Background: an optimization exercise with open tools, aiming at small area. Do not read the settings as production practice.
At most, simulation tests tie the RTL to the original design; equivalence was not proved.
Some runs may be left out. An edit can pass the tests and still lose a function that they never use.
Only the layout flow was run in runs 2, 3 and 9 to 13; the RTL was not checked for function there.
The flow treats the clock pin as an ideal source, which a real chip does not have.
No activity file was given, so power comes from the tool's default toggle rates.

<file path="flow/flow/run.sh">
#!/bin/bash
# Own layout flow: the standard synthesis unchanged, then the standard ORFS
# steps with these changes:
#  - before floorplanning, every combinational cell is swapped to the
#    smallest-area variant of its function (flow/downsize.tcl); the repair
#    steps size up only what timing or slew needs;
#  - ports get buf_1 buffers instead of the default delay buffers;
#  - repair steps may use only buf_1/buf_2 as buffers (flow/dontuse.tcl);
#  - placement is not timing-driven (its built-in repair buffers heavily);
#  - the clock tree uses clkbuf_8 and no dummy loads;
# Each tool's output is in synth.log / layout.log here and in orfs/logs/.
set -euo pipefail
here=$(pwd)
bash standard.sh synth > synth.log 2>&1
bash standard.sh \
  "PRE_FLOORPLAN_TCL=$here/flow/downsize.tcl" \
  "PRE_GLOBAL_PLACE_TCL=$here/flow/dontuse.tcl" \
  "PRE_RESIZE_TCL=$here/flow/dontuse.tcl" \
  "PRE_CTS_TCL=$here/flow/dontuse_cts.tcl" \
  "PRE_GLOBAL_ROUTE_TCL=$here/flow/dontuse.tcl" \
  "BUFFER_PORTS_ARGS=-buffer_cell sky130_fd_sc_hd__buf_1" \
  "CTS_ARGS=-sink_clustering_enable -repair_clock_nets -dont_use_dummy_load -buf_list sky130_fd_sc_hd__clkbuf_8 -sink_clustering_size 14 -sink_clustering_max_diameter 50" \
  finish > layout.log 2>&1
</file>
<file path="flow/flow/dontuse.tcl">
# Keep the repair steps to small buffers: with the large ones allowed they buffer
# the high-fanout register-file nets with buf_16/clkbuf_16 trees.
set_dont_use {
  sky130_fd_sc_hd__buf_4 sky130_fd_sc_hd__buf_6 sky130_fd_sc_hd__buf_8
  sky130_fd_sc_hd__buf_12 sky130_fd_sc_hd__buf_16
  sky130_fd_sc_hd__bufbuf_8 sky130_fd_sc_hd__bufbuf_16
  sky130_fd_sc_hd__bufinv_8 sky130_fd_sc_hd__bufinv_16
  sky130_fd_sc_hd__clkbuf_1 sky130_fd_sc_hd__clkbuf_2 sky130_fd_sc_hd__clkbuf_4
  sky130_fd_sc_hd__clkbuf_16
  sky130_fd_sc_hd__clkdlybuf4s15_1 sky130_fd_sc_hd__clkdlybuf4s15_2
  sky130_fd_sc_hd__clkdlybuf4s18_1 sky130_fd_sc_hd__clkdlybuf4s18_2
  sky130_fd_sc_hd__clkdlybuf4s25_1 sky130_fd_sc_hd__clkdlybuf4s25_2
  sky130_fd_sc_hd__clkdlybuf4s50_1 sky130_fd_sc_hd__clkdlybuf4s50_2
  sky130_fd_sc_hd__dlygate4sd1_1 sky130_fd_sc_hd__dlygate4sd2_1 sky130_fd_sc_hd__dlygate4sd3_1
  sky130_fd_sc_hd__dlymetal6s2s_1 sky130_fd_sc_hd__dlymetal6s4s_1 sky130_fd_sc_hd__dlymetal6s6s_1
}
if { ![info exists ::my_cts_step] } {
  set_dont_use {sky130_fd_sc_hd__clkbuf_8}
}
</file>
<file path="flow/flow/dontuse_cts.tcl">
# The clock tree step: same restriction, except clkbuf_8, which the tree uses.
set ::my_cts_step 1
source [file join [file dirname [info script]] dontuse.tcl]
</file>
<file path="flow/flow/downsize.tcl">
# Swap every combinational cell to the smallest-area variant of its function.
# Synthesis maps each small module on its own and sizes its cells for an
# unknown load; the repair steps later size up only the cells that need it.
source [file join [file dirname [info script]] downsize_map.tcl]
array set dmap $downsize_map
set db [ord::get_db]
set n 0
foreach inst [[ord::get_db_block] getInsts] {
  set m [[$inst getMaster] getName]
  if { [info exists dmap($m)] } {
    $inst swapMaster [$db findMaster $dmap($m)]
    incr n
  }
}
puts "downsize: swapped $n instances to smaller variants"
</file>
<file path="flow/flow/downsize_map.tcl">
# larger drive strengths and their smallest-area variant (same function)
set downsize_map {
  sky130_fd_sc_hd__a2111o_2 sky130_fd_sc_hd__a2111o_1
  sky130_fd_sc_hd__a2111o_4 sky130_fd_sc_hd__a2111o_1
  sky130_fd_sc_hd__a2111oi_1 sky130_fd_sc_hd__a2111oi_0
  sky130_fd_sc_hd__a2111oi_2 sky130_fd_sc_hd__a2111oi_0
  sky130_fd_sc_hd__a2111oi_4 sky130_fd_sc_hd__a2111oi_0
  sky130_fd_sc_hd__a211o_2 sky130_fd_sc_hd__a211o_1
  sky130_fd_sc_hd__a211o_4 sky130_fd_sc_hd__a211o_1
  sky130_fd_sc_hd__a211oi_2 sky130_fd_sc_hd__a211oi_1
  sky130_fd_sc_hd__a211oi_4 sky130_fd_sc_hd__a211oi_1
  sky130_fd_sc_hd__a21bo_4 sky130_fd_sc_hd__a21bo_2
  sky130_fd_sc_hd__a21boi_2 sky130_fd_sc_hd__a21boi_1
  sky130_fd_sc_hd__a21boi_4 sky130_fd_sc_hd__a21boi_1
  sky130_fd_sc_hd__a21o_2 sky130_fd_sc_hd__a21o_1
  sky130_fd_sc_hd__a21o_4 sky130_fd_sc_hd__a21o_1
  sky130_fd_sc_hd__a21oi_2 sky130_fd_sc_hd__a21oi_1
  sky130_fd_sc_hd__a21oi_4 sky130_fd_sc_hd__a21oi_1
  sky130_fd_sc_hd__a221o_2 sky130_fd_sc_hd__a221o_1
  sky130_fd_sc_hd__a221o_4 sky130_fd_sc_hd__a221o_1
  sky130_fd_sc_hd__a221oi_2 sky130_fd_sc_hd__a221oi_1
  sky130_fd_sc_hd__a221oi_4 sky130_fd_sc_hd__a221oi_1
  sky130_fd_sc_hd__a22o_2 sky130_fd_sc_hd__a22o_1
  sky130_fd_sc_hd__a22o_4 sky130_fd_sc_hd__a22o_1
  sky130_fd_sc_hd__a22oi_2 sky130_fd_sc_hd__a22oi_1
  sky130_fd_sc_hd__a22oi_4 sky130_fd_sc_hd__a22oi_1
  sky130_fd_sc_hd__a2bb2o_2 sky130_fd_sc_hd__a2bb2o_1
  sky130_fd_sc_hd__a2bb2o_4 sky130_fd_sc_hd__a2bb2o_1
  sky130_fd_sc_hd__a2bb2oi_2 sky130_fd_sc_hd__a2bb2oi_1
  sky130_fd_sc_hd__a2bb2oi_4 sky130_fd_sc_hd__a2bb2oi_1
  sky130_fd_sc_hd__a311o_2 sky130_fd_sc_hd__a311o_1
  sky130_fd_sc_hd__a311o_4 sky130_fd_sc_hd__a311o_1
  sky130_fd_sc_hd__a311oi_2 sky130_fd_sc_hd__a311oi_1
  sky130_fd_sc_hd__a311oi_4 sky130_fd_sc_hd__a311oi_1
  sky130_fd_sc_hd__a31o_4 sky130_fd_sc_hd__a31o_2
  sky130_fd_sc_hd__a31oi_2 sky130_fd_sc_hd__a31oi_1
  sky130_fd_sc_hd__a31oi_4 sky130_fd_sc_hd__a31oi_1
  sky130_fd_sc_hd__a32o_2 sky130_fd_sc_hd__a32o_1
  sky130_fd_sc_hd__a32o_4 sky130_fd_sc_hd__a32o_1
  sky130_fd_sc_hd__a32oi_2 sky130_fd_sc_hd__a32oi_1
  sky130_fd_sc_hd__a32oi_4 sky130_fd_sc_hd__a32oi_1
  sky130_fd_sc_hd__a41o_2 sky130_fd_sc_hd__a41o_1
  sky130_fd_sc_hd__a41o_4 sky130_fd_sc_hd__a41o_1
  sky130_fd_sc_hd__a41oi_2 sky130_fd_sc_hd__a41oi_1
  sky130_fd_sc_hd__a41oi_4 sky130_fd_sc_hd__a41oi_1
  sky130_fd_sc_hd__and2_2 sky130_fd_sc_hd__and2_1
  sky130_fd_sc_hd__and2_4 sky130_fd_sc_hd__and2_1
  sky130_fd_sc_hd__and2b_2 sky130_fd_sc_hd__and2b_1
  sky130_fd_sc_hd__and2b_4 sky130_fd_sc_hd__and2b_1
  sky130_fd_sc_hd__and3_2 sky130_fd_sc_hd__and3_1
  sky130_fd_sc_hd__and3_4 sky130_fd_sc_hd__and3_1
  sky130_fd_sc_hd__and3b_2 sky130_fd_sc_hd__and3b_1
  sky130_fd_sc_hd__and3b_4 sky130_fd_sc_hd__and3b_1
  sky130_fd_sc_hd__and4_2 sky130_fd_sc_hd__and4_1
  sky130_fd_sc_hd__and4_4 sky130_fd_sc_hd__and4_1
  sky130_fd_sc_hd__and4b_2 sky130_fd_sc_hd__and4b_1
  sky130_fd_sc_hd__and4b_4 sky130_fd_sc_hd__and4b_1
  sky130_fd_sc_hd__and4bb_4 sky130_fd_sc_hd__and4bb_2
  sky130_fd_sc_hd__buf_12 sky130_fd_sc_hd__buf_1
  sky130_fd_sc_hd__buf_16 sky130_fd_sc_hd__buf_1
  sky130_fd_sc_hd__buf_2 sky130_fd_sc_hd__buf_1
  sky130_fd_sc_hd__buf_4 sky130_fd_sc_hd__buf_1
  sky130_fd_sc_hd__buf_6 sky130_fd_sc_hd__buf_1
  sky130_fd_sc_hd__buf_8 sky130_fd_sc_hd__buf_1
  sky130_fd_sc_hd__ebufn_2 sky130_fd_sc_hd__ebufn_1
  sky130_fd_sc_hd__ebufn_4 sky130_fd_sc_hd__ebufn_1
  sky130_fd_sc_hd__ebufn_8 sky130_fd_sc_hd__ebufn_1
  sky130_fd_sc_hd__einvn_1 sky130_fd_sc_hd__einvn_0
  sky130_fd_sc_hd__einvn_2 sky130_fd_sc_hd__einvn_0
  sky130_fd_sc_hd__einvn_4 sky130_fd_sc_hd__einvn_0
  sky130_fd_sc_hd__einvn_8 sky130_fd_sc_hd__einvn_0
  sky130_fd_sc_hd__einvp_2 sky130_fd_sc_hd__einvp_1
  sky130_fd_sc_hd__einvp_4 sky130_fd_sc_hd__einvp_1
  sky130_fd_sc_hd__einvp_8 sky130_fd_sc_hd__einvp_1
  sky130_fd_sc_hd__fa_2 sky130_fd_sc_hd__fa_1
  sky130_fd_sc_hd__fa_4 sky130_fd_sc_hd__fa_1
  sky130_fd_sc_hd__ha_2 sky130_fd_sc_hd__ha_1
  sky130_fd_sc_hd__ha_4 sky130_fd_sc_hd__ha_1
  sky130_fd_sc_hd__inv_12 sky130_fd_sc_hd__inv_2
  sky130_fd_sc_hd__inv_16 sky130_fd_sc_hd__inv_2
  sky130_fd_sc_hd__inv_4 sky130_fd_sc_hd__inv_2
  sky130_fd_sc_hd__inv_6 sky130_fd_sc_hd__inv_2
  sky130_fd_sc_hd__inv_8 sky130_fd_sc_hd__inv_2
  sky130_fd_sc_hd__maj3_2 sky130_fd_sc_hd__maj3_1
  sky130_fd_sc_hd__maj3_4 sky130_fd_sc_hd__maj3_1
  sky130_fd_sc_hd__mux2_4 sky130_fd_sc_hd__mux2_2
  sky130_fd_sc_hd__mux2_8 sky130_fd_sc_hd__mux2_2
  sky130_fd_sc_hd__mux2i_2 sky130_fd_sc_hd__mux2i_1
  sky130_fd_sc_hd__mux2i_4 sky130_fd_sc_hd__mux2i_1
  sky130_fd_sc_hd__mux4_1 sky130_fd_sc_hd__mux4_2
  sky130_fd_sc_hd__mux4_4 sky130_fd_sc_hd__mux4_2
  sky130_fd_sc_hd__nand2_2 sky130_fd_sc_hd__nand2_1
  sky130_fd_sc_hd__nand2_4 sky130_fd_sc_hd__nand2_1
  sky130_fd_sc_hd__nand2_8 sky130_fd_sc_hd__nand2_1
  sky130_fd_sc_hd__nand2b_2 sky130_fd_sc_hd__nand2b_1
  sky130_fd_sc_hd__nand2b_4 sky130_fd_sc_hd__nand2b_1
  sky130_fd_sc_hd__nand3_2 sky130_fd_sc_hd__nand3_1
  sky130_fd_sc_hd__nand3_4 sky130_fd_sc_hd__nand3_1
  sky130_fd_sc_hd__nand3b_2 sky130_fd_sc_hd__nand3b_1
  sky130_fd_sc_hd__nand3b_4 sky130_fd_sc_hd__nand3b_1
  sky130_fd_sc_hd__nand4_2 sky130_fd_sc_hd__nand4_1
  sky130_fd_sc_hd__nand4_4 sky130_fd_sc_hd__nand4_1
  sky130_fd_sc_hd__nand4b_2 sky130_fd_sc_hd__nand4b_1
  sky130_fd_sc_hd__nand4b_4 sky130_fd_sc_hd__nand4b_1
  sky130_fd_sc_hd__nand4bb_2 sky130_fd_sc_hd__nand4bb_1
  sky130_fd_sc_hd__nand4bb_4 sky130_fd_sc_hd__nand4bb_1
  sky130_fd_sc_hd__nor2_2 sky130_fd_sc_hd__nor2_1
  sky130_fd_sc_hd__nor2_4 sky130_fd_sc_hd__nor2_1
  sky130_fd_sc_hd__nor2_8 sky130_fd_sc_hd__nor2_1
  sky130_fd_sc_hd__nor2b_2 sky130_fd_sc_hd__nor2b_1
  sky130_fd_sc_hd__nor2b_4 sky130_fd_sc_hd__nor2b_1
  sky130_fd_sc_hd__nor3_2 sky130_fd_sc_hd__nor3_1
  sky130_fd_sc_hd__nor3_4 sky130_fd_sc_hd__nor3_1
  sky130_fd_sc_hd__nor3b_2 sky130_fd_sc_hd__nor3b_1
  sky130_fd_sc_hd__nor3b_4 sky130_fd_sc_hd__nor3b_1
  sky130_fd_sc_hd__nor4_2 sky130_fd_sc_hd__nor4_1
  sky130_fd_sc_hd__nor4_4 sky130_fd_sc_hd__nor4_1
  sky130_fd_sc_hd__nor4b_2 sky130_fd_sc_hd__nor4b_1
  sky130_fd_sc_hd__nor4b_4 sky130_fd_sc_hd__nor4b_1
  sky130_fd_sc_hd__nor4bb_2 sky130_fd_sc_hd__nor4bb_1
  sky130_fd_sc_hd__nor4bb_4 sky130_fd_sc_hd__nor4bb_1
  sky130_fd_sc_hd__o2111a_2 sky130_fd_sc_hd__o2111a_1
  sky130_fd_sc_hd__o2111a_4 sky130_fd_sc_hd__o2111a_1
  sky130_fd_sc_hd__o2111ai_2 sky130_fd_sc_hd__o2111ai_1
  sky130_fd_sc_hd__o2111ai_4 sky130_fd_sc_hd__o2111ai_1
  sky130_fd_sc_hd__o211a_4 sky130_fd_sc_hd__o211a_2
  sky130_fd_sc_hd__o211ai_2 sky130_fd_sc_hd__o211ai_1
  sky130_fd_sc_hd__o211ai_4 sky130_fd_sc_hd__o211ai_1
  sky130_fd_sc_hd__o21a_2 sky130_fd_sc_hd__o21a_1
  sky130_fd_sc_hd__o21a_4 sky130_fd_sc_hd__o21a_1
  sky130_fd_sc_hd__o21ai_2 sky130_fd_sc_hd__o21ai_1
  sky130_fd_sc_hd__o21ai_4 sky130_fd_sc_hd__o21ai_1
  sky130_fd_sc_hd__o21ba_4 sky130_fd_sc_hd__o21ba_2
  sky130_fd_sc_hd__o21bai_2 sky130_fd_sc_hd__o21bai_1
  sky130_fd_sc_hd__o21bai_4 sky130_fd_sc_hd__o21bai_1
  sky130_fd_sc_hd__o221a_4 sky130_fd_sc_hd__o221a_2
  sky130_fd_sc_hd__o221ai_2 sky130_fd_sc_hd__o221ai_1
  sky130_fd_sc_hd__o221ai_4 sky130_fd_sc_hd__o221ai_1
  sky130_fd_sc_hd__o22a_2 sky130_fd_sc_hd__o22a_1
  sky130_fd_sc_hd__o22a_4 sky130_fd_sc_hd__o22a_1
  sky130_fd_sc_hd__o22ai_2 sky130_fd_sc_hd__o22ai_1
  sky130_fd_sc_hd__o22ai_4 sky130_fd_sc_hd__o22ai_1
  sky130_fd_sc_hd__o2bb2a_2 sky130_fd_sc_hd__o2bb2a_1
  sky130_fd_sc_hd__o2bb2a_4 sky130_fd_sc_hd__o2bb2a_1
  sky130_fd_sc_hd__o2bb2ai_2 sky130_fd_sc_hd__o2bb2ai_1
  sky130_fd_sc_hd__o2bb2ai_4 sky130_fd_sc_hd__o2bb2ai_1
  sky130_fd_sc_hd__o311a_2 sky130_fd_sc_hd__o311a_1
  sky130_fd_sc_hd__o311a_4 sky130_fd_sc_hd__o311a_1
  sky130_fd_sc_hd__o311ai_2 sky130_fd_sc_hd__o311ai_1
  sky130_fd_sc_hd__o311ai_4 sky130_fd_sc_hd__o311ai_1
  sky130_fd_sc_hd__o31a_2 sky130_fd_sc_hd__o31a_1
  sky130_fd_sc_hd__o31a_4 sky130_fd_sc_hd__o31a_1
  sky130_fd_sc_hd__o31ai_2 sky130_fd_sc_hd__o31ai_1
  sky130_fd_sc_hd__o31ai_4 sky130_fd_sc_hd__o31ai_1
  sky130_fd_sc_hd__o32a_2 sky130_fd_sc_hd__o32a_1
  sky130_fd_sc_hd__o32a_4 sky130_fd_sc_hd__o32a_1
  sky130_fd_sc_hd__o32ai_2 sky130_fd_sc_hd__o32ai_1
  sky130_fd_sc_hd__o32ai_4 sky130_fd_sc_hd__o32ai_1
  sky130_fd_sc_hd__o41a_2 sky130_fd_sc_hd__o41a_1
  sky130_fd_sc_hd__o41a_4 sky130_fd_sc_hd__o41a_1
  sky130_fd_sc_hd__o41ai_2 sky130_fd_sc_hd__o41ai_1
  sky130_fd_sc_hd__o41ai_4 sky130_fd_sc_hd__o41ai_1
  sky130_fd_sc_hd__or2_4 sky130_fd_sc_hd__or2_2
  sky130_fd_sc_hd__or2b_2 sky130_fd_sc_hd__or2b_1
  sky130_fd_sc_hd__or2b_4 sky130_fd_sc_hd__or2b_1
  sky130_fd_sc_hd__or3_2 sky130_fd_sc_hd__or3_1
  sky130_fd_sc_hd__or3_4 sky130_fd_sc_hd__or3_1
  sky130_fd_sc_hd__or3b_4 sky130_fd_sc_hd__or3b_2
  sky130_fd_sc_hd__or4_2 sky130_fd_sc_hd__or4_1
  sky130_fd_sc_hd__or4_4 sky130_fd_sc_hd__or4_1
  sky130_fd_sc_hd__or4b_4 sky130_fd_sc_hd__or4b_2
  sky130_fd_sc_hd__or4bb_2 sky130_fd_sc_hd__or4bb_1
  sky130_fd_sc_hd__or4bb_4 sky130_fd_sc_hd__or4bb_1
  sky130_fd_sc_hd__sdlclkp_2 sky130_fd_sc_hd__sdlclkp_1
  sky130_fd_sc_hd__sdlclkp_4 sky130_fd_sc_hd__sdlclkp_1
  sky130_fd_sc_hd__xnor2_2 sky130_fd_sc_hd__xnor2_1
  sky130_fd_sc_hd__xnor2_4 sky130_fd_sc_hd__xnor2_1
  sky130_fd_sc_hd__xnor3_2 sky130_fd_sc_hd__xnor3_1
  sky130_fd_sc_hd__xnor3_4 sky130_fd_sc_hd__xnor3_1
  sky130_fd_sc_hd__xor2_2 sky130_fd_sc_hd__xor2_1
  sky130_fd_sc_hd__xor2_4 sky130_fd_sc_hd__xor2_1
  sky130_fd_sc_hd__xor3_2 sky130_fd_sc_hd__xor3_1
  sky130_fd_sc_hd__xor3_4 sky130_fd_sc_hd__xor3_1
}
</file>
<file path="flow/standard.sh">
#!/bin/bash
# synth_recipe.tcl (not shown) runs the flow's synth.tcl, then flattens the netlist and writes it again
# the make line also repeats each setting of config.mk as NAME=value (left out here)
make -C /OpenROAD-flow-scripts/flow DESIGN_CONFIG=/design/flow/config.mk WORK_HOME=/design/flow/orfs CLKGATE_MAP_FILE= SYNTH_SCRIPT=/design/flow/synth_recipe.tcl "${@:-finish}"
</file>
<file path="flow/config.mk">
export PLATFORM = sky130hd
export DESIGN_NAME = processor
export DESIGN_NICKNAME = processor
export VERILOG_FILES = /design/flow/design.v
export SDC_FILE = /design/flow/constraint.sdc
export NUM_CORES = 8
export LEC_CHECK = 0
export CAP_MARGIN = 20
export CORE_MARGIN = 2
export CORE_UTILIZATION = 45
export CTS_BUF_LIST = sky130_fd_sc_hd__clkbuf_8
export CTS_CLUSTER_DIAMETER = 50
export CTS_CLUSTER_SIZE = 14
export GPL_TIMING_DRIVEN = 0
export PLACE_DENSITY = 0.55
export SETUP_SLACK_MARGIN = 0.45
export SLEW_MARGIN = 20
export SYNTH_HIERARCHICAL = 1
</file>
<file path="flow/constraint.sdc">
create_clock -name core_clock -period 10.0 [get_ports {clk}]
set_input_delay 2.0000 -clock core_clock [delete_from_list [all_inputs] [get_ports {clk}]]
set_output_delay 2.0000 -clock core_clock [all_outputs]
set_load 0.01 [all_outputs]
</file>
<file path="flow/design.v">
`default_nettype none
module processor( input         clk, reset,
                  output [31:0] PC,
                  input  [31:0] instruction,
                  output        WE,
                  output [31:0] address_to_mem,
                  output [31:0] data_to_mem,
                  input  [31:0] data_from_mem
                );
	reg         p;
	reg  [31:0] PCr;
	reg  [31:0] rf [1:31];
	wire regWrite, isSTORE, isOPIMM, isQB, selPC, selRS1, useRs2, sub;
	wire useSum, shR, shL, isAnd, isSlt, isLink, isLOAD, isBRANCH, isBNE;
	wire left, arith;
	wire [9:0] immsel;
	ctrl CTRL (instruction, regWrite, isSTORE, isOPIMM, isQB, selPC, selRS1, useRs2, sub,
	           useSum, shR, shL, isAnd, isSlt, isLink, isLOAD, isBRANCH, isBNE,
	           left, arith, immsel);
	always @(posedge clk) p <= ~p;
	wire [31:0] x;
	wire [31:1] we, sel1, sel2;
	rf_dec DEC_W (instruction[11:7],  regWrite, we);
	rf_dec_r DEC_1 (instruction[19:15], sel1);
	rf_dec_r DEC_2 (instruction[24:20], sel2);
	genvar r, b;
	generate
		for (r = 1; r < 32; r = r + 1) begin : g_rf
			wire wen_r = ~we[r];
			wire [31:0] d_r;
			for (b = 0; b < 32; b = b + 1) begin : g_bit
				rf_nxt NXT (rf[r][b], x[b], we[r], wen_r, d_r[b]);
			end
			always @(posedge clk) rf[r] <= d_r;
		end
	endgenerate
	wire pc1 = p & (instruction[19:15] != 5'd0);
	wire pc2 = (p & (instruction[24:20] != 5'd0)) ^ sub;
	wire [31:0] rd1, rd2;    
	generate
		for (b = 0; b < 32; b = b + 1) begin : g_rd
			wire [31:1] col;
			for (r = 1; r < 32; r = r + 1) begin : g_col
				assign col[r] = rf[r][b];
			end
			rf_rmux RM1 (col, sel1, pc1, rd1[b]);
			rf_rmux RM2 (col, sel2, pc2, rd2[b]);
		end
	endgenerate
	wire [31:0] An, Bn, sum, gand;
	opmux OPMUX (PCr, rd1, rd2, instruction, selPC, selRS1, useRs2, immsel, An, Bn);
	add32 ADD (An, Bn, sub, isQB, sum, gand);
	wire [31:0] shr;
	shifter SH (rd1, isOPIMM ? instruction[24:20] : rd2[4:0], left, arith, shr);
	wire [31:0] pc4;
	wire [31:2] pcc;    
	assign pc4[1:0] = PCr[1:0];
	assign pc4[2] = ~PCr[2];
	assign pcc[3] = PCr[2];
	generate
		for (b = 3; b < 32; b = b + 1) begin : g_inc
			if (b < 31) begin : h
				c_ha HA (PCr[b], pcc[b], pc4[b], pcc[b+1]);
			end else begin : t
				assign pc4[b] = PCr[b] ^ pcc[b];
			end
		end
	endgenerate
	wire lt = (rd1[31] ^ ~rd2[31]) ? rd1[31] : sum[31];
	wbmux WB (useSum, sum, shR, shr, shL, isAnd, gand, isLink, pc4, isLOAD, data_from_mem,
	          isSlt & lt, p, x);
	wire eq = (rd1 == rd2);
	wire taken = isLink | (isBRANCH & (eq ^ isBNE));
	wire [31:0] PCn;
	pcmux PCMUX (taken, sum, pc4, reset, PCn);
	always @(posedge clk) PCr <= PCn;
	assign PC = PCr;
	assign WE = isSTORE;
	assign address_to_mem = sum;
	assign data_to_mem = rd2;
endmodule
module ctrl(input [31:0] I,
            output regWrite, isSTORE, isOPIMM, isQB, selPC, selRS1, useRs2, sub,
            output useSum, shR, shL, isAnd, isSlt, isLink, isLOAD, isBRANCH, isBNE,
            output left, arith,
            output [9:0] immsel);
	wire [6:0] op = I[6:0];
	wire [2:0] f3 = I[14:12];
	wire isOP   = (op == 7'b0110011);
	assign isOPIMM = (op == 7'b0010011);
	assign isLOAD  = (op == 7'b0000011);
	assign isSTORE = (op == 7'b0100011);
	assign isBRANCH = (op == 7'b1100011);
	wire isJAL  = (op == 7'b1101111);
	wire isJALR = (op == 7'b1100111);
	wire isLUI  = (op == 7'b0110111);
	wire isAUIPC = (op == 7'b0010111);
	assign isQB = (op == 7'b0001011);
	wire f7zero = (I[31:25] == 7'b0000000);
	wire f7sub  = (I[31:25] == 7'b0100000);
	wire f7ok   = f7zero | f7sub;
	wire opValid = (f3 == 3'b001) | (f3 == 3'b010) | (f3 == 3'b111) |
	               (((f3 == 3'b000) | (f3 == 3'b101)) & f7ok);
	wire opimmValid = (f3 != 3'b101) | f7ok;
	assign regWrite = (isOP & opValid) | (isOPIMM & opimmValid) | isLOAD | isJAL |
	                  isJALR | isLUI | isAUIPC | isQB;
	wire isShift = (isOP | isOPIMM) & (f3[1:0] == 2'b01);      
	assign isSlt  = isOP & (f3 == 3'b010);
	assign isAnd  = isOP & (f3 == 3'b111);
	assign isLink = isJAL | isJALR;
	assign useSum = ~(isShift | isSlt | isAnd | isLink | isLOAD);
	assign left   = ~f3[2];
	assign arith  = I[30];
	assign shR    = isShift & f3[2];
	assign shL    = isShift & ~f3[2];
	assign isBNE  = (f3 == 3'b001);
	assign selPC  = isBRANCH | isJAL | isAUIPC;
	assign selRS1 = ~(selPC | isLUI);
	assign useRs2 = isOP | isQB;
	assign sub    = isOP & ~f3[2] & ~f3[0] & (f3[1] | I[30]);
	wire tU = isLUI | isAUIPC;
	wire tI = ~(useRs2 | isSTORE | isBRANCH | isJAL | tU);
	assign immsel[0] = tI;
	assign immsel[1] = isSTORE;
	assign immsel[2] = tI | isJAL;
	assign immsel[3] = isSTORE | isBRANCH;
	assign immsel[4] = tI | isSTORE | isBRANCH | isJAL;
	assign immsel[5] = tI | isSTORE | isBRANCH;
	assign immsel[6] = isBRANCH;
	assign immsel[7] = isJAL;
	assign immsel[8] = tU;
	assign immsel[9] = tI | isSTORE;
endmodule
module opmux(input [31:0] pc, rs1, rs2, I, input selPC, selRS1, useRs2,
             input [9:0] immsel, output [31:0] An, Bn);
	wire useImm = ~useRs2;
	wire tUJ = immsel[8] | immsel[7];
	genvar b;
	generate
		for (b = 0; b < 32; b = b + 1) begin : g
			c_aoi22 AM (selPC, pc[b], selRS1, rs1[b], An[b]);
			if (b == 0) begin : b0
				c_aoi222 BM (useRs2, rs2[b], immsel[0], I[20], immsel[1], I[7], Bn[b]);
			end else if (b < 5) begin : b1
				c_aoi222 BM (useRs2, rs2[b], immsel[2], I[20+b], immsel[3], I[7+b], Bn[b]);
			end else if (b < 11) begin : b5
				c_aoi22 BM (useRs2, rs2[b], immsel[4], I[20+b], Bn[b]);
			end else if (b == 11) begin : b11
				wire t1, t2;
				c_aoi22 BM1 (useRs2, rs2[b], immsel[9], I[31], t1);
				c_aoi22 BM2 (immsel[6], I[7], immsel[7], I[20], t2);
				c_and2 BM (t1, t2, Bn[b]);
			end else if (b < 20) begin : b12
				c_aoi222 BM (useRs2, rs2[b], immsel[5], I[31], tUJ, I[b], Bn[b]);
			end else if (b < 31) begin : b20
				c_aoi222 BM (useRs2, rs2[b], immsel[4], I[31], immsel[8], I[b], Bn[b]);
			end else begin : b31
				c_aoi22 BM (useRs2, rs2[b], useImm, I[31], Bn[b]);
			end
		end
	endgenerate
endmodule
module wbmux(input useSum, input [31:0] sum, input shR, input [31:0] sh, input shL,
             input isAnd, input [31:0] gand, input isLink, input [31:0] pc4,
             input isLOAD, input [31:0] mem, input slt, input p, output [31:0] x);
	genvar b;
	generate
		for (b = 0; b < 32; b = b + 1) begin : g
			wire g1, g2, wd;
			c_aoi222 M1 (useSum, sum[b], shR, sh[b], shL, sh[31-b], g1);
			c_aoi222 M2 (isAnd, gand[b], isLink, pc4[b], isLOAD, mem[b], g2);
			if (b == 0) begin : b0
				c_nand3 N (g1, g2, ~slt, wd);
			end else begin : bn
				c_nand2 N (g1, g2, wd);
			end
			c_xor2 X (wd, p, x[b]);
		end
	endgenerate
endmodule
module pcmux(input taken, input [31:0] sum, pc4, input reset, output [31:0] y);
	wire nt = ~taken;
	genvar b;
	generate
		for (b = 0; b < 32; b = b + 1) begin : g
			wire t;
			c_aoi22 M (taken, sum[b], nt, pc4[b], t);
			c_nor2 R (t, reset, y[b]);
		end
	endgenerate
endmodule
module shifter(input [31:0] a, input [4:0] s, input left, input arith, output [31:0] y);
	wire right = ~left;
	wire ar = arith & right;
	wire fill, filln, filln4;
	c_and2  F1 (ar, a[31], fill);       
	c_nand2 F0 (ar, a[31], filln);      
	c_nand2 F4 (ar, a[31], filln4);     
	wire [4:0] sn = ~s;
	wire [31:0] i0, l0, l1, l2, l3;    
	genvar b;
	generate
		for (b = 0; b < 32; b = b + 1) begin : g
			c_aoi22 R (left, a[31-b], right, a[b], i0[b]);
			if (b < 31) begin : s0a c_aoi22 S0 (s[0], i0[b+1], sn[0], i0[b], l0[b]); end
			else        begin : s0b c_aoi22 S0 (s[0], filln,   sn[0], i0[b], l0[b]); end
			if (b < 30) begin : s1a c_aoi22 S1 (s[1], l0[b+2], sn[1], l0[b], l1[b]); end
			else        begin : s1b c_aoi22 S1 (s[1], fill,    sn[1], l0[b], l1[b]); end
			if (b < 28) begin : s2a c_aoi22 S2 (s[2], l1[b+4], sn[2], l1[b], l2[b]); end
			else        begin : s2b c_aoi22 S2 (s[2], filln,   sn[2], l1[b], l2[b]); end
			if (b < 24) begin : s3a c_aoi22 S3 (s[3], l2[b+8], sn[3], l2[b], l3[b]); end
			else        begin : s3b c_aoi22 S3 (s[3], fill,    sn[3], l2[b], l3[b]); end
			if (b < 16) begin : s4a c_aoi22 S4 (s[4], l3[b+16], sn[4], l3[b], y[b]); end
			else        begin : s4b c_aoi22 S4 (s[4], filln4,   sn[4], l3[b], y[b]); end
		end
	endgenerate
endmodule
module rf_nxt(input s, x, we, wen, output d);
	assign d = ~((wen | x) & (we | s));
endmodule
module rf_dec(input [4:0] a, input en, output [31:1] y);
	wire [4:0] an;
	wire [3:0] lon;
	wire [7:0] hin;
	genvar i, r;
	generate
		for (i = 0; i < 5; i = i + 1) begin : g_inv
			c_inv I (a[i], an[i]);
		end
		for (i = 0; i < 4; i = i + 1) begin : g_lo
			c_nand2 L ((i % 2) ? a[0] : an[0], ((i / 2) % 2) ? a[1] : an[1], lon[i]);
		end
		for (i = 0; i < 8; i = i + 1) begin : g_hi
			c_nand4 H (en, (i % 2) ? a[2] : an[2], ((i / 2) % 2) ? a[3] : an[3],
			           ((i / 4) % 2) ? a[4] : an[4], hin[i]);
		end
		for (r = 1; r < 32; r = r + 1) begin : g
			c_nor2 N (lon[r % 4], hin[r / 4], y[r]);
		end
	endgenerate
endmodule
module rf_dec_r(input [4:0] a, output [31:1] y);
	wire [4:0] an;
	wire [3:0] lon;
	wire [7:0] hin;
	genvar i, r;
	generate
		for (i = 0; i < 5; i = i + 1) begin : g_inv
			c_inv I (a[i], an[i]);
		end
		for (i = 0; i < 4; i = i + 1) begin : g_lo
			c_nand2 L ((i % 2) ? a[0] : an[0], ((i / 2) % 2) ? a[1] : an[1], lon[i]);
		end
		for (i = 0; i < 8; i = i + 1) begin : g_hi
			c_nand3 H ((i % 2) ? a[2] : an[2], ((i / 2) % 2) ? a[3] : an[3],
			           ((i / 4) % 2) ? a[4] : an[4], hin[i]);
		end
		for (r = 1; r < 32; r = r + 1) begin : g
			c_nor2 N (lon[r % 4], hin[r / 4], y[r]);
		end
	endgenerate
endmodule
module rf_rmux(input [31:1] d, input [31:1] sel, input pc, output y);
	wire [10:0] g;
	wire [2:0] h;
	wire n;
	genvar k;
	generate
		for (k = 0; k < 10; k = k + 1) begin : g_aoi
			c_aoi222 A (d[3*k+1], sel[3*k+1], d[3*k+2], sel[3*k+2], d[3*k+3], sel[3*k+3], g[k]);
		end
	endgenerate
	c_nand2 N31 (d[31], sel[31], g[10]);
	c_nand4 H0 (g[0], g[1], g[2], g[3], h[0]);
	c_nand4 H1 (g[4], g[5], g[6], g[7], h[1]);
	c_nand3 H2 (g[8], g[9], g[10], h[2]);
	c_nor3  NO (h[0], h[1], h[2], n);
	c_xnor2 XO (n, pc, y);
endmodule
module add32(input [31:0] an, input [31:0] bn, input cin, input kill,
             output [31:0] s, output [31:0] g);
	wire p0, p1, p2, p3, p4, p5, p6, pn7;
	wire pp7, p8, p9, p10, p11, p12, p13, p14;
	wire pn15, pp15, p16, p17, p18, p19, p20, p21;
	wire p22, pn23, pp23, p24, p25, p26, p27, p28;
	wire p29, p30, p31, g0c, i_g0c, G1, G2, P2;
	wire G3, P3, G4, P4, G5, P5, G6, P6;
	wire G7, P7, G8, P8, G9, P9, G10, P10;
	wire G11, P11, G12, P12, G13, P13, G14, P14;
	wire G15, P15, G16, P16, G17, G18, P18, G19;
	wire P19, G20, P20, G21, P21, G22, P22, G23;
	wire P23, G24, P24, G25, G26, P26, G27, P27;
	wire G28, P28, G29, G30, P30, G31, i_G29, G32;
	wire i_G25, G33, G34, G35, i_G17, G36, G37, G38;
	wire G39, G40, i_G32, G41, G42, i_G1, G43, G44;
	wire G45, G46, G47, i_G33, G48, G49, G50, G51;
	wire i_G34, G52, G53, G54, G55, i_G35, G56, G57;
	c_xor2 XP0 (an[0], bn[0], p0);
	c_nor2 NG0 (an[0], bn[0], g[0]);
	c_xor2 XP1 (an[1], bn[1], p1);
	c_nor2 NG1 (an[1], bn[1], g[1]);
	c_xor2 XP2 (an[2], bn[2], p2);
	c_nor2 NG2 (an[2], bn[2], g[2]);
	c_xor2 XP3 (an[3], bn[3], p3);
	c_nor2 NG3 (an[3], bn[3], g[3]);
	c_xor2 XP4 (an[4], bn[4], p4);
	c_nor2 NG4 (an[4], bn[4], g[4]);
	c_xor2 XP5 (an[5], bn[5], p5);
	c_nor2 NG5 (an[5], bn[5], g[5]);
	c_xor2 XP6 (an[6], bn[6], p6);
	c_nor2 NG6 (an[6], bn[6], g[6]);
	c_xnor2 XP7 (an[7], bn[7], pn7);
	c_nor2 KP7 (pn7, kill, pp7);
	c_nor3 KG7 (an[7], bn[7], kill, g[7]);
	c_xor2 XP8 (an[8], bn[8], p8);
	c_nor2 NG8 (an[8], bn[8], g[8]);
	c_xor2 XP9 (an[9], bn[9], p9);
	c_nor2 NG9 (an[9], bn[9], g[9]);
	c_xor2 XP10 (an[10], bn[10], p10);
	c_nor2 NG10 (an[10], bn[10], g[10]);
	c_xor2 XP11 (an[11], bn[11], p11);
	c_nor2 NG11 (an[11], bn[11], g[11]);
	c_xor2 XP12 (an[12], bn[12], p12);
	c_nor2 NG12 (an[12], bn[12], g[12]);
	c_xor2 XP13 (an[13], bn[13], p13);
	c_nor2 NG13 (an[13], bn[13], g[13]);
	c_xor2 XP14 (an[14], bn[14], p14);
	c_nor2 NG14 (an[14], bn[14], g[14]);
	c_xnor2 XP15 (an[15], bn[15], pn15);
	c_nor2 KP15 (pn15, kill, pp15);
	c_nor3 KG15 (an[15], bn[15], kill, g[15]);
	c_xor2 XP16 (an[16], bn[16], p16);
	c_nor2 NG16 (an[16], bn[16], g[16]);
	c_xor2 XP17 (an[17], bn[17], p17);
	c_nor2 NG17 (an[17], bn[17], g[17]);
	c_xor2 XP18 (an[18], bn[18], p18);
	c_nor2 NG18 (an[18], bn[18], g[18]);
	c_xor2 XP19 (an[19], bn[19], p19);
	c_nor2 NG19 (an[19], bn[19], g[19]);
	c_xor2 XP20 (an[20], bn[20], p20);
	c_nor2 NG20 (an[20], bn[20], g[20]);
	c_xor2 XP21 (an[21], bn[21], p21);
	c_nor2 NG21 (an[21], bn[21], g[21]);
	c_xor2 XP22 (an[22], bn[22], p22);
	c_nor2 NG22 (an[22], bn[22], g[22]);
	c_xnor2 XP23 (an[23], bn[23], pn23);
	c_nor2 KP23 (pn23, kill, pp23);
	c_nor3 KG23 (an[23], bn[23], kill, g[23]);
	c_xor2 XP24 (an[24], bn[24], p24);
	c_nor2 NG24 (an[24], bn[24], g[24]);
	c_xor2 XP25 (an[25], bn[25], p25);
	c_nor2 NG25 (an[25], bn[25], g[25]);
	c_xor2 XP26 (an[26], bn[26], p26);
	c_nor2 NG26 (an[26], bn[26], g[26]);
	c_xor2 XP27 (an[27], bn[27], p27);
	c_nor2 NG27 (an[27], bn[27], g[27]);
	c_xor2 XP28 (an[28], bn[28], p28);
	c_nor2 NG28 (an[28], bn[28], g[28]);
	c_xor2 XP29 (an[29], bn[29], p29);
	c_nor2 NG29 (an[29], bn[29], g[29]);
	c_xor2 XP30 (an[30], bn[30], p30);
	c_nor2 NG30 (an[30], bn[30], g[30]);
	c_xor2 XP31 (an[31], bn[31], p31);
	c_nor2 NG31 (an[31], bn[31], g[31]);
	c_a21oi CI (p0, cin, g[0], g0c);
	c_inv IV_i_g0c (g0c, i_g0c);
	c_a21oi BG1 (p1, i_g0c, g[1], G1);
	c_a21oi BG2 (p3, g[2], g[3], G2);
	c_nand2 BP2 (p3, p2, P2);
	c_a21oi BG3 (p5, g[4], g[5], G3);
	c_nand2 BP3 (p5, p4, P3);
	c_a21oi BG4 (pp7, g[6], g[7], G4);
	c_nand2 BP4 (pp7, p6, P4);
	c_a21oi BG5 (p9, g[8], g[9], G5);
	c_nand2 BP5 (p9, p8, P5);
	c_a21oi BG6 (p11, g[10], g[11], G6);
	c_nand2 BP6 (p11, p10, P6);
	c_a21oi BG7 (p13, g[12], g[13], G7);
	c_nand2 BP7 (p13, p12, P7);
	c_a21oi BG8 (pp15, g[14], g[15], G8);
	c_nand2 BP8 (pp15, p14, P8);
	c_a21oi BG9 (p17, g[16], g[17], G9);
	c_nand2 BP9 (p17, p16, P9);
	c_a21oi BG10 (p19, g[18], g[19], G10);
	c_nand2 BP10 (p19, p18, P10);
	c_a21oi BG11 (p21, g[20], g[21], G11);
	c_nand2 BP11 (p21, p20, P11);
	c_a21oi BG12 (pp23, g[22], g[23], G12);
	c_nand2 BP12 (pp23, p22, P12);
	c_a21oi BG13 (p25, g[24], g[25], G13);
	c_nand2 BP13 (p25, p24, P13);
	c_a21oi BG14 (p27, g[26], g[27], G14);
	c_nand2 BP14 (p27, p26, P14);
	c_a21oi BG15 (p29, g[28], g[29], G15);
	c_nand2 BP15 (p29, p28, P15);
	c_a21oi BG16 (p31, g[30], g[31], G16);
	c_nand2 BP16 (p31, p30, P16);
	c_o21ai BG17 (P2, G1, G2, G17);
	c_o21ai BG18 (P4, G3, G4, G18);
	c_nor2 BP18 (P4, P3, P18);
	c_o21ai BG19 (P6, G5, G6, G19);
	c_nor2 BP19 (P6, P5, P19);
	c_o21ai BG20 (P8, G7, G8, G20);
	c_nor2 BP20 (P8, P7, P20);
	c_o21ai BG21 (P10, G9, G10, G21);
	c_nor2 BP21 (P10, P9, P21);
	c_o21ai BG22 (P12, G11, G12, G22);
	c_nor2 BP22 (P12, P11, P22);
	c_o21ai BG23 (P14, G13, G14, G23);
	c_nor2 BP23 (P14, P13, P23);
	c_o21ai BG24 (P16, G15, G16, G24);
	c_nor2 BP24 (P16, P15, P24);
	c_a21oi BG25 (P18, G17, G18, G25);
	c_a21oi BG26 (P20, G19, G20, G26);
	c_nand2 BP26 (P20, P19, P26);
	c_a21oi BG27 (P22, G21, G22, G27);
	c_nand2 BP27 (P22, P21, P27);
	c_a21oi BG28 (P24, G23, G24, G28);
	c_nand2 BP28 (P24, P23, P28);
	c_o21ai BG29 (P26, G25, G26, G29);
	c_o21ai BG30 (P28, G27, G28, G30);
	c_nor2 BP30 (P28, P27, P30);
	c_a21oi BG31 (P30, G29, G30, G31);
	c_inv IV_i_G29 (G29, i_G29);
	c_o21ai BG32 (P27, i_G29, G27, G32);
	c_inv IV_i_G25 (G25, i_G25);
	c_a21oi BG33 (P19, i_G25, G19, G33);
	c_a21oi BG34 (P21, G29, G21, G34);
	c_a21oi BG35 (P23, G32, G23, G35);
	c_inv IV_i_G17 (G17, i_G17);
	c_o21ai BG36 (P3, i_G17, G3, G36);
	c_o21ai BG37 (P5, G25, G5, G37);
	c_o21ai BG38 (P7, G33, G7, G38);
	c_o21ai BG39 (P9, i_G29, G9, G39);
	c_o21ai BG40 (P11, G34, G11, G40);
	c_inv IV_i_G32 (G32, i_G32);
	c_o21ai BG41 (P13, i_G32, G13, G41);
	c_o21ai BG42 (P15, G35, G15, G42);
	c_inv IV_i_G1 (G1, i_G1);
	c_a21oi BG43 (p2, i_G1, g[2], G43);
	c_a21oi BG44 (p4, G17, g[4], G44);
	c_a21oi BG45 (p6, G36, g[6], G45);
	c_a21oi BG46 (p8, i_G25, g[8], G46);
	c_a21oi BG47 (p10, G37, g[10], G47);
	c_inv IV_i_G33 (G33, i_G33);
	c_a21oi BG48 (p12, i_G33, g[12], G48);
	c_a21oi BG49 (p14, G38, g[14], G49);
	c_a21oi BG50 (p16, G29, g[16], G50);
	c_a21oi BG51 (p18, G39, g[18], G51);
	c_inv IV_i_G34 (G34, i_G34);
	c_a21oi BG52 (p20, i_G34, g[20], G52);
	c_a21oi BG53 (p22, G40, g[22], G53);
	c_a21oi BG54 (p24, G32, g[24], G54);
	c_a21oi BG55 (p26, G41, g[26], G55);
	c_inv IV_i_G35 (G35, i_G35);
	c_a21oi BG56 (p28, i_G35, g[28], G56);
	c_a21oi BG57 (p30, G42, g[30], G57);
	c_xor2 XS0 (p0, cin, s[0]);
	c_xnor2 XS1 (p1, g0c, s[1]);
	c_xnor2 XS2 (p2, G1, s[2]);
	c_xnor2 XS3 (p3, G43, s[3]);
	c_xor2 XS4 (p4, G17, s[4]);
	c_xnor2 XS5 (p5, G44, s[5]);
	c_xor2 XS6 (p6, G36, s[6]);
	c_xor2 XS7 (pn7, G45, s[7]);
	c_xnor2 XS8 (p8, G25, s[8]);
	c_xnor2 XS9 (p9, G46, s[9]);
	c_xor2 XS10 (p10, G37, s[10]);
	c_xnor2 XS11 (p11, G47, s[11]);
	c_xnor2 XS12 (p12, G33, s[12]);
	c_xnor2 XS13 (p13, G48, s[13]);
	c_xor2 XS14 (p14, G38, s[14]);
	c_xor2 XS15 (pn15, G49, s[15]);
	c_xor2 XS16 (p16, G29, s[16]);
	c_xnor2 XS17 (p17, G50, s[17]);
	c_xor2 XS18 (p18, G39, s[18]);
	c_xnor2 XS19 (p19, G51, s[19]);
	c_xnor2 XS20 (p20, G34, s[20]);
	c_xnor2 XS21 (p21, G52, s[21]);
	c_xor2 XS22 (p22, G40, s[22]);
	c_xor2 XS23 (pn23, G53, s[23]);
	c_xor2 XS24 (p24, G32, s[24]);
	c_xnor2 XS25 (p25, G54, s[25]);
	c_xor2 XS26 (p26, G41, s[26]);
	c_xnor2 XS27 (p27, G55, s[27]);
	c_xnor2 XS28 (p28, G35, s[28]);
	c_xnor2 XS29 (p29, G56, s[29]);
	c_xor2 XS30 (p30, G42, s[30]);
	c_xnor2 XS31 (p31, G57, s[31]);
endmodule
module c_aoi222(input a1, a2, b1, b2, c1, c2, output y);
	assign y = ~(a1 & a2 | b1 & b2 | c1 & c2);
endmodule
module c_nand2(input a, b, output y);
	assign y = ~(a & b);
endmodule
module c_nand3(input a, b, c, output y);
	assign y = ~(a & b & c);
endmodule
module c_nand4(input a, b, c, d, output y);
	assign y = ~(a & b & c & d);
endmodule
module c_nor3(input a, b, c, output y);
	assign y = ~(a | b | c);
endmodule
module c_xnor2(input a, b, output y);
	assign y = ~(a ^ b);
endmodule
module c_aoi22(input a1, a2, b1, b2, output y);
	assign y = ~(a1 & a2 | b1 & b2);
endmodule
module c_and2(input a, b, output y);
	assign y = a & b;
endmodule
module c_nor2(input a, b, output y);
	assign y = ~(a | b);
endmodule
module c_xor2(input a, b, output y);
	assign y = a ^ b;
endmodule
module c_a21oi(input a1, a2, b1, output y);
	assign y = ~(a1 & a2 | b1);
endmodule
module c_o21ai(input a1, a2, b1, output y);
	assign y = ~((a1 | a2) & b1);
endmodule
module c_inv(input a, output y);
	assign y = ~a;
endmodule
module c_ha(input a, b, output s, c);
	assign s = a ^ b;
	assign c = a & b;
endmodule
`default_nettype wire
</file>
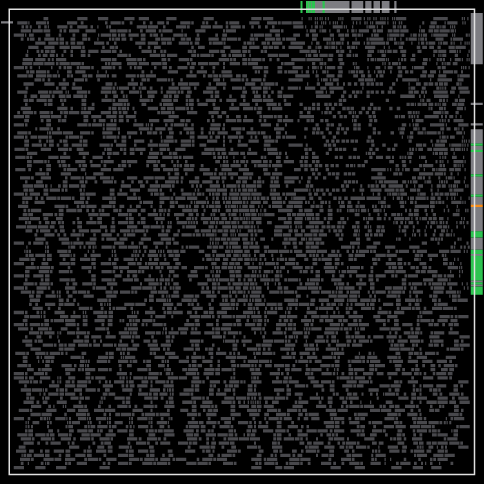
*I/O pins on the die edge, run 1*
(1.5 px per um) Pins as bars across the die edge, other pins in grey.
`data_to_mem` -> green  # pins 32, direction output, edge 26 east, 6 north
`WE` -> orange  # pins 1, direction output, edge east
Port Buffer Count: 161
Die Y: 309.1 um
Die Wd: 309.1 um

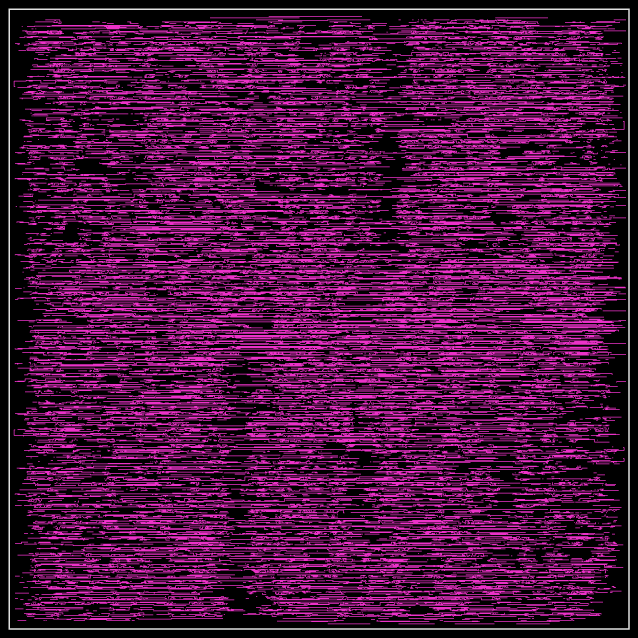
*The metal 1 layer, run 1*
(2 px per um)
nets with wire on the layer = 4742
share of all routed wire = 35%
Vias: 48.88k
final WL: 243100 um
Global Route met1 Usage: 60.63%

==> summary.md, run 1 <==
| Metric | Value |
|---|---|
| Tapcell count | 1243 |
| Gr busiest metal | met2 |
| Grt met3 use | between 10% and 20% |
| Layout Utilization | between 50% and 60% |
| Slowest stage cell, crit path | nor3_2 |
| WP depth | 24 |
| Clk cell area share | between 3 and 4% |
| Multi-Input Combinational | about 2.9k |
| Comb power frac | between 30 and 40% |
| Main power group | sequential cells |
| Final Cell Area | about 51000 um^2 |
| Fillcell total | 8354 |
| Layout net count | between 4k and 5k |
| Worst setup EP type | output port |
| Synth Instances | ~4.0k |
| Final period util | a little over nine tenths |
| Hold Path Depth | 1 |
| Signal buffers | 688 |
| Most common cell after layout, fill and taps aside | dfxtp_1 |
| Fin crit period | about 9.9 ns |
| Worst-path fanout max | 16 |
| Register area | 20520 um^2 |
| Reg2reg end | rf[15][31] |
| I/O Pins | 163 |
| Via density | between 8 and 9 |
| Slew margin rel. | roughly 8.9% |
| DR WL/cell | 40.04 um |
| Max Clock Freq | between 100 and 150 MHz |
| Sw frac | around two fifths |
| Worst r2r path cells | 34 |
| DR pass1 iterations | 14 |
| Remaining antenna violation count | 0 |
| Max reg flops | 992 |
| Core Area | between 90000 and 100000 um^2 |
| Clk pin slew, worst setup/hold paths | 0.04 ns |
| Overall power | 11.24 mW |
| Biggest register | rf |
| NetSw | 4.649 mW |
| Top sig layer | met5 |
| Outcome | complete, no violations |
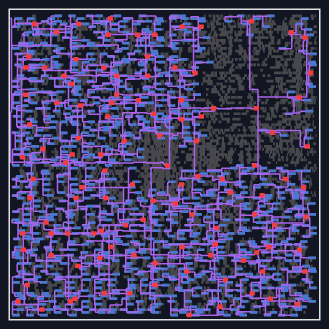
*Clock network drawn from the DEF, run 1*
(1 px per um)
flip-flops -> blue  # count 1025
clock wires -> purple  # length 12700 um
clock-net drivers -> red  # count 113
routed clock nets = 114
flops lie = spread over the die
Clk Latency, worst-skew pair: 0.86 ns
final clock skew: 0.1437 ns
power share of the clock group: 22.1%
clock-net power: 2.48 mW

==> run 2: changes to the inputs <==
--- a/flow/design.v
+++ b/flow/design.v
@@ -13,7 +13,7 @@
 	wire regWrite, isSTORE, isOPIMM, isQB, selPC, selRS1, useRs2, sub;
 	wire useSum, shR, shL, isAnd, isSlt, isLink, isLOAD, isBRANCH, isBNE;
 	wire left, arith;
-	wire [9:0] immsel;
+	wire [8:0] immsel;
 	ctrl CTRL (instruction, regWrite, isSTORE, isOPIMM, isQB, selPC, selRS1, useRs2, sub,
 	           useSum, shR, shL, isAnd, isSlt, isLink, isLOAD, isBRANCH, isBNE,
 	           left, arith, immsel);
@@ -83,7 +83,7 @@
             output regWrite, isSTORE, isOPIMM, isQB, selPC, selRS1, useRs2, sub,
             output useSum, shR, shL, isAnd, isSlt, isLink, isLOAD, isBRANCH, isBNE,
             output left, arith,
-            output [9:0] immsel);
+            output [8:0] immsel);
 	wire [6:0] op = I[6:0];
 	wire [2:0] f3 = I[14:12];
 	wire isOP   = (op == 7'b0110011);
@@ -129,10 +129,9 @@
 	assign immsel[6] = isBRANCH;
 	assign immsel[7] = isJAL;
 	assign immsel[8] = tU;
-	assign immsel[9] = tI | isSTORE;
 endmodule
 module opmux(input [31:0] pc, rs1, rs2, I, input selPC, selRS1, useRs2,
-             input [9:0] immsel, output [31:0] An, Bn);
+             input [8:0] immsel, output [31:0] An, Bn);
 	wire useImm = ~useRs2;
 	wire tUJ = immsel[8] | immsel[7];
 	genvar b;
@@ -147,7 +146,7 @@
 				c_aoi22 BM (useRs2, rs2[b], immsel[4], I[20+b], Bn[b]);
 			end else if (b == 11) begin : b11
 				wire t1, t2;
-				c_aoi22 BM1 (useRs2, rs2[b], immsel[9], I[31], t1);
+				c_aoi22 BM1 (useRs2, rs2[b], immsel[5], I[31], t1);
 				c_aoi22 BM2 (immsel[6], I[7], immsel[7], I[20], t2);
 				c_and2 BM (t1, t2, Bn[b]);
 			end else if (b < 20) begin : b12
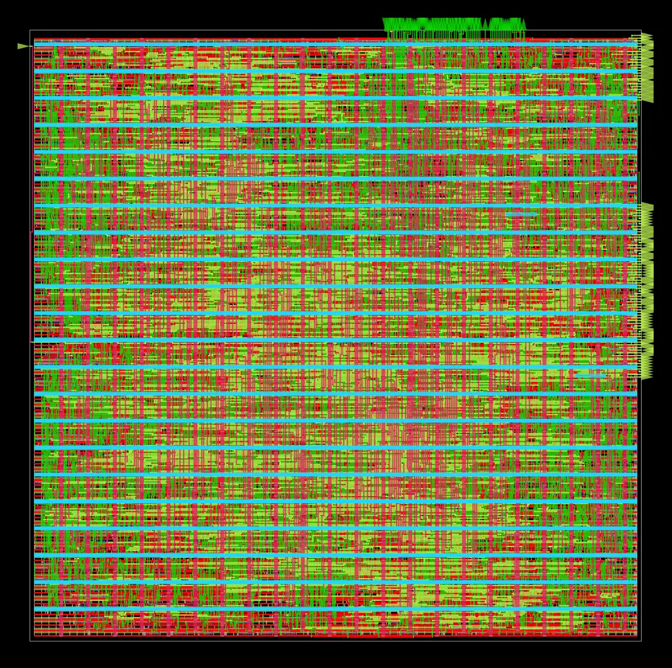
*Final layout, run 2*
die area: 95530 um^2
Layout Utilization: 54.69%
final instance count without filler cells: 6002

==> run 2 against run 1 <==
  * Sequential share of layout area is 0.33 points higher
  * Critical endpoint is now address_to_mem[29]
  * Combinational power is 23% lower
  * Total power is 11% lower
  * Die area hardly changed
  * Maximum frequency is 0.80% higher
  * Register-to-register slack worse by 0.06 ns
  * Routed wire length is 0.75% higher
  * Cell count is 1.1% lower
==> summary.md, run 2 <==
| Metric | Value |
|---|---|
| Outcome | complete, no violations |
| Final WL | 244900 um (+0.75%) |
| Register share of total power | between 40% and 50% |
| Combinational power | around 2.8 mW |
| Final Cell Area | 50280 um^2 (-0.81%) |
| Buf/Inv on CP | 5 |
| Max Clock Freq | 102.0 MHz (+0.80%) |
| Cell Pwr Density | between 150 and 200 nW/um^2 |
| Largest registers | rf x992, PCr x32, p x1 |
| WP depth | 18 (-25%) |
| Largest net degree at the start of global routing | 38 |
| Non-clock buffering overhead | 5.405% |
| First-pass GRT wire length | 333700 um |
| Comb power frac | 27.7% (-4.5 points) |
| Power share of the clock group | 24.6% (+2.5 points) |
| Initial antenna violation count | 8 |
| Final clock skew | 0.08706 ns (-0.05668 ns) |
| Hold crit path type | flip-flop to flip-flop |
| Core Area | 91940 um^2 (unchanged) |
| Layout net count | 4849 (-1.4%) |
| Worst-path fanout max | 13 (-3) |
| Clk pin slew, worst setup/hold paths | 0.06 ns (+0.02 ns) |
| CTS resizes | ~140 |
| Max reg flops | 992 (unchanged) |
| Ratio of cells with drive above 1 in the final layout | about 16% |
| Cts bufs inserted | between 100 and 150 |
| Clk sink count | 1025 |
| Multi-Input Combinational | 2931 (+0.068%) |
| Clk Latency, worst-skew pair | 0.85 ns (about the same) |
| Synth Warn # | 9 |
| Vias | 48.71k (-0.35%) |
| Clkbuf count | 113 |
| Remaining antenna violation count | 0 (unchanged) |
| DRT iter0 DRCs | 11.75k |
| Gr busiest metal | met2 |
| Global Route met1 Usage | 61.23% (+0.60 points) |
| Grt total ovfl | 0 |
| I/O Pins | 163 (unchanged) |
| Drc violations | 0 |
| Main power group | sequential cells |
| Maxcap violations | 0 |
| Worst r2r path cells | 34 (unchanged) |
| Clock-net power | 2.47 mW (about the same) |
| DR WL/cell | 40.80 um (+1.9%) |
| Final Slew Violations | 0 |
| Fin crit period | 9.800 ns (-0.07831 ns) |
| Final setup fails | 0 |
| Most common cell after layout, fill and taps aside | dfxtp_1 |
| Biggest register | rf |
| Fin Hold WS | around 0.48 ns |
| Via density | 8.115 (+0.80%) |
| Final Hold Viols | 0 |
| Grt met3 use | 19.61% (+1.5 points) |
| Multi-input gate share of total cell area | 47.02% |
| CP arrival | between 7 and 8 ns |
| Slowest stage cell, crit path | xnor2_1 |
| GRT Overall Usage | approximately half |
| Sw frac | 38.68% (-2.7 points) |
| Synth Instances | 4037 (+0.050%) |
| Seq cells | 1025 |
| Fillcell total | 8538 (+2.2%) |
| Startpoint types | input port |
| Hold Path Depth | 1 (unchanged) |
| DP HPWL | approximately 160000 um |
| Worst setup EP type | output port |
| Slew margin rel. | 9.110% (+0.26 points) |
| Final period util | 98.00% (-0.78 points) |
| Register area | 20520 um^2 (unchanged) |
| Hold_sp | rf[20][27] |
| NetSw | 3.885 mW (-16%) |
| Tapcell count | 1243 (unchanged) |
| Top sig layer | met5 |
| Hold EP | rf[20][27] |
| Reg2reg end | rf[16][31] |
| Clk cell area share | 3.093% (+0.025 points) |
| Signal buffers | 614 (-11%) |
| Post-CTS setup buffer count | about 110 |
| Port Buffer Count | 161 (unchanged) |
| DR pass1 iterations | 14 (unchanged) |
| Overall power | 10.04 mW (-11%) |
| GP Congestion | just over 1 |
| DP Area | between 40000 and 50000 um^2 |
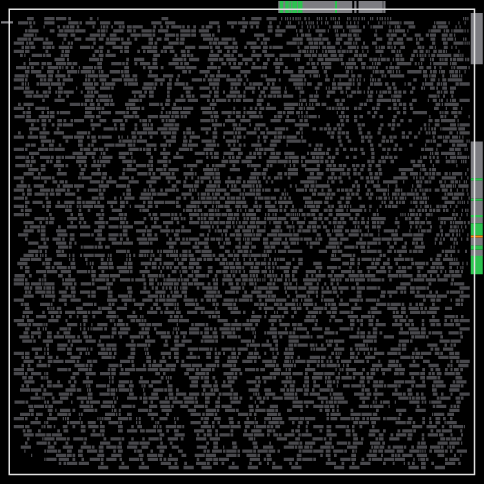
*I/O pins on the die edge, run 2*
(1.5 px per um) Pins as bars across the die edge, other pins in grey.
`WE` -> orange  # pins 1, direction output, edge east
`data_to_mem` -> green  # pins 32, direction output, edge 20 east, 12 north
Die Y: 309.1 um
Die Wd: 309.1 um

==> run 3: changes to the inputs <==
--- a/flow/flow/run.sh
+++ b/flow/flow/run.sh
@@ -6,7 +6,8 @@
 #    steps size up only what timing or slew needs;
 #  - ports get buf_1 buffers instead of the default delay buffers;
 #  - repair steps may use only buf_1/buf_2 as buffers (flow/dontuse.tcl);
-#  - placement is not timing-driven (its built-in repair buffers heavily);
+#  - timing-driven placement keeps none of its own repair changes (they buffer heavily);
+#  - wire capacitance estimates are scaled up (flow/setRC_scaled.tcl) to match extraction;
 #  - the clock tree uses clkbuf_8 and no dummy loads;
 # Each tool's output is in synth.log / layout.log here and in orfs/logs/.
 set -euo pipefail
@@ -18,6 +19,8 @@
   "PRE_RESIZE_TCL=$here/flow/dontuse.tcl" \
   "PRE_CTS_TCL=$here/flow/dontuse_cts.tcl" \
   "PRE_GLOBAL_ROUTE_TCL=$here/flow/dontuse.tcl" \
+  "GPL_KEEP_OVERFLOW=0" \
+  "LAYER_PARASITICS_FILE=$here/flow/setRC_scaled.tcl" \
   "BUFFER_PORTS_ARGS=-buffer_cell sky130_fd_sc_hd__buf_1" \
   "CTS_ARGS=-sink_clustering_enable -repair_clock_nets -dont_use_dummy_load -buf_list sky130_fd_sc_hd__clkbuf_8 -sink_clustering_size 14 -sink_clustering_max_diameter 50" \
   finish > layout.log 2>&1
==> flow/flow/setRC_scaled.tcl (new file) <==
# The platform's setRC.tcl with every wire capacitance scaled by 1.15, so that the
# repair steps see wire loads closer to what extraction finds after detailed routing.
# correlateRC.py gcd,ibex,aes,jpeg,chameleon,riscv32i,chameleon_hier
# cap units pf/um
set_layer_rc -layer li1 -capacitance 1.723850e-04 -resistance 7.176e-02
set_layer_rc -layer met1 -capacitance 1.982312e-04 -resistance 8.929e-04
set_layer_rc -layer met2 -capacitance 1.566680e-04 -resistance 8.929e-04
set_layer_rc -layer met3 -capacitance 2.472063e-04 -resistance 1.567e-04
set_layer_rc -layer met4 -capacitance 1.703472e-04 -resistance 1.567e-04
set_layer_rc -layer met5 -capacitance 1.772000e-04 -resistance 1.781e-05
# end correlate

set_layer_rc -via mcon -resistance 9.249146E-3
set_layer_rc -via via -resistance 4.5E-3
set_layer_rc -via via2 -resistance 3.368786E-3
set_layer_rc -via via3 -resistance 0.376635E-3
set_layer_rc -via via4 -resistance 0.00580E-3

set_wire_rc -signal -layer met1
set_wire_rc -clock -layer met3
--- a/flow/config.mk
+++ b/flow/config.mk
@@ -11,8 +11,8 @@
 export CTS_BUF_LIST = sky130_fd_sc_hd__clkbuf_8
 export CTS_CLUSTER_DIAMETER = 50
 export CTS_CLUSTER_SIZE = 14
-export GPL_TIMING_DRIVEN = 0
+export GPL_TIMING_DRIVEN = 1
 export PLACE_DENSITY = 0.55
-export SETUP_SLACK_MARGIN = 0.45
+export SETUP_SLACK_MARGIN = 0.15
 export SLEW_MARGIN = 20
 export SYNTH_HIERARCHICAL = 1
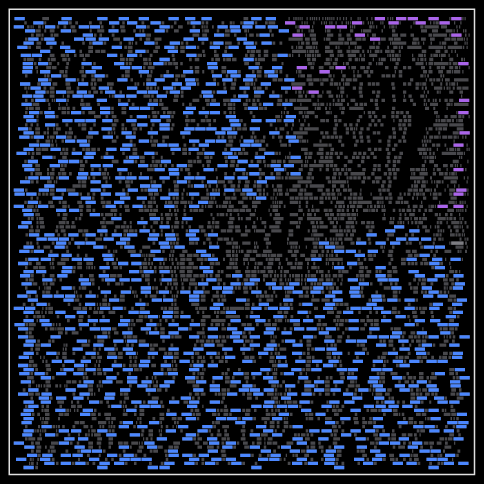
*Sequential cells coloured by netlist name, run 3*
(1.5 px per um)
`rf` -> blue  # placed flops 992, where spread over the die
`PCr` -> purple  # placed flops 32
Layout Utilization: 54.33%
Flop+latch power: 4.81 mW
register area: 20520 um^2
Seq area share: 41.09%

==> run 3 against run 2 <==
  * Clock power barely moved
  * Register-to-register slack got worse by 0.17 ns
  * Combinational power down 2%
  * Global-route usage down 1.0 points
  * Setup slack gained 0.14 ns
  * Routed wire length decreased by 2.1%
  * Maximum frequency is 1.5% higher
  * Critical path depth is 1 higher
  * First-iteration DRC count rose by 4.3%
  * Still clean
==> summary.md, run 3 <==
| Metric | Value |
|---|---|
| DR WL/cell | 39.97 um (-2.0%) |
| Hold crit path type | flip-flop to flip-flop |
| Die Wd | 309.1 um (unchanged) |
| DRT iter0 DRCs | 12.25k (+4.3%) |
| I/O Pins | 163 (unchanged) |
| Non-clock buffering overhead | 5.445% (+0.040 points) |
| Most common cell after layout, fill and taps aside | dfxtp_1 |
| Comb power frac | 27.3% (-0.4 points) |
| Synth Instances | 4037 (unchanged) |
| DP Area | 46440 um^2 (+0.14%) |
| Reg2reg end | rf[28][31] |
| Combinational power | 2.73 mW (-2%) |
| Register share of total power | 48.0% (+0.2 points) |
| Fin Hold WS | 0.4746 ns (-0.001631 ns) |
| Maxcap violations | 0 (unchanged) |
| Seq cells | 1025 (unchanged) |
| Final setup fails | 0 (unchanged) |
| First-pass GRT wire length | 330500 um (-0.98%) |
| Hold Path Depth | 1 (unchanged) |
| Tapcell count | 1243 (unchanged) |
| Slew margin rel. | 20.96% (+12 points) |
| Final instance count without filler cells | 5997 (-0.083%) |
| Multi-input gate share of total cell area | 46.64% (-0.38 points) |
| CTS resizes | 95 (-31%) |
| Die area | 95530 um^2 (unchanged) |
| Clk cell area share | 3.141% (+0.048 points) |
| Via density | 8.126 (+0.14%) |
| Final clock skew | 0.1076 ns (+0.02056 ns) |
| Hold_sp | rf[18][13] |
| GRT Overall Usage | 47.68% (-1.0 points) |
| Slowest stage cell, crit path | xnor2_1 |
| Drc violations | 0 (unchanged) |
| Sw frac | 38.67% (about the same) |
| Largest net degree at the start of global routing | 38 (unchanged) |
| Main power group | sequential cells |
| Final Cell Area | 49950 um^2 (-0.65%) |
| Worst r2r path cells | 34 (unchanged) |
| DR pass1 iterations | 14 (unchanged) |
| Largest registers | rf x992, PCr x32, p x1 |
| Gr busiest metal | met2 |
| Clk pin slew, worst setup/hold paths | 0.06 ns (about the same) |
| Signal buffers | 606 (-1.3%) |
| Synth Warn # | 9 (unchanged) |
| Outcome | complete, no violations |
| CP arrival | 7.66 ns (-0.14 ns) |
| Clock-net power | 2.48 mW (about the same) |
| GP Congestion | 1.032 (+1.6%) |
| Cts bufs inserted | 114 (+0.88%) |
| Biggest register | rf |
| Worst-path fanout max | 14 (+1) |
| Final Slew Violations | 0 (unchanged) |
| Max Clock Freq | 103.6 MHz (+1.5%) |
| Final Hold Viols | 0 (unchanged) |
| Buf/Inv on CP | 5 (unchanged) |
| WP depth | 19 (+1) |
| Layout net count | 4840 (-0.19%) |
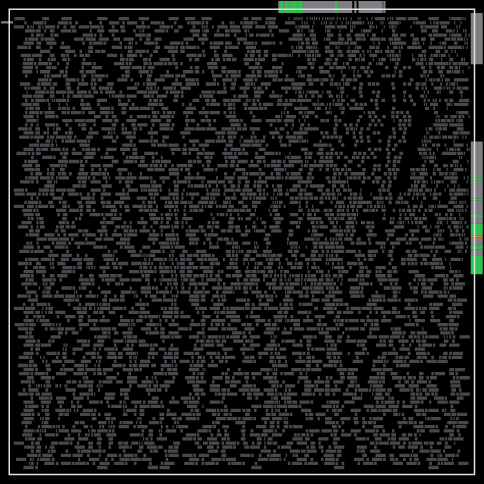
*I/O pins on the die edge, run 3*
(1.5 px per um) Pins as bars across the die edge, other pins in grey.
`WE` -> orange  # pins 1, direction output, edge east
`data_to_mem` -> green  # pins 32, direction output, edge 20 east, 12 north
all pins by edge = 90 east, 72 north, 1 west
Port Buffer Count: 162

==> run 4: changes to the inputs <==
--- a/flow/design.v
+++ b/flow/design.v
@@ -13,7 +13,7 @@
 	wire regWrite, isSTORE, isOPIMM, isQB, selPC, selRS1, useRs2, sub;
 	wire useSum, shR, shL, isAnd, isSlt, isLink, isLOAD, isBRANCH, isBNE;
 	wire left, arith;
-	wire [8:0] immsel;
+	wire [9:0] immsel;
 	ctrl CTRL (instruction, regWrite, isSTORE, isOPIMM, isQB, selPC, selRS1, useRs2, sub,
 	           useSum, shR, shL, isAnd, isSlt, isLink, isLOAD, isBRANCH, isBNE,
 	           left, arith, immsel);
@@ -83,7 +83,7 @@
             output regWrite, isSTORE, isOPIMM, isQB, selPC, selRS1, useRs2, sub,
             output useSum, shR, shL, isAnd, isSlt, isLink, isLOAD, isBRANCH, isBNE,
             output left, arith,
-            output [8:0] immsel);
+            output [9:0] immsel);
 	wire [6:0] op = I[6:0];
 	wire [2:0] f3 = I[14:12];
 	wire isOP   = (op == 7'b0110011);
@@ -129,9 +129,10 @@
 	assign immsel[6] = isBRANCH;
 	assign immsel[7] = isJAL;
 	assign immsel[8] = tU;
+	assign immsel[9] = tI | isSTORE;
 endmodule
 module opmux(input [31:0] pc, rs1, rs2, I, input selPC, selRS1, useRs2,
-             input [8:0] immsel, output [31:0] An, Bn);
+             input [9:0] immsel, output [31:0] An, Bn);
 	wire useImm = ~useRs2;
 	wire tUJ = immsel[8] | immsel[7];
 	genvar b;
@@ -146,7 +147,7 @@
 				c_aoi22 BM (useRs2, rs2[b], immsel[4], I[20+b], Bn[b]);
 			end else if (b == 11) begin : b11
 				wire t1, t2;
-				c_aoi22 BM1 (useRs2, rs2[b], immsel[5], I[31], t1);
+				c_aoi22 BM1 (useRs2, rs2[b], immsel[9], I[31], t1);
 				c_aoi22 BM2 (immsel[6], I[7], immsel[7], I[20], t2);
 				c_and2 BM (t1, t2, Bn[b]);
 			end else if (b < 20) begin : b12
--- a/flow/flow/run.sh
+++ b/flow/flow/run.sh
@@ -22,5 +22,5 @@
   "GPL_KEEP_OVERFLOW=0" \
   "LAYER_PARASITICS_FILE=$here/flow/setRC_scaled.tcl" \
   "BUFFER_PORTS_ARGS=-buffer_cell sky130_fd_sc_hd__buf_1" \
-  "CTS_ARGS=-sink_clustering_enable -repair_clock_nets -dont_use_dummy_load -buf_list sky130_fd_sc_hd__clkbuf_8 -sink_clustering_size 14 -sink_clustering_max_diameter 50" \
+  "CTS_ARGS=-sink_clustering_enable -repair_clock_nets -dont_use_dummy_load -buf_list sky130_fd_sc_hd__clkbuf_8 -sink_clustering_size 14 -sink_clustering_max_diameter 70" \
   finish > layout.log 2>&1
--- a/flow/flow/dontuse.tcl
+++ b/flow/flow/dontuse.tcl
@@ -17,3 +17,4 @@
 if { ![info exists ::my_cts_step] } {
   set_dont_use {sky130_fd_sc_hd__clkbuf_8}
 }
+set_dont_use {sky130_fd_sc_hd__xor2_4 sky130_fd_sc_hd__xnor2_4}
--- a/flow/config.mk
+++ b/flow/config.mk
@@ -9,10 +9,10 @@
 export CORE_MARGIN = 2
 export CORE_UTILIZATION = 45
 export CTS_BUF_LIST = sky130_fd_sc_hd__clkbuf_8
-export CTS_CLUSTER_DIAMETER = 50
+export CTS_CLUSTER_DIAMETER = 70
 export CTS_CLUSTER_SIZE = 14
 export GPL_TIMING_DRIVEN = 1
 export PLACE_DENSITY = 0.55
-export SETUP_SLACK_MARGIN = 0.15
+export SETUP_SLACK_MARGIN = 0.1
 export SLEW_MARGIN = 20
 export SYNTH_HIERARCHICAL = 1
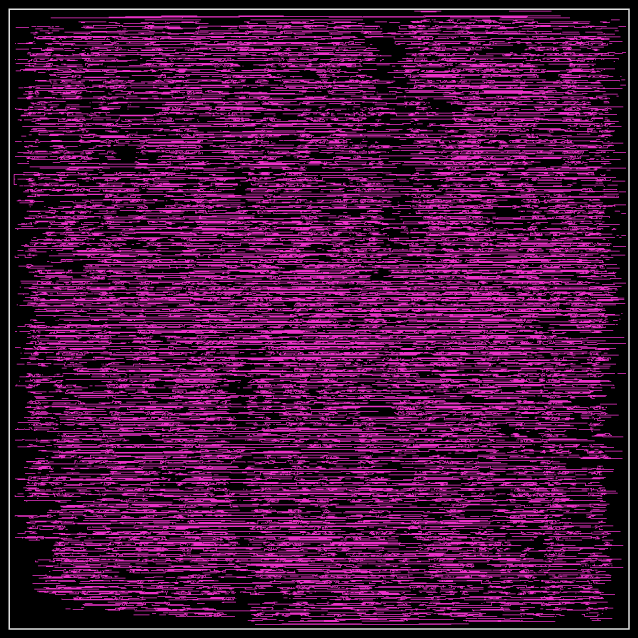
*The metal 1 layer, run 4*
(2 px per um)
nets with wire on the layer = 4556
share of all routed wire = 36%
Vias: 47.87k
Global Route met1 Usage: 60.03%
final WL: 235600 um

==> run 4 against run 3 <==
  * Setup slack got worse by 0.10 ns
  * Sequential power rose by 7.1%
  * Non-clock buffer count fell by 77
  * Register-to-register slack improved by 0.56 ns
  * Utilization fell by 1.3 points
  * Cell count fell by 1.8%
  * Via count fell by 1.8%
  * Routed wire length fell by 1.7%
  * Hold slack improved by 0.0029 ns
  * Clock skew rose by 0.0070 ns
  * Maximum frequency fell by 1.1%
  * Critical endpoint unchanged
  * Largest power group unchanged
==> summary.md, run 4 <==
| Metric | Value |
|---|---|
| DR WL/cell | 40.01 um (about the same) |
| Cell Pwr Density | 222.4 nW/um^2 |
| Initial antenna violation count | 17 |
| Synth Warn # | 9 (unchanged) |
| Biggest register | rf |
| CTS resizes | 70 (-26%) |
| R2R Setup Slk | approximately 2.2 ns |
| Clock-net power | 2.18 mW (-12%) |
| Combinational power | 3.51 mW (+29%) |
| Clk cell area share | 2.429% (-0.71 points) |
| Synth Instances | 4035 (-0.050%) |
| Final instance count without filler cells | 5888 (-1.8%) |
| Multi-input gate share of total cell area | 46.76% (+0.12 points) |
| Worst r2r path cells | 35 (+2.9%) |
| Top sig layer | met5 |
| NetSw | 4.494 mW |
| Largest net degree at the start of global routing | 39 (+2.6%) |
| Reg2reg end | rf[30][31] |
| Most common cell after layout, fill and taps aside | dfxtp_1 |
| Final setup fails | 0 (unchanged) |
| Slowest stage cell, crit path | nor3_1 |
| Final Slew Violations | 0 (unchanged) |
| GP Congestion | 1.034 (+0.25%) |
| Outcome | complete, no violations |
| Gr busiest metal | met2 |
| Slew margin rel. | 17.67% (-3.3 points) |
| DR pass1 iterations | 15 (+1) |
| Placed cells | 5660 |
| Layout net count | 4730 (-2.3%) |
| Main power group | sequential cells |
| Cts bufs inserted | 86 (-25%) |
| Drc violations | 0 (unchanged) |
| DP Area | 46320 um^2 (-0.26%) |
| Die area | 95540 um^2 (about the same) |
| Worst-path fanout max | 15 (+1) |
| Final Hold Viols | 0 (unchanged) |
| Comb power frac | 32.3% (+5.0 points) |
| Critical path capture point | address_to_mem[31] |
| Fin Hold WS | 0.4775 ns (+0.002937 ns) |
| Register area | 20520 um^2 (unchanged) |
| Register share of total power | 47.5% (-0.5 points) |
| Fillcell total | about 8.5k |
| Req. time, crit path | around 8.0 ns |
| Hold crit path type | flip-flop to flip-flop |
| RSZ-0062 raised after global routing | false |
| Seq cells | 1025 (unchanged) |
| CP arrival | 7.76 ns (+0.10 ns) |
| Hold Path Depth | 1 (unchanged) |
| Die Wd | 309.1 um (about the same) |
| Clkbuf count | 86 |
| WP depth | 21 (+2) |
| Max Clock Freq | 102.5 MHz (-1.1%) |
| Clk pin slew, worst setup/hold paths | 0.08 ns (+0.02 ns) |
| DRT iter0 DRCs | 12.27k (+0.17%) |
| Signal buffers | 529 (-13%) |
| I/O Pins | 163 (unchanged) |
| Via density | 8.130 (about the same) |
| Buf/Inv on CP | 5 (unchanged) |
| Sw frac | 41.46% (+2.8 points) |
| Port Buffer Count | 162 (unchanged) |
| Final Cell Area | 48740 um^2 (-2.4%) |
| First-pass GRT wire length | 327100 um (-1.0%) |
| Area taken by multi-input logic gates | about 23000 um^2 |
| # hold bufs at CTS | 0 |
| Hold_sp | rf[31][4] |
| Maxcap violations | 0 (unchanged) |
| Final period util | a little over nine tenths |
| Tapcell count | 1243 (unchanged) |
| Largest registers | rf x992, PCr x32, p x1 |
| Leak | about 18 nW |
| CTS tree | built |
| Final clock skew | 0.1146 ns (+0.006984 ns) |
| GRT Overall Usage | 47.12% (-0.56 points) |
| Non-clock buffering overhead | 4.927% (-0.52 points) |
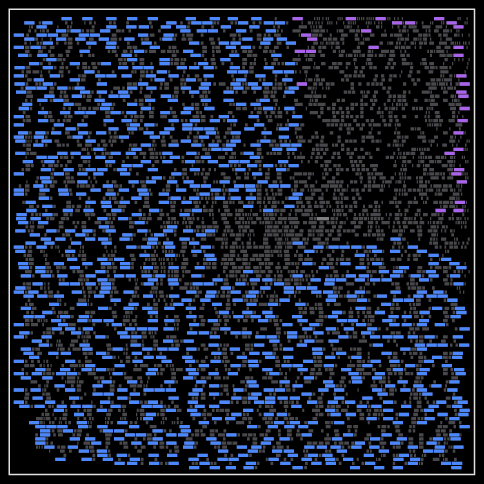
*Sequential cells coloured by netlist name, run 4*
(1.5 px per um)
`PCr` -> purple  # placed flops 32
`rf` -> blue  # placed flops 992, where spread over the die
Flop+latch power: 5.15 mW
Seq area share: 42.11%
Layout Utilization: 53.01%

==> run 5: changes to the inputs <==
--- a/flow/flow/run.sh
+++ b/flow/flow/run.sh
@@ -9,6 +9,8 @@
 #  - timing-driven placement keeps none of its own repair changes (they buffer heavily);
 #  - wire capacitance estimates are scaled up (flow/setRC_scaled.tcl) to match extraction;
 #  - the clock tree uses clkbuf_8 and no dummy loads;
+#  - after global routing, cells the repairs sized up are sized down again
+#    where timing, slew and capacitance allow (flow/arecover.tcl);
 # Each tool's output is in synth.log / layout.log here and in orfs/logs/.
 set -euo pipefail
 here=$(pwd)
@@ -19,6 +21,7 @@
   "PRE_RESIZE_TCL=$here/flow/dontuse.tcl" \
   "PRE_CTS_TCL=$here/flow/dontuse_cts.tcl" \
   "PRE_GLOBAL_ROUTE_TCL=$here/flow/dontuse.tcl" \
+  "POST_GLOBAL_ROUTE_TCL=$here/flow/post_grt.tcl" \
   "GPL_KEEP_OVERFLOW=0" \
   "LAYER_PARASITICS_FILE=$here/flow/setRC_scaled.tcl" \
   "BUFFER_PORTS_ARGS=-buffer_cell sky130_fd_sc_hd__buf_1" \
==> flow/flow/arecover.tcl (new file) <==
# Area recovery after global routing: the repair steps only ever size cells up,
# so try each sized-up combinational cell again at every smaller drive strength
# of the same function (smallest first) and keep the first one with which the
# worst setup slack stays at least the margin and no slew or capacitance limit
# is exceeded (with a tighter slew limit). Connectivity does not change; the
# wire parasitics are estimated again from the global routes after every swap.
proc my_area_recover { margin max_slew } {
  set db [ord::get_db]
  set block [ord::get_db_block]
  set_max_transition $max_slew [current_design]
  set fam {}
  foreach lib [$db getLibs] {
    foreach m [$lib getMasters] {
      if {[regexp {^(sky130_fd_sc_hd__[a-z0-9]+)_([0-9]+)$} [$m getName] -> base sz]} {
        dict lappend fam $base [list [expr {[$m getWidth] * [$m getHeight]}] [$m getName]]
      }
    }
  }
  set cands {}
  foreach inst [$block getInsts] {
    set n [[$inst getMaster] getName]
    if {![regexp {^(sky130_fd_sc_hd__[a-z0-9]+)_([0-9]+)$} $n -> base sz]} continue
    if {[regexp {df|dl|clk|tap|fill|decap|diode|conb} $base]} continue
    set a [expr {[[$inst getMaster] getWidth] * [[$inst getMaster] getHeight]}]
    set smaller {}
    foreach v [lsort -index 0 -integer [dict get $fam $base]] {
      if {[lindex $v 0] < $a} { lappend smaller [lindex $v 1] }
    }
    if {[llength $smaller]} { lappend cands [list $inst $a $smaller] }
  }
  set ws0 [sta::worst_slack -max]
  set sv0 [sta::max_slew_violation_count]
  set cv0 [sta::max_capacitance_violation_count]
  # never let the worst slack drop below the margin, or below where it is now
  if {$ws0 < $margin} { set margin $ws0 }
  puts "area_recover: [llength $cands] candidates, worst slack $ws0, slew/cap violations $sv0/$cv0"
  set saved 0
  set n 0
  foreach c [lsort -index 1 -integer -decreasing $cands] {
    lassign $c inst a smaller
    set orig [$inst getMaster]
    foreach s $smaller {
      $inst swapMaster [$db findMaster $s]
      estimate_parasitics -global_routing
      if {[sta::worst_slack -max] >= $margin
          && [sta::max_slew_violation_count] <= $sv0
          && [sta::max_capacitance_violation_count] <= $cv0} {
        incr n
        set m [$db findMaster $s]
        set saved [expr {$saved + $a - [$m getWidth] * [$m getHeight]}]
        break
      }
      $inst swapMaster $orig
    }
  }
  estimate_parasitics -global_routing
  puts "area_recover: downsized $n instances, saved [expr {$saved / 1e6}] um2,\
    worst slack [sta::worst_slack -max]"
  # back to the library limit for the steps after this one
  set_max_transition 1.5 [current_design]
}
==> flow/flow/post_grt.tcl (new file) <==
# after global routing and its repairs (parasitics already estimated from the
# global routes with flow/setRC_scaled.tcl)
source [file join [file dirname [info script]] arecover.tcl]
my_area_recover 0.05 1.25
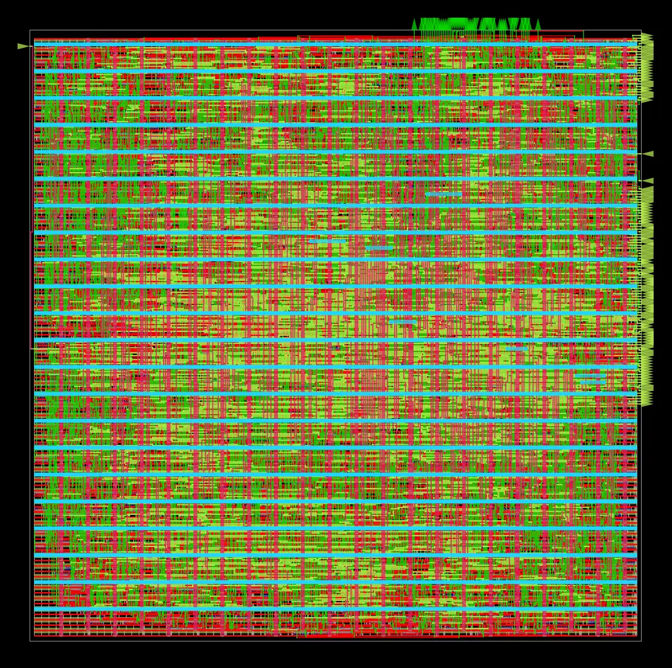
*Final layout, run 5*
final instance count without filler cells: 5890
Layout Utilization: 52.04%

==> run 5 against run 4 <==
  * Clock skew fell by 0.0014 ns
  * Combinational power fell by 3%
  * Still clean
  * Critical path depth rose by 1
  * Via count rose by 0.45%
==> summary.md, run 5 <==
| Metric | Value |
|---|---|
| Largest net degree at the start of global routing | 39 (unchanged) |
| Synth Warn # | 9 (unchanged) |
| Area taken by multi-input logic gates | 22110 um^2 (-3.0%) |
| DR pass1 iterations | 22 (+7) |
| CP arrival | 7.75 ns (about the same) |
| NetSw | 4.476 mW (-0.41%) |
| Final setup fails | 0 (unchanged) |
| Buf/Inv on CP | 6 (+1) |
| Leak | 16.91 nW (-3.8%) |
| Drc violations | 0 (unchanged) |
| First-pass GRT wire length | 327100 um (unchanged) |
| Hold Path Depth | 1 (unchanged) |
| Tapcell count | 1243 (unchanged) |
| Hold_sp | rf[31][4] |
| Final period util | 97.47% (-0.13 points) |
| Final Cell Area | 47850 um^2 (-1.8%) |
| Seq area share | 42.89% (+0.78 points) |
| Clk pin slew, worst setup/hold paths | 0.08 ns (about the same) |
| Layout net count | 4730 (unchanged) |
| Most common cell after layout, fill and taps aside | dfxtp_1 |
| Non-clock buffering overhead | 4.571% (-0.36 points) |
| Main power group | sequential cells |
| Clkbuf count | 86 (unchanged) |
| Fin Hold WS | 0.4777 ns (+0.0001690 ns) |
| Die Wd | 309.1 um (unchanged) |
| Sw frac | 41.65% (+0.19 points) |
| Register share of total power | 47.9% (+0.4 points) |
| Port Buffer Count | 162 (unchanged) |
| DP Area | 46320 um^2 (unchanged) |
| Biggest register | rf |
| Combinational power | 3.41 mW (-3%) |
| I/O Pins | 163 (unchanged) |
| Via density | 8.163 (+0.41%) |
| Slew margin rel. | 13.96% (-3.7 points) |
| GRT Overall Usage | 47.12% (unchanged) |
| R2R Setup Slk | 1.59 ns (-0.65 ns) |
| Top sig layer | met5 |
| Worst r2r path cells | 35 (unchanged) |
| Global Route met1 Usage | 60.03% (unchanged) |
| Final Hold Viols | 0 (unchanged) |
| Cell Pwr Density | 224.6 nW/um^2 (+0.97%) |
| Signal buffers | 529 (unchanged) |
| DR WL/cell | 39.97 um (about the same) |
| Seq cells | 1025 (unchanged) |
| Outcome | complete, no violations |
| CTS resizes | 70 (unchanged) |
| Fillcell total | 8663 (+2.4%) |
| Req. time, crit path | 8.00 ns (about the same) |
| Die area | 95540 um^2 (unchanged) |
| Comb power frac | 31.7% (-0.6 points) |
| Slowest stage cell, crit path | xnor2_1 |
| Max Clock Freq | 102.6 MHz (+0.14%) |
| Maxcap violations | 0 (unchanged) |
| Largest registers | rf x992, PCr x32, p x1 |
| Initial antenna violation count | 17 (unchanged) |
| Gr busiest metal | met2 |
| WP depth | 22 (+4.8%) |
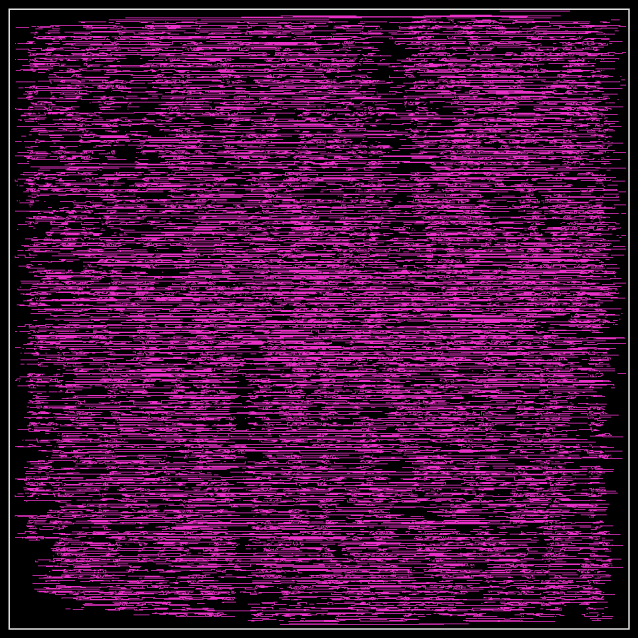
*The metal 1 layer, run 5*
(2 px per um)
share of all routed wire = 36%
longest straight run = 118 um
wire length on this layer = 85.4 mm
main direction = horizontal
Vias: 48.08k
final WL: 235400 um

==> run 6: changes to the inputs <==
--- a/flow/design.v
+++ b/flow/design.v
@@ -19,17 +19,16 @@
 	           left, arith, immsel);
 	always @(posedge clk) p <= ~p;
 	wire [31:0] x;
-	wire [31:1] we, sel1, sel2;
-	rf_dec DEC_W (instruction[11:7],  regWrite, we);
+	wire [31:1] we, wen, sel1, sel2;
+	rf_dec DEC_W (instruction[11:7],  regWrite, we, wen);
 	rf_dec_r DEC_1 (instruction[19:15], sel1);
 	rf_dec_r DEC_2 (instruction[24:20], sel2);
 	genvar r, b;
 	generate
 		for (r = 1; r < 32; r = r + 1) begin : g_rf
-			wire wen_r = ~we[r];
 			wire [31:0] d_r;
 			for (b = 0; b < 32; b = b + 1) begin : g_bit
-				rf_nxt NXT (rf[r][b], x[b], we[r], wen_r, d_r[b]);
+				rf_nxt NXT (rf[r][b], x[b], we[r], wen[r], d_r[b]);
 			end
 			always @(posedge clk) rf[r] <= d_r;
 		end
@@ -174,7 +173,9 @@
 			end else begin : bn
 				c_nand2 N (g1, g2, wd);
 			end
-			c_xor2 X (wd, p, x[b]);
+			wire xn;
+			c_xnor2 X (wd, p, xn);
+			c_inv XD (xn, x[b]);    
 		end
 	endgenerate
 endmodule
@@ -218,45 +219,50 @@
 module rf_nxt(input s, x, we, wen, output d);
 	assign d = ~((wen | x) & (we | s));
 endmodule
-module rf_dec(input [4:0] a, input en, output [31:1] y);
+module rf_dec(input [4:0] a, input en, output [31:1] y, output [31:1] yn);
 	wire [4:0] an;
-	wire [3:0] lon;
-	wire [7:0] hin;
+	wire enn;
+	wire [3:0] lo;
+	wire [7:0] hi;
 	genvar i, r;
 	generate
 		for (i = 0; i < 5; i = i + 1) begin : g_inv
 			c_inv I (a[i], an[i]);
 		end
+		c_inv IE (en, enn);
 		for (i = 0; i < 4; i = i + 1) begin : g_lo
-			c_nand2 L ((i % 2) ? a[0] : an[0], ((i / 2) % 2) ? a[1] : an[1], lon[i]);
+			c_nor2 L ((i % 2) ? an[0] : a[0], ((i / 2) % 2) ? an[1] : a[1], lo[i]);
 		end
 		for (i = 0; i < 8; i = i + 1) begin : g_hi
-			c_nand4 H (en, (i % 2) ? a[2] : an[2], ((i / 2) % 2) ? a[3] : an[3],
-			           ((i / 4) % 2) ? a[4] : an[4], hin[i]);
+			c_nor4 H (enn, (i % 2) ? an[2] : a[2], ((i / 2) % 2) ? an[3] : a[3],
+			          ((i / 4) % 2) ? an[4] : a[4], hi[i]);
 		end
 		for (r = 1; r < 32; r = r + 1) begin : g
-			c_nor2 N (lon[r % 4], hin[r / 4], y[r]);
+			c_nand2 N (lo[r % 4], hi[r / 4], yn[r]);
+			c_inv D (yn[r], y[r]);
 		end
 	endgenerate
 endmodule
 module rf_dec_r(input [4:0] a, output [31:1] y);
 	wire [4:0] an;
-	wire [3:0] lon;
-	wire [7:0] hin;
+	wire [3:0] lo;
+	wire [7:0] hi;
 	genvar i, r;
 	generate
 		for (i = 0; i < 5; i = i + 1) begin : g_inv
 			c_inv I (a[i], an[i]);
 		end
 		for (i = 0; i < 4; i = i + 1) begin : g_lo
-			c_nand2 L ((i % 2) ? a[0] : an[0], ((i / 2) % 2) ? a[1] : an[1], lon[i]);
+			c_nor2 L ((i % 2) ? an[0] : a[0], ((i / 2) % 2) ? an[1] : a[1], lo[i]);
 		end
 		for (i = 0; i < 8; i = i + 1) begin : g_hi
-			c_nand3 H ((i % 2) ? a[2] : an[2], ((i / 2) % 2) ? a[3] : an[3],
-			           ((i / 4) % 2) ? a[4] : an[4], hin[i]);
+			c_nor3 H ((i % 2) ? an[2] : a[2], ((i / 2) % 2) ? an[3] : a[3],
+			          ((i / 4) % 2) ? an[4] : a[4], hi[i]);
 		end
 		for (r = 1; r < 32; r = r + 1) begin : g
-			c_nor2 N (lon[r % 4], hin[r / 4], y[r]);
+			wire yn;
+			c_nand2 N (lo[r % 4], hi[r / 4], yn);
+			c_inv D (yn, y[r]);
 		end
 	endgenerate
 endmodule
@@ -500,6 +506,9 @@
 module c_nand4(input a, b, c, d, output y);
 	assign y = ~(a & b & c & d);
 endmodule
+module c_nor4(input a, b, c, d, output y);
+	assign y = ~(a | b | c | d);
+endmodule
 module c_nor3(input a, b, c, output y);
 	assign y = ~(a | b | c);
 endmodule
--- a/flow/flow/downsize_map.tcl
+++ b/flow/flow/downsize_map.tcl
@@ -1,4 +1,4 @@
-# larger drive strengths and their smallest-area variant (same function)
+# drive strengths and their smallest-area variant (same function; the strongest of that area)
 set downsize_map {
   sky130_fd_sc_hd__a2111o_2 sky130_fd_sc_hd__a2111o_1
   sky130_fd_sc_hd__a2111o_4 sky130_fd_sc_hd__a2111o_1
@@ -9,7 +9,9 @@
   sky130_fd_sc_hd__a211o_4 sky130_fd_sc_hd__a211o_1
   sky130_fd_sc_hd__a211oi_2 sky130_fd_sc_hd__a211oi_1
   sky130_fd_sc_hd__a211oi_4 sky130_fd_sc_hd__a211oi_1
+  sky130_fd_sc_hd__a21bo_1 sky130_fd_sc_hd__a21bo_2
   sky130_fd_sc_hd__a21bo_4 sky130_fd_sc_hd__a21bo_2
+  sky130_fd_sc_hd__a21boi_0 sky130_fd_sc_hd__a21boi_1
   sky130_fd_sc_hd__a21boi_2 sky130_fd_sc_hd__a21boi_1
   sky130_fd_sc_hd__a21boi_4 sky130_fd_sc_hd__a21boi_1
   sky130_fd_sc_hd__a21o_2 sky130_fd_sc_hd__a21o_1
@@ -32,6 +34,7 @@
   sky130_fd_sc_hd__a311o_4 sky130_fd_sc_hd__a311o_1
   sky130_fd_sc_hd__a311oi_2 sky130_fd_sc_hd__a311oi_1
   sky130_fd_sc_hd__a311oi_4 sky130_fd_sc_hd__a311oi_1
+  sky130_fd_sc_hd__a31o_1 sky130_fd_sc_hd__a31o_2
   sky130_fd_sc_hd__a31o_4 sky130_fd_sc_hd__a31o_2
   sky130_fd_sc_hd__a31oi_2 sky130_fd_sc_hd__a31oi_1
   sky130_fd_sc_hd__a31oi_4 sky130_fd_sc_hd__a31oi_1
@@ -43,6 +46,7 @@
   sky130_fd_sc_hd__a41o_4 sky130_fd_sc_hd__a41o_1
   sky130_fd_sc_hd__a41oi_2 sky130_fd_sc_hd__a41oi_1
   sky130_fd_sc_hd__a41oi_4 sky130_fd_sc_hd__a41oi_1
+  sky130_fd_sc_hd__and2_0 sky130_fd_sc_hd__and2_1
   sky130_fd_sc_hd__and2_2 sky130_fd_sc_hd__and2_1
   sky130_fd_sc_hd__and2_4 sky130_fd_sc_hd__and2_1
   sky130_fd_sc_hd__and2b_2 sky130_fd_sc_hd__and2b_1
@@ -55,6 +59,7 @@
   sky130_fd_sc_hd__and4_4 sky130_fd_sc_hd__and4_1
   sky130_fd_sc_hd__and4b_2 sky130_fd_sc_hd__and4b_1
   sky130_fd_sc_hd__and4b_4 sky130_fd_sc_hd__and4b_1
+  sky130_fd_sc_hd__and4bb_1 sky130_fd_sc_hd__and4bb_2
   sky130_fd_sc_hd__and4bb_4 sky130_fd_sc_hd__and4bb_2
   sky130_fd_sc_hd__buf_12 sky130_fd_sc_hd__buf_1
   sky130_fd_sc_hd__buf_16 sky130_fd_sc_hd__buf_1
@@ -76,6 +81,7 @@
   sky130_fd_sc_hd__fa_4 sky130_fd_sc_hd__fa_1
   sky130_fd_sc_hd__ha_2 sky130_fd_sc_hd__ha_1
   sky130_fd_sc_hd__ha_4 sky130_fd_sc_hd__ha_1
+  sky130_fd_sc_hd__inv_1 sky130_fd_sc_hd__inv_2
   sky130_fd_sc_hd__inv_12 sky130_fd_sc_hd__inv_2
   sky130_fd_sc_hd__inv_16 sky130_fd_sc_hd__inv_2
   sky130_fd_sc_hd__inv_4 sky130_fd_sc_hd__inv_2
@@ -83,6 +89,7 @@
   sky130_fd_sc_hd__inv_8 sky130_fd_sc_hd__inv_2
   sky130_fd_sc_hd__maj3_2 sky130_fd_sc_hd__maj3_1
   sky130_fd_sc_hd__maj3_4 sky130_fd_sc_hd__maj3_1
+  sky130_fd_sc_hd__mux2_1 sky130_fd_sc_hd__mux2_2
   sky130_fd_sc_hd__mux2_4 sky130_fd_sc_hd__mux2_2
   sky130_fd_sc_hd__mux2_8 sky130_fd_sc_hd__mux2_2
   sky130_fd_sc_hd__mux2i_2 sky130_fd_sc_hd__mux2i_1
@@ -123,16 +130,20 @@
   sky130_fd_sc_hd__o2111a_4 sky130_fd_sc_hd__o2111a_1
   sky130_fd_sc_hd__o2111ai_2 sky130_fd_sc_hd__o2111ai_1
   sky130_fd_sc_hd__o2111ai_4 sky130_fd_sc_hd__o2111ai_1
+  sky130_fd_sc_hd__o211a_1 sky130_fd_sc_hd__o211a_2
   sky130_fd_sc_hd__o211a_4 sky130_fd_sc_hd__o211a_2
   sky130_fd_sc_hd__o211ai_2 sky130_fd_sc_hd__o211ai_1
   sky130_fd_sc_hd__o211ai_4 sky130_fd_sc_hd__o211ai_1
   sky130_fd_sc_hd__o21a_2 sky130_fd_sc_hd__o21a_1
   sky130_fd_sc_hd__o21a_4 sky130_fd_sc_hd__o21a_1
+  sky130_fd_sc_hd__o21ai_0 sky130_fd_sc_hd__o21ai_1
   sky130_fd_sc_hd__o21ai_2 sky130_fd_sc_hd__o21ai_1
   sky130_fd_sc_hd__o21ai_4 sky130_fd_sc_hd__o21ai_1
+  sky130_fd_sc_hd__o21ba_1 sky130_fd_sc_hd__o21ba_2
   sky130_fd_sc_hd__o21ba_4 sky130_fd_sc_hd__o21ba_2
   sky130_fd_sc_hd__o21bai_2 sky130_fd_sc_hd__o21bai_1
   sky130_fd_sc_hd__o21bai_4 sky130_fd_sc_hd__o21bai_1
+  sky130_fd_sc_hd__o221a_1 sky130_fd_sc_hd__o221a_2
   sky130_fd_sc_hd__o221a_4 sky130_fd_sc_hd__o221a_2
   sky130_fd_sc_hd__o221ai_2 sky130_fd_sc_hd__o221ai_1
   sky130_fd_sc_hd__o221ai_4 sky130_fd_sc_hd__o221ai_1
@@ -146,6 +157,7 @@
   sky130_fd_sc_hd__o2bb2ai_4 sky130_fd_sc_hd__o2bb2ai_1
   sky130_fd_sc_hd__o311a_2 sky130_fd_sc_hd__o311a_1
   sky130_fd_sc_hd__o311a_4 sky130_fd_sc_hd__o311a_1
+  sky130_fd_sc_hd__o311ai_0 sky130_fd_sc_hd__o311ai_1
   sky130_fd_sc_hd__o311ai_2 sky130_fd_sc_hd__o311ai_1
   sky130_fd_sc_hd__o311ai_4 sky130_fd_sc_hd__o311ai_1
   sky130_fd_sc_hd__o31a_2 sky130_fd_sc_hd__o31a_1
@@ -160,14 +172,18 @@
   sky130_fd_sc_hd__o41a_4 sky130_fd_sc_hd__o41a_1
   sky130_fd_sc_hd__o41ai_2 sky130_fd_sc_hd__o41ai_1
   sky130_fd_sc_hd__o41ai_4 sky130_fd_sc_hd__o41ai_1
+  sky130_fd_sc_hd__or2_0 sky130_fd_sc_hd__or2_2
+  sky130_fd_sc_hd__or2_1 sky130_fd_sc_hd__or2_2
   sky130_fd_sc_hd__or2_4 sky130_fd_sc_hd__or2_2
   sky130_fd_sc_hd__or2b_2 sky130_fd_sc_hd__or2b_1
   sky130_fd_sc_hd__or2b_4 sky130_fd_sc_hd__or2b_1
   sky130_fd_sc_hd__or3_2 sky130_fd_sc_hd__or3_1
   sky130_fd_sc_hd__or3_4 sky130_fd_sc_hd__or3_1
+  sky130_fd_sc_hd__or3b_1 sky130_fd_sc_hd__or3b_2
   sky130_fd_sc_hd__or3b_4 sky130_fd_sc_hd__or3b_2
   sky130_fd_sc_hd__or4_2 sky130_fd_sc_hd__or4_1
   sky130_fd_sc_hd__or4_4 sky130_fd_sc_hd__or4_1
+  sky130_fd_sc_hd__or4b_1 sky130_fd_sc_hd__or4b_2
   sky130_fd_sc_hd__or4b_4 sky130_fd_sc_hd__or4b_2
   sky130_fd_sc_hd__or4bb_2 sky130_fd_sc_hd__or4bb_1
   sky130_fd_sc_hd__or4bb_4 sky130_fd_sc_hd__or4bb_1
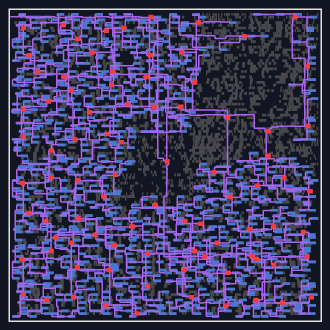
*Clock network drawn from the DEF, run 6*
(1 px per um)
clock-net drivers -> red  # count 86
clock wires -> purple  # length 12400 um
flip-flops -> blue  # count 1025
routed clock nets = 87
power share of the clock group: 20.6%
final clock skew: 0.1028 ns
Clk Latency, worst-skew pair: 0.82 ns
clock-net power: 2.19 mW

==> run 6 against run 5 <==
  * Still clean
  * Cell count shrank 3.3%
  * Utilization is 2.1 points lower
  * Routed wire length down 0.60%
  * First-iteration DRC count grew 0.42%
  * Clock-buffer cell count unchanged
  * Via count down 2.6%
  * Register-to-register slack gained 0.67 ns
  * Critical endpoint unchanged
  * Largest cell class unchanged
==> summary.md, run 6 <==
| Metric | Value |
|---|---|
| Clk sink count | a little over 1k |
| Fin Hold WS | 0.4808 ns (+0.003095 ns) |
| CTS resizes | 131 (+87%) |
| Gr busiest metal | met2 |
| Critical path capture point | address_to_mem[31] |
| Fillcell total | 8848 (+2.1%) |
| Global Route met1 Usage | 60.63% (+0.60 points) |
| Seq cells | 1025 (unchanged) |
| Synth Instances | a little over 4k |
| GRT Overall Usage | 46.31% (-0.80 points) |
| Layout net count | 4529 (-4.2%) |
| Remaining antenna violation count | 0 |
| Vias | 46.85k (-2.6%) |
| Leak | 16.56 nW (-2.1%) |
| Ratio of cells with drive above 1 in the final layout | roughly 9% |
| Via density | 8.223 (+0.73%) |
| # hold bufs at CTS | 0 |
| Overall power | roughly 11 mW |
| Die area | 96350 um^2 (+0.84%) |
| Pint | 6.208 mW |
| Drc violations | 0 (unchanged) |
| Vias in the first global route | 41.51k |
| Main power group | sequential cells |
| CP top delay family | compound AO/OA/AOI/OAI gates |
| Comb power frac | 30.9% (-0.8 points) |
| Final Hold Viols | 0 (unchanged) |
| DP Area | 44860 um^2 (-3.2%) |
| Worst reg2reg path startpoint | PCr[2] |
| Largest net degree at the start of global routing | 39 (unchanged) |
| Worst r2r path cells | 34 (-2.9%) |
| Placed cells | approximately 5.6k |
| Setup crit start | instruction[15] |
| Combinational power | 3.28 mW (-4%) |
| Final period util | 96.01% (-1.5 points) |
| Final setup fails | 0 (unchanged) |
| Largest class | multi-input gates |
| Worst setup EP type | output port |
| Outcome | complete, no violations |
| Synth Warn # | 9 (unchanged) |
| DP HPWL | approximately 150000 um |
| Slowest stage cell, crit path | nor3_2 |
| Transition time of the tightest slew-check pin | about 1.3 ns |
| Cts bufs inserted | 86 |
| Grt met3 use | around 16% |
| Maxcap violations | 0 (unchanged) |
| CP Cell Sequence | buf_2 > nor2_1 > nand2_1 > inv_4 > a222oi_1 > nand4_1 > nor3_2 > xnor2_2 > a22oi_1 > xor2_1 > nand2_1 > nor2_1 > a21oi_2 > o21ai_2 > inv_2 > o21ai_4 > a21oi_2 > o21ai_1 > a21oi_1 > xnor2_2 > buf_1 |
| Final instance count without filler cells | 5697 (-3.3%) |
| M2 GR Usage | between 60% and 70% |
| Setup slack at placement | -1.186 ns |
| Seq area share | 44.10% (+1.2 points) |
| Signal buffers | 233 (-56%) |
| Hold_sp | rf[28][12] |
| Multi-input gate share of total cell area | 46.19% |
| Multi-Input Combinational | slightly below 3k |
| CP arrival | 7.60 ns (-0.15 ns) |
| Startpoint types | input port |
| Worst-path fanout max | 32 |
| Biggest register | rf |
| Final WL | 234000 um (-0.60%) |
| Cell Pwr Density | 228.3 nW/um^2 (+1.7%) |
| NetSw | 4.415 mW (-1.4%) |
| Non-clock buffering overhead | 2.041% (-2.5 points) |
| Inverters | roughly 160 |
| Max Clock Freq | 104.2 MHz (+1.5%) |
| Hold Path Depth | 1 (unchanged) |
| Port Buffer Count | 162 (unchanged) |
| Tapcell count | 1254 (+0.88%) |
| Clkbuf count | 86 (unchanged) |
| DRT iter0 DRCs | 12.09k |
| Layout Utilization | 49.93% (-2.1 points) |
| Top sig layer | met5 |
| Grt total ovfl | 0 |
| Clk pin slew, worst setup/hold paths | 0.09 ns (about the same) |
| Slew margin rel. | 14.82% (+0.86 points) |
| Max reg flops | around 990 |
| Metal3 WL | around 36000 um |
| Req. time, crit path | 8.00 ns (about the same) |
| Reg2reg end | rf[21][31] |
| R2R Setup Slk | 2.26 ns (+0.67 ns) |
| DR WL/cell | 41.08 um (+2.8%) |
| Final Cell Area | 46530 um^2 (-2.8%) |
| Sw frac | 41.56% (-0.092 points) |
| DR pass1 iterations | 14 (-36%) |
| I/O Pins | 163 (unchanged) |
| Area taken by multi-input logic gates | 21490 um^2 (-2.8%) |
| Most common cell after layout, fill and taps aside | dfxtp_1 |
| Most frequent cells in the layout | dfxtp_1, o22ai_1, a222oi_1 |
| Core Area | 93190 um^2 |
| First-pass GRT wire length | 320800 um (-1.9%) |
| Initial antenna violation count | 17 (unchanged) |
| Hold EP | rf[28][12] |
| M1 WL | 86780 um |
| Final Slew Violations | 0 |
| Register share of total power | 48.5% (+0.6 points) |
| Largest registers | rf x992, PCr x32, p x1 |
| Hold crit path type | flip-flop to flip-flop |
| WP depth | 21 (-4.5%) |
| Buf/Inv on CP | 4 (-2) |
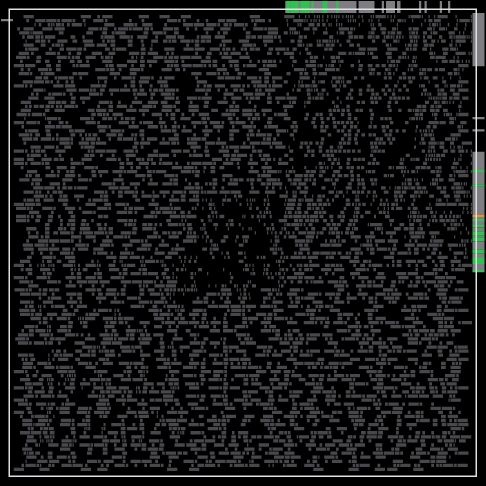
*I/O pins on the die edge, run 6*
(1.5 px per um) Pins as bars across the die edge, other pins in grey.
`data_to_mem` -> green  # pins 32, direction output, edge 18 north, 14 east
`WE` -> orange  # pins 1, direction output, edge east
Die Y: 310.4 um
Die Wd: 310.4 um

==> run 7: changes to the inputs <==
--- a/flow/flow/run.sh
+++ b/flow/flow/run.sh
@@ -25,5 +25,5 @@
   "GPL_KEEP_OVERFLOW=0" \
   "LAYER_PARASITICS_FILE=$here/flow/setRC_scaled.tcl" \
   "BUFFER_PORTS_ARGS=-buffer_cell sky130_fd_sc_hd__buf_1" \
-  "CTS_ARGS=-sink_clustering_enable -repair_clock_nets -dont_use_dummy_load -buf_list sky130_fd_sc_hd__clkbuf_8 -sink_clustering_size 14 -sink_clustering_max_diameter 70" \
+  "CTS_ARGS=-sink_clustering_enable -repair_clock_nets -dont_use_dummy_load -buf_list sky130_fd_sc_hd__clkbuf_8 -sink_clustering_size 16 -sink_clustering_max_diameter 70" \
   finish > layout.log 2>&1
==> flow/flow/post_grt.tcl (replaced) <==
# after global routing and its repairs (parasitics already estimated from the
# global routes with flow/setRC_scaled.tcl)
source [file join [file dirname [info script]] arecover.tcl]
my_area_recover 0.0 1.25
--- a/flow/config.mk
+++ b/flow/config.mk
@@ -10,7 +10,7 @@
 export CORE_UTILIZATION = 45
 export CTS_BUF_LIST = sky130_fd_sc_hd__clkbuf_8
 export CTS_CLUSTER_DIAMETER = 70
-export CTS_CLUSTER_SIZE = 14
+export CTS_CLUSTER_SIZE = 16
 export GPL_TIMING_DRIVEN = 1
 export PLACE_DENSITY = 0.55
 export SETUP_SLACK_MARGIN = 0.1
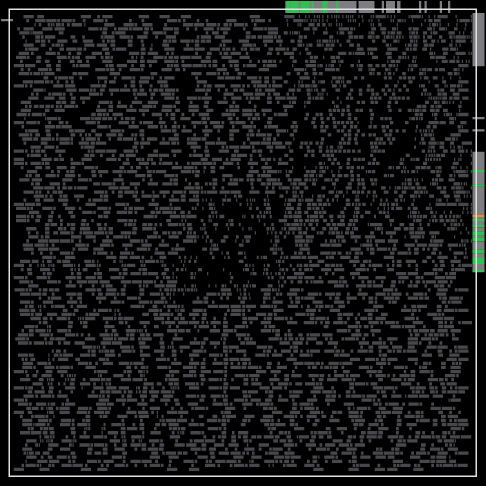
*I/O pins on the die edge, run 7*
(1.5 px per um) Pins as bars across the die edge, other pins in grey.

==> run 7 against run 6 <==
  * Still clean
  * Critical path depth unchanged
  * Routed wire length hardly changed
  * Utilization decreased by 0.13 points
  * Critical path type unchanged
==> summary.md, run 7 <==
| Metric | Value |
|---|---|
| Slowest stage cell, crit path | nor3_2 |
| Vias in the first global route | 41.38k (-0.31%) |
| Final clock skew | 0.1125 ns (+0.009725 ns) |
| Core Area | 93190 um^2 (unchanged) |
| Remaining antenna violation count | 0 (unchanged) |
| Leak | 16.47 nW (-0.53%) |
| Buf/Inv on CP | 4 (unchanged) |
| Grt total ovfl | 0 (unchanged) |
| GRT Overall Usage | 46.27% (about the same) |
| Signal buffers | 236 (+1.3%) |
| Non-clock buffering overhead | 2.065% (+0.024 points) |
| Seq cells | 1025 (unchanged) |
| Critical path capture point | address_to_mem[31] |
| Synth Instances | 4130 (unchanged) |
| Setup slack at placement | -1.186 ns (unchanged) |
| M1 WL | 87120 um (+0.40%) |
| Outcome | complete, no violations |
| Clock-net power | 2.11 mW (-4%) |
| Reg2reg end | rf[16][31] |
| Cts bufs inserted | 78 (-9.3%) |
| Metal3 WL | 35690 um (-0.72%) |
| Layout net count | 4524 (-0.11%) |
| Req. time, crit path | 8.00 ns (about the same) |
| Gr busiest metal | met2 |
| Multi-Input Combinational | 2925 (unchanged) |
| CP Cell Sequence | buf_2 > nor2_1 > nand2_1 > inv_4 > a222oi_1 > nand4_1 > nor3_2 > xnor2_2 > a22oi_1 > xor2_1 > nand2_1 > nor2_1 > a21oi_2 > o21ai_2 > inv_2 > o21ai_4 > a21oi_2 > o21ai_1 > a21oi_1 > xnor2_2 > buf_1 |
| Main power group | sequential cells |
| Fillcell total | 8872 (+0.27%) |
| I/O Pins | 163 (unchanged) |
| DR pass1 iterations | 14 (unchanged) |
| Port Buffer Count | 162 (unchanged) |
| Drc violations | 0 (unchanged) |
| CTS resizes | 131 (unchanged) |
| Most frequent cells in the layout | dfxtp_1, o22ai_1, a222oi_1 |
| Final Slew Violations | 0 (unchanged) |
| Tapcell count | 1254 (unchanged) |
| Transition time of the tightest slew-check pin | 1.234 ns (-0.03368 ns) |
| DP Area | 44860 um^2 (unchanged) |
| Die Wd | 310.4 um (unchanged) |
| DRT iter0 DRCs | 12.21k (+1.0%) |
| Final setup fails | 0 (unchanged) |
| Largest registers | rf x992, PCr x32, p x1 |
| Maxcap violations | 0 (unchanged) |
| Initial antenna violation count | 18 (+1) |
| Most common cell after layout, fill and taps aside | dfxtp_1 |
| DP HPWL | 145400 um (unchanged) |
| Fin Hold WS | 0.4787 ns (-0.002130 ns) |
| Seq area share | 44.22% (+0.12 points) |
| # hold bufs at CTS | 0 (unchanged) |
| Clk Latency, worst-skew pair | 0.83 ns (about the same) |
| Synth Warn # | 9 (unchanged) |
| DR WL/cell | 41.15 um (+0.16%) |
| Hold EP | rf[18][29] |
| Vias | 46.80k (-0.10%) |
| Final Hold Viols | 0 (unchanged) |
| Combinational power | 3.29 mW (about the same) |
| Setup crit start | instruction[15] |
| Area taken by multi-input logic gates | 21460 um^2 (-0.15%) |
| Die Y | 310.4 um (unchanged) |
| Final period util | 96.80% (+0.79 points) |
| R2R Setup Slk | 2.13 ns (-0.13 ns) |
| Biggest register | rf |
| Worst setup EP type | output port |
| Hold_sp | rf[18][29] |
| NetSw | 4.421 mW (+0.13%) |
| Power share of the clock group | 20.0% (-0.6 points) |
| M2 GR Usage | 64.11% (-0.21 points) |
| Clk sink count | 1025 (unchanged) |
| Global Route met1 Usage | 61.10% (+0.47 points) |
| CP arrival | 7.68 ns (+0.08 ns) |
| Slew margin rel. | 17.72% (+2.9 points) |
| Startpoint types | input port |
| Inverters | 164 (unchanged) |
| Die area | 96350 um^2 (unchanged) |
| Overall power | 10.56 mW (-0.59%) |
| Hold Path Depth | 1 (unchanged) |
| Largest net degree at the start of global routing | 39 (unchanged) |
| Placed cells | 5583 (unchanged) |
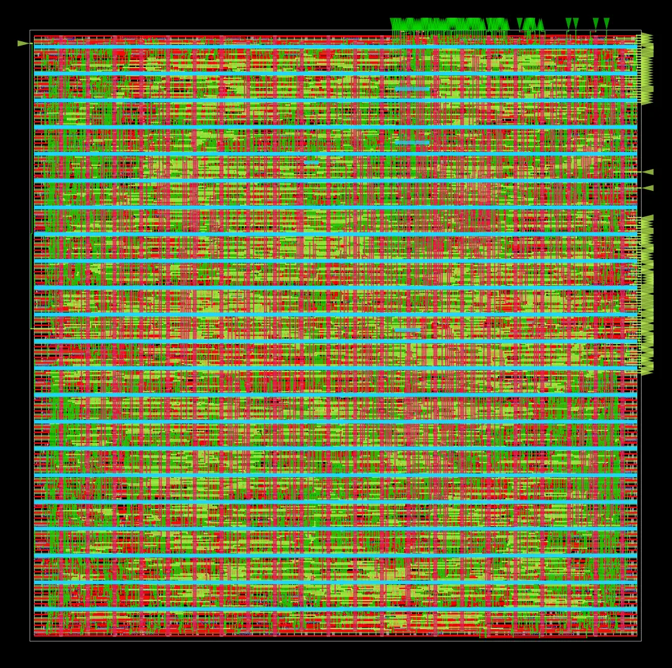
*Final layout, run 7*
Final Cell Area: 46410 um^2
Layout Utilization: 49.80%
final instance count without filler cells: 5692
final WL: 234200 um

==> run 8: changes to the inputs <==
--- a/flow/design.v
+++ b/flow/design.v
@@ -238,8 +238,10 @@
 			          ((i / 4) % 2) ? an[4] : a[4], hi[i]);
 		end
 		for (r = 1; r < 32; r = r + 1) begin : g
-			c_nand2 N (lo[r % 4], hi[r / 4], yn[r]);
-			c_inv D (yn[r], y[r]);
+			wire n;
+			c_nand2 N (lo[r % 4], hi[r / 4], n);
+			c_inv D (n, y[r]);
+			c_inv E (y[r], yn[r]);
 		end
 	endgenerate
 endmodule
--- a/flow/flow/run.sh
+++ b/flow/flow/run.sh
@@ -9,8 +9,8 @@
 #  - timing-driven placement keeps none of its own repair changes (they buffer heavily);
 #  - wire capacitance estimates are scaled up (flow/setRC_scaled.tcl) to match extraction;
 #  - the clock tree uses clkbuf_8 and no dummy loads;
-#  - after global routing, cells the repairs sized up are sized down again
-#    where timing, slew and capacitance allow (flow/arecover.tcl);
+#  - after placement repair and after global routing, cells the repairs sized up
+#    are sized down again where timing, slew and capacitance allow (flow/arecover.tcl);
 # Each tool's output is in synth.log / layout.log here and in orfs/logs/.
 set -euo pipefail
 here=$(pwd)
@@ -22,6 +22,7 @@
   "PRE_CTS_TCL=$here/flow/dontuse_cts.tcl" \
   "PRE_GLOBAL_ROUTE_TCL=$here/flow/dontuse.tcl" \
   "POST_GLOBAL_ROUTE_TCL=$here/flow/post_grt.tcl" \
+  "POST_RESIZE_TCL=$here/flow/post_resize.tcl" \
   "GPL_KEEP_OVERFLOW=0" \
   "LAYER_PARASITICS_FILE=$here/flow/setRC_scaled.tcl" \
   "BUFFER_PORTS_ARGS=-buffer_cell sky130_fd_sc_hd__buf_1" \
--- a/flow/flow/arecover.tcl
+++ b/flow/flow/arecover.tcl
@@ -4,7 +4,7 @@
 # worst setup slack stays at least the margin and no slew or capacitance limit
 # is exceeded (with a tighter slew limit). Connectivity does not change; the
 # wire parasitics are estimated again from the global routes after every swap.
-proc my_area_recover { margin max_slew } {
+proc my_area_recover { margin max_slew {est -global_routing} } {
   set db [ord::get_db]
   set block [ord::get_db_block]
   set_max_transition $max_slew [current_design]
@@ -41,7 +41,7 @@
     set orig [$inst getMaster]
     foreach s $smaller {
       $inst swapMaster [$db findMaster $s]
-      estimate_parasitics -global_routing
+      estimate_parasitics $est
       if {[sta::worst_slack -max] >= $margin
           && [sta::max_slew_violation_count] <= $sv0
           && [sta::max_capacitance_violation_count] <= $cv0} {
@@ -53,7 +53,7 @@
       $inst swapMaster $orig
     }
   }
-  estimate_parasitics -global_routing
+  estimate_parasitics $est
   puts "area_recover: downsized $n instances, saved [expr {$saved / 1e6}] um2,\
     worst slack [sta::worst_slack -max]"
   # back to the library limit for the steps after this one
==> flow/flow/post_resize.tcl (new file) <==
# after placement and its slew/capacitance repair
source [file join [file dirname [info script]] dontuse.tcl]
source [file join [file dirname [info script]] arecover.tcl]
estimate_parasitics -placement
my_area_recover 0.1 1.25 -placement
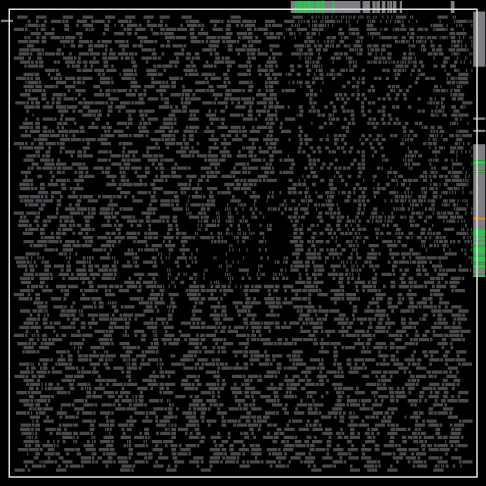
*I/O pins on the die edge, run 8*
(1.5 px per um) Pins as bars across the die edge, other pins in grey.
Die Y: 310.8 um
Die Wd: 310.8 um

==> run 8 against run 7 <==
  * Non-clock buffer count shrank 37
  * Cell count shrank 0.18%
  * Maximum frequency shrank 1.1%
  * Clock-buffer cell count shrank 1
  * Critical path depth grew 2
  * Sequential power is essentially flat
  * Combinational power is essentially flat
  * Largest cell class unchanged
  * Largest power group unchanged
==> summary.md, run 8 <==
| Metric | Value |
|---|---|
| Hold_sp | p |
| Largest registers | rf x992, PCr x32, p x1 |
| Gr busiest metal | met2 |
| Fin Hold WS | 0.4589 ns (-0.01980 ns) |
| Biggest register | rf |
| DP Area | 44660 um^2 (-0.45%) |
| Vias | 46.70k (-0.21%) |
| CTS resizes | 121 (-7.6%) |
| Remaining antenna violation count | 0 (unchanged) |
| Synth Warn # | 9 (unchanged) |
| Buf/Inv on CP | 6 (+2) |
| DRT iter0 DRCs | 11.91k (-2.4%) |
| Placed cells | 5587 (+0.072%) |
| Vias in the first global route | 42.94k (+3.8%) |
| Met2 WL | 92040 um |
| Setup crit start | instruction[23] |
| Worst VDD drop | between 0.0001 and 0.00015 V |
| CP Cell Sequence | buf_2 > inv_2 > nor3_2 > nand2_1 > inv_4 > a222oi_1 > nand4_1 > nor3_4 > xnor2_2 > a222oi_1 > buf_2 > xor2_1 > nand2_1 > o21ai_2 > a21oi_4 > o21ai_4 > inv_2 > o21ai_4 > a21oi_2 > o21ai_1 > a21oi_1 > xnor2_2 > buf_1 |
| Max Clock Freq | 102.1 MHz |
| Final period util | 97.92% (+1.1 points) |
| Signal buffers | 199 (-16%) |
| CP top delay family | compound AO/OA/AOI/OAI gates |
| Metal3 WL | 36410 um (+2.0%) |
| Worst setup EP type | output port |
| Combinational power | 3.30 mW (about the same) |
| Clk pin slew, worst setup/hold paths | about 0.1 ns |
| Outcome | complete, no violations |
| Final Hold Viols | 0 (unchanged) |
| Synth Instances | 4161 (+0.75%) |
| Flop+latch power | 5.16 mW |
| Multi-Input Combinational | 2925 (unchanged) |
| M1 WL | 87070 um (about the same) |
| Non-clock buffering overhead | 1.694% (-0.37 points) |
| Fillcell total | 8868 (-0.045%) |
| NetSw | 4.424 mW (about the same) |
| Total negative slack | 0 ns |
| Slowest stage cell, crit path | nand4_1 |
| Main power group | sequential cells |
| Area taken by multi-input logic gates | 21370 um^2 (-0.41%) |
| Final WL | 234600 um (+0.16%) |
| Leak | 16.37 nW (-0.61%) |
| Maxcap violations | 0 (unchanged) |
| R2R Setup Slk | 2.29 ns (+0.16 ns) |
| Reg2reg end | rf[1][31] |
| Slew margin rel. | 19.98% (+2.3 points) |
| Max incr delay on CP | approximately 0.67 ns |
| DR WL/cell | 41.29 um (+0.34%) |
| GRT Overall Usage | 46.08% (-0.18 points) |
| Final instance count without filler cells | 5682 (-0.18%) |
| Power share of the clock group | 19.8% (-0.2 points) |
| Drc violations | 0 (unchanged) |
| Core Area | 93330 um^2 (+0.15%) |
| Tapcell count | 1254 (unchanged) |
| Transition time of the tightest slew-check pin | 1.191 ns (-0.04304 ns) |
| Global Route met1 Usage | 59.34% (-1.8 points) |
| Seq area share | 44.40% (+0.18 points) |
| Overall power | 10.55 mW (about the same) |
| Most frequent cells in the layout | dfxtp_1, o22ai_1, a222oi_1 |
| # hold bufs at CTS | 0 (unchanged) |
| Clk sink count | 1025 (unchanged) |
| Seq cells | 1025 (unchanged) |
| Hold EP | p |
| Most common cell after layout, fill and taps aside | dfxtp_1 |
| Initial antenna violation count | 20 (+2) |
| Cell Pwr Density | 228.3 nW/um^2 |
| Largest class | multi-input gates |
| Final setup fails | 0 (unchanged) |
| Setup slack at placement | -1.663 ns (-0.4771 ns) |
| Layout Utilization | 49.53% (-0.27 points) |
| I/O Pins | 163 (unchanged) |
| Register area | slightly above 20000 um^2 |
| Clk Latency, worst-skew pair | 0.82 ns (about the same) |
| Inverters | 195 (+19%) |
| Via density | ~8.2 |
| WP depth | 23 |
| Req. time, crit path | 8.00 ns (about the same) |
| Hold Path Depth | 1 (unchanged) |
| M2 GR Usage | 62.80% (-1.3 points) |
| DR pass1 iterations | 16 (+2) |
| Die area | 96610 um^2 (+0.27%) |
| Sw frac | 41.92% |
| Largest net degree at the start of global routing | 39 (unchanged) |
| Clk cell area share | under 10% |
| Port Buffer Count | 162 (unchanged) |
| CTS tree | built |
| Row count | approximately 110 |
| First-pass GRT wire length | roughly 330000 um |
| Critical path capture point | address_to_mem[31] |
| Final Slew Violations | 0 (unchanged) |
| Final Cell Area | 46220 um^2 (-0.40%) |
| DP HPWL | 142000 um (-2.3%) |
| Layout net count | 4517 (-0.15%) |
| Fin crit period | about 9.8 ns |
| Top sig layer | met5 |
| Cts bufs inserted | 77 (-1.3%) |
| Startpoint types | input port |
| Grt total ovfl | 0 (unchanged) |
| CP arrival | 7.79 ns (+0.11 ns) |
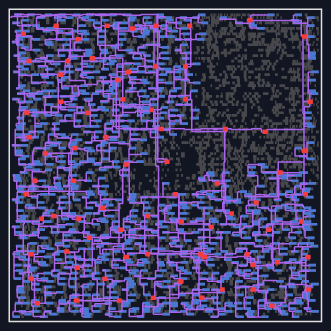
*Clock network drawn from the DEF, run 8*
(1 px per um)
clock wires -> purple  # length 12300 um
clock-net drivers -> red  # count 77
flip-flops -> blue  # count 1025
flops lie = spread over the die
final clock skew: 0.09386 ns
clock-net power: 2.09 mW

==> run 9: changes to the inputs <==
--- a/flow/design.v
+++ b/flow/design.v
@@ -13,22 +13,23 @@
 	wire regWrite, isSTORE, isOPIMM, isQB, selPC, selRS1, useRs2, sub;
 	wire useSum, shR, shL, isAnd, isSlt, isLink, isLOAD, isBRANCH, isBNE;
 	wire left, arith;
-	wire [9:0] immsel;
+	wire [8:0] immsel;
 	ctrl CTRL (instruction, regWrite, isSTORE, isOPIMM, isQB, selPC, selRS1, useRs2, sub,
 	           useSum, shR, shL, isAnd, isSlt, isLink, isLOAD, isBRANCH, isBNE,
 	           left, arith, immsel);
 	always @(posedge clk) p <= ~p;
 	wire [31:0] x;
-	wire [31:1] we, wen, sel1, sel2;
-	rf_dec DEC_W (instruction[11:7],  regWrite, we, wen);
-	rf_dec_r DEC_1 (instruction[19:15], sel1);
-	rf_dec_r DEC_2 (instruction[24:20], sel2);
+	wire [31:1] we, sel1, sel2;
+	rf_dec DEC_W (instruction[11:7],  regWrite, we);
+	rf_dec DEC_1 (instruction[19:15], 1'b1,     sel1);
+	rf_dec DEC_2 (instruction[24:20], 1'b1,     sel2);
 	genvar r, b;
 	generate
 		for (r = 1; r < 32; r = r + 1) begin : g_rf
+			wire wen_r = ~we[r];
 			wire [31:0] d_r;
 			for (b = 0; b < 32; b = b + 1) begin : g_bit
-				rf_nxt NXT (rf[r][b], x[b], we[r], wen[r], d_r[b]);
+				rf_nxt NXT (rf[r][b], x[b], we[r], wen_r, d_r[b]);
 			end
 			always @(posedge clk) rf[r] <= d_r;
 		end
@@ -82,7 +83,7 @@
             output regWrite, isSTORE, isOPIMM, isQB, selPC, selRS1, useRs2, sub,
             output useSum, shR, shL, isAnd, isSlt, isLink, isLOAD, isBRANCH, isBNE,
             output left, arith,
-            output [9:0] immsel);
+            output [8:0] immsel);
 	wire [6:0] op = I[6:0];
 	wire [2:0] f3 = I[14:12];
 	wire isOP   = (op == 7'b0110011);
@@ -128,10 +129,9 @@
 	assign immsel[6] = isBRANCH;
 	assign immsel[7] = isJAL;
 	assign immsel[8] = tU;
-	assign immsel[9] = tI | isSTORE;
 endmodule
 module opmux(input [31:0] pc, rs1, rs2, I, input selPC, selRS1, useRs2,
-             input [9:0] immsel, output [31:0] An, Bn);
+             input [8:0] immsel, output [31:0] An, Bn);
 	wire useImm = ~useRs2;
 	wire tUJ = immsel[8] | immsel[7];
 	genvar b;
@@ -146,7 +146,7 @@
 				c_aoi22 BM (useRs2, rs2[b], immsel[4], I[20+b], Bn[b]);
 			end else if (b == 11) begin : b11
 				wire t1, t2;
-				c_aoi22 BM1 (useRs2, rs2[b], immsel[9], I[31], t1);
+				c_aoi22 BM1 (useRs2, rs2[b], immsel[5], I[31], t1);
 				c_aoi22 BM2 (immsel[6], I[7], immsel[7], I[20], t2);
 				c_and2 BM (t1, t2, Bn[b]);
 			end else if (b < 20) begin : b12
@@ -173,9 +173,7 @@
 			end else begin : bn
 				c_nand2 N (g1, g2, wd);
 			end
-			wire xn;
-			c_xnor2 X (wd, p, xn);
-			c_inv XD (xn, x[b]);    
+			c_xor2 X (wd, p, x[b]);
 		end
 	endgenerate
 endmodule
@@ -192,11 +190,8 @@
 endmodule
 module shifter(input [31:0] a, input [4:0] s, input left, input arith, output [31:0] y);
 	wire right = ~left;
-	wire ar = arith & right;
-	wire fill, filln, filln4;
-	c_and2  F1 (ar, a[31], fill);       
-	c_nand2 F0 (ar, a[31], filln);      
-	c_nand2 F4 (ar, a[31], filln4);     
+	wire fill = arith & a[31] & right;
+	wire filln = ~fill;
 	wire [4:0] sn = ~s;
 	wire [31:0] i0, l0, l1, l2, l3;    
 	genvar b;
@@ -212,59 +207,18 @@
 			if (b < 24) begin : s3a c_aoi22 S3 (s[3], l2[b+8], sn[3], l2[b], l3[b]); end
 			else        begin : s3b c_aoi22 S3 (s[3], fill,    sn[3], l2[b], l3[b]); end
 			if (b < 16) begin : s4a c_aoi22 S4 (s[4], l3[b+16], sn[4], l3[b], y[b]); end
-			else        begin : s4b c_aoi22 S4 (s[4], filln4,   sn[4], l3[b], y[b]); end
+			else        begin : s4b c_aoi22 S4 (s[4], filln,    sn[4], l3[b], y[b]); end
 		end
 	endgenerate
 endmodule
 module rf_nxt(input s, x, we, wen, output d);
 	assign d = ~((wen | x) & (we | s));
 endmodule
-module rf_dec(input [4:0] a, input en, output [31:1] y, output [31:1] yn);
-	wire [4:0] an;
-	wire enn;
-	wire [3:0] lo;
-	wire [7:0] hi;
-	genvar i, r;
+module rf_dec(input [4:0] a, input en, output [31:1] y);
+	genvar r;
 	generate
-		for (i = 0; i < 5; i = i + 1) begin : g_inv
-			c_inv I (a[i], an[i]);
-		end
-		c_inv IE (en, enn);
-		for (i = 0; i < 4; i = i + 1) begin : g_lo
-			c_nor2 L ((i % 2) ? an[0] : a[0], ((i / 2) % 2) ? an[1] : a[1], lo[i]);
-		end
-		for (i = 0; i < 8; i = i + 1) begin : g_hi
-			c_nor4 H (enn, (i % 2) ? an[2] : a[2], ((i / 2) % 2) ? an[3] : a[3],
-			          ((i / 4) % 2) ? an[4] : a[4], hi[i]);
-		end
-		for (r = 1; r < 32; r = r + 1) begin : g
-			wire n;
-			c_nand2 N (lo[r % 4], hi[r / 4], n);
-			c_inv D (n, y[r]);
-			c_inv E (y[r], yn[r]);
-		end
-	endgenerate
-endmodule
-module rf_dec_r(input [4:0] a, output [31:1] y);
-	wire [4:0] an;
-	wire [3:0] lo;
-	wire [7:0] hi;
-	genvar i, r;
-	generate
-		for (i = 0; i < 5; i = i + 1) begin : g_inv
-			c_inv I (a[i], an[i]);
-		end
-		for (i = 0; i < 4; i = i + 1) begin : g_lo
-			c_nor2 L ((i % 2) ? an[0] : a[0], ((i / 2) % 2) ? an[1] : a[1], lo[i]);
-		end
-		for (i = 0; i < 8; i = i + 1) begin : g_hi
-			c_nor3 H ((i % 2) ? an[2] : a[2], ((i / 2) % 2) ? an[3] : a[3],
-			          ((i / 4) % 2) ? an[4] : a[4], hi[i]);
-		end
 		for (r = 1; r < 32; r = r + 1) begin : g
-			wire yn;
-			c_nand2 N (lo[r % 4], hi[r / 4], yn);
-			c_inv D (yn, y[r]);
+			assign y[r] = en & (a == r);
 		end
 	endgenerate
 endmodule
@@ -508,9 +462,6 @@
 module c_nand4(input a, b, c, d, output y);
 	assign y = ~(a & b & c & d);
 endmodule
-module c_nor4(input a, b, c, d, output y);
-	assign y = ~(a | b | c | d);
-endmodule
 module c_nor3(input a, b, c, output y);
 	assign y = ~(a | b | c);
 endmodule
==> flow/flow/run.sh (replaced) <==
#!/bin/bash
# Own layout flow: the standard synthesis unchanged, then the standard ORFS
# steps with these changes:
#  - before floorplanning, every combinational cell is swapped to the
#    smallest-area variant of its function (flow/downsize.tcl); the repair
#    steps size up only what timing or slew needs;
#  - ports get buf_1 buffers instead of the default delay buffers;
#  - repair steps may use only buf_1/buf_2 as buffers (flow/dontuse.tcl);
#  - placement is not timing-driven (its built-in repair buffers heavily);
#  - the clock tree uses clkbuf_8 and no dummy loads;
#  - after global routing, gates on paths with positive slack are sized down.
# Each tool's output is in synth.log / layout.log here and in orfs/logs/.
set -euo pipefail
here=$(pwd)
bash standard.sh synth > synth.log 2>&1
bash standard.sh \
  "PRE_FLOORPLAN_TCL=$here/flow/downsize.tcl" \
  "PRE_GLOBAL_PLACE_TCL=$here/flow/dontuse.tcl" \
  "PRE_RESIZE_TCL=$here/flow/dontuse.tcl" \
  "PRE_CTS_TCL=$here/flow/dontuse_cts.tcl" \
  "PRE_GLOBAL_ROUTE_TCL=$here/flow/dontuse.tcl" \
  "BUFFER_PORTS_ARGS=-buffer_cell sky130_fd_sc_hd__buf_1" \
  "CTS_ARGS=-sink_clustering_enable -repair_clock_nets -dont_use_dummy_load -buf_list sky130_fd_sc_hd__clkbuf_8 -sink_clustering_size 16 -sink_clustering_max_diameter 60" \
  "RECOVER_POWER=100" \
  finish > layout.log 2>&1
--- a/flow/flow/dontuse.tcl
+++ b/flow/flow/dontuse.tcl
@@ -17,4 +17,3 @@
 if { ![info exists ::my_cts_step] } {
   set_dont_use {sky130_fd_sc_hd__clkbuf_8}
 }
-set_dont_use {sky130_fd_sc_hd__xor2_4 sky130_fd_sc_hd__xnor2_4}
--- a/flow/flow/downsize_map.tcl
+++ b/flow/flow/downsize_map.tcl
@@ -1,4 +1,4 @@
-# drive strengths and their smallest-area variant (same function; the strongest of that area)
+# larger drive strengths and their smallest-area variant (same function)
 set downsize_map {
   sky130_fd_sc_hd__a2111o_2 sky130_fd_sc_hd__a2111o_1
   sky130_fd_sc_hd__a2111o_4 sky130_fd_sc_hd__a2111o_1
@@ -9,9 +9,7 @@
   sky130_fd_sc_hd__a211o_4 sky130_fd_sc_hd__a211o_1
   sky130_fd_sc_hd__a211oi_2 sky130_fd_sc_hd__a211oi_1
   sky130_fd_sc_hd__a211oi_4 sky130_fd_sc_hd__a211oi_1
-  sky130_fd_sc_hd__a21bo_1 sky130_fd_sc_hd__a21bo_2
   sky130_fd_sc_hd__a21bo_4 sky130_fd_sc_hd__a21bo_2
-  sky130_fd_sc_hd__a21boi_0 sky130_fd_sc_hd__a21boi_1
   sky130_fd_sc_hd__a21boi_2 sky130_fd_sc_hd__a21boi_1
   sky130_fd_sc_hd__a21boi_4 sky130_fd_sc_hd__a21boi_1
   sky130_fd_sc_hd__a21o_2 sky130_fd_sc_hd__a21o_1
@@ -34,7 +32,6 @@
   sky130_fd_sc_hd__a311o_4 sky130_fd_sc_hd__a311o_1
   sky130_fd_sc_hd__a311oi_2 sky130_fd_sc_hd__a311oi_1
   sky130_fd_sc_hd__a311oi_4 sky130_fd_sc_hd__a311oi_1
-  sky130_fd_sc_hd__a31o_1 sky130_fd_sc_hd__a31o_2
   sky130_fd_sc_hd__a31o_4 sky130_fd_sc_hd__a31o_2
   sky130_fd_sc_hd__a31oi_2 sky130_fd_sc_hd__a31oi_1
   sky130_fd_sc_hd__a31oi_4 sky130_fd_sc_hd__a31oi_1
@@ -46,7 +43,6 @@
   sky130_fd_sc_hd__a41o_4 sky130_fd_sc_hd__a41o_1
   sky130_fd_sc_hd__a41oi_2 sky130_fd_sc_hd__a41oi_1
   sky130_fd_sc_hd__a41oi_4 sky130_fd_sc_hd__a41oi_1
-  sky130_fd_sc_hd__and2_0 sky130_fd_sc_hd__and2_1
   sky130_fd_sc_hd__and2_2 sky130_fd_sc_hd__and2_1
   sky130_fd_sc_hd__and2_4 sky130_fd_sc_hd__and2_1
   sky130_fd_sc_hd__and2b_2 sky130_fd_sc_hd__and2b_1
@@ -59,7 +55,6 @@
   sky130_fd_sc_hd__and4_4 sky130_fd_sc_hd__and4_1
   sky130_fd_sc_hd__and4b_2 sky130_fd_sc_hd__and4b_1
   sky130_fd_sc_hd__and4b_4 sky130_fd_sc_hd__and4b_1
-  sky130_fd_sc_hd__and4bb_1 sky130_fd_sc_hd__and4bb_2
   sky130_fd_sc_hd__and4bb_4 sky130_fd_sc_hd__and4bb_2
   sky130_fd_sc_hd__buf_12 sky130_fd_sc_hd__buf_1
   sky130_fd_sc_hd__buf_16 sky130_fd_sc_hd__buf_1
@@ -81,7 +76,6 @@
   sky130_fd_sc_hd__fa_4 sky130_fd_sc_hd__fa_1
   sky130_fd_sc_hd__ha_2 sky130_fd_sc_hd__ha_1
   sky130_fd_sc_hd__ha_4 sky130_fd_sc_hd__ha_1
-  sky130_fd_sc_hd__inv_1 sky130_fd_sc_hd__inv_2
   sky130_fd_sc_hd__inv_12 sky130_fd_sc_hd__inv_2
   sky130_fd_sc_hd__inv_16 sky130_fd_sc_hd__inv_2
   sky130_fd_sc_hd__inv_4 sky130_fd_sc_hd__inv_2
@@ -89,7 +83,6 @@
   sky130_fd_sc_hd__inv_8 sky130_fd_sc_hd__inv_2
   sky130_fd_sc_hd__maj3_2 sky130_fd_sc_hd__maj3_1
   sky130_fd_sc_hd__maj3_4 sky130_fd_sc_hd__maj3_1
-  sky130_fd_sc_hd__mux2_1 sky130_fd_sc_hd__mux2_2
   sky130_fd_sc_hd__mux2_4 sky130_fd_sc_hd__mux2_2
   sky130_fd_sc_hd__mux2_8 sky130_fd_sc_hd__mux2_2
   sky130_fd_sc_hd__mux2i_2 sky130_fd_sc_hd__mux2i_1
@@ -130,20 +123,16 @@
   sky130_fd_sc_hd__o2111a_4 sky130_fd_sc_hd__o2111a_1
   sky130_fd_sc_hd__o2111ai_2 sky130_fd_sc_hd__o2111ai_1
   sky130_fd_sc_hd__o2111ai_4 sky130_fd_sc_hd__o2111ai_1
-  sky130_fd_sc_hd__o211a_1 sky130_fd_sc_hd__o211a_2
   sky130_fd_sc_hd__o211a_4 sky130_fd_sc_hd__o211a_2
   sky130_fd_sc_hd__o211ai_2 sky130_fd_sc_hd__o211ai_1
   sky130_fd_sc_hd__o211ai_4 sky130_fd_sc_hd__o211ai_1
   sky130_fd_sc_hd__o21a_2 sky130_fd_sc_hd__o21a_1
   sky130_fd_sc_hd__o21a_4 sky130_fd_sc_hd__o21a_1
-  sky130_fd_sc_hd__o21ai_0 sky130_fd_sc_hd__o21ai_1
   sky130_fd_sc_hd__o21ai_2 sky130_fd_sc_hd__o21ai_1
   sky130_fd_sc_hd__o21ai_4 sky130_fd_sc_hd__o21ai_1
-  sky130_fd_sc_hd__o21ba_1 sky130_fd_sc_hd__o21ba_2
   sky130_fd_sc_hd__o21ba_4 sky130_fd_sc_hd__o21ba_2
   sky130_fd_sc_hd__o21bai_2 sky130_fd_sc_hd__o21bai_1
   sky130_fd_sc_hd__o21bai_4 sky130_fd_sc_hd__o21bai_1
-  sky130_fd_sc_hd__o221a_1 sky130_fd_sc_hd__o221a_2
   sky130_fd_sc_hd__o221a_4 sky130_fd_sc_hd__o221a_2
   sky130_fd_sc_hd__o221ai_2 sky130_fd_sc_hd__o221ai_1
   sky130_fd_sc_hd__o221ai_4 sky130_fd_sc_hd__o221ai_1
@@ -157,7 +146,6 @@
   sky130_fd_sc_hd__o2bb2ai_4 sky130_fd_sc_hd__o2bb2ai_1
   sky130_fd_sc_hd__o311a_2 sky130_fd_sc_hd__o311a_1
   sky130_fd_sc_hd__o311a_4 sky130_fd_sc_hd__o311a_1
-  sky130_fd_sc_hd__o311ai_0 sky130_fd_sc_hd__o311ai_1
   sky130_fd_sc_hd__o311ai_2 sky130_fd_sc_hd__o311ai_1
   sky130_fd_sc_hd__o311ai_4 sky130_fd_sc_hd__o311ai_1
   sky130_fd_sc_hd__o31a_2 sky130_fd_sc_hd__o31a_1
@@ -172,18 +160,14 @@
   sky130_fd_sc_hd__o41a_4 sky130_fd_sc_hd__o41a_1
   sky130_fd_sc_hd__o41ai_2 sky130_fd_sc_hd__o41ai_1
   sky130_fd_sc_hd__o41ai_4 sky130_fd_sc_hd__o41ai_1
-  sky130_fd_sc_hd__or2_0 sky130_fd_sc_hd__or2_2
-  sky130_fd_sc_hd__or2_1 sky130_fd_sc_hd__or2_2
   sky130_fd_sc_hd__or2_4 sky130_fd_sc_hd__or2_2
   sky130_fd_sc_hd__or2b_2 sky130_fd_sc_hd__or2b_1
   sky130_fd_sc_hd__or2b_4 sky130_fd_sc_hd__or2b_1
   sky130_fd_sc_hd__or3_2 sky130_fd_sc_hd__or3_1
   sky130_fd_sc_hd__or3_4 sky130_fd_sc_hd__or3_1
-  sky130_fd_sc_hd__or3b_1 sky130_fd_sc_hd__or3b_2
   sky130_fd_sc_hd__or3b_4 sky130_fd_sc_hd__or3b_2
   sky130_fd_sc_hd__or4_2 sky130_fd_sc_hd__or4_1
   sky130_fd_sc_hd__or4_4 sky130_fd_sc_hd__or4_1
-  sky130_fd_sc_hd__or4b_1 sky130_fd_sc_hd__or4b_2
   sky130_fd_sc_hd__or4b_4 sky130_fd_sc_hd__or4b_2
   sky130_fd_sc_hd__or4bb_2 sky130_fd_sc_hd__or4bb_1
   sky130_fd_sc_hd__or4bb_4 sky130_fd_sc_hd__or4bb_1
==> flow/config.mk (replaced) <==
export PLATFORM = sky130hd
export DESIGN_NAME = processor
export DESIGN_NICKNAME = processor
export VERILOG_FILES = /design/flow/design.v
export SDC_FILE = /design/flow/constraint.sdc
export NUM_CORES = 8
export LEC_CHECK = 0
export CAP_MARGIN = 10
export CORE_MARGIN = 2
export CORE_UTILIZATION = 50
export CTS_BUF_LIST = sky130_fd_sc_hd__clkbuf_8
export CTS_CLUSTER_DIAMETER = 60
export CTS_CLUSTER_SIZE = 16
export GPL_TIMING_DRIVEN = 0
export PLACE_DENSITY = 0.62
export SETUP_SLACK_MARGIN = 0.1
export SLEW_MARGIN = 10
export SYNTH_HIERARCHICAL = 1
removed: flow/flow/arecover.tcl
removed: flow/flow/post_grt.tcl
removed: flow/flow/post_resize.tcl
removed: flow/flow/setRC_scaled.tcl
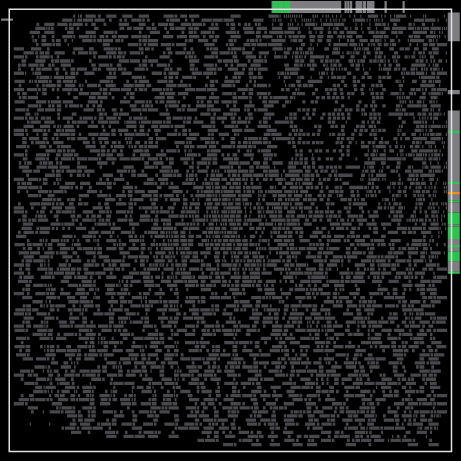
*I/O pins on the die edge, run 9*
(1.5 px per um) Pins as bars across the die edge, other pins in grey.
`WE` -> orange  # pins 1, direction output, edge east
`data_to_mem` -> green  # pins 32, direction output, edge 22 east, 10 north
all pins by edge = 96 east, 66 north, 1 west
Port Buffer Count: 161
Die Wd: 293.8 um
Die Y: 293.8 um

==> run 9 against run 8 <==
  * Setup slack worse by 0.36 ns
  * Highest routed layer unchanged
  * Routed wire length down 0.91%
  * Utilization up 9.2 points
  * Largest cell class unchanged
  * Now fails the layout checks on capacitance limit, slew limit, setup timing
==> summary.md, run 9 <==
| Metric | Value |
|---|---|
| Largest class | multi-input gates |
| Most frequent cells in the layout | dfxtp_1, o22ai_1, a222oi_1 |
| Final WL | 232500 um (-0.91%) |
| CTS tree | built |
| I/O Pins | 163 (unchanged) |
| NetSw | 3.215 mW (-27%) |
| Signal buffers | 529 (+170%) |
| DR pass1 iterations | 21 (+5) |
| Initial antenna violation count | 16 (-20%) |
| Startpoint types | input port |
| Critical path capture point | rf[29][7] |
| Hold_sp | rf[19][30] |
| DRT iter0 DRCs | 13.15k (+10%) |
| Setup slack at placement | -2.710 ns (-1.047 ns) |
| Final period util | 101.5% (+3.6 points) |
| Hold Path Depth | 1 (unchanged) |
| Combinational power | 2.01 mW (-39%) |
| Area taken by multi-input logic gates | 23320 um^2 (+9.1%) |
| Clock-net power | 2.16 mW (+3%) |
| Fillcell total | 7273 (-18%) |
| Synth Warn # | 9 (unchanged) |
| Final instance count without filler cells | 5724 (+0.74%) |
| Cell Pwr Density | 183.1 nW/um^2 (-20%) |
| DP HPWL | 151100 um (+6.4%) |
| M2 GR Usage | 69.92% (+7.1 points) |
| Placed cells | 5441 (-2.6%) |
| Via density | 8.499 (+3.4%) |
| Layout net count | 4732 (+4.8%) |
| Gr busiest metal | met2 |
| Max Clock Freq | 98.53 MHz (-3.5%) |
| Slowest stage cell, crit path | xnor2_1 |
| Biggest register | rf |
| Inverters | 55 (-72%) |
| Worst setup EP type | flip-flop |
| Final setup fails | 70 (+70) |
| Transition time of the tightest slew-check pin | 1.610 ns (+0.4189 ns) |
| Largest registers | rf x992, PCr x32, p x1 |
| Clk Latency, worst-skew pair | 0.81 ns (about the same) |
| Clk pin slew, worst setup/hold paths | 0.11 ns (about the same) |
| Drc violations | 0 (unchanged) |
| Reg2reg end | rf[31][31] |
| # hold bufs at CTS | 0 (unchanged) |
| CP Cell Sequence | buf_2 > or4b_2 > nor2_4 > buf_2 > a222oi_1 > nand4_1 > nor3_1 > xnor2_1 > nand3b_1 > a22oi_1 > a22oi_1 > a22oi_1 > a22oi_1 > a22oi_1 > a222oi_1 > nand2_1 > xor2_1 > buf_2 > o22ai_1 |
| Outcome | finished with violations |
| Leak | 17.66 nW (+7.9%) |
| Final setup slack of the worst path | -0.1496 ns |
| Setup crit start | instruction[19] |
| Power share of the clock group | 24.1% (+4.3 points) |
| Metal3 WL | 40530 um (+11%) |
| Synth Instances | 4030 (-3.1%) |
| Met2 WL | 90000 um (-2.2%) |
| Sw frac | 35.86% (-6.1 points) |
| Vias | 48.65k (+4.2%) |
| Most common cell after layout, fill and taps aside | dfxtp_1 |
| Maxcap violations | 1 (+1) |
| Main power group | sequential cells |
| Hold EP | rf[19][30] |
| Grt total ovfl | 0 (unchanged) |
| Tapcell count | 1080 (-14%) |
| M1 WL | 79670 um (-8.5%) |
| DP Area | 46160 um^2 (+3.4%) |
| Remaining antenna violation count | 0 (unchanged) |
| Top sig layer | met5 |
| Seq cells | 1025 (unchanged) |
| WP depth | 19 (-17%) |
| R2R Setup Slk | 1.29 ns (-1.00 ns) |
| Final Cell Area | 48960 um^2 (+5.9%) |
| Die area | 86300 um^2 (-11%) |
| Fin crit period | 10.15 ns (+0.3574 ns) |
| Final Slew Violations | 34 (+34) |
| First-pass GRT wire length | 318500 um (-2.8%) |
| Vias in the first global route | 43.63k (+1.6%) |
| Core Area | 83420 um^2 (-11%) |
| Failing Checks | capacitance limit, slew limit, setup timing |
| Worst VDD drop | 0.0001299 V (-8.8%) |
| Slew margin rel. | -7.338% (-27 points) |
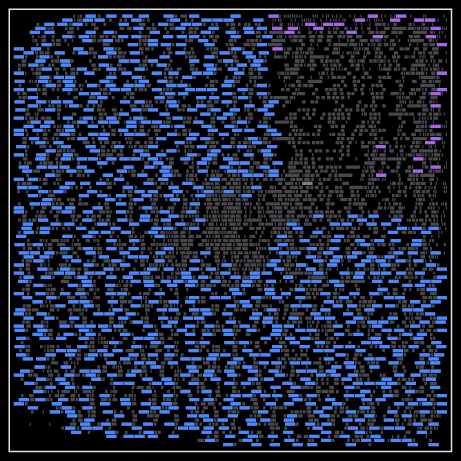
*Sequential cells coloured by netlist name, run 9*
(1.5 px per um)
register area: 20520 um^2
Layout Utilization: 58.68%
Seq area share: 41.91%
Flop+latch power: 4.80 mW

==> run 10: changes to the inputs <==
--- a/flow/flow/run.sh
+++ b/flow/flow/run.sh
@@ -8,7 +8,6 @@
 #  - repair steps may use only buf_1/buf_2 as buffers (flow/dontuse.tcl);
 #  - placement is not timing-driven (its built-in repair buffers heavily);
 #  - the clock tree uses clkbuf_8 and no dummy loads;
-#  - after global routing, gates on paths with positive slack are sized down.
 # Each tool's output is in synth.log / layout.log here and in orfs/logs/.
 set -euo pipefail
 here=$(pwd)
@@ -21,5 +20,4 @@
   "PRE_GLOBAL_ROUTE_TCL=$here/flow/dontuse.tcl" \
   "BUFFER_PORTS_ARGS=-buffer_cell sky130_fd_sc_hd__buf_1" \
   "CTS_ARGS=-sink_clustering_enable -repair_clock_nets -dont_use_dummy_load -buf_list sky130_fd_sc_hd__clkbuf_8 -sink_clustering_size 16 -sink_clustering_max_diameter 60" \
-  "RECOVER_POWER=100" \
   finish > layout.log 2>&1
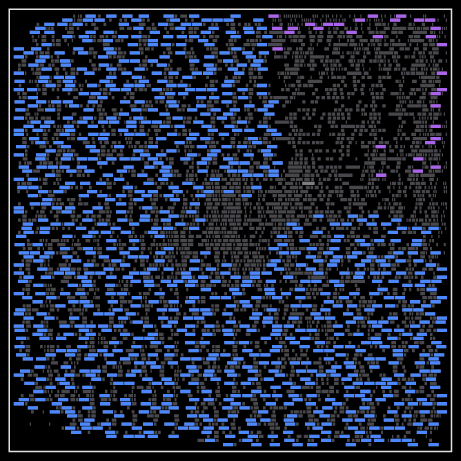
*Sequential cells coloured by netlist name, run 10*
(1.5 px per um)
`PCr` -> purple  # placed flops 32
`rf` -> blue  # placed flops 992, where spread over the die
Seq area share: 41.81%
register area: 20520 um^2

==> run 10 against run 9 <==
  * The layout fails its checks (setup timing)
  * Utilization is 0.16 points higher
  * Cell count hardly changed
  * Register-to-register slack better by 0.47 ns
  * Setup slack better by 0.019 ns
  * Synthesized cell count stayed put
  * Critical path depth is 4 higher
  * Final area is 0.28% higher
  * Via count is 0.41% higher
  * Sequential power hardly changed
  * Combinational power hardly changed
  * Die area stayed put
  * Clock skew is 0.0029 ns lower
  * Critical path type is now input port to output port
  * Critical endpoint is now address_to_mem[26]
==> summary.md, run 10 <==
| Metric | Value |
|---|---|
| Outcome | finished with violations |
| Failing Checks | setup timing |
| Final setup slack of the worst path | -0.1309 ns (+0.01872 ns) |
| Vias | 48.85k (+0.41%) |
| Via density | 8.532 (+0.38%) |
| Critical path capture point | address_to_mem[26] |
| Sw frac | 35.90% (+0.038 points) |
| Remaining antenna violation count | 0 (unchanged) |
| Most common cell after layout, fill and taps aside | dfxtp_1 |
| Layout Utilization | 58.85% (+0.16 points) |
| M2 GR Usage | 69.92% (unchanged) |
| Startpoint types | input port |
| Inverters | 55 (unchanged) |
| Hold EP | rf[19][30] |
| Biggest register | rf |
| Transition time of the tightest slew-check pin | 1.461 ns (-0.1495 ns) |
| Maxcap violations | 1 (unchanged) |
| Register share of total power | 53.4% |
| Area taken by multi-input logic gates | 23450 um^2 (+0.54%) |
| Worst-path fanout max | 15 |
| DRT iter0 DRCs | 13.38k (+1.7%) |
| M1 WL | 78660 um (-1.3%) |
| Clk Latency, worst-skew pair | 0.80 ns (about the same) |
| Top sig layer | met5 |
| DR pass1 iterations | 15 (-29%) |
| Hold crit path type | flip-flop to flip-flop |
| Synth Instances | 4030 (unchanged) |
| Final instance count without filler cells | 5726 (+0.035%) |
| Metal3 WL | 41420 um (+2.2%) |
| Worst setup EP type | output port |
| Gr busiest metal | met2 |
| Largest registers | rf x992, PCr x32, p x1 |
| Final Slew Violations | 0 (-100%) |
| Fillcell total | 7243 (-0.41%) |
| Largest class | multi-input gates |
| Seq cells | 1025 (unchanged) |
| WP depth | 23 (+4) |
| Worst VDD drop | 0.0001295 V (-0.32%) |
| Multi-Input Combinational | 2942 |
| I/O Pins | 163 (unchanged) |
| Clk pin slew, worst setup/hold paths | 0.06 ns (-0.05 ns) |
| Fin crit period | 10.13 ns (-0.01872 ns) |
| Vias in the first global route | 43.63k (unchanged) |
| Max Clock Freq | 98.71 MHz (+0.18%) |
| # hold bufs at CTS | 0 (unchanged) |
| Non-clock buffering overhead | between 4 and 5% |
| Slew margin rel. | 1.883% (+9.2 points) |
| Signal buffers | 529 (unchanged) |
| Final WL | 232400 um (about the same) |
| Clock-net power | 2.16 mW (about the same) |
| Met2 WL | 90000 um (about the same) |
| Flop+latch power | 4.80 mW (about the same) |
| Die area | 86300 um^2 (unchanged) |
| Final period util | 101.3% (-0.19 points) |
| Max incr delay on CP | ~0.7 ns |
| Drc violations | 0 (unchanged) |
| Setup crit start | instruction[20] |
| Slowest stage cell, crit path | nor3_2 |
| Layout net count | 4732 (unchanged) |
| Hold Path Depth | 1 (unchanged) |
| Combinational power | 2.02 mW (about the same) |
| Setup slack at placement | -2.710 ns (unchanged) |
| DP HPWL | 151100 um (unchanged) |
| CTS resizes | 81 |
| Die Wd | 293.8 um (unchanged) |
| Grt total ovfl | 0 (unchanged) |
| Hold_sp | rf[19][30] |
| Port Buffer Count | 161 (unchanged) |
| Row count | ~110 |
| R2R Setup Slk | 1.76 ns (+0.47 ns) |
| Main power group | sequential cells |
| Initial antenna violation count | 16 (unchanged) |
| Power share of the clock group | 24.0% (about the same) |
| Tapcell count | 1080 (unchanged) |
| Placed cells | 5441 (unchanged) |
| Cell Pwr Density | 182.9 nW/um^2 (-0.12%) |
| Die Y | 293.8 um (unchanged) |
| Most frequent cells in the layout | dfxtp_1, o22ai_1, a222oi_1 |
| Synth Warn # | 9 (unchanged) |
| RSZ-0062 raised after global routing | true |
| Reg2reg end | rf[30][0] |
| DP Area | 46160 um^2 (unchanged) |
| CP Cell Sequence | buf_2 > nand2b_1 > clkbuf_1 > buf_2 > buf_2 > nor2_4 > buf_1 > a222oi_1 > nand4_1 > nor3_2 > xnor2_4 > a22oi_1 > xor2_1 > nand2_1 > nor2_1 > nand2_1 > o21ai_4 > inv_1 > o21ai_4 > inv_1 > o21ai_1 > xor2_1 > buf_1 |
| Final setup fails | 6 (-91%) |
| Core Area | 83420 um^2 (unchanged) |
| CTS tree | built |
| First-pass GRT wire length | 318500 um (unchanged) |
| Final Cell Area | 49090 um^2 (+0.28%) |
| Leak | 17.70 nW (+0.22%) |
| NetSw | 3.223 mW (+0.26%) |
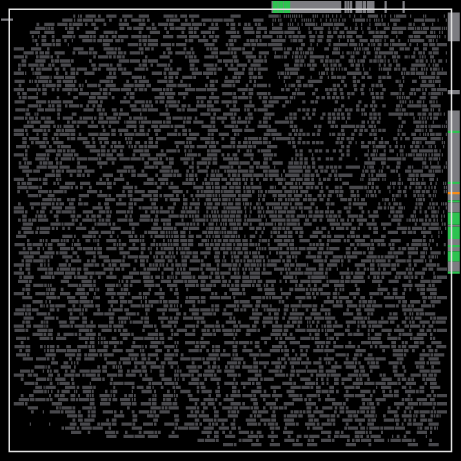
*I/O pins on the die edge, run 10*
(1.5 px per um) Pins as bars across the die edge, other pins in grey.

==> run 11: changes to the inputs <==
--- a/flow/design.v
+++ b/flow/design.v
@@ -52,20 +52,7 @@
 	add32 ADD (An, Bn, sub, isQB, sum, gand);
 	wire [31:0] shr;
 	shifter SH (rd1, isOPIMM ? instruction[24:20] : rd2[4:0], left, arith, shr);
-	wire [31:0] pc4;
-	wire [31:2] pcc;    
-	assign pc4[1:0] = PCr[1:0];
-	assign pc4[2] = ~PCr[2];
-	assign pcc[3] = PCr[2];
-	generate
-		for (b = 3; b < 32; b = b + 1) begin : g_inc
-			if (b < 31) begin : h
-				c_ha HA (PCr[b], pcc[b], pc4[b], pcc[b+1]);
-			end else begin : t
-				assign pc4[b] = PCr[b] ^ pcc[b];
-			end
-		end
-	endgenerate
+	wire [31:0] pc4 = {PCr[31:2] + 30'd1, PCr[1:0]};
 	wire lt = (rd1[31] ^ ~rd2[31]) ? rd1[31] : sum[31];
 	wbmux WB (useSum, sum, shR, shr, shL, isAnd, gand, isLink, pc4, isLOAD, data_from_mem,
 	          isSlt & lt, p, x);
@@ -489,8 +476,4 @@
 module c_inv(input a, output y);
 	assign y = ~a;
 endmodule
-module c_ha(input a, b, output s, c);
-	assign s = a ^ b;
-	assign c = a & b;
-endmodule
 `default_nettype wire
==> flow/flow/run.sh (replaced) <==
#!/bin/bash
# Own layout flow: the standard synthesis unchanged, then the standard ORFS
# steps with these changes:
#  - before floorplanning, every combinational cell is swapped to the
#    smallest-area variant of its function (flow/downsize.tcl); the repair
#    steps size up only what timing or slew needs;
#  - ports get buf_1 buffers instead of the default delay buffers;
#  - the clock tree uses clkbuf_8 and no dummy loads;
#  - after global routing, gates on paths with positive slack are sized down.
set -euo pipefail
here=$(pwd)
bash standard.sh synth > synth.log 2>&1
bash standard.sh \
  "PRE_FLOORPLAN_TCL=$here/flow/downsize.tcl" \
  "BUFFER_PORTS_ARGS=-buffer_cell sky130_fd_sc_hd__buf_1" \
  "CTS_ARGS=-sink_clustering_enable -repair_clock_nets -dont_use_dummy_load -buf_list sky130_fd_sc_hd__clkbuf_8 -sink_clustering_size 16 -sink_clustering_max_diameter 60" \
  "RECOVER_POWER=100" \
  finish > layout.log 2>&1
==> flow/config.mk (replaced) <==
export PLATFORM = sky130hd
export DESIGN_NAME = processor
export DESIGN_NICKNAME = processor
export VERILOG_FILES = /design/flow/design.v
export SDC_FILE = /design/flow/constraint.sdc
export NUM_CORES = 8
export LEC_CHECK = 0
export CAP_MARGIN = 20
export CORE_MARGIN = 2
export CORE_UTILIZATION = 50
export CTS_BUF_LIST = sky130_fd_sc_hd__clkbuf_8
export CTS_CLUSTER_DIAMETER = 60
export CTS_CLUSTER_SIZE = 16
export PLACE_DENSITY = 0.62
export SETUP_SLACK_MARGIN = 0.1
export SLEW_MARGIN = 20
export SYNTH_HIERARCHICAL = 1
removed: flow/flow/dontuse.tcl
removed: flow/flow/dontuse_cts.tcl
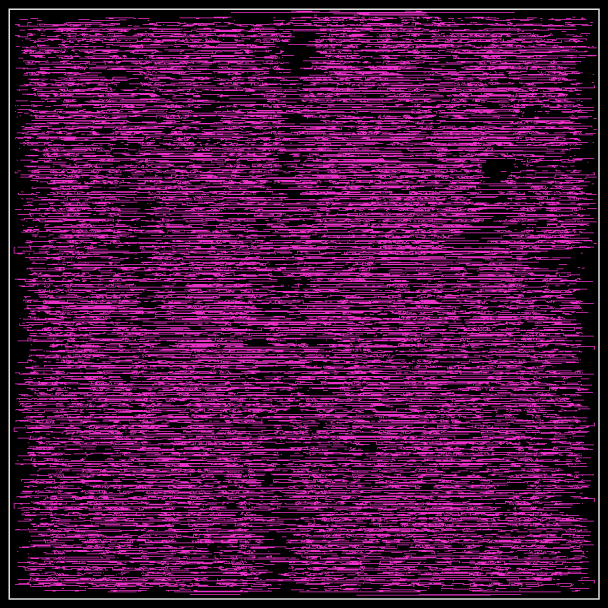
*The metal 1 layer, run 11*
(2 px per um)
share of all routed wire = 34%
main direction = horizontal
Global Route met1 Usage: 64.85%
final WL: 237500 um
Vias: 49.56k

==> run 11 against run 10 <==
  * Fails layout checks on capacitance limit, slew limit, setup timing
  * Cell count rose by 2.0%
  * Flip-flop and latch count unchanged
  * Non-clock buffer count increased by 50
  * Largest cell class unchanged
  * Largest power group unchanged
  * Highest routed layer unchanged
==> summary.md, run 11 <==
| Metric | Value |
|---|---|
| Largest class | multi-input gates |
| Largest registers | rf x992, PCr x32, p x1 |
| Initial antenna violation count | 35 (+19) |
| Sw frac | 38.00% (+2.1 points) |
| NetSw | 3.773 mW (+17%) |
| Placed cells | 5694 (+4.6%) |
| Grt total ovfl | 0 (unchanged) |
| Layout net count | 4808 (+1.6%) |
| Multi-Input Combinational | 2993 (+1.7%) |
| Register share of total power | 52.0% (-1.4 points) |
| Biggest register | rf |
| M1 WL | 80990 um (+3.0%) |
| Remaining antenna violation count | 0 (unchanged) |
| Worst VDD drop | 0.0002316 V (+79%) |
| Failing Checks | capacitance limit, slew limit, setup timing |
| Register area | 20520 um^2 (unchanged) |
| Final period util | 100.0% (-1.3 points) |
| Non-clock buffering overhead | 7.610% (+2.8 points) |
| Setup crit start | instruction[21] |
| Layout Utilization | 59.66% (+0.81 points) |
| DP Area | 48430 um^2 (+4.9%) |
| Hold_sp | rf[30][0] |
| First-pass GRT wire length | 326400 um (+2.5%) |
| Main power group | sequential cells |
| Final Slew Violations | 427 (+427) |
| Clk Latency, worst-skew pair | 0.82 ns (+0.02 ns) |
| Most frequent cells in the layout | dfxtp_1, o22ai_1, a222oi_1 |
| Transition time of the tightest slew-check pin | 2.441 ns (+0.9800 ns) |
| Seq cells | 1025 (unchanged) |
| R2R Setup Slk | 1.33 ns (-0.43 ns) |
| M2 GR Usage | 71.06% (+1.1 points) |
| Fillcell total | 7378 (+1.9%) |
| DP HPWL | 152700 um (+1.0%) |
| Inverters | 56 (+1.8%) |
| Seq area share | 41.17% (-0.64 points) |
| Final setup fails | 1 (-5) |
| Area taken by multi-input logic gates | 22730 um^2 (-3.0%) |
| CTS tree | built |
| Worst-path fanout max | 33 (+18) |
| Max incr delay on CP | 1.75 ns (+1.04 ns) |
| Drc violations | 0 (unchanged) |
| Max Clock Freq | 99.98 MHz (+1.3%) |
| Cell Pwr Density | 199.2 nW/um^2 (+8.9%) |
| Outcome | finished with violations |
| Final instance count without filler cells | 5840 (+2.0%) |
| Core Area | 83560 um^2 (+0.16%) |
| # hold bufs at CTS | 0 (unchanged) |
| Final setup slack of the worst path | -0.001872 ns (+0.1290 ns) |
| Hold crit path type | flip-flop to flip-flop |
| Row count | 106 (unchanged) |
| Clk pin slew, worst setup/hold paths | 0.10 ns (+0.04 ns) |
| Via density | 8.487 (-0.52%) |
| Maxcap violations | 15 (+14) |
| Combinational power | 2.60 mW (+29%) |
| Top sig layer | met5 |
| Final Cell Area | 49850 um^2 (+1.5%) |
| DRT iter0 DRCs | 13.71k (+2.5%) |
| Fin crit period | 10.00 ns (-0.1290 ns) |
| WP depth | 21 (-8.7%) |
| Clock-net power | 2.17 mW (about the same) |
| I/O Pins | 163 (unchanged) |
| CP Cell Sequence | clkbuf_1 > nand2b_1 > buf_4 > nor2_1 > buf_12 > a222oi_1 > nand3_1 > nor3_1 > clkbuf_1 > xnor2_2 > mux2_1 > inv_1 > a22oi_1 > a22oi_1 > a22oi_1 > a22oi_1 > a222oi_1 > nand2_1 > xor2_4 > clkbuf_1 > o22ai_1 |
| Hold Path Depth | 1 (unchanged) |
| Worst setup EP type | flip-flop |
| Startpoint types | input port |
| Met2 WL | 91010 um (+1.1%) |
| Most common cell after layout, fill and taps aside | dfxtp_1 |
| Synth Warn # | 9 (unchanged) |
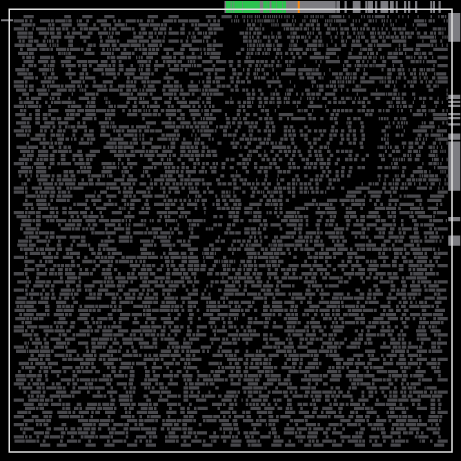
*I/O pins on the die edge, run 11*
(1.5 px per um) Pins as bars across the die edge, other pins in grey.
`WE` -> orange  # pins 1, direction output, edge north
`data_to_mem` -> green  # pins 32, direction output, edge north
all pins by edge = 107 north, 55 east, 1 west
Die Wd: 294.1 um
Port Buffer Count: 162
Die Y: 294.1 um

==> run 12: a larger rewrite; changed files in full <==
removed: flow/flow/run.sh
removed: flow/flow/downsize.tcl
removed: flow/flow/downsize_map.tcl
removed: flow/standard.sh
==> flow/design.v <==
`default_nettype none
module processor( input         clk, reset,
                  output [31:0] PC,
                  input  [31:0] instruction,
                  output        WE,
                  output [31:0] address_to_mem,
                  output [31:0] data_to_mem,
                  input  [31:0] data_from_mem
                );
	wire branchJalr_w, branchJal_w, branchBeq_w, branchBne_w, regWrite_w, memToReg_w, memWrite_w, aluSrc_w, auiControl_w;
	wire[2:0] immControl_w;
	wire[3:0] aluControl_w;
	wire[31:0] immOp_w;
	wire[31:0] srcA_w, srcB_w;
	wire[31:0] rs2_w;
	wire zero_w;
	wire[31:0] aluOut_w;
	wire[31:0] wd3_w;
	wire[31:0] pc_plus_4_w, pc_plus_imm_w;
	wire[31:0] branchmux_to_datamux_w;
	wire[31:0] PCn_w, PC_w;
	wire[31:0] auimuxout_w;
	control_unit CONTROL_UNIT(instruction, branchJalr_w, branchJal_w, branchBeq_w, branchBne_w, regWrite_w, memToReg_w, 					  memWrite_w, aluSrc_w, auiControl_w,aluControl_w, immControl_w);
	imm_decoder IMM_DECODER( instruction[31:7], immControl_w, immOp_w);
	mux2_1 ALU_MUX(rs2_w, immOp_w, aluSrc_w, srcB_w);
	ALU ALU_3000(srcA_w, srcB_w, aluControl_w, zero_w, aluOut_w);
	GPR_set GPR_SET(instruction[19:15], instruction[24:20], instruction[11:7], wd3_w, regWrite_w, srcA_w, rs2_w, clk);
	assign address_to_mem = auimuxout_w;
	assign data_to_mem = rs2_w;
	assign WE = memWrite_w;
	mux2_1 BRANCH_WRITE_MUX(auimuxout_w, pc_plus_4_w, branchJalr_w | branchJal_w, branchmux_to_datamux_w);
	mux2_1 DATA_MUX(branchmux_to_datamux_w, data_from_mem, memToReg_w, wd3_w);
	mux2_1 AUIPC_MUX(aluOut_w, pc_plus_imm_w, auiControl_w, auimuxout_w);
	mux3_1 PC_MUX(pc_plus_4_w, aluOut_w, pc_plus_imm_w, (branchBeq_w & zero_w) | (branchBne_w & ~zero_w) | branchJal_w, branchJalr_w, PCn_w);
	pc_passer PC_PASSER(PCn_w, clk, reset, PC_w);
	assign PC = PC_w;
	adder_4 PC_4_ADDER(PC_w, pc_plus_4_w);
	adder_32 PC_IMM_ADDER(immOp_w, PC_w, pc_plus_imm_w);
endmodule
`default_nettype wire
module mux2_1(input[31:0] d0, d1,input s, output[31:0] y);
  assign y = s ? d1 : d0;
endmodule
module mux3_1(input[31:0] d0, d1, d2, input s1, s0, output[31:0] y);
	wire[31:0] w0;
	mux2_1 A(d0, d2, s1, w0);
	mux2_1 B(w0, d1, s0, y);
endmodule 
module GPR_set(input[4:0] a1, a2, a3, input[31:0] wd3, input we3, output reg[31:0] rd1, rd2, input clk);
	reg [31:0] regs[31:0];
	always@(*) begin	
		rd1 = (a1 == 0) ? 32'b0 : regs[a1];
		rd2 = (a2 == 0) ? 32'b0 : regs[a2];
	end
	always@(posedge clk) begin
		if(we3) regs[a3]<=wd3;	
	end
endmodule
module adder_32(input[31:0] a1, a2, output [31:0] y);
	assign y = a1 + a2;
endmodule
module adder_4(input[31:0] a1, output [31:0] y);
	assign y = a1 + 4;
endmodule
module ALU(input signed [31:0] srcA, srcB, input[3:0] ALUControl, output reg zero, output reg[31:0] ALUOut);
	always@(*) begin
		case(ALUControl)
			4'b0000:  ALUOut = srcA + srcB;
			4'b0001:  ALUOut = srcA - srcB;
			4'b0010:  ALUOut = (srcA < srcB) ? 1 : 0 ;
			4'b0011:  ALUOut = srcA & srcB;
			4'b0100:  ALUOut = { srcA[31:24] + srcB[31:24], srcA[23:16] + srcB[23:16], srcA[15:8] + srcB[15:8], srcA[7:0] + srcB[7:0]};
			4'b0101:  ALUOut = { srcB[31:12], 12'b0};
			4'b0110:  ALUOut = srcA << srcB[4:0];
			4'b0111:  ALUOut = ( $unsigned(srcA) >> (srcB[4:0]) );
			4'b1000:  ALUOut = ( $signed(srcA) >>> (srcB[4:0]) );
		default:
			ALUOut = 32'b11111111111111111111111111111111;
		endcase
		if(ALUOut == 0) zero = 1;
		else zero = 0;
	end
endmodule
module imm_decoder(input[31:7] imm, input[2:0] immControl, output reg[31:0] immOp);
	always@(*) begin
		case(immControl)
			3'b000: immOp = { {20{imm[31]}}, imm[31:20] };
			3'b001: immOp = { {20{imm[31]}}, imm[31:25], imm[11:7] };
			3'b010: immOp = { {19{imm[31]}}, imm[31], imm[7], imm[30:25], imm[11:8], 1'b0 };
			3'b011: immOp = { imm[31:12], 12'b0 };
			3'b100: immOp = { {11{imm[31]}}, imm[31], imm[19:12], imm[20], imm[30:21], 1'b0 };
		default:
			immOp = 32'b0;
		endcase
	end
endmodule
module control_unit(input[31:0] instr, output reg branchJalr, branchJal, branchBeq, branchBne, regWrite, memToReg, memWrite, aluSrc, auiControl_w 						,output reg[3:0] aluControl, output reg[2:0] immControl);
	always@(*)begin
		immControl = 3'b111;
		aluSrc = 0;
		aluControl = 4'b0000;
		memWrite = 0;
		memToReg = 0;
		regWrite = 0;
		branchBeq = 0;
		branchBne = 0;
		branchJal = 0;
		branchJalr = 0;
		auiControl_w = 0;
		case(instr[6:0])
			7'b0110011: begin
				case(instr[14:12])
					3'b000: begin
						case(instr[31:25])
							7'b0000000: begin
								immControl = 3'b000;
								aluSrc = 0;
								aluControl = 4'b0000;
								memWrite = 0;
								memToReg = 0;
								regWrite = 1;
								branchBeq = 0;
								branchJal = 0;
								branchJalr = 0;
								auiControl_w = 0;
							end
							7'b0100000: begin
								immControl = 3'b000;
								aluSrc = 0;
								aluControl = 4'b0001;
								memWrite = 0;
								memToReg = 0;
								regWrite = 1;
								branchBeq = 0;
								branchJal = 0;
								branchJalr = 0;
								auiControl_w = 0;
							end
						default: immControl = 3'b111;
						endcase
					end
					3'b111: begin
						immControl = 3'b000;
						aluSrc = 0;
						aluControl = 4'b0011;
						memWrite = 0;
						memToReg = 0;
						regWrite = 1;
						branchBeq = 0;
						branchJal = 0;
						branchJalr = 0;
						auiControl_w = 0;
					end
					3'b010: begin
						immControl = 3'b000;
						aluSrc = 0;
						aluControl = 4'b0010;
						memWrite = 0;
						memToReg = 0;
						regWrite = 1;
						branchBeq = 0;
						branchJal = 0;
						branchJalr = 0;
						auiControl_w = 0;
					end
					3'b001: begin
						immControl = 3'b000;
						aluSrc = 0;
						aluControl = 4'b0110;
						memWrite = 0;
						memToReg = 0;
						regWrite = 1;
						branchBeq = 0;
						branchJal = 0;
						branchJalr = 0;
						auiControl_w = 0;
					end
					3'b101: begin
						case(instr[31:25])
							7'b0000000: begin
								immControl = 3'b000;
								aluSrc = 0;
								aluControl = 4'b0111;
								memWrite = 0;
								memToReg = 0;
								regWrite = 1;
								branchBeq = 0;
								branchJal = 0;
								branchJalr = 0;
								auiControl_w = 0;
							end
							7'b0100000: begin
								immControl = 3'b000;
								aluSrc = 0;
								aluControl = 4'b1000;
								memWrite = 0;
								memToReg = 0;
								regWrite = 1;
								branchBeq = 0;
								branchJal = 0;
								branchJalr = 0;
								auiControl_w = 0;
							end
						default: immControl = 3'b111;
						endcase
					end
				default: immControl = 3'b111;
				endcase
			end
			7'b0010011: begin
				immControl = 3'b000;
				aluSrc = 1;
				aluControl = 4'b0000;
				memWrite = 0;
				memToReg = 0;
				regWrite = 1;
				branchBeq = 0;
				branchJal = 0;
				branchJalr = 0;
				auiControl_w = 0;
				case(instr[14:12])
					3'b001: aluControl = 4'b0110;
					3'b101: begin
						case(instr[31:25])
							7'b0000000: aluControl = 4'b0111;
							7'b0100000: aluControl = 4'b1000;
						default: regWrite = 0;
						endcase
					end
				default: ;
				endcase
			end
			7'b0000011: begin
				immControl = 3'b000;
				aluSrc = 1;
				aluControl = 4'b0000;
				memWrite = 0;
				memToReg = 1;
				regWrite = 1;
				branchBeq = 0;
				branchJal = 0;
				branchJalr = 0;
				auiControl_w = 0;
			end
			7'b1100111: begin
				immControl = 3'b000;
				aluSrc = 1;
				aluControl = 4'b0000;
				memWrite = 0;
				memToReg = 0;
				regWrite = 1;
				branchBeq = 0;
				branchJal = 0;
				branchJalr = 1;
				auiControl_w = 0;
			end
			7'b1100011: begin
				immControl = 3'b010;
				aluSrc = 0;
				aluControl = 4'b0001;
				memWrite = 0;
				memToReg = 0;
				regWrite = 0;
				branchBeq = (instr[14:12] != 3'b001);
				branchBne = (instr[14:12] == 3'b001);
				branchJal = 0;
				branchJalr = 0;
				auiControl_w = 0;
			end
			7'b0100011: begin
				immControl = 3'b001;
				aluSrc = 1;
				aluControl = 4'b0000;
				memWrite = 1;
				memToReg = 1;
				regWrite = 0;
				branchBeq = 0;
				branchJal = 0;
				branchJalr = 0;
				auiControl_w = 0;
			end
			7'b0110111: begin
				immControl = 3'b011;
				aluSrc = 1;
				aluControl = 4'b0101;
				memWrite = 0;
				memToReg = 0;
				regWrite = 1;
				branchBeq = 0;
				branchJal = 0;
				branchJalr = 0;
				auiControl_w = 0;	
			end
			7'b1101111: begin
				immControl = 3'b100;
				aluSrc = 0;
				aluControl = 4'b0000;
				memWrite = 0;
				memToReg = 0;
				regWrite = 1;
				branchBeq = 0;
				branchJal = 1;
				branchJalr = 0;
				auiControl_w = 0;
			end
			7'b0001011: begin
				immControl = 3'b000;
				aluSrc = 0;
				aluControl = 4'b0100;
				memWrite = 0;
				memToReg = 0;
				regWrite = 1;
				branchBeq = 0;
				branchJal = 0;
				branchJalr = 0;
				auiControl_w = 0;
			end
			7'b0010111: begin
				immControl = 3'b011;
				aluSrc = 1;
				aluControl = 4'b0100;
				memWrite = 0;
				memToReg = 0;
				regWrite = 1;
				branchBeq = 0;
				branchJal = 0;
				branchJalr = 0;
				auiControl_w = 1;
			end
		default: immControl = 3'b111;	
		endcase
	end
endmodule
module pc_passer(input[31:0] PCn, input clk, input reset, output reg[31:0] PC);
	always@(posedge clk) begin
		if(reset == 1) PC <= 32'b0;
		else PC <= PCn;
	end
endmodule
==> flow/run.sh <==
#!/bin/bash
# synth_recipe.tcl (not shown) runs the flow's synth.tcl, then flattens the netlist and writes it again
# the make line also repeats each setting of config.mk as NAME=value (left out here)
make -C /OpenROAD-flow-scripts/flow DESIGN_CONFIG=/design/flow/config.mk WORK_HOME=/design/flow/orfs CLKGATE_MAP_FILE= SYNTH_SCRIPT=/design/flow/synth_recipe.tcl finish
==> flow/config.mk <==
export PLATFORM = sky130hd
export DESIGN_NAME = processor
export DESIGN_NICKNAME = processor
export VERILOG_FILES = /design/flow/design.v
export SDC_FILE = /design/flow/constraint.sdc
export NUM_CORES = 8
export LEC_CHECK = 0
export CAP_MARGIN = 20
export CORE_MARGIN = 2
export CORE_UTILIZATION = 40
export PLACE_DENSITY = 0.6
export SETUP_SLACK_MARGIN = 0.5
export SLEW_MARGIN = 20
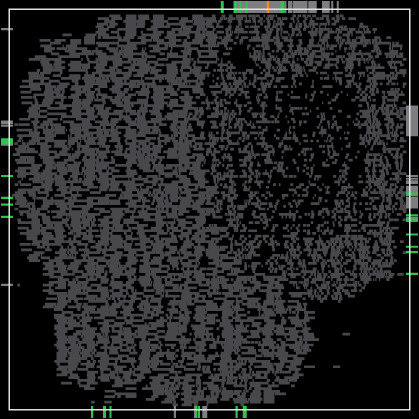
*I/O pins on the die edge, run 12*
(1 px per um) Pins as bars across the die edge, other pins in grey.
`data_to_mem` -> green  # pins 32, direction output, edge 9 south, 8 west, 8 north, 7 east
`WE` -> orange  # pins 1, direction output, edge north
all pins by edge = 86 north, 49 east, 14 west, 14 south
Die Wd: 398.9 um
Die Y: 398.9 um

==> run 12 against run 11 <==
  * The run now finishes clean
  * Clock power grew 97%
  * Setup slack better by 0.56 ns
  * Register-to-register slack gained 1.5 ns
  * First-iteration DRC count decreased by 54%
  * Combinational power increased by 69%
  * Flip-flop and latch count grew 31
  * Total power increased by 42%
  * Non-clock buffer count grew 533
  * Critical path type is now input port to output port
  * Largest power group unchanged
  * Highest routed layer unchanged
==> summary.md, run 12 <==
| Metric | Value |
|---|---|
| Outcome | complete, no violations |
| Combinational power | 4.39 mW (+69%) |
| Clk cell area share | ~4.8% |
| DP Area | 72530 um^2 (+50%) |
| Register share of total power | 38.5% (-14 points) |
| Clk Latency, worst-skew pair | 0.75 ns (-0.07 ns) |
| Cts bufs inserted | 113 |
| Non-clock buffering overhead | 12.67% (+5.1 points) |
| Final instance count without filler cells | 7574 (+30%) |
| Sw frac | 32.16% (-5.8 points) |
| Largest class | flip-flops and latches |
| Synthesis-stage register bit count | around 1.1k |
| Layout Utilization | 50.76% (-8.9 points) |
| WP depth | 28 (+33%) |
| Slew margin rel. | a little under a fifth |
| Layout net count | 5603 (+17%) |
| Synth Instances | 4555 |
| Core Area | 154400 um^2 (+85%) |
| Met2 WL | 123600 um (+36%) |
| Clk pin slew, worst setup/hold paths | 0.06 ns (-0.04 ns) |
| Synth Warn # | 5 (-4) |
| Startpoint types | input port |
| Setup crit start | instruction[20] |
| M2 GR Usage | 52.45% (-19 points) |
| Final setup fails | 0 (-1) |
| Max incr delay on CP | 0.49 ns (-1.26 ns) |
| GP Congestion | around 1.0 |
| Longest Clk Path Bufs | 3 |
| Most common cell after layout, fill and taps aside | edfxtp_1 |
| Leak | about 28 nW |
| Most frequent cells in the layout | edfxtp_1, buf_4, mux4_2 |
| M1 WL | 101900 um (+26%) |
| Area taken by multi-input logic gates | 30360 um^2 (+34%) |
| Row count | 144 (+36%) |
| Register area | 31390 um^2 (+53%) |
| Port Buffer Count | 162 (unchanged) |
| Synth cell types | roughly 110 |
| Via density | 6.465 (-24%) |
| Top sig layer | met5 |
| Largest registers | GPR_SET.regs x1024, PC_PASSER.PC x32 |
| Seq cells | 1056 (+3.0%) |
| Post-CTS setup buffer count | 25 |
| Hold_sp | PC_PASSER.PC[31] |
| Final setup slack of the worst path | 0.5571 ns (+0.5590 ns) |
| Worst setup EP type | output port |
| R2R Setup Slk | 2.81 ns (+1.48 ns) |
| Hold crit path type | flip-flop to flip-flop |
| Tapcell count | 2044 |
| DP HPWL | 191500 um (+25%) |
| Worst-path fanout max | 8 (-76%) |
| Fillcell total | 13.09k (+77%) |
| Grt total ovfl | 0 (unchanged) |
| Worst VDD drop | 0.0001732 V (-25%) |
| DRT iter0 DRCs | 6284 (-54%) |
| Cell Pwr Density | 179.8 nW/um^2 (-9.7%) |
| NetSw | 4.533 mW (+20%) |
| CTS tree | built |
| Critical path capture point | address_to_mem[31] |
| Worst reg2reg path startpoint | GPR_SET.regs[2][0] |
| Main power group | sequential cells |
| Vias in the first global route | 47.96k |
| Gr busiest metal | met2 |
| First-pass GRT wire length | 372200 um (+14%) |
| Final period util | 94.43% (-5.6 points) |
| Initial antenna violation count | 13 (-63%) |
| Biggest register | GPR_SET.regs |
| Final Slew Violations | 0 (-100%) |
| Seq area share | 40.05% (-1.1 points) |
| Maxcap violations | 0 (-15) |
| Final Cell Area | 78380 um^2 (+57%) |
| Multi-Input Combinational | 3051 (+1.9%) |
| Transition time of the tightest slew-check pin | 1.220 ns (-1.220 ns) |
| I/O Pins | 163 (unchanged) |
| Synth top area cells | edfxtp_1, mux4_2, mux2i_1, a21oi_1, ha_1 |
| Placed cells | 7287 (+28%) |
| Hold Path Depth | 3 (+2) |
| Max Clock Freq | 105.9 MHz (+5.9%) |
| DR pass1 iterations | 7 |
| RSZ-0062 raised after global routing | true |
| Fin crit period | 9.443 ns (-0.5590 ns) |
| Inverters | 100 (+79%) |
| Drc violations | 0 (unchanged) |
| Hold EP | PC_PASSER.PC[31] |
| Final Hold Viols | 0 |
| Clock-net power | 4.28 mW (+97%) |
| Remaining antenna violation count | 0 (unchanged) |
| # hold bufs at CTS | 0 (unchanged) |
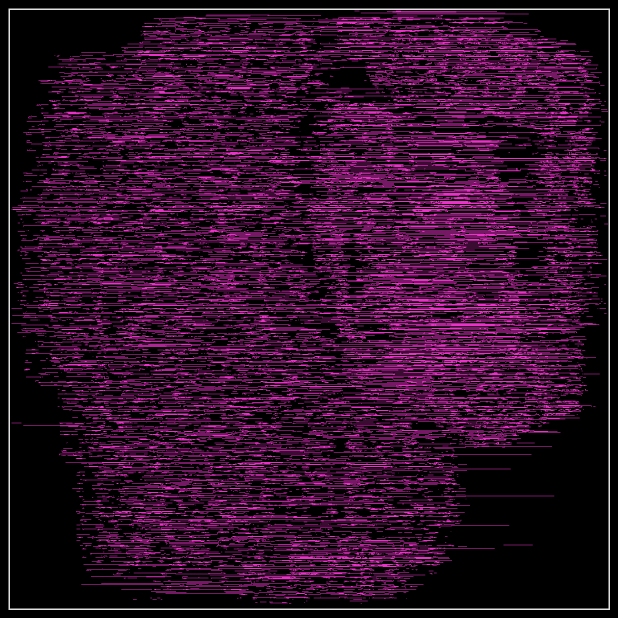
*The metal 1 layer, run 12*
(1.5 px per um)
main direction = horizontal
longest straight run = 96.1 um
share of all routed wire = 38%
wire length on this layer = 102 mm
Vias: 48.97k
final WL: 268600 um
Global Route met1 Usage: 43.59%

--- run 13 (changed files replaced; the others as in run 12) ---
==> flow/design.v <==
`default_nettype none
module processor( input         clk, reset,
                  output [31:0] PC,
                  input  [31:0] instruction,
                  output        WE,
                  output [31:0] address_to_mem,
                  output [31:0] data_to_mem,
                  input  [31:0] data_from_mem
                );
	wire [31:0] I = instruction;
	wire [6:0]  op = I[6:0];
	wire [2:0]  f3 = I[14:12];
	wire isOP     = (op == 7'b0110011);
	wire isOPIMM  = (op == 7'b0010011);
	wire isLOAD   = (op == 7'b0000011);
	wire isSTORE  = (op == 7'b0100011);
	wire isBRANCH = (op == 7'b1100011);
	wire isJAL    = (op == 7'b1101111);
	wire isJALR   = (op == 7'b1100111);
	wire isLUI    = (op == 7'b0110111);
	wire isAUIPC  = (op == 7'b0010111);
	wire isQB     = (op == 7'b0001011);
	wire f7zero = (I[31:25] == 7'b0000000);
	wire f7sub  = (I[31:25] == 7'b0100000);
	wire f7ok   = f7zero | f7sub;
	wire opValid = (f3 == 3'b001) | (f3 == 3'b010) | (f3 == 3'b111) |
	               (((f3 == 3'b000) | (f3 == 3'b101)) & f7ok);
	wire opimmValid = (f3 != 3'b101) | f7ok;
	wire regWrite = (isOP & opValid) | (isOPIMM & opimmValid) | isLOAD | isJAL |
	                isJALR | isLUI | isAUIPC | isQB;
	wire isShift = (isOP | isOPIMM) & (f3[1:0] == 2'b01);      
	wire isSlt   = isOP & (f3 == 3'b010);
	wire isAnd   = isOP & (f3 == 3'b111);
	wire isLink  = isJAL | isJALR;
	wire useSum  = ~(isShift | isSlt | isAnd | isLink | isLOAD);
	wire [31:0] immI = {{20{I[31]}}, I[31:20]};
	wire [31:0] immS = {{20{I[31]}}, I[31:25], I[11:7]};
	wire [31:0] immB = {{19{I[31]}}, I[31], I[7], I[30:25], I[11:8], 1'b0};
	wire [31:0] immU = {I[31:12], 12'b0};
	wire [31:0] immJ = {{11{I[31]}}, I[31], I[19:12], I[20], I[30:21], 1'b0};
	wire [31:0] imm = isSTORE ? immS :
	                  isBRANCH ? immB :
	                  isJAL ? immJ :
	                  (isLUI | isAUIPC) ? immU : immI;
	reg p;
	always @(posedge clk) p <= ~p;
	wire [31:0] wd;
	wire [31:0] x = wd ^ {32{p}};
	reg  [31:0] rf [1:31];
	wire [31:1] we, sel1, sel2;
	rf_dec DEC_W (I[11:7],  regWrite, we);
	rf_dec DEC_1 (I[19:15], 1'b1,     sel1);
	rf_dec DEC_2 (I[24:20], 1'b1,     sel2);
	genvar r, b;
	generate
		for (r = 1; r < 32; r = r + 1) begin : g_rf
			wire wen_r = ~we[r];
			wire [31:0] d_r;
			for (b = 0; b < 32; b = b + 1) begin : g_bit
				rf_nxt NXT (rf[r][b], x[b], we[r], wen_r, d_r[b]);
			end
			always @(posedge clk) rf[r] <= d_r;
		end
	endgenerate
	wire pc1 = p & (I[19:15] != 5'd0);
	wire pc2 = p & (I[24:20] != 5'd0);
	wire [31:0] rdata1, rdata2;
	generate
		for (b = 0; b < 32; b = b + 1) begin : g_rd
			wire [31:1] col;
			for (r = 1; r < 32; r = r + 1) begin : g_col
				assign col[r] = rf[r][b];
			end
			rf_rmux RM1 (col, sel1, pc1, rdata1[b]);
			rf_rmux RM2 (col, sel2, pc2, rdata2[b]);
		end
	endgenerate
	reg  [31:0] PCr;
	wire selPC  = isBRANCH | isJAL | isAUIPC;
	wire selRS1 = ~(selPC | isLUI);
	wire useRs2 = isOP | isQB;
	wire sub    = isOP & (I[13] | I[30]);
	wire [31:0] A = selPC ? PCr : (selRS1 ? rdata1 : 32'b0);
	wire [31:0] B = useRs2 ? (rdata2 ^ {32{sub}}) : imm;
	wire [31:0] sum;
	add32 ADD (A, B, sub, isQB, sum);
	wire lt = (rdata1[31] ^ rdata2[31]) ? rdata1[31] : sum[31];
	wire eq = (rdata1 == rdata2);
	wire [4:0] shamt = isOPIMM ? I[24:20] : rdata2[4:0];
	wire left  = ~f3[2];
	wire fill  = I[30] & rdata1[31] & ~left;
	wire [31:0] shin;
	generate
		for (b = 0; b < 32; b = b + 1) begin : g_rev_in
			assign shin[b] = left ? rdata1[31-b] : rdata1[b];
		end
	endgenerate
	wire [31:0] sh0 = shamt[0] ? {fill, shin[31:1]} : shin;
	wire [31:0] sh1 = shamt[1] ? {{2{fill}}, sh0[31:2]} : sh0;
	wire [31:0] sh2 = shamt[2] ? {{4{fill}}, sh1[31:4]} : sh1;
	wire [31:0] sh3 = shamt[3] ? {{8{fill}}, sh2[31:8]} : sh2;
	wire [31:0] sh4 = shamt[4] ? {{16{fill}}, sh3[31:16]} : sh3;
	wire [31:0] shrev;
	generate
		for (b = 0; b < 32; b = b + 1) begin : g_rev_out
			assign shrev[b] = sh4[31-b];
		end
	endgenerate
	wire [31:0] pc4 = {PCr[31:2] + 30'd1, PCr[1:0]};
	wire shR = isShift & ~left;
	wire shL = isShift & left;
	assign wd = ({32{useSum}} & sum) |
	            ({32{shR}} & sh4) |
	            ({32{shL}} & shrev) |
	            ({32{isAnd}} & (rdata1 & rdata2)) |
	            {31'b0, isSlt & lt} |
	            ({32{isLink}} & pc4) |
	            ({32{isLOAD}} & data_from_mem);
	wire taken = isLink | (isBRANCH & (eq ^ (f3 == 3'b001)));
	always @(posedge clk) begin
		if (reset) PCr <= 32'b0;
		else PCr <= taken ? sum : pc4;
	end
	assign PC = PCr;
	assign WE = isSTORE;
	assign address_to_mem = sum;
	assign data_to_mem = rdata2;
endmodule
module rf_nxt(input s, x, we, wen, output d);
	assign d = ~((wen | x) & (we | s));
endmodule
module rf_dec(input [4:0] a, input en, output [31:1] y);
	genvar r;
	generate
		for (r = 1; r < 32; r = r + 1) begin : g
			assign y[r] = en & (a == r);
		end
	endgenerate
endmodule
module rf_rmux(input [31:1] d, input [31:1] sel, input pc, output y);
	assign y = (|(d & sel)) ^ pc;
endmodule
module add32(input [31:0] a, input [31:0] b, input cin, input kill, output [31:0] s);
	wire [31:0] p = a ^ b;
	wire [31:0] g = a & b;
	wire [31:0] gp, pp;
	genvar i;
	generate
		for (i = 0; i < 32; i = i + 1) begin : g_in
			if (i == 7 || i == 15 || i == 23) begin : cut
				assign gp[i] = g[i] & ~kill;
				assign pp[i] = p[i] & ~kill;
			end else if (i == 0) begin : c0
				assign gp[i] = g[i] | (p[i] & cin);
				assign pp[i] = p[i];
			end else begin : n
				assign gp[i] = g[i];
				assign pp[i] = p[i];
			end
		end
	endgenerate
	reg [31:0] G, P;
	integer k, lvl, step;
	always @(*) begin
		G = gp; P = pp;
		for (lvl = 0; lvl < 5; lvl = lvl + 1) begin
			step = 1 << lvl;
			for (k = 0; k < 32; k = k + 1)
				if ((k % (2*step)) == (2*step - 1)) begin
					G[k] = G[k] | (P[k] & G[k-step]);
					P[k] = P[k] & P[k-step];
				end
		end
		for (lvl = 3; lvl >= 0; lvl = lvl - 1) begin
			step = 1 << lvl;
			for (k = 0; k < 32; k = k + 1)
				if ((k % (2*step)) == (step - 1) && k >= 2*step) begin
					G[k] = G[k] | (P[k] & G[k-step]);
					P[k] = P[k] & P[k-step];
				end
		end
	end
	assign s = p ^ {G[30:0], cin};
endmodule
`default_nettype wire
==> flow/config.mk <==
export PLATFORM = sky130hd
export DESIGN_NAME = processor
export DESIGN_NICKNAME = processor
export VERILOG_FILES = /design/flow/design.v
export SDC_FILE = /design/flow/constraint.sdc
export NUM_CORES = 8
export LEC_CHECK = 0
export CAP_MARGIN = 20
export CORE_MARGIN = 2
export CORE_UTILIZATION = 40
export PLACE_DENSITY = 0.6
export SETUP_SLACK_MARGIN = 0.5
export SLEW_MARGIN = 20
export SYNTH_HIERARCHICAL = 1
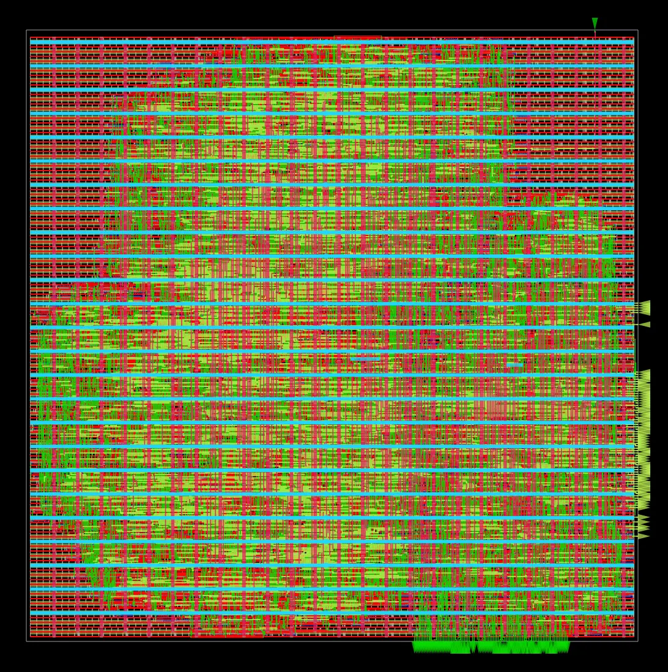
*Final layout, run 13*
final instance count without filler cells: 7179
final WL: 261700 um

==> run 13 against run 12 <==
  * Still clean
  * First-iteration DRC count increased by 37%
  * Area after synthesis decreased by 23%
  * Clock-buffer cell count increased by 11
  * Die area decreased by 23%
  * Largest cell class is now multi-input gates
  * Highest routed layer unchanged
  * Critical endpoint is now address_to_mem[27]
  * Setup slack improved by 0.0052 ns
  * Clock skew decreased by 0.0045 ns
  * Maximum frequency about the same
  * Register-to-register slack improved by 0.45 ns
==> summary.md, run 13 <==
| Metric | Value |
|---|---|
| Setup crit start | instruction[16] |
| Ys async rst share | 0% |
| Gr busiest metal | met2 |
| Area taken by multi-input logic gates | 28120 um^2 (-7.4%) |
| Critical path capture point | address_to_mem[27] |
| Largest family of logic cells by synthesized area | compound AO/OA/AOI/OAI gates |
| Largest registers | rf x992, PCr x32, p x1 |
| Setup slack at placement | -0.2198 ns |
| Synth Instances | 4715 (+3.5%) |
| Vias | 52.75k (+7.7%) |
| Tapcell count | 1536 (-25%) |
| Max Clock Freq | 106.0 MHz (about the same) |
| Signal buffers | 801 |
| Seq cells | 1025 (-2.9%) |
| Ratio of cells with drive above 1 in the final layout | between 20% and 30% |
| DR pass1 iterations | 10 (+3) |
| Req. time, crit path | about 8.0 ns |
| Layout net count | 5691 (+1.6%) |
| Worst r2r path cells | 28 |
| Met2 WL | 103500 um (-16%) |
| First-pass GRT wire length | 367400 um (-1.3%) |
| Synth Warn # | 10 (+5) |
| Sw frac | 32.54% (+0.38 points) |
| Multi-Input Combinational | 3546 (+16%) |
| DP Area | 57450 um^2 (-21%) |
| Final Slew Violations | 0 (unchanged) |
| Via density | 7.348 (+14%) |
| Slew margin rel. | 19.16% (+0.72 points) |
| Fillcell total | 10.65k (-19%) |
| Fin crit period | 9.438 ns (-0.005239 ns) |
| Grt total ovfl | 0 (unchanged) |
| Synthesis-stage register bit count | 1025 (-2.9%) |
| Worst-path fanout max | 32 (+24) |
| Top sig layer | met5 |
| Most common cell after layout, fill and taps aside | dfxtp_1 |
| XOR/XNOR Fraction of Synth Area | between 3 and 4% |
| Register area | 20520 um^2 (-35%) |
| Worst reg2reg path startpoint | rf[9][7] |
| Drc violations | 0 (unchanged) |
| Synth cell types | 94 (-17%) |
| Initial antenna violation count | 4 (-9) |
| DR WL/cell | 36.46 um |
| Main power group | sequential cells |
| WP depth | 25 (-11%) |
| Worst VDD drop | 0.0001585 V (-8.5%) |
| Power share of the clock group | a little under two fifths |
| Post-CTS setup buffer count | 26 (+4.0%) |
| Cts bufs inserted | 109 (-3.5%) |
| DP HPWL | 170300 um (-11%) |
| Buf/Inv on CP | 9 |
| Leak | 22.72 nW (-20%) |
| Mean post-synth cell area | 10.14 um^2 |
| Clk Latency, worst-skew pair | 0.80 ns (+0.05 ns) |
| Multi-input gate share of total cell area | approximately 45% |
| Biggest register | rf |
| Worst setup EP type | output port |
| Clk pin slew, worst setup/hold paths | 0.06 ns (about the same) |
| Adder-cell area share of the yosys netlist | 2.330% |
| Non-clock buffering overhead | 12.24% (-0.43 points) |
| Placed cells | 6924 (-5.0%) |
| Clk sink count | 1025 |
| Combinational power | 2.59 mW (-41%) |
| Remaining antenna violation count | 0 (unchanged) |
| Hold crit path type | flip-flop to flip-flop |
| Final Cell Area | 62470 um^2 (-20%) |
| Max incr delay on CP | 0.46 ns (-0.03 ns) |
| GP Congestion | 1.055 (+3.7%) |
| RSZ-0062 raised after global routing | false |
| Hold EP | rf[19][8] |
| Most frequent cells in the layout | dfxtp_1, o22ai_1, a22oi_1 |
| DRT iter0 DRCs | 8586 (+37%) |
| Final setup fails | 0 (unchanged) |
| Maxcap violations | 0 (unchanged) |
| CTS tree | built |
| Outcome | complete, no violations |
| Layout area overhead | 30.71% |
| # hold bufs at CTS | 0 (unchanged) |
| M2 GR Usage | 57.20% (+4.7 points) |
| Hold_sp | rf[19][8] |
| Transition time of the tightest slew-check pin | 1.207 ns (-0.01346 ns) |
| Clock-net power | 4.52 mW (+5.6%) |
| Comb power frac | between 20% and 30% |
| Final Hold Viols | 0 (unchanged) |
| Max reg flops | 992 |
| NetSw | 3.891 mW (-14%) |
| Flop+latch power | roughly 4.8 mW |
| Final setup slack of the worst path | 0.5623 ns (+0.005239 ns) |
| Cell Pwr Density | 191.4 nW/um^2 (+6.5%) |
| EDFF count, synth | 0 |
| Row count | 126 (-13%) |
| Port Buffer Count | 162 (unchanged) |
| Inverters | 64 (-36%) |
| I/O Pins | 163 (unchanged) |
| M1 WL | 96520 um (-5.2%) |
| Largest class | multi-input gates |
| R2R Setup Slk | 3.26 ns (+0.45 ns) |
| Register share of total power | 40.5% (+2.0 points) |
| Global Route met1 Usage | 52.61% (+9.0 points) |
| Slowest stage cell, crit path | clkdlybuf4s50_1 |
| Longest Clk Path Bufs | 3 (unchanged) |
| Vias in the first global route | 49.13k (+2.4%) |
| Core Area | 118200 um^2 (-23%) |
| Synth top area cells | dfxtp_1, o22ai_1, a22oi_1, a221oi_2, a22o_1 |
| Seq area share | 32.85% (-7.2 points) |
| Startpoint types | input port |
| Final period util | 94.38% (about the same) |
| Clk cell area share | 6.431% (+1.6 points) |
| Layout Utilization | 52.83% (+2.1 points) |
| Hold Path Depth | 1 (-2) |
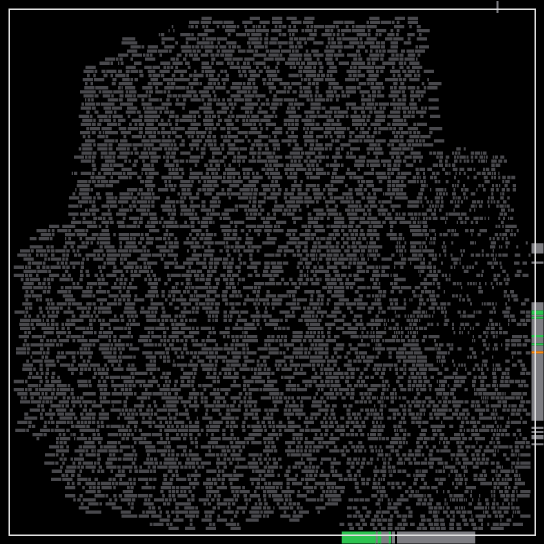
*I/O pins on the die edge, run 13*
(1.5 px per um) Pins as bars across the die edge, other pins in grey.
`data_to_mem` -> green  # pins 32, direction output, edge 27 south, 5 east
`WE` -> orange  # pins 1, direction output, edge east
all pins by edge = 93 south, 69 east, 1 north
Die Wd: 349.7 um
Die Y: 349.7 um


==> screenshots <==
The metal 1 layer.
image #1
(2 px per um)
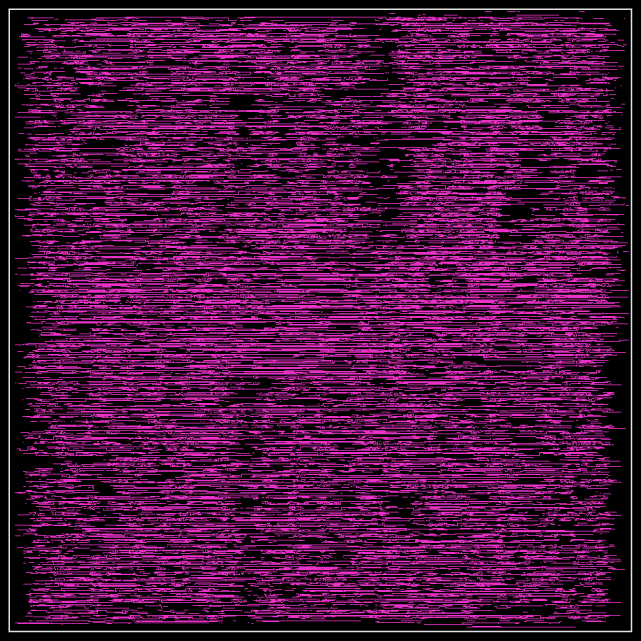
image #2
(2 px per um)
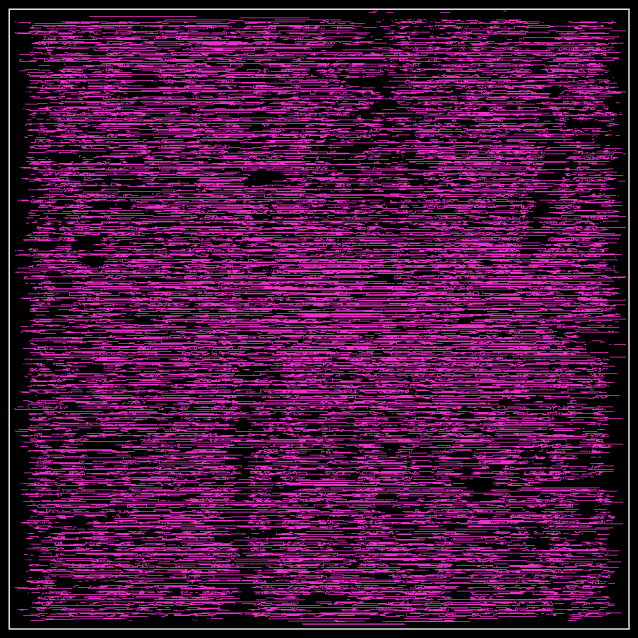
image #3
(1.5 px per um)
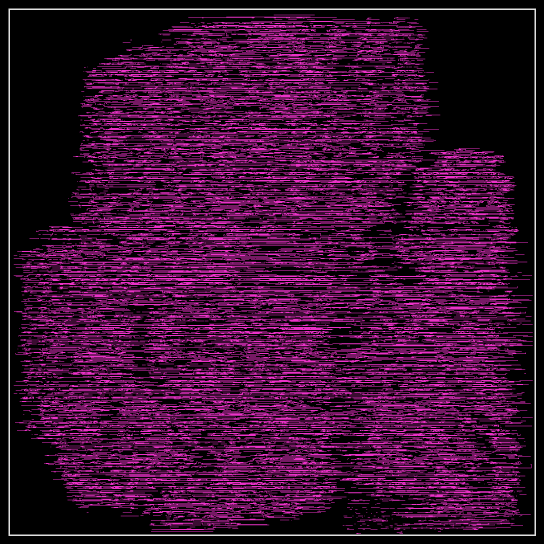
Run 7 is image #1.
Run 3 is image #2.
Run 13 is image #3.
Of these, largest die: image #3

==> re-timing with driven ports <==
No port has a modelled driver above. Below, the same layouts with a new extraction and two added sets of constraints. Step 1 sets driving cells, clkbuf_16 on the clock port and buf_2 on the other inputs (assumed; they add their load-dependent delay and slew). Step 2 adds t to the input delays and takes it off the output delays; t is the mean of the earliest and latest rising clock arrival at the registers after step 1. Input paths then give back, and output paths get back, about the clock's delay inside the block. Three values: ideal, step 1, step 2; two values: the first two.
run | shift t [ns] | setup WS [ns] | worst slew at a driven data input, ns
run 1 | 0.858 | 0.122 / 0.095 / -0.227 | 0.14
run 2 | 0.879 | 0.200 / 0.181 / 0.135 | 0.13
run 3 | 0.879 | 0.345 / 0.239 / 0.118 | 0.14
run 4 | 0.845 | 0.240 / 0.135 / 0.057 | 0.16
run 5 | 0.849 | 0.253 / 0.231 / -0.467 | 0.15
run 6 | 0.848 | 0.399 / 0.370 / 0.370 | 0.13
run 7 | 0.839 | 0.320 / 0.246 / 0.246 | 0.13
run 8 | 0.838 | 0.208 / 0.172 / 0.172 | 0.14
run 9 | 0.796 | -0.150 / -0.191 / -0.898 | 0.16
run 10 | 0.794 | -0.131 / -0.163 / -0.517 | 0.15
run 11 | 0.852 | -0.002 / -0.013 / -0.865 | 0.19
run 12 | 0.796 | 0.557 / 0.432 / 0.432 | 0.16
run 13 | 0.837 | 0.562 / 0.528 / 0.376 | 0.16
Met with ideal ports but missed after step 2: setup timing in run 1 and run 5. For run 11, which loses most, drivers alone change the setup slack by -0.011 ns; drivers and shift together by -0.863 ns.
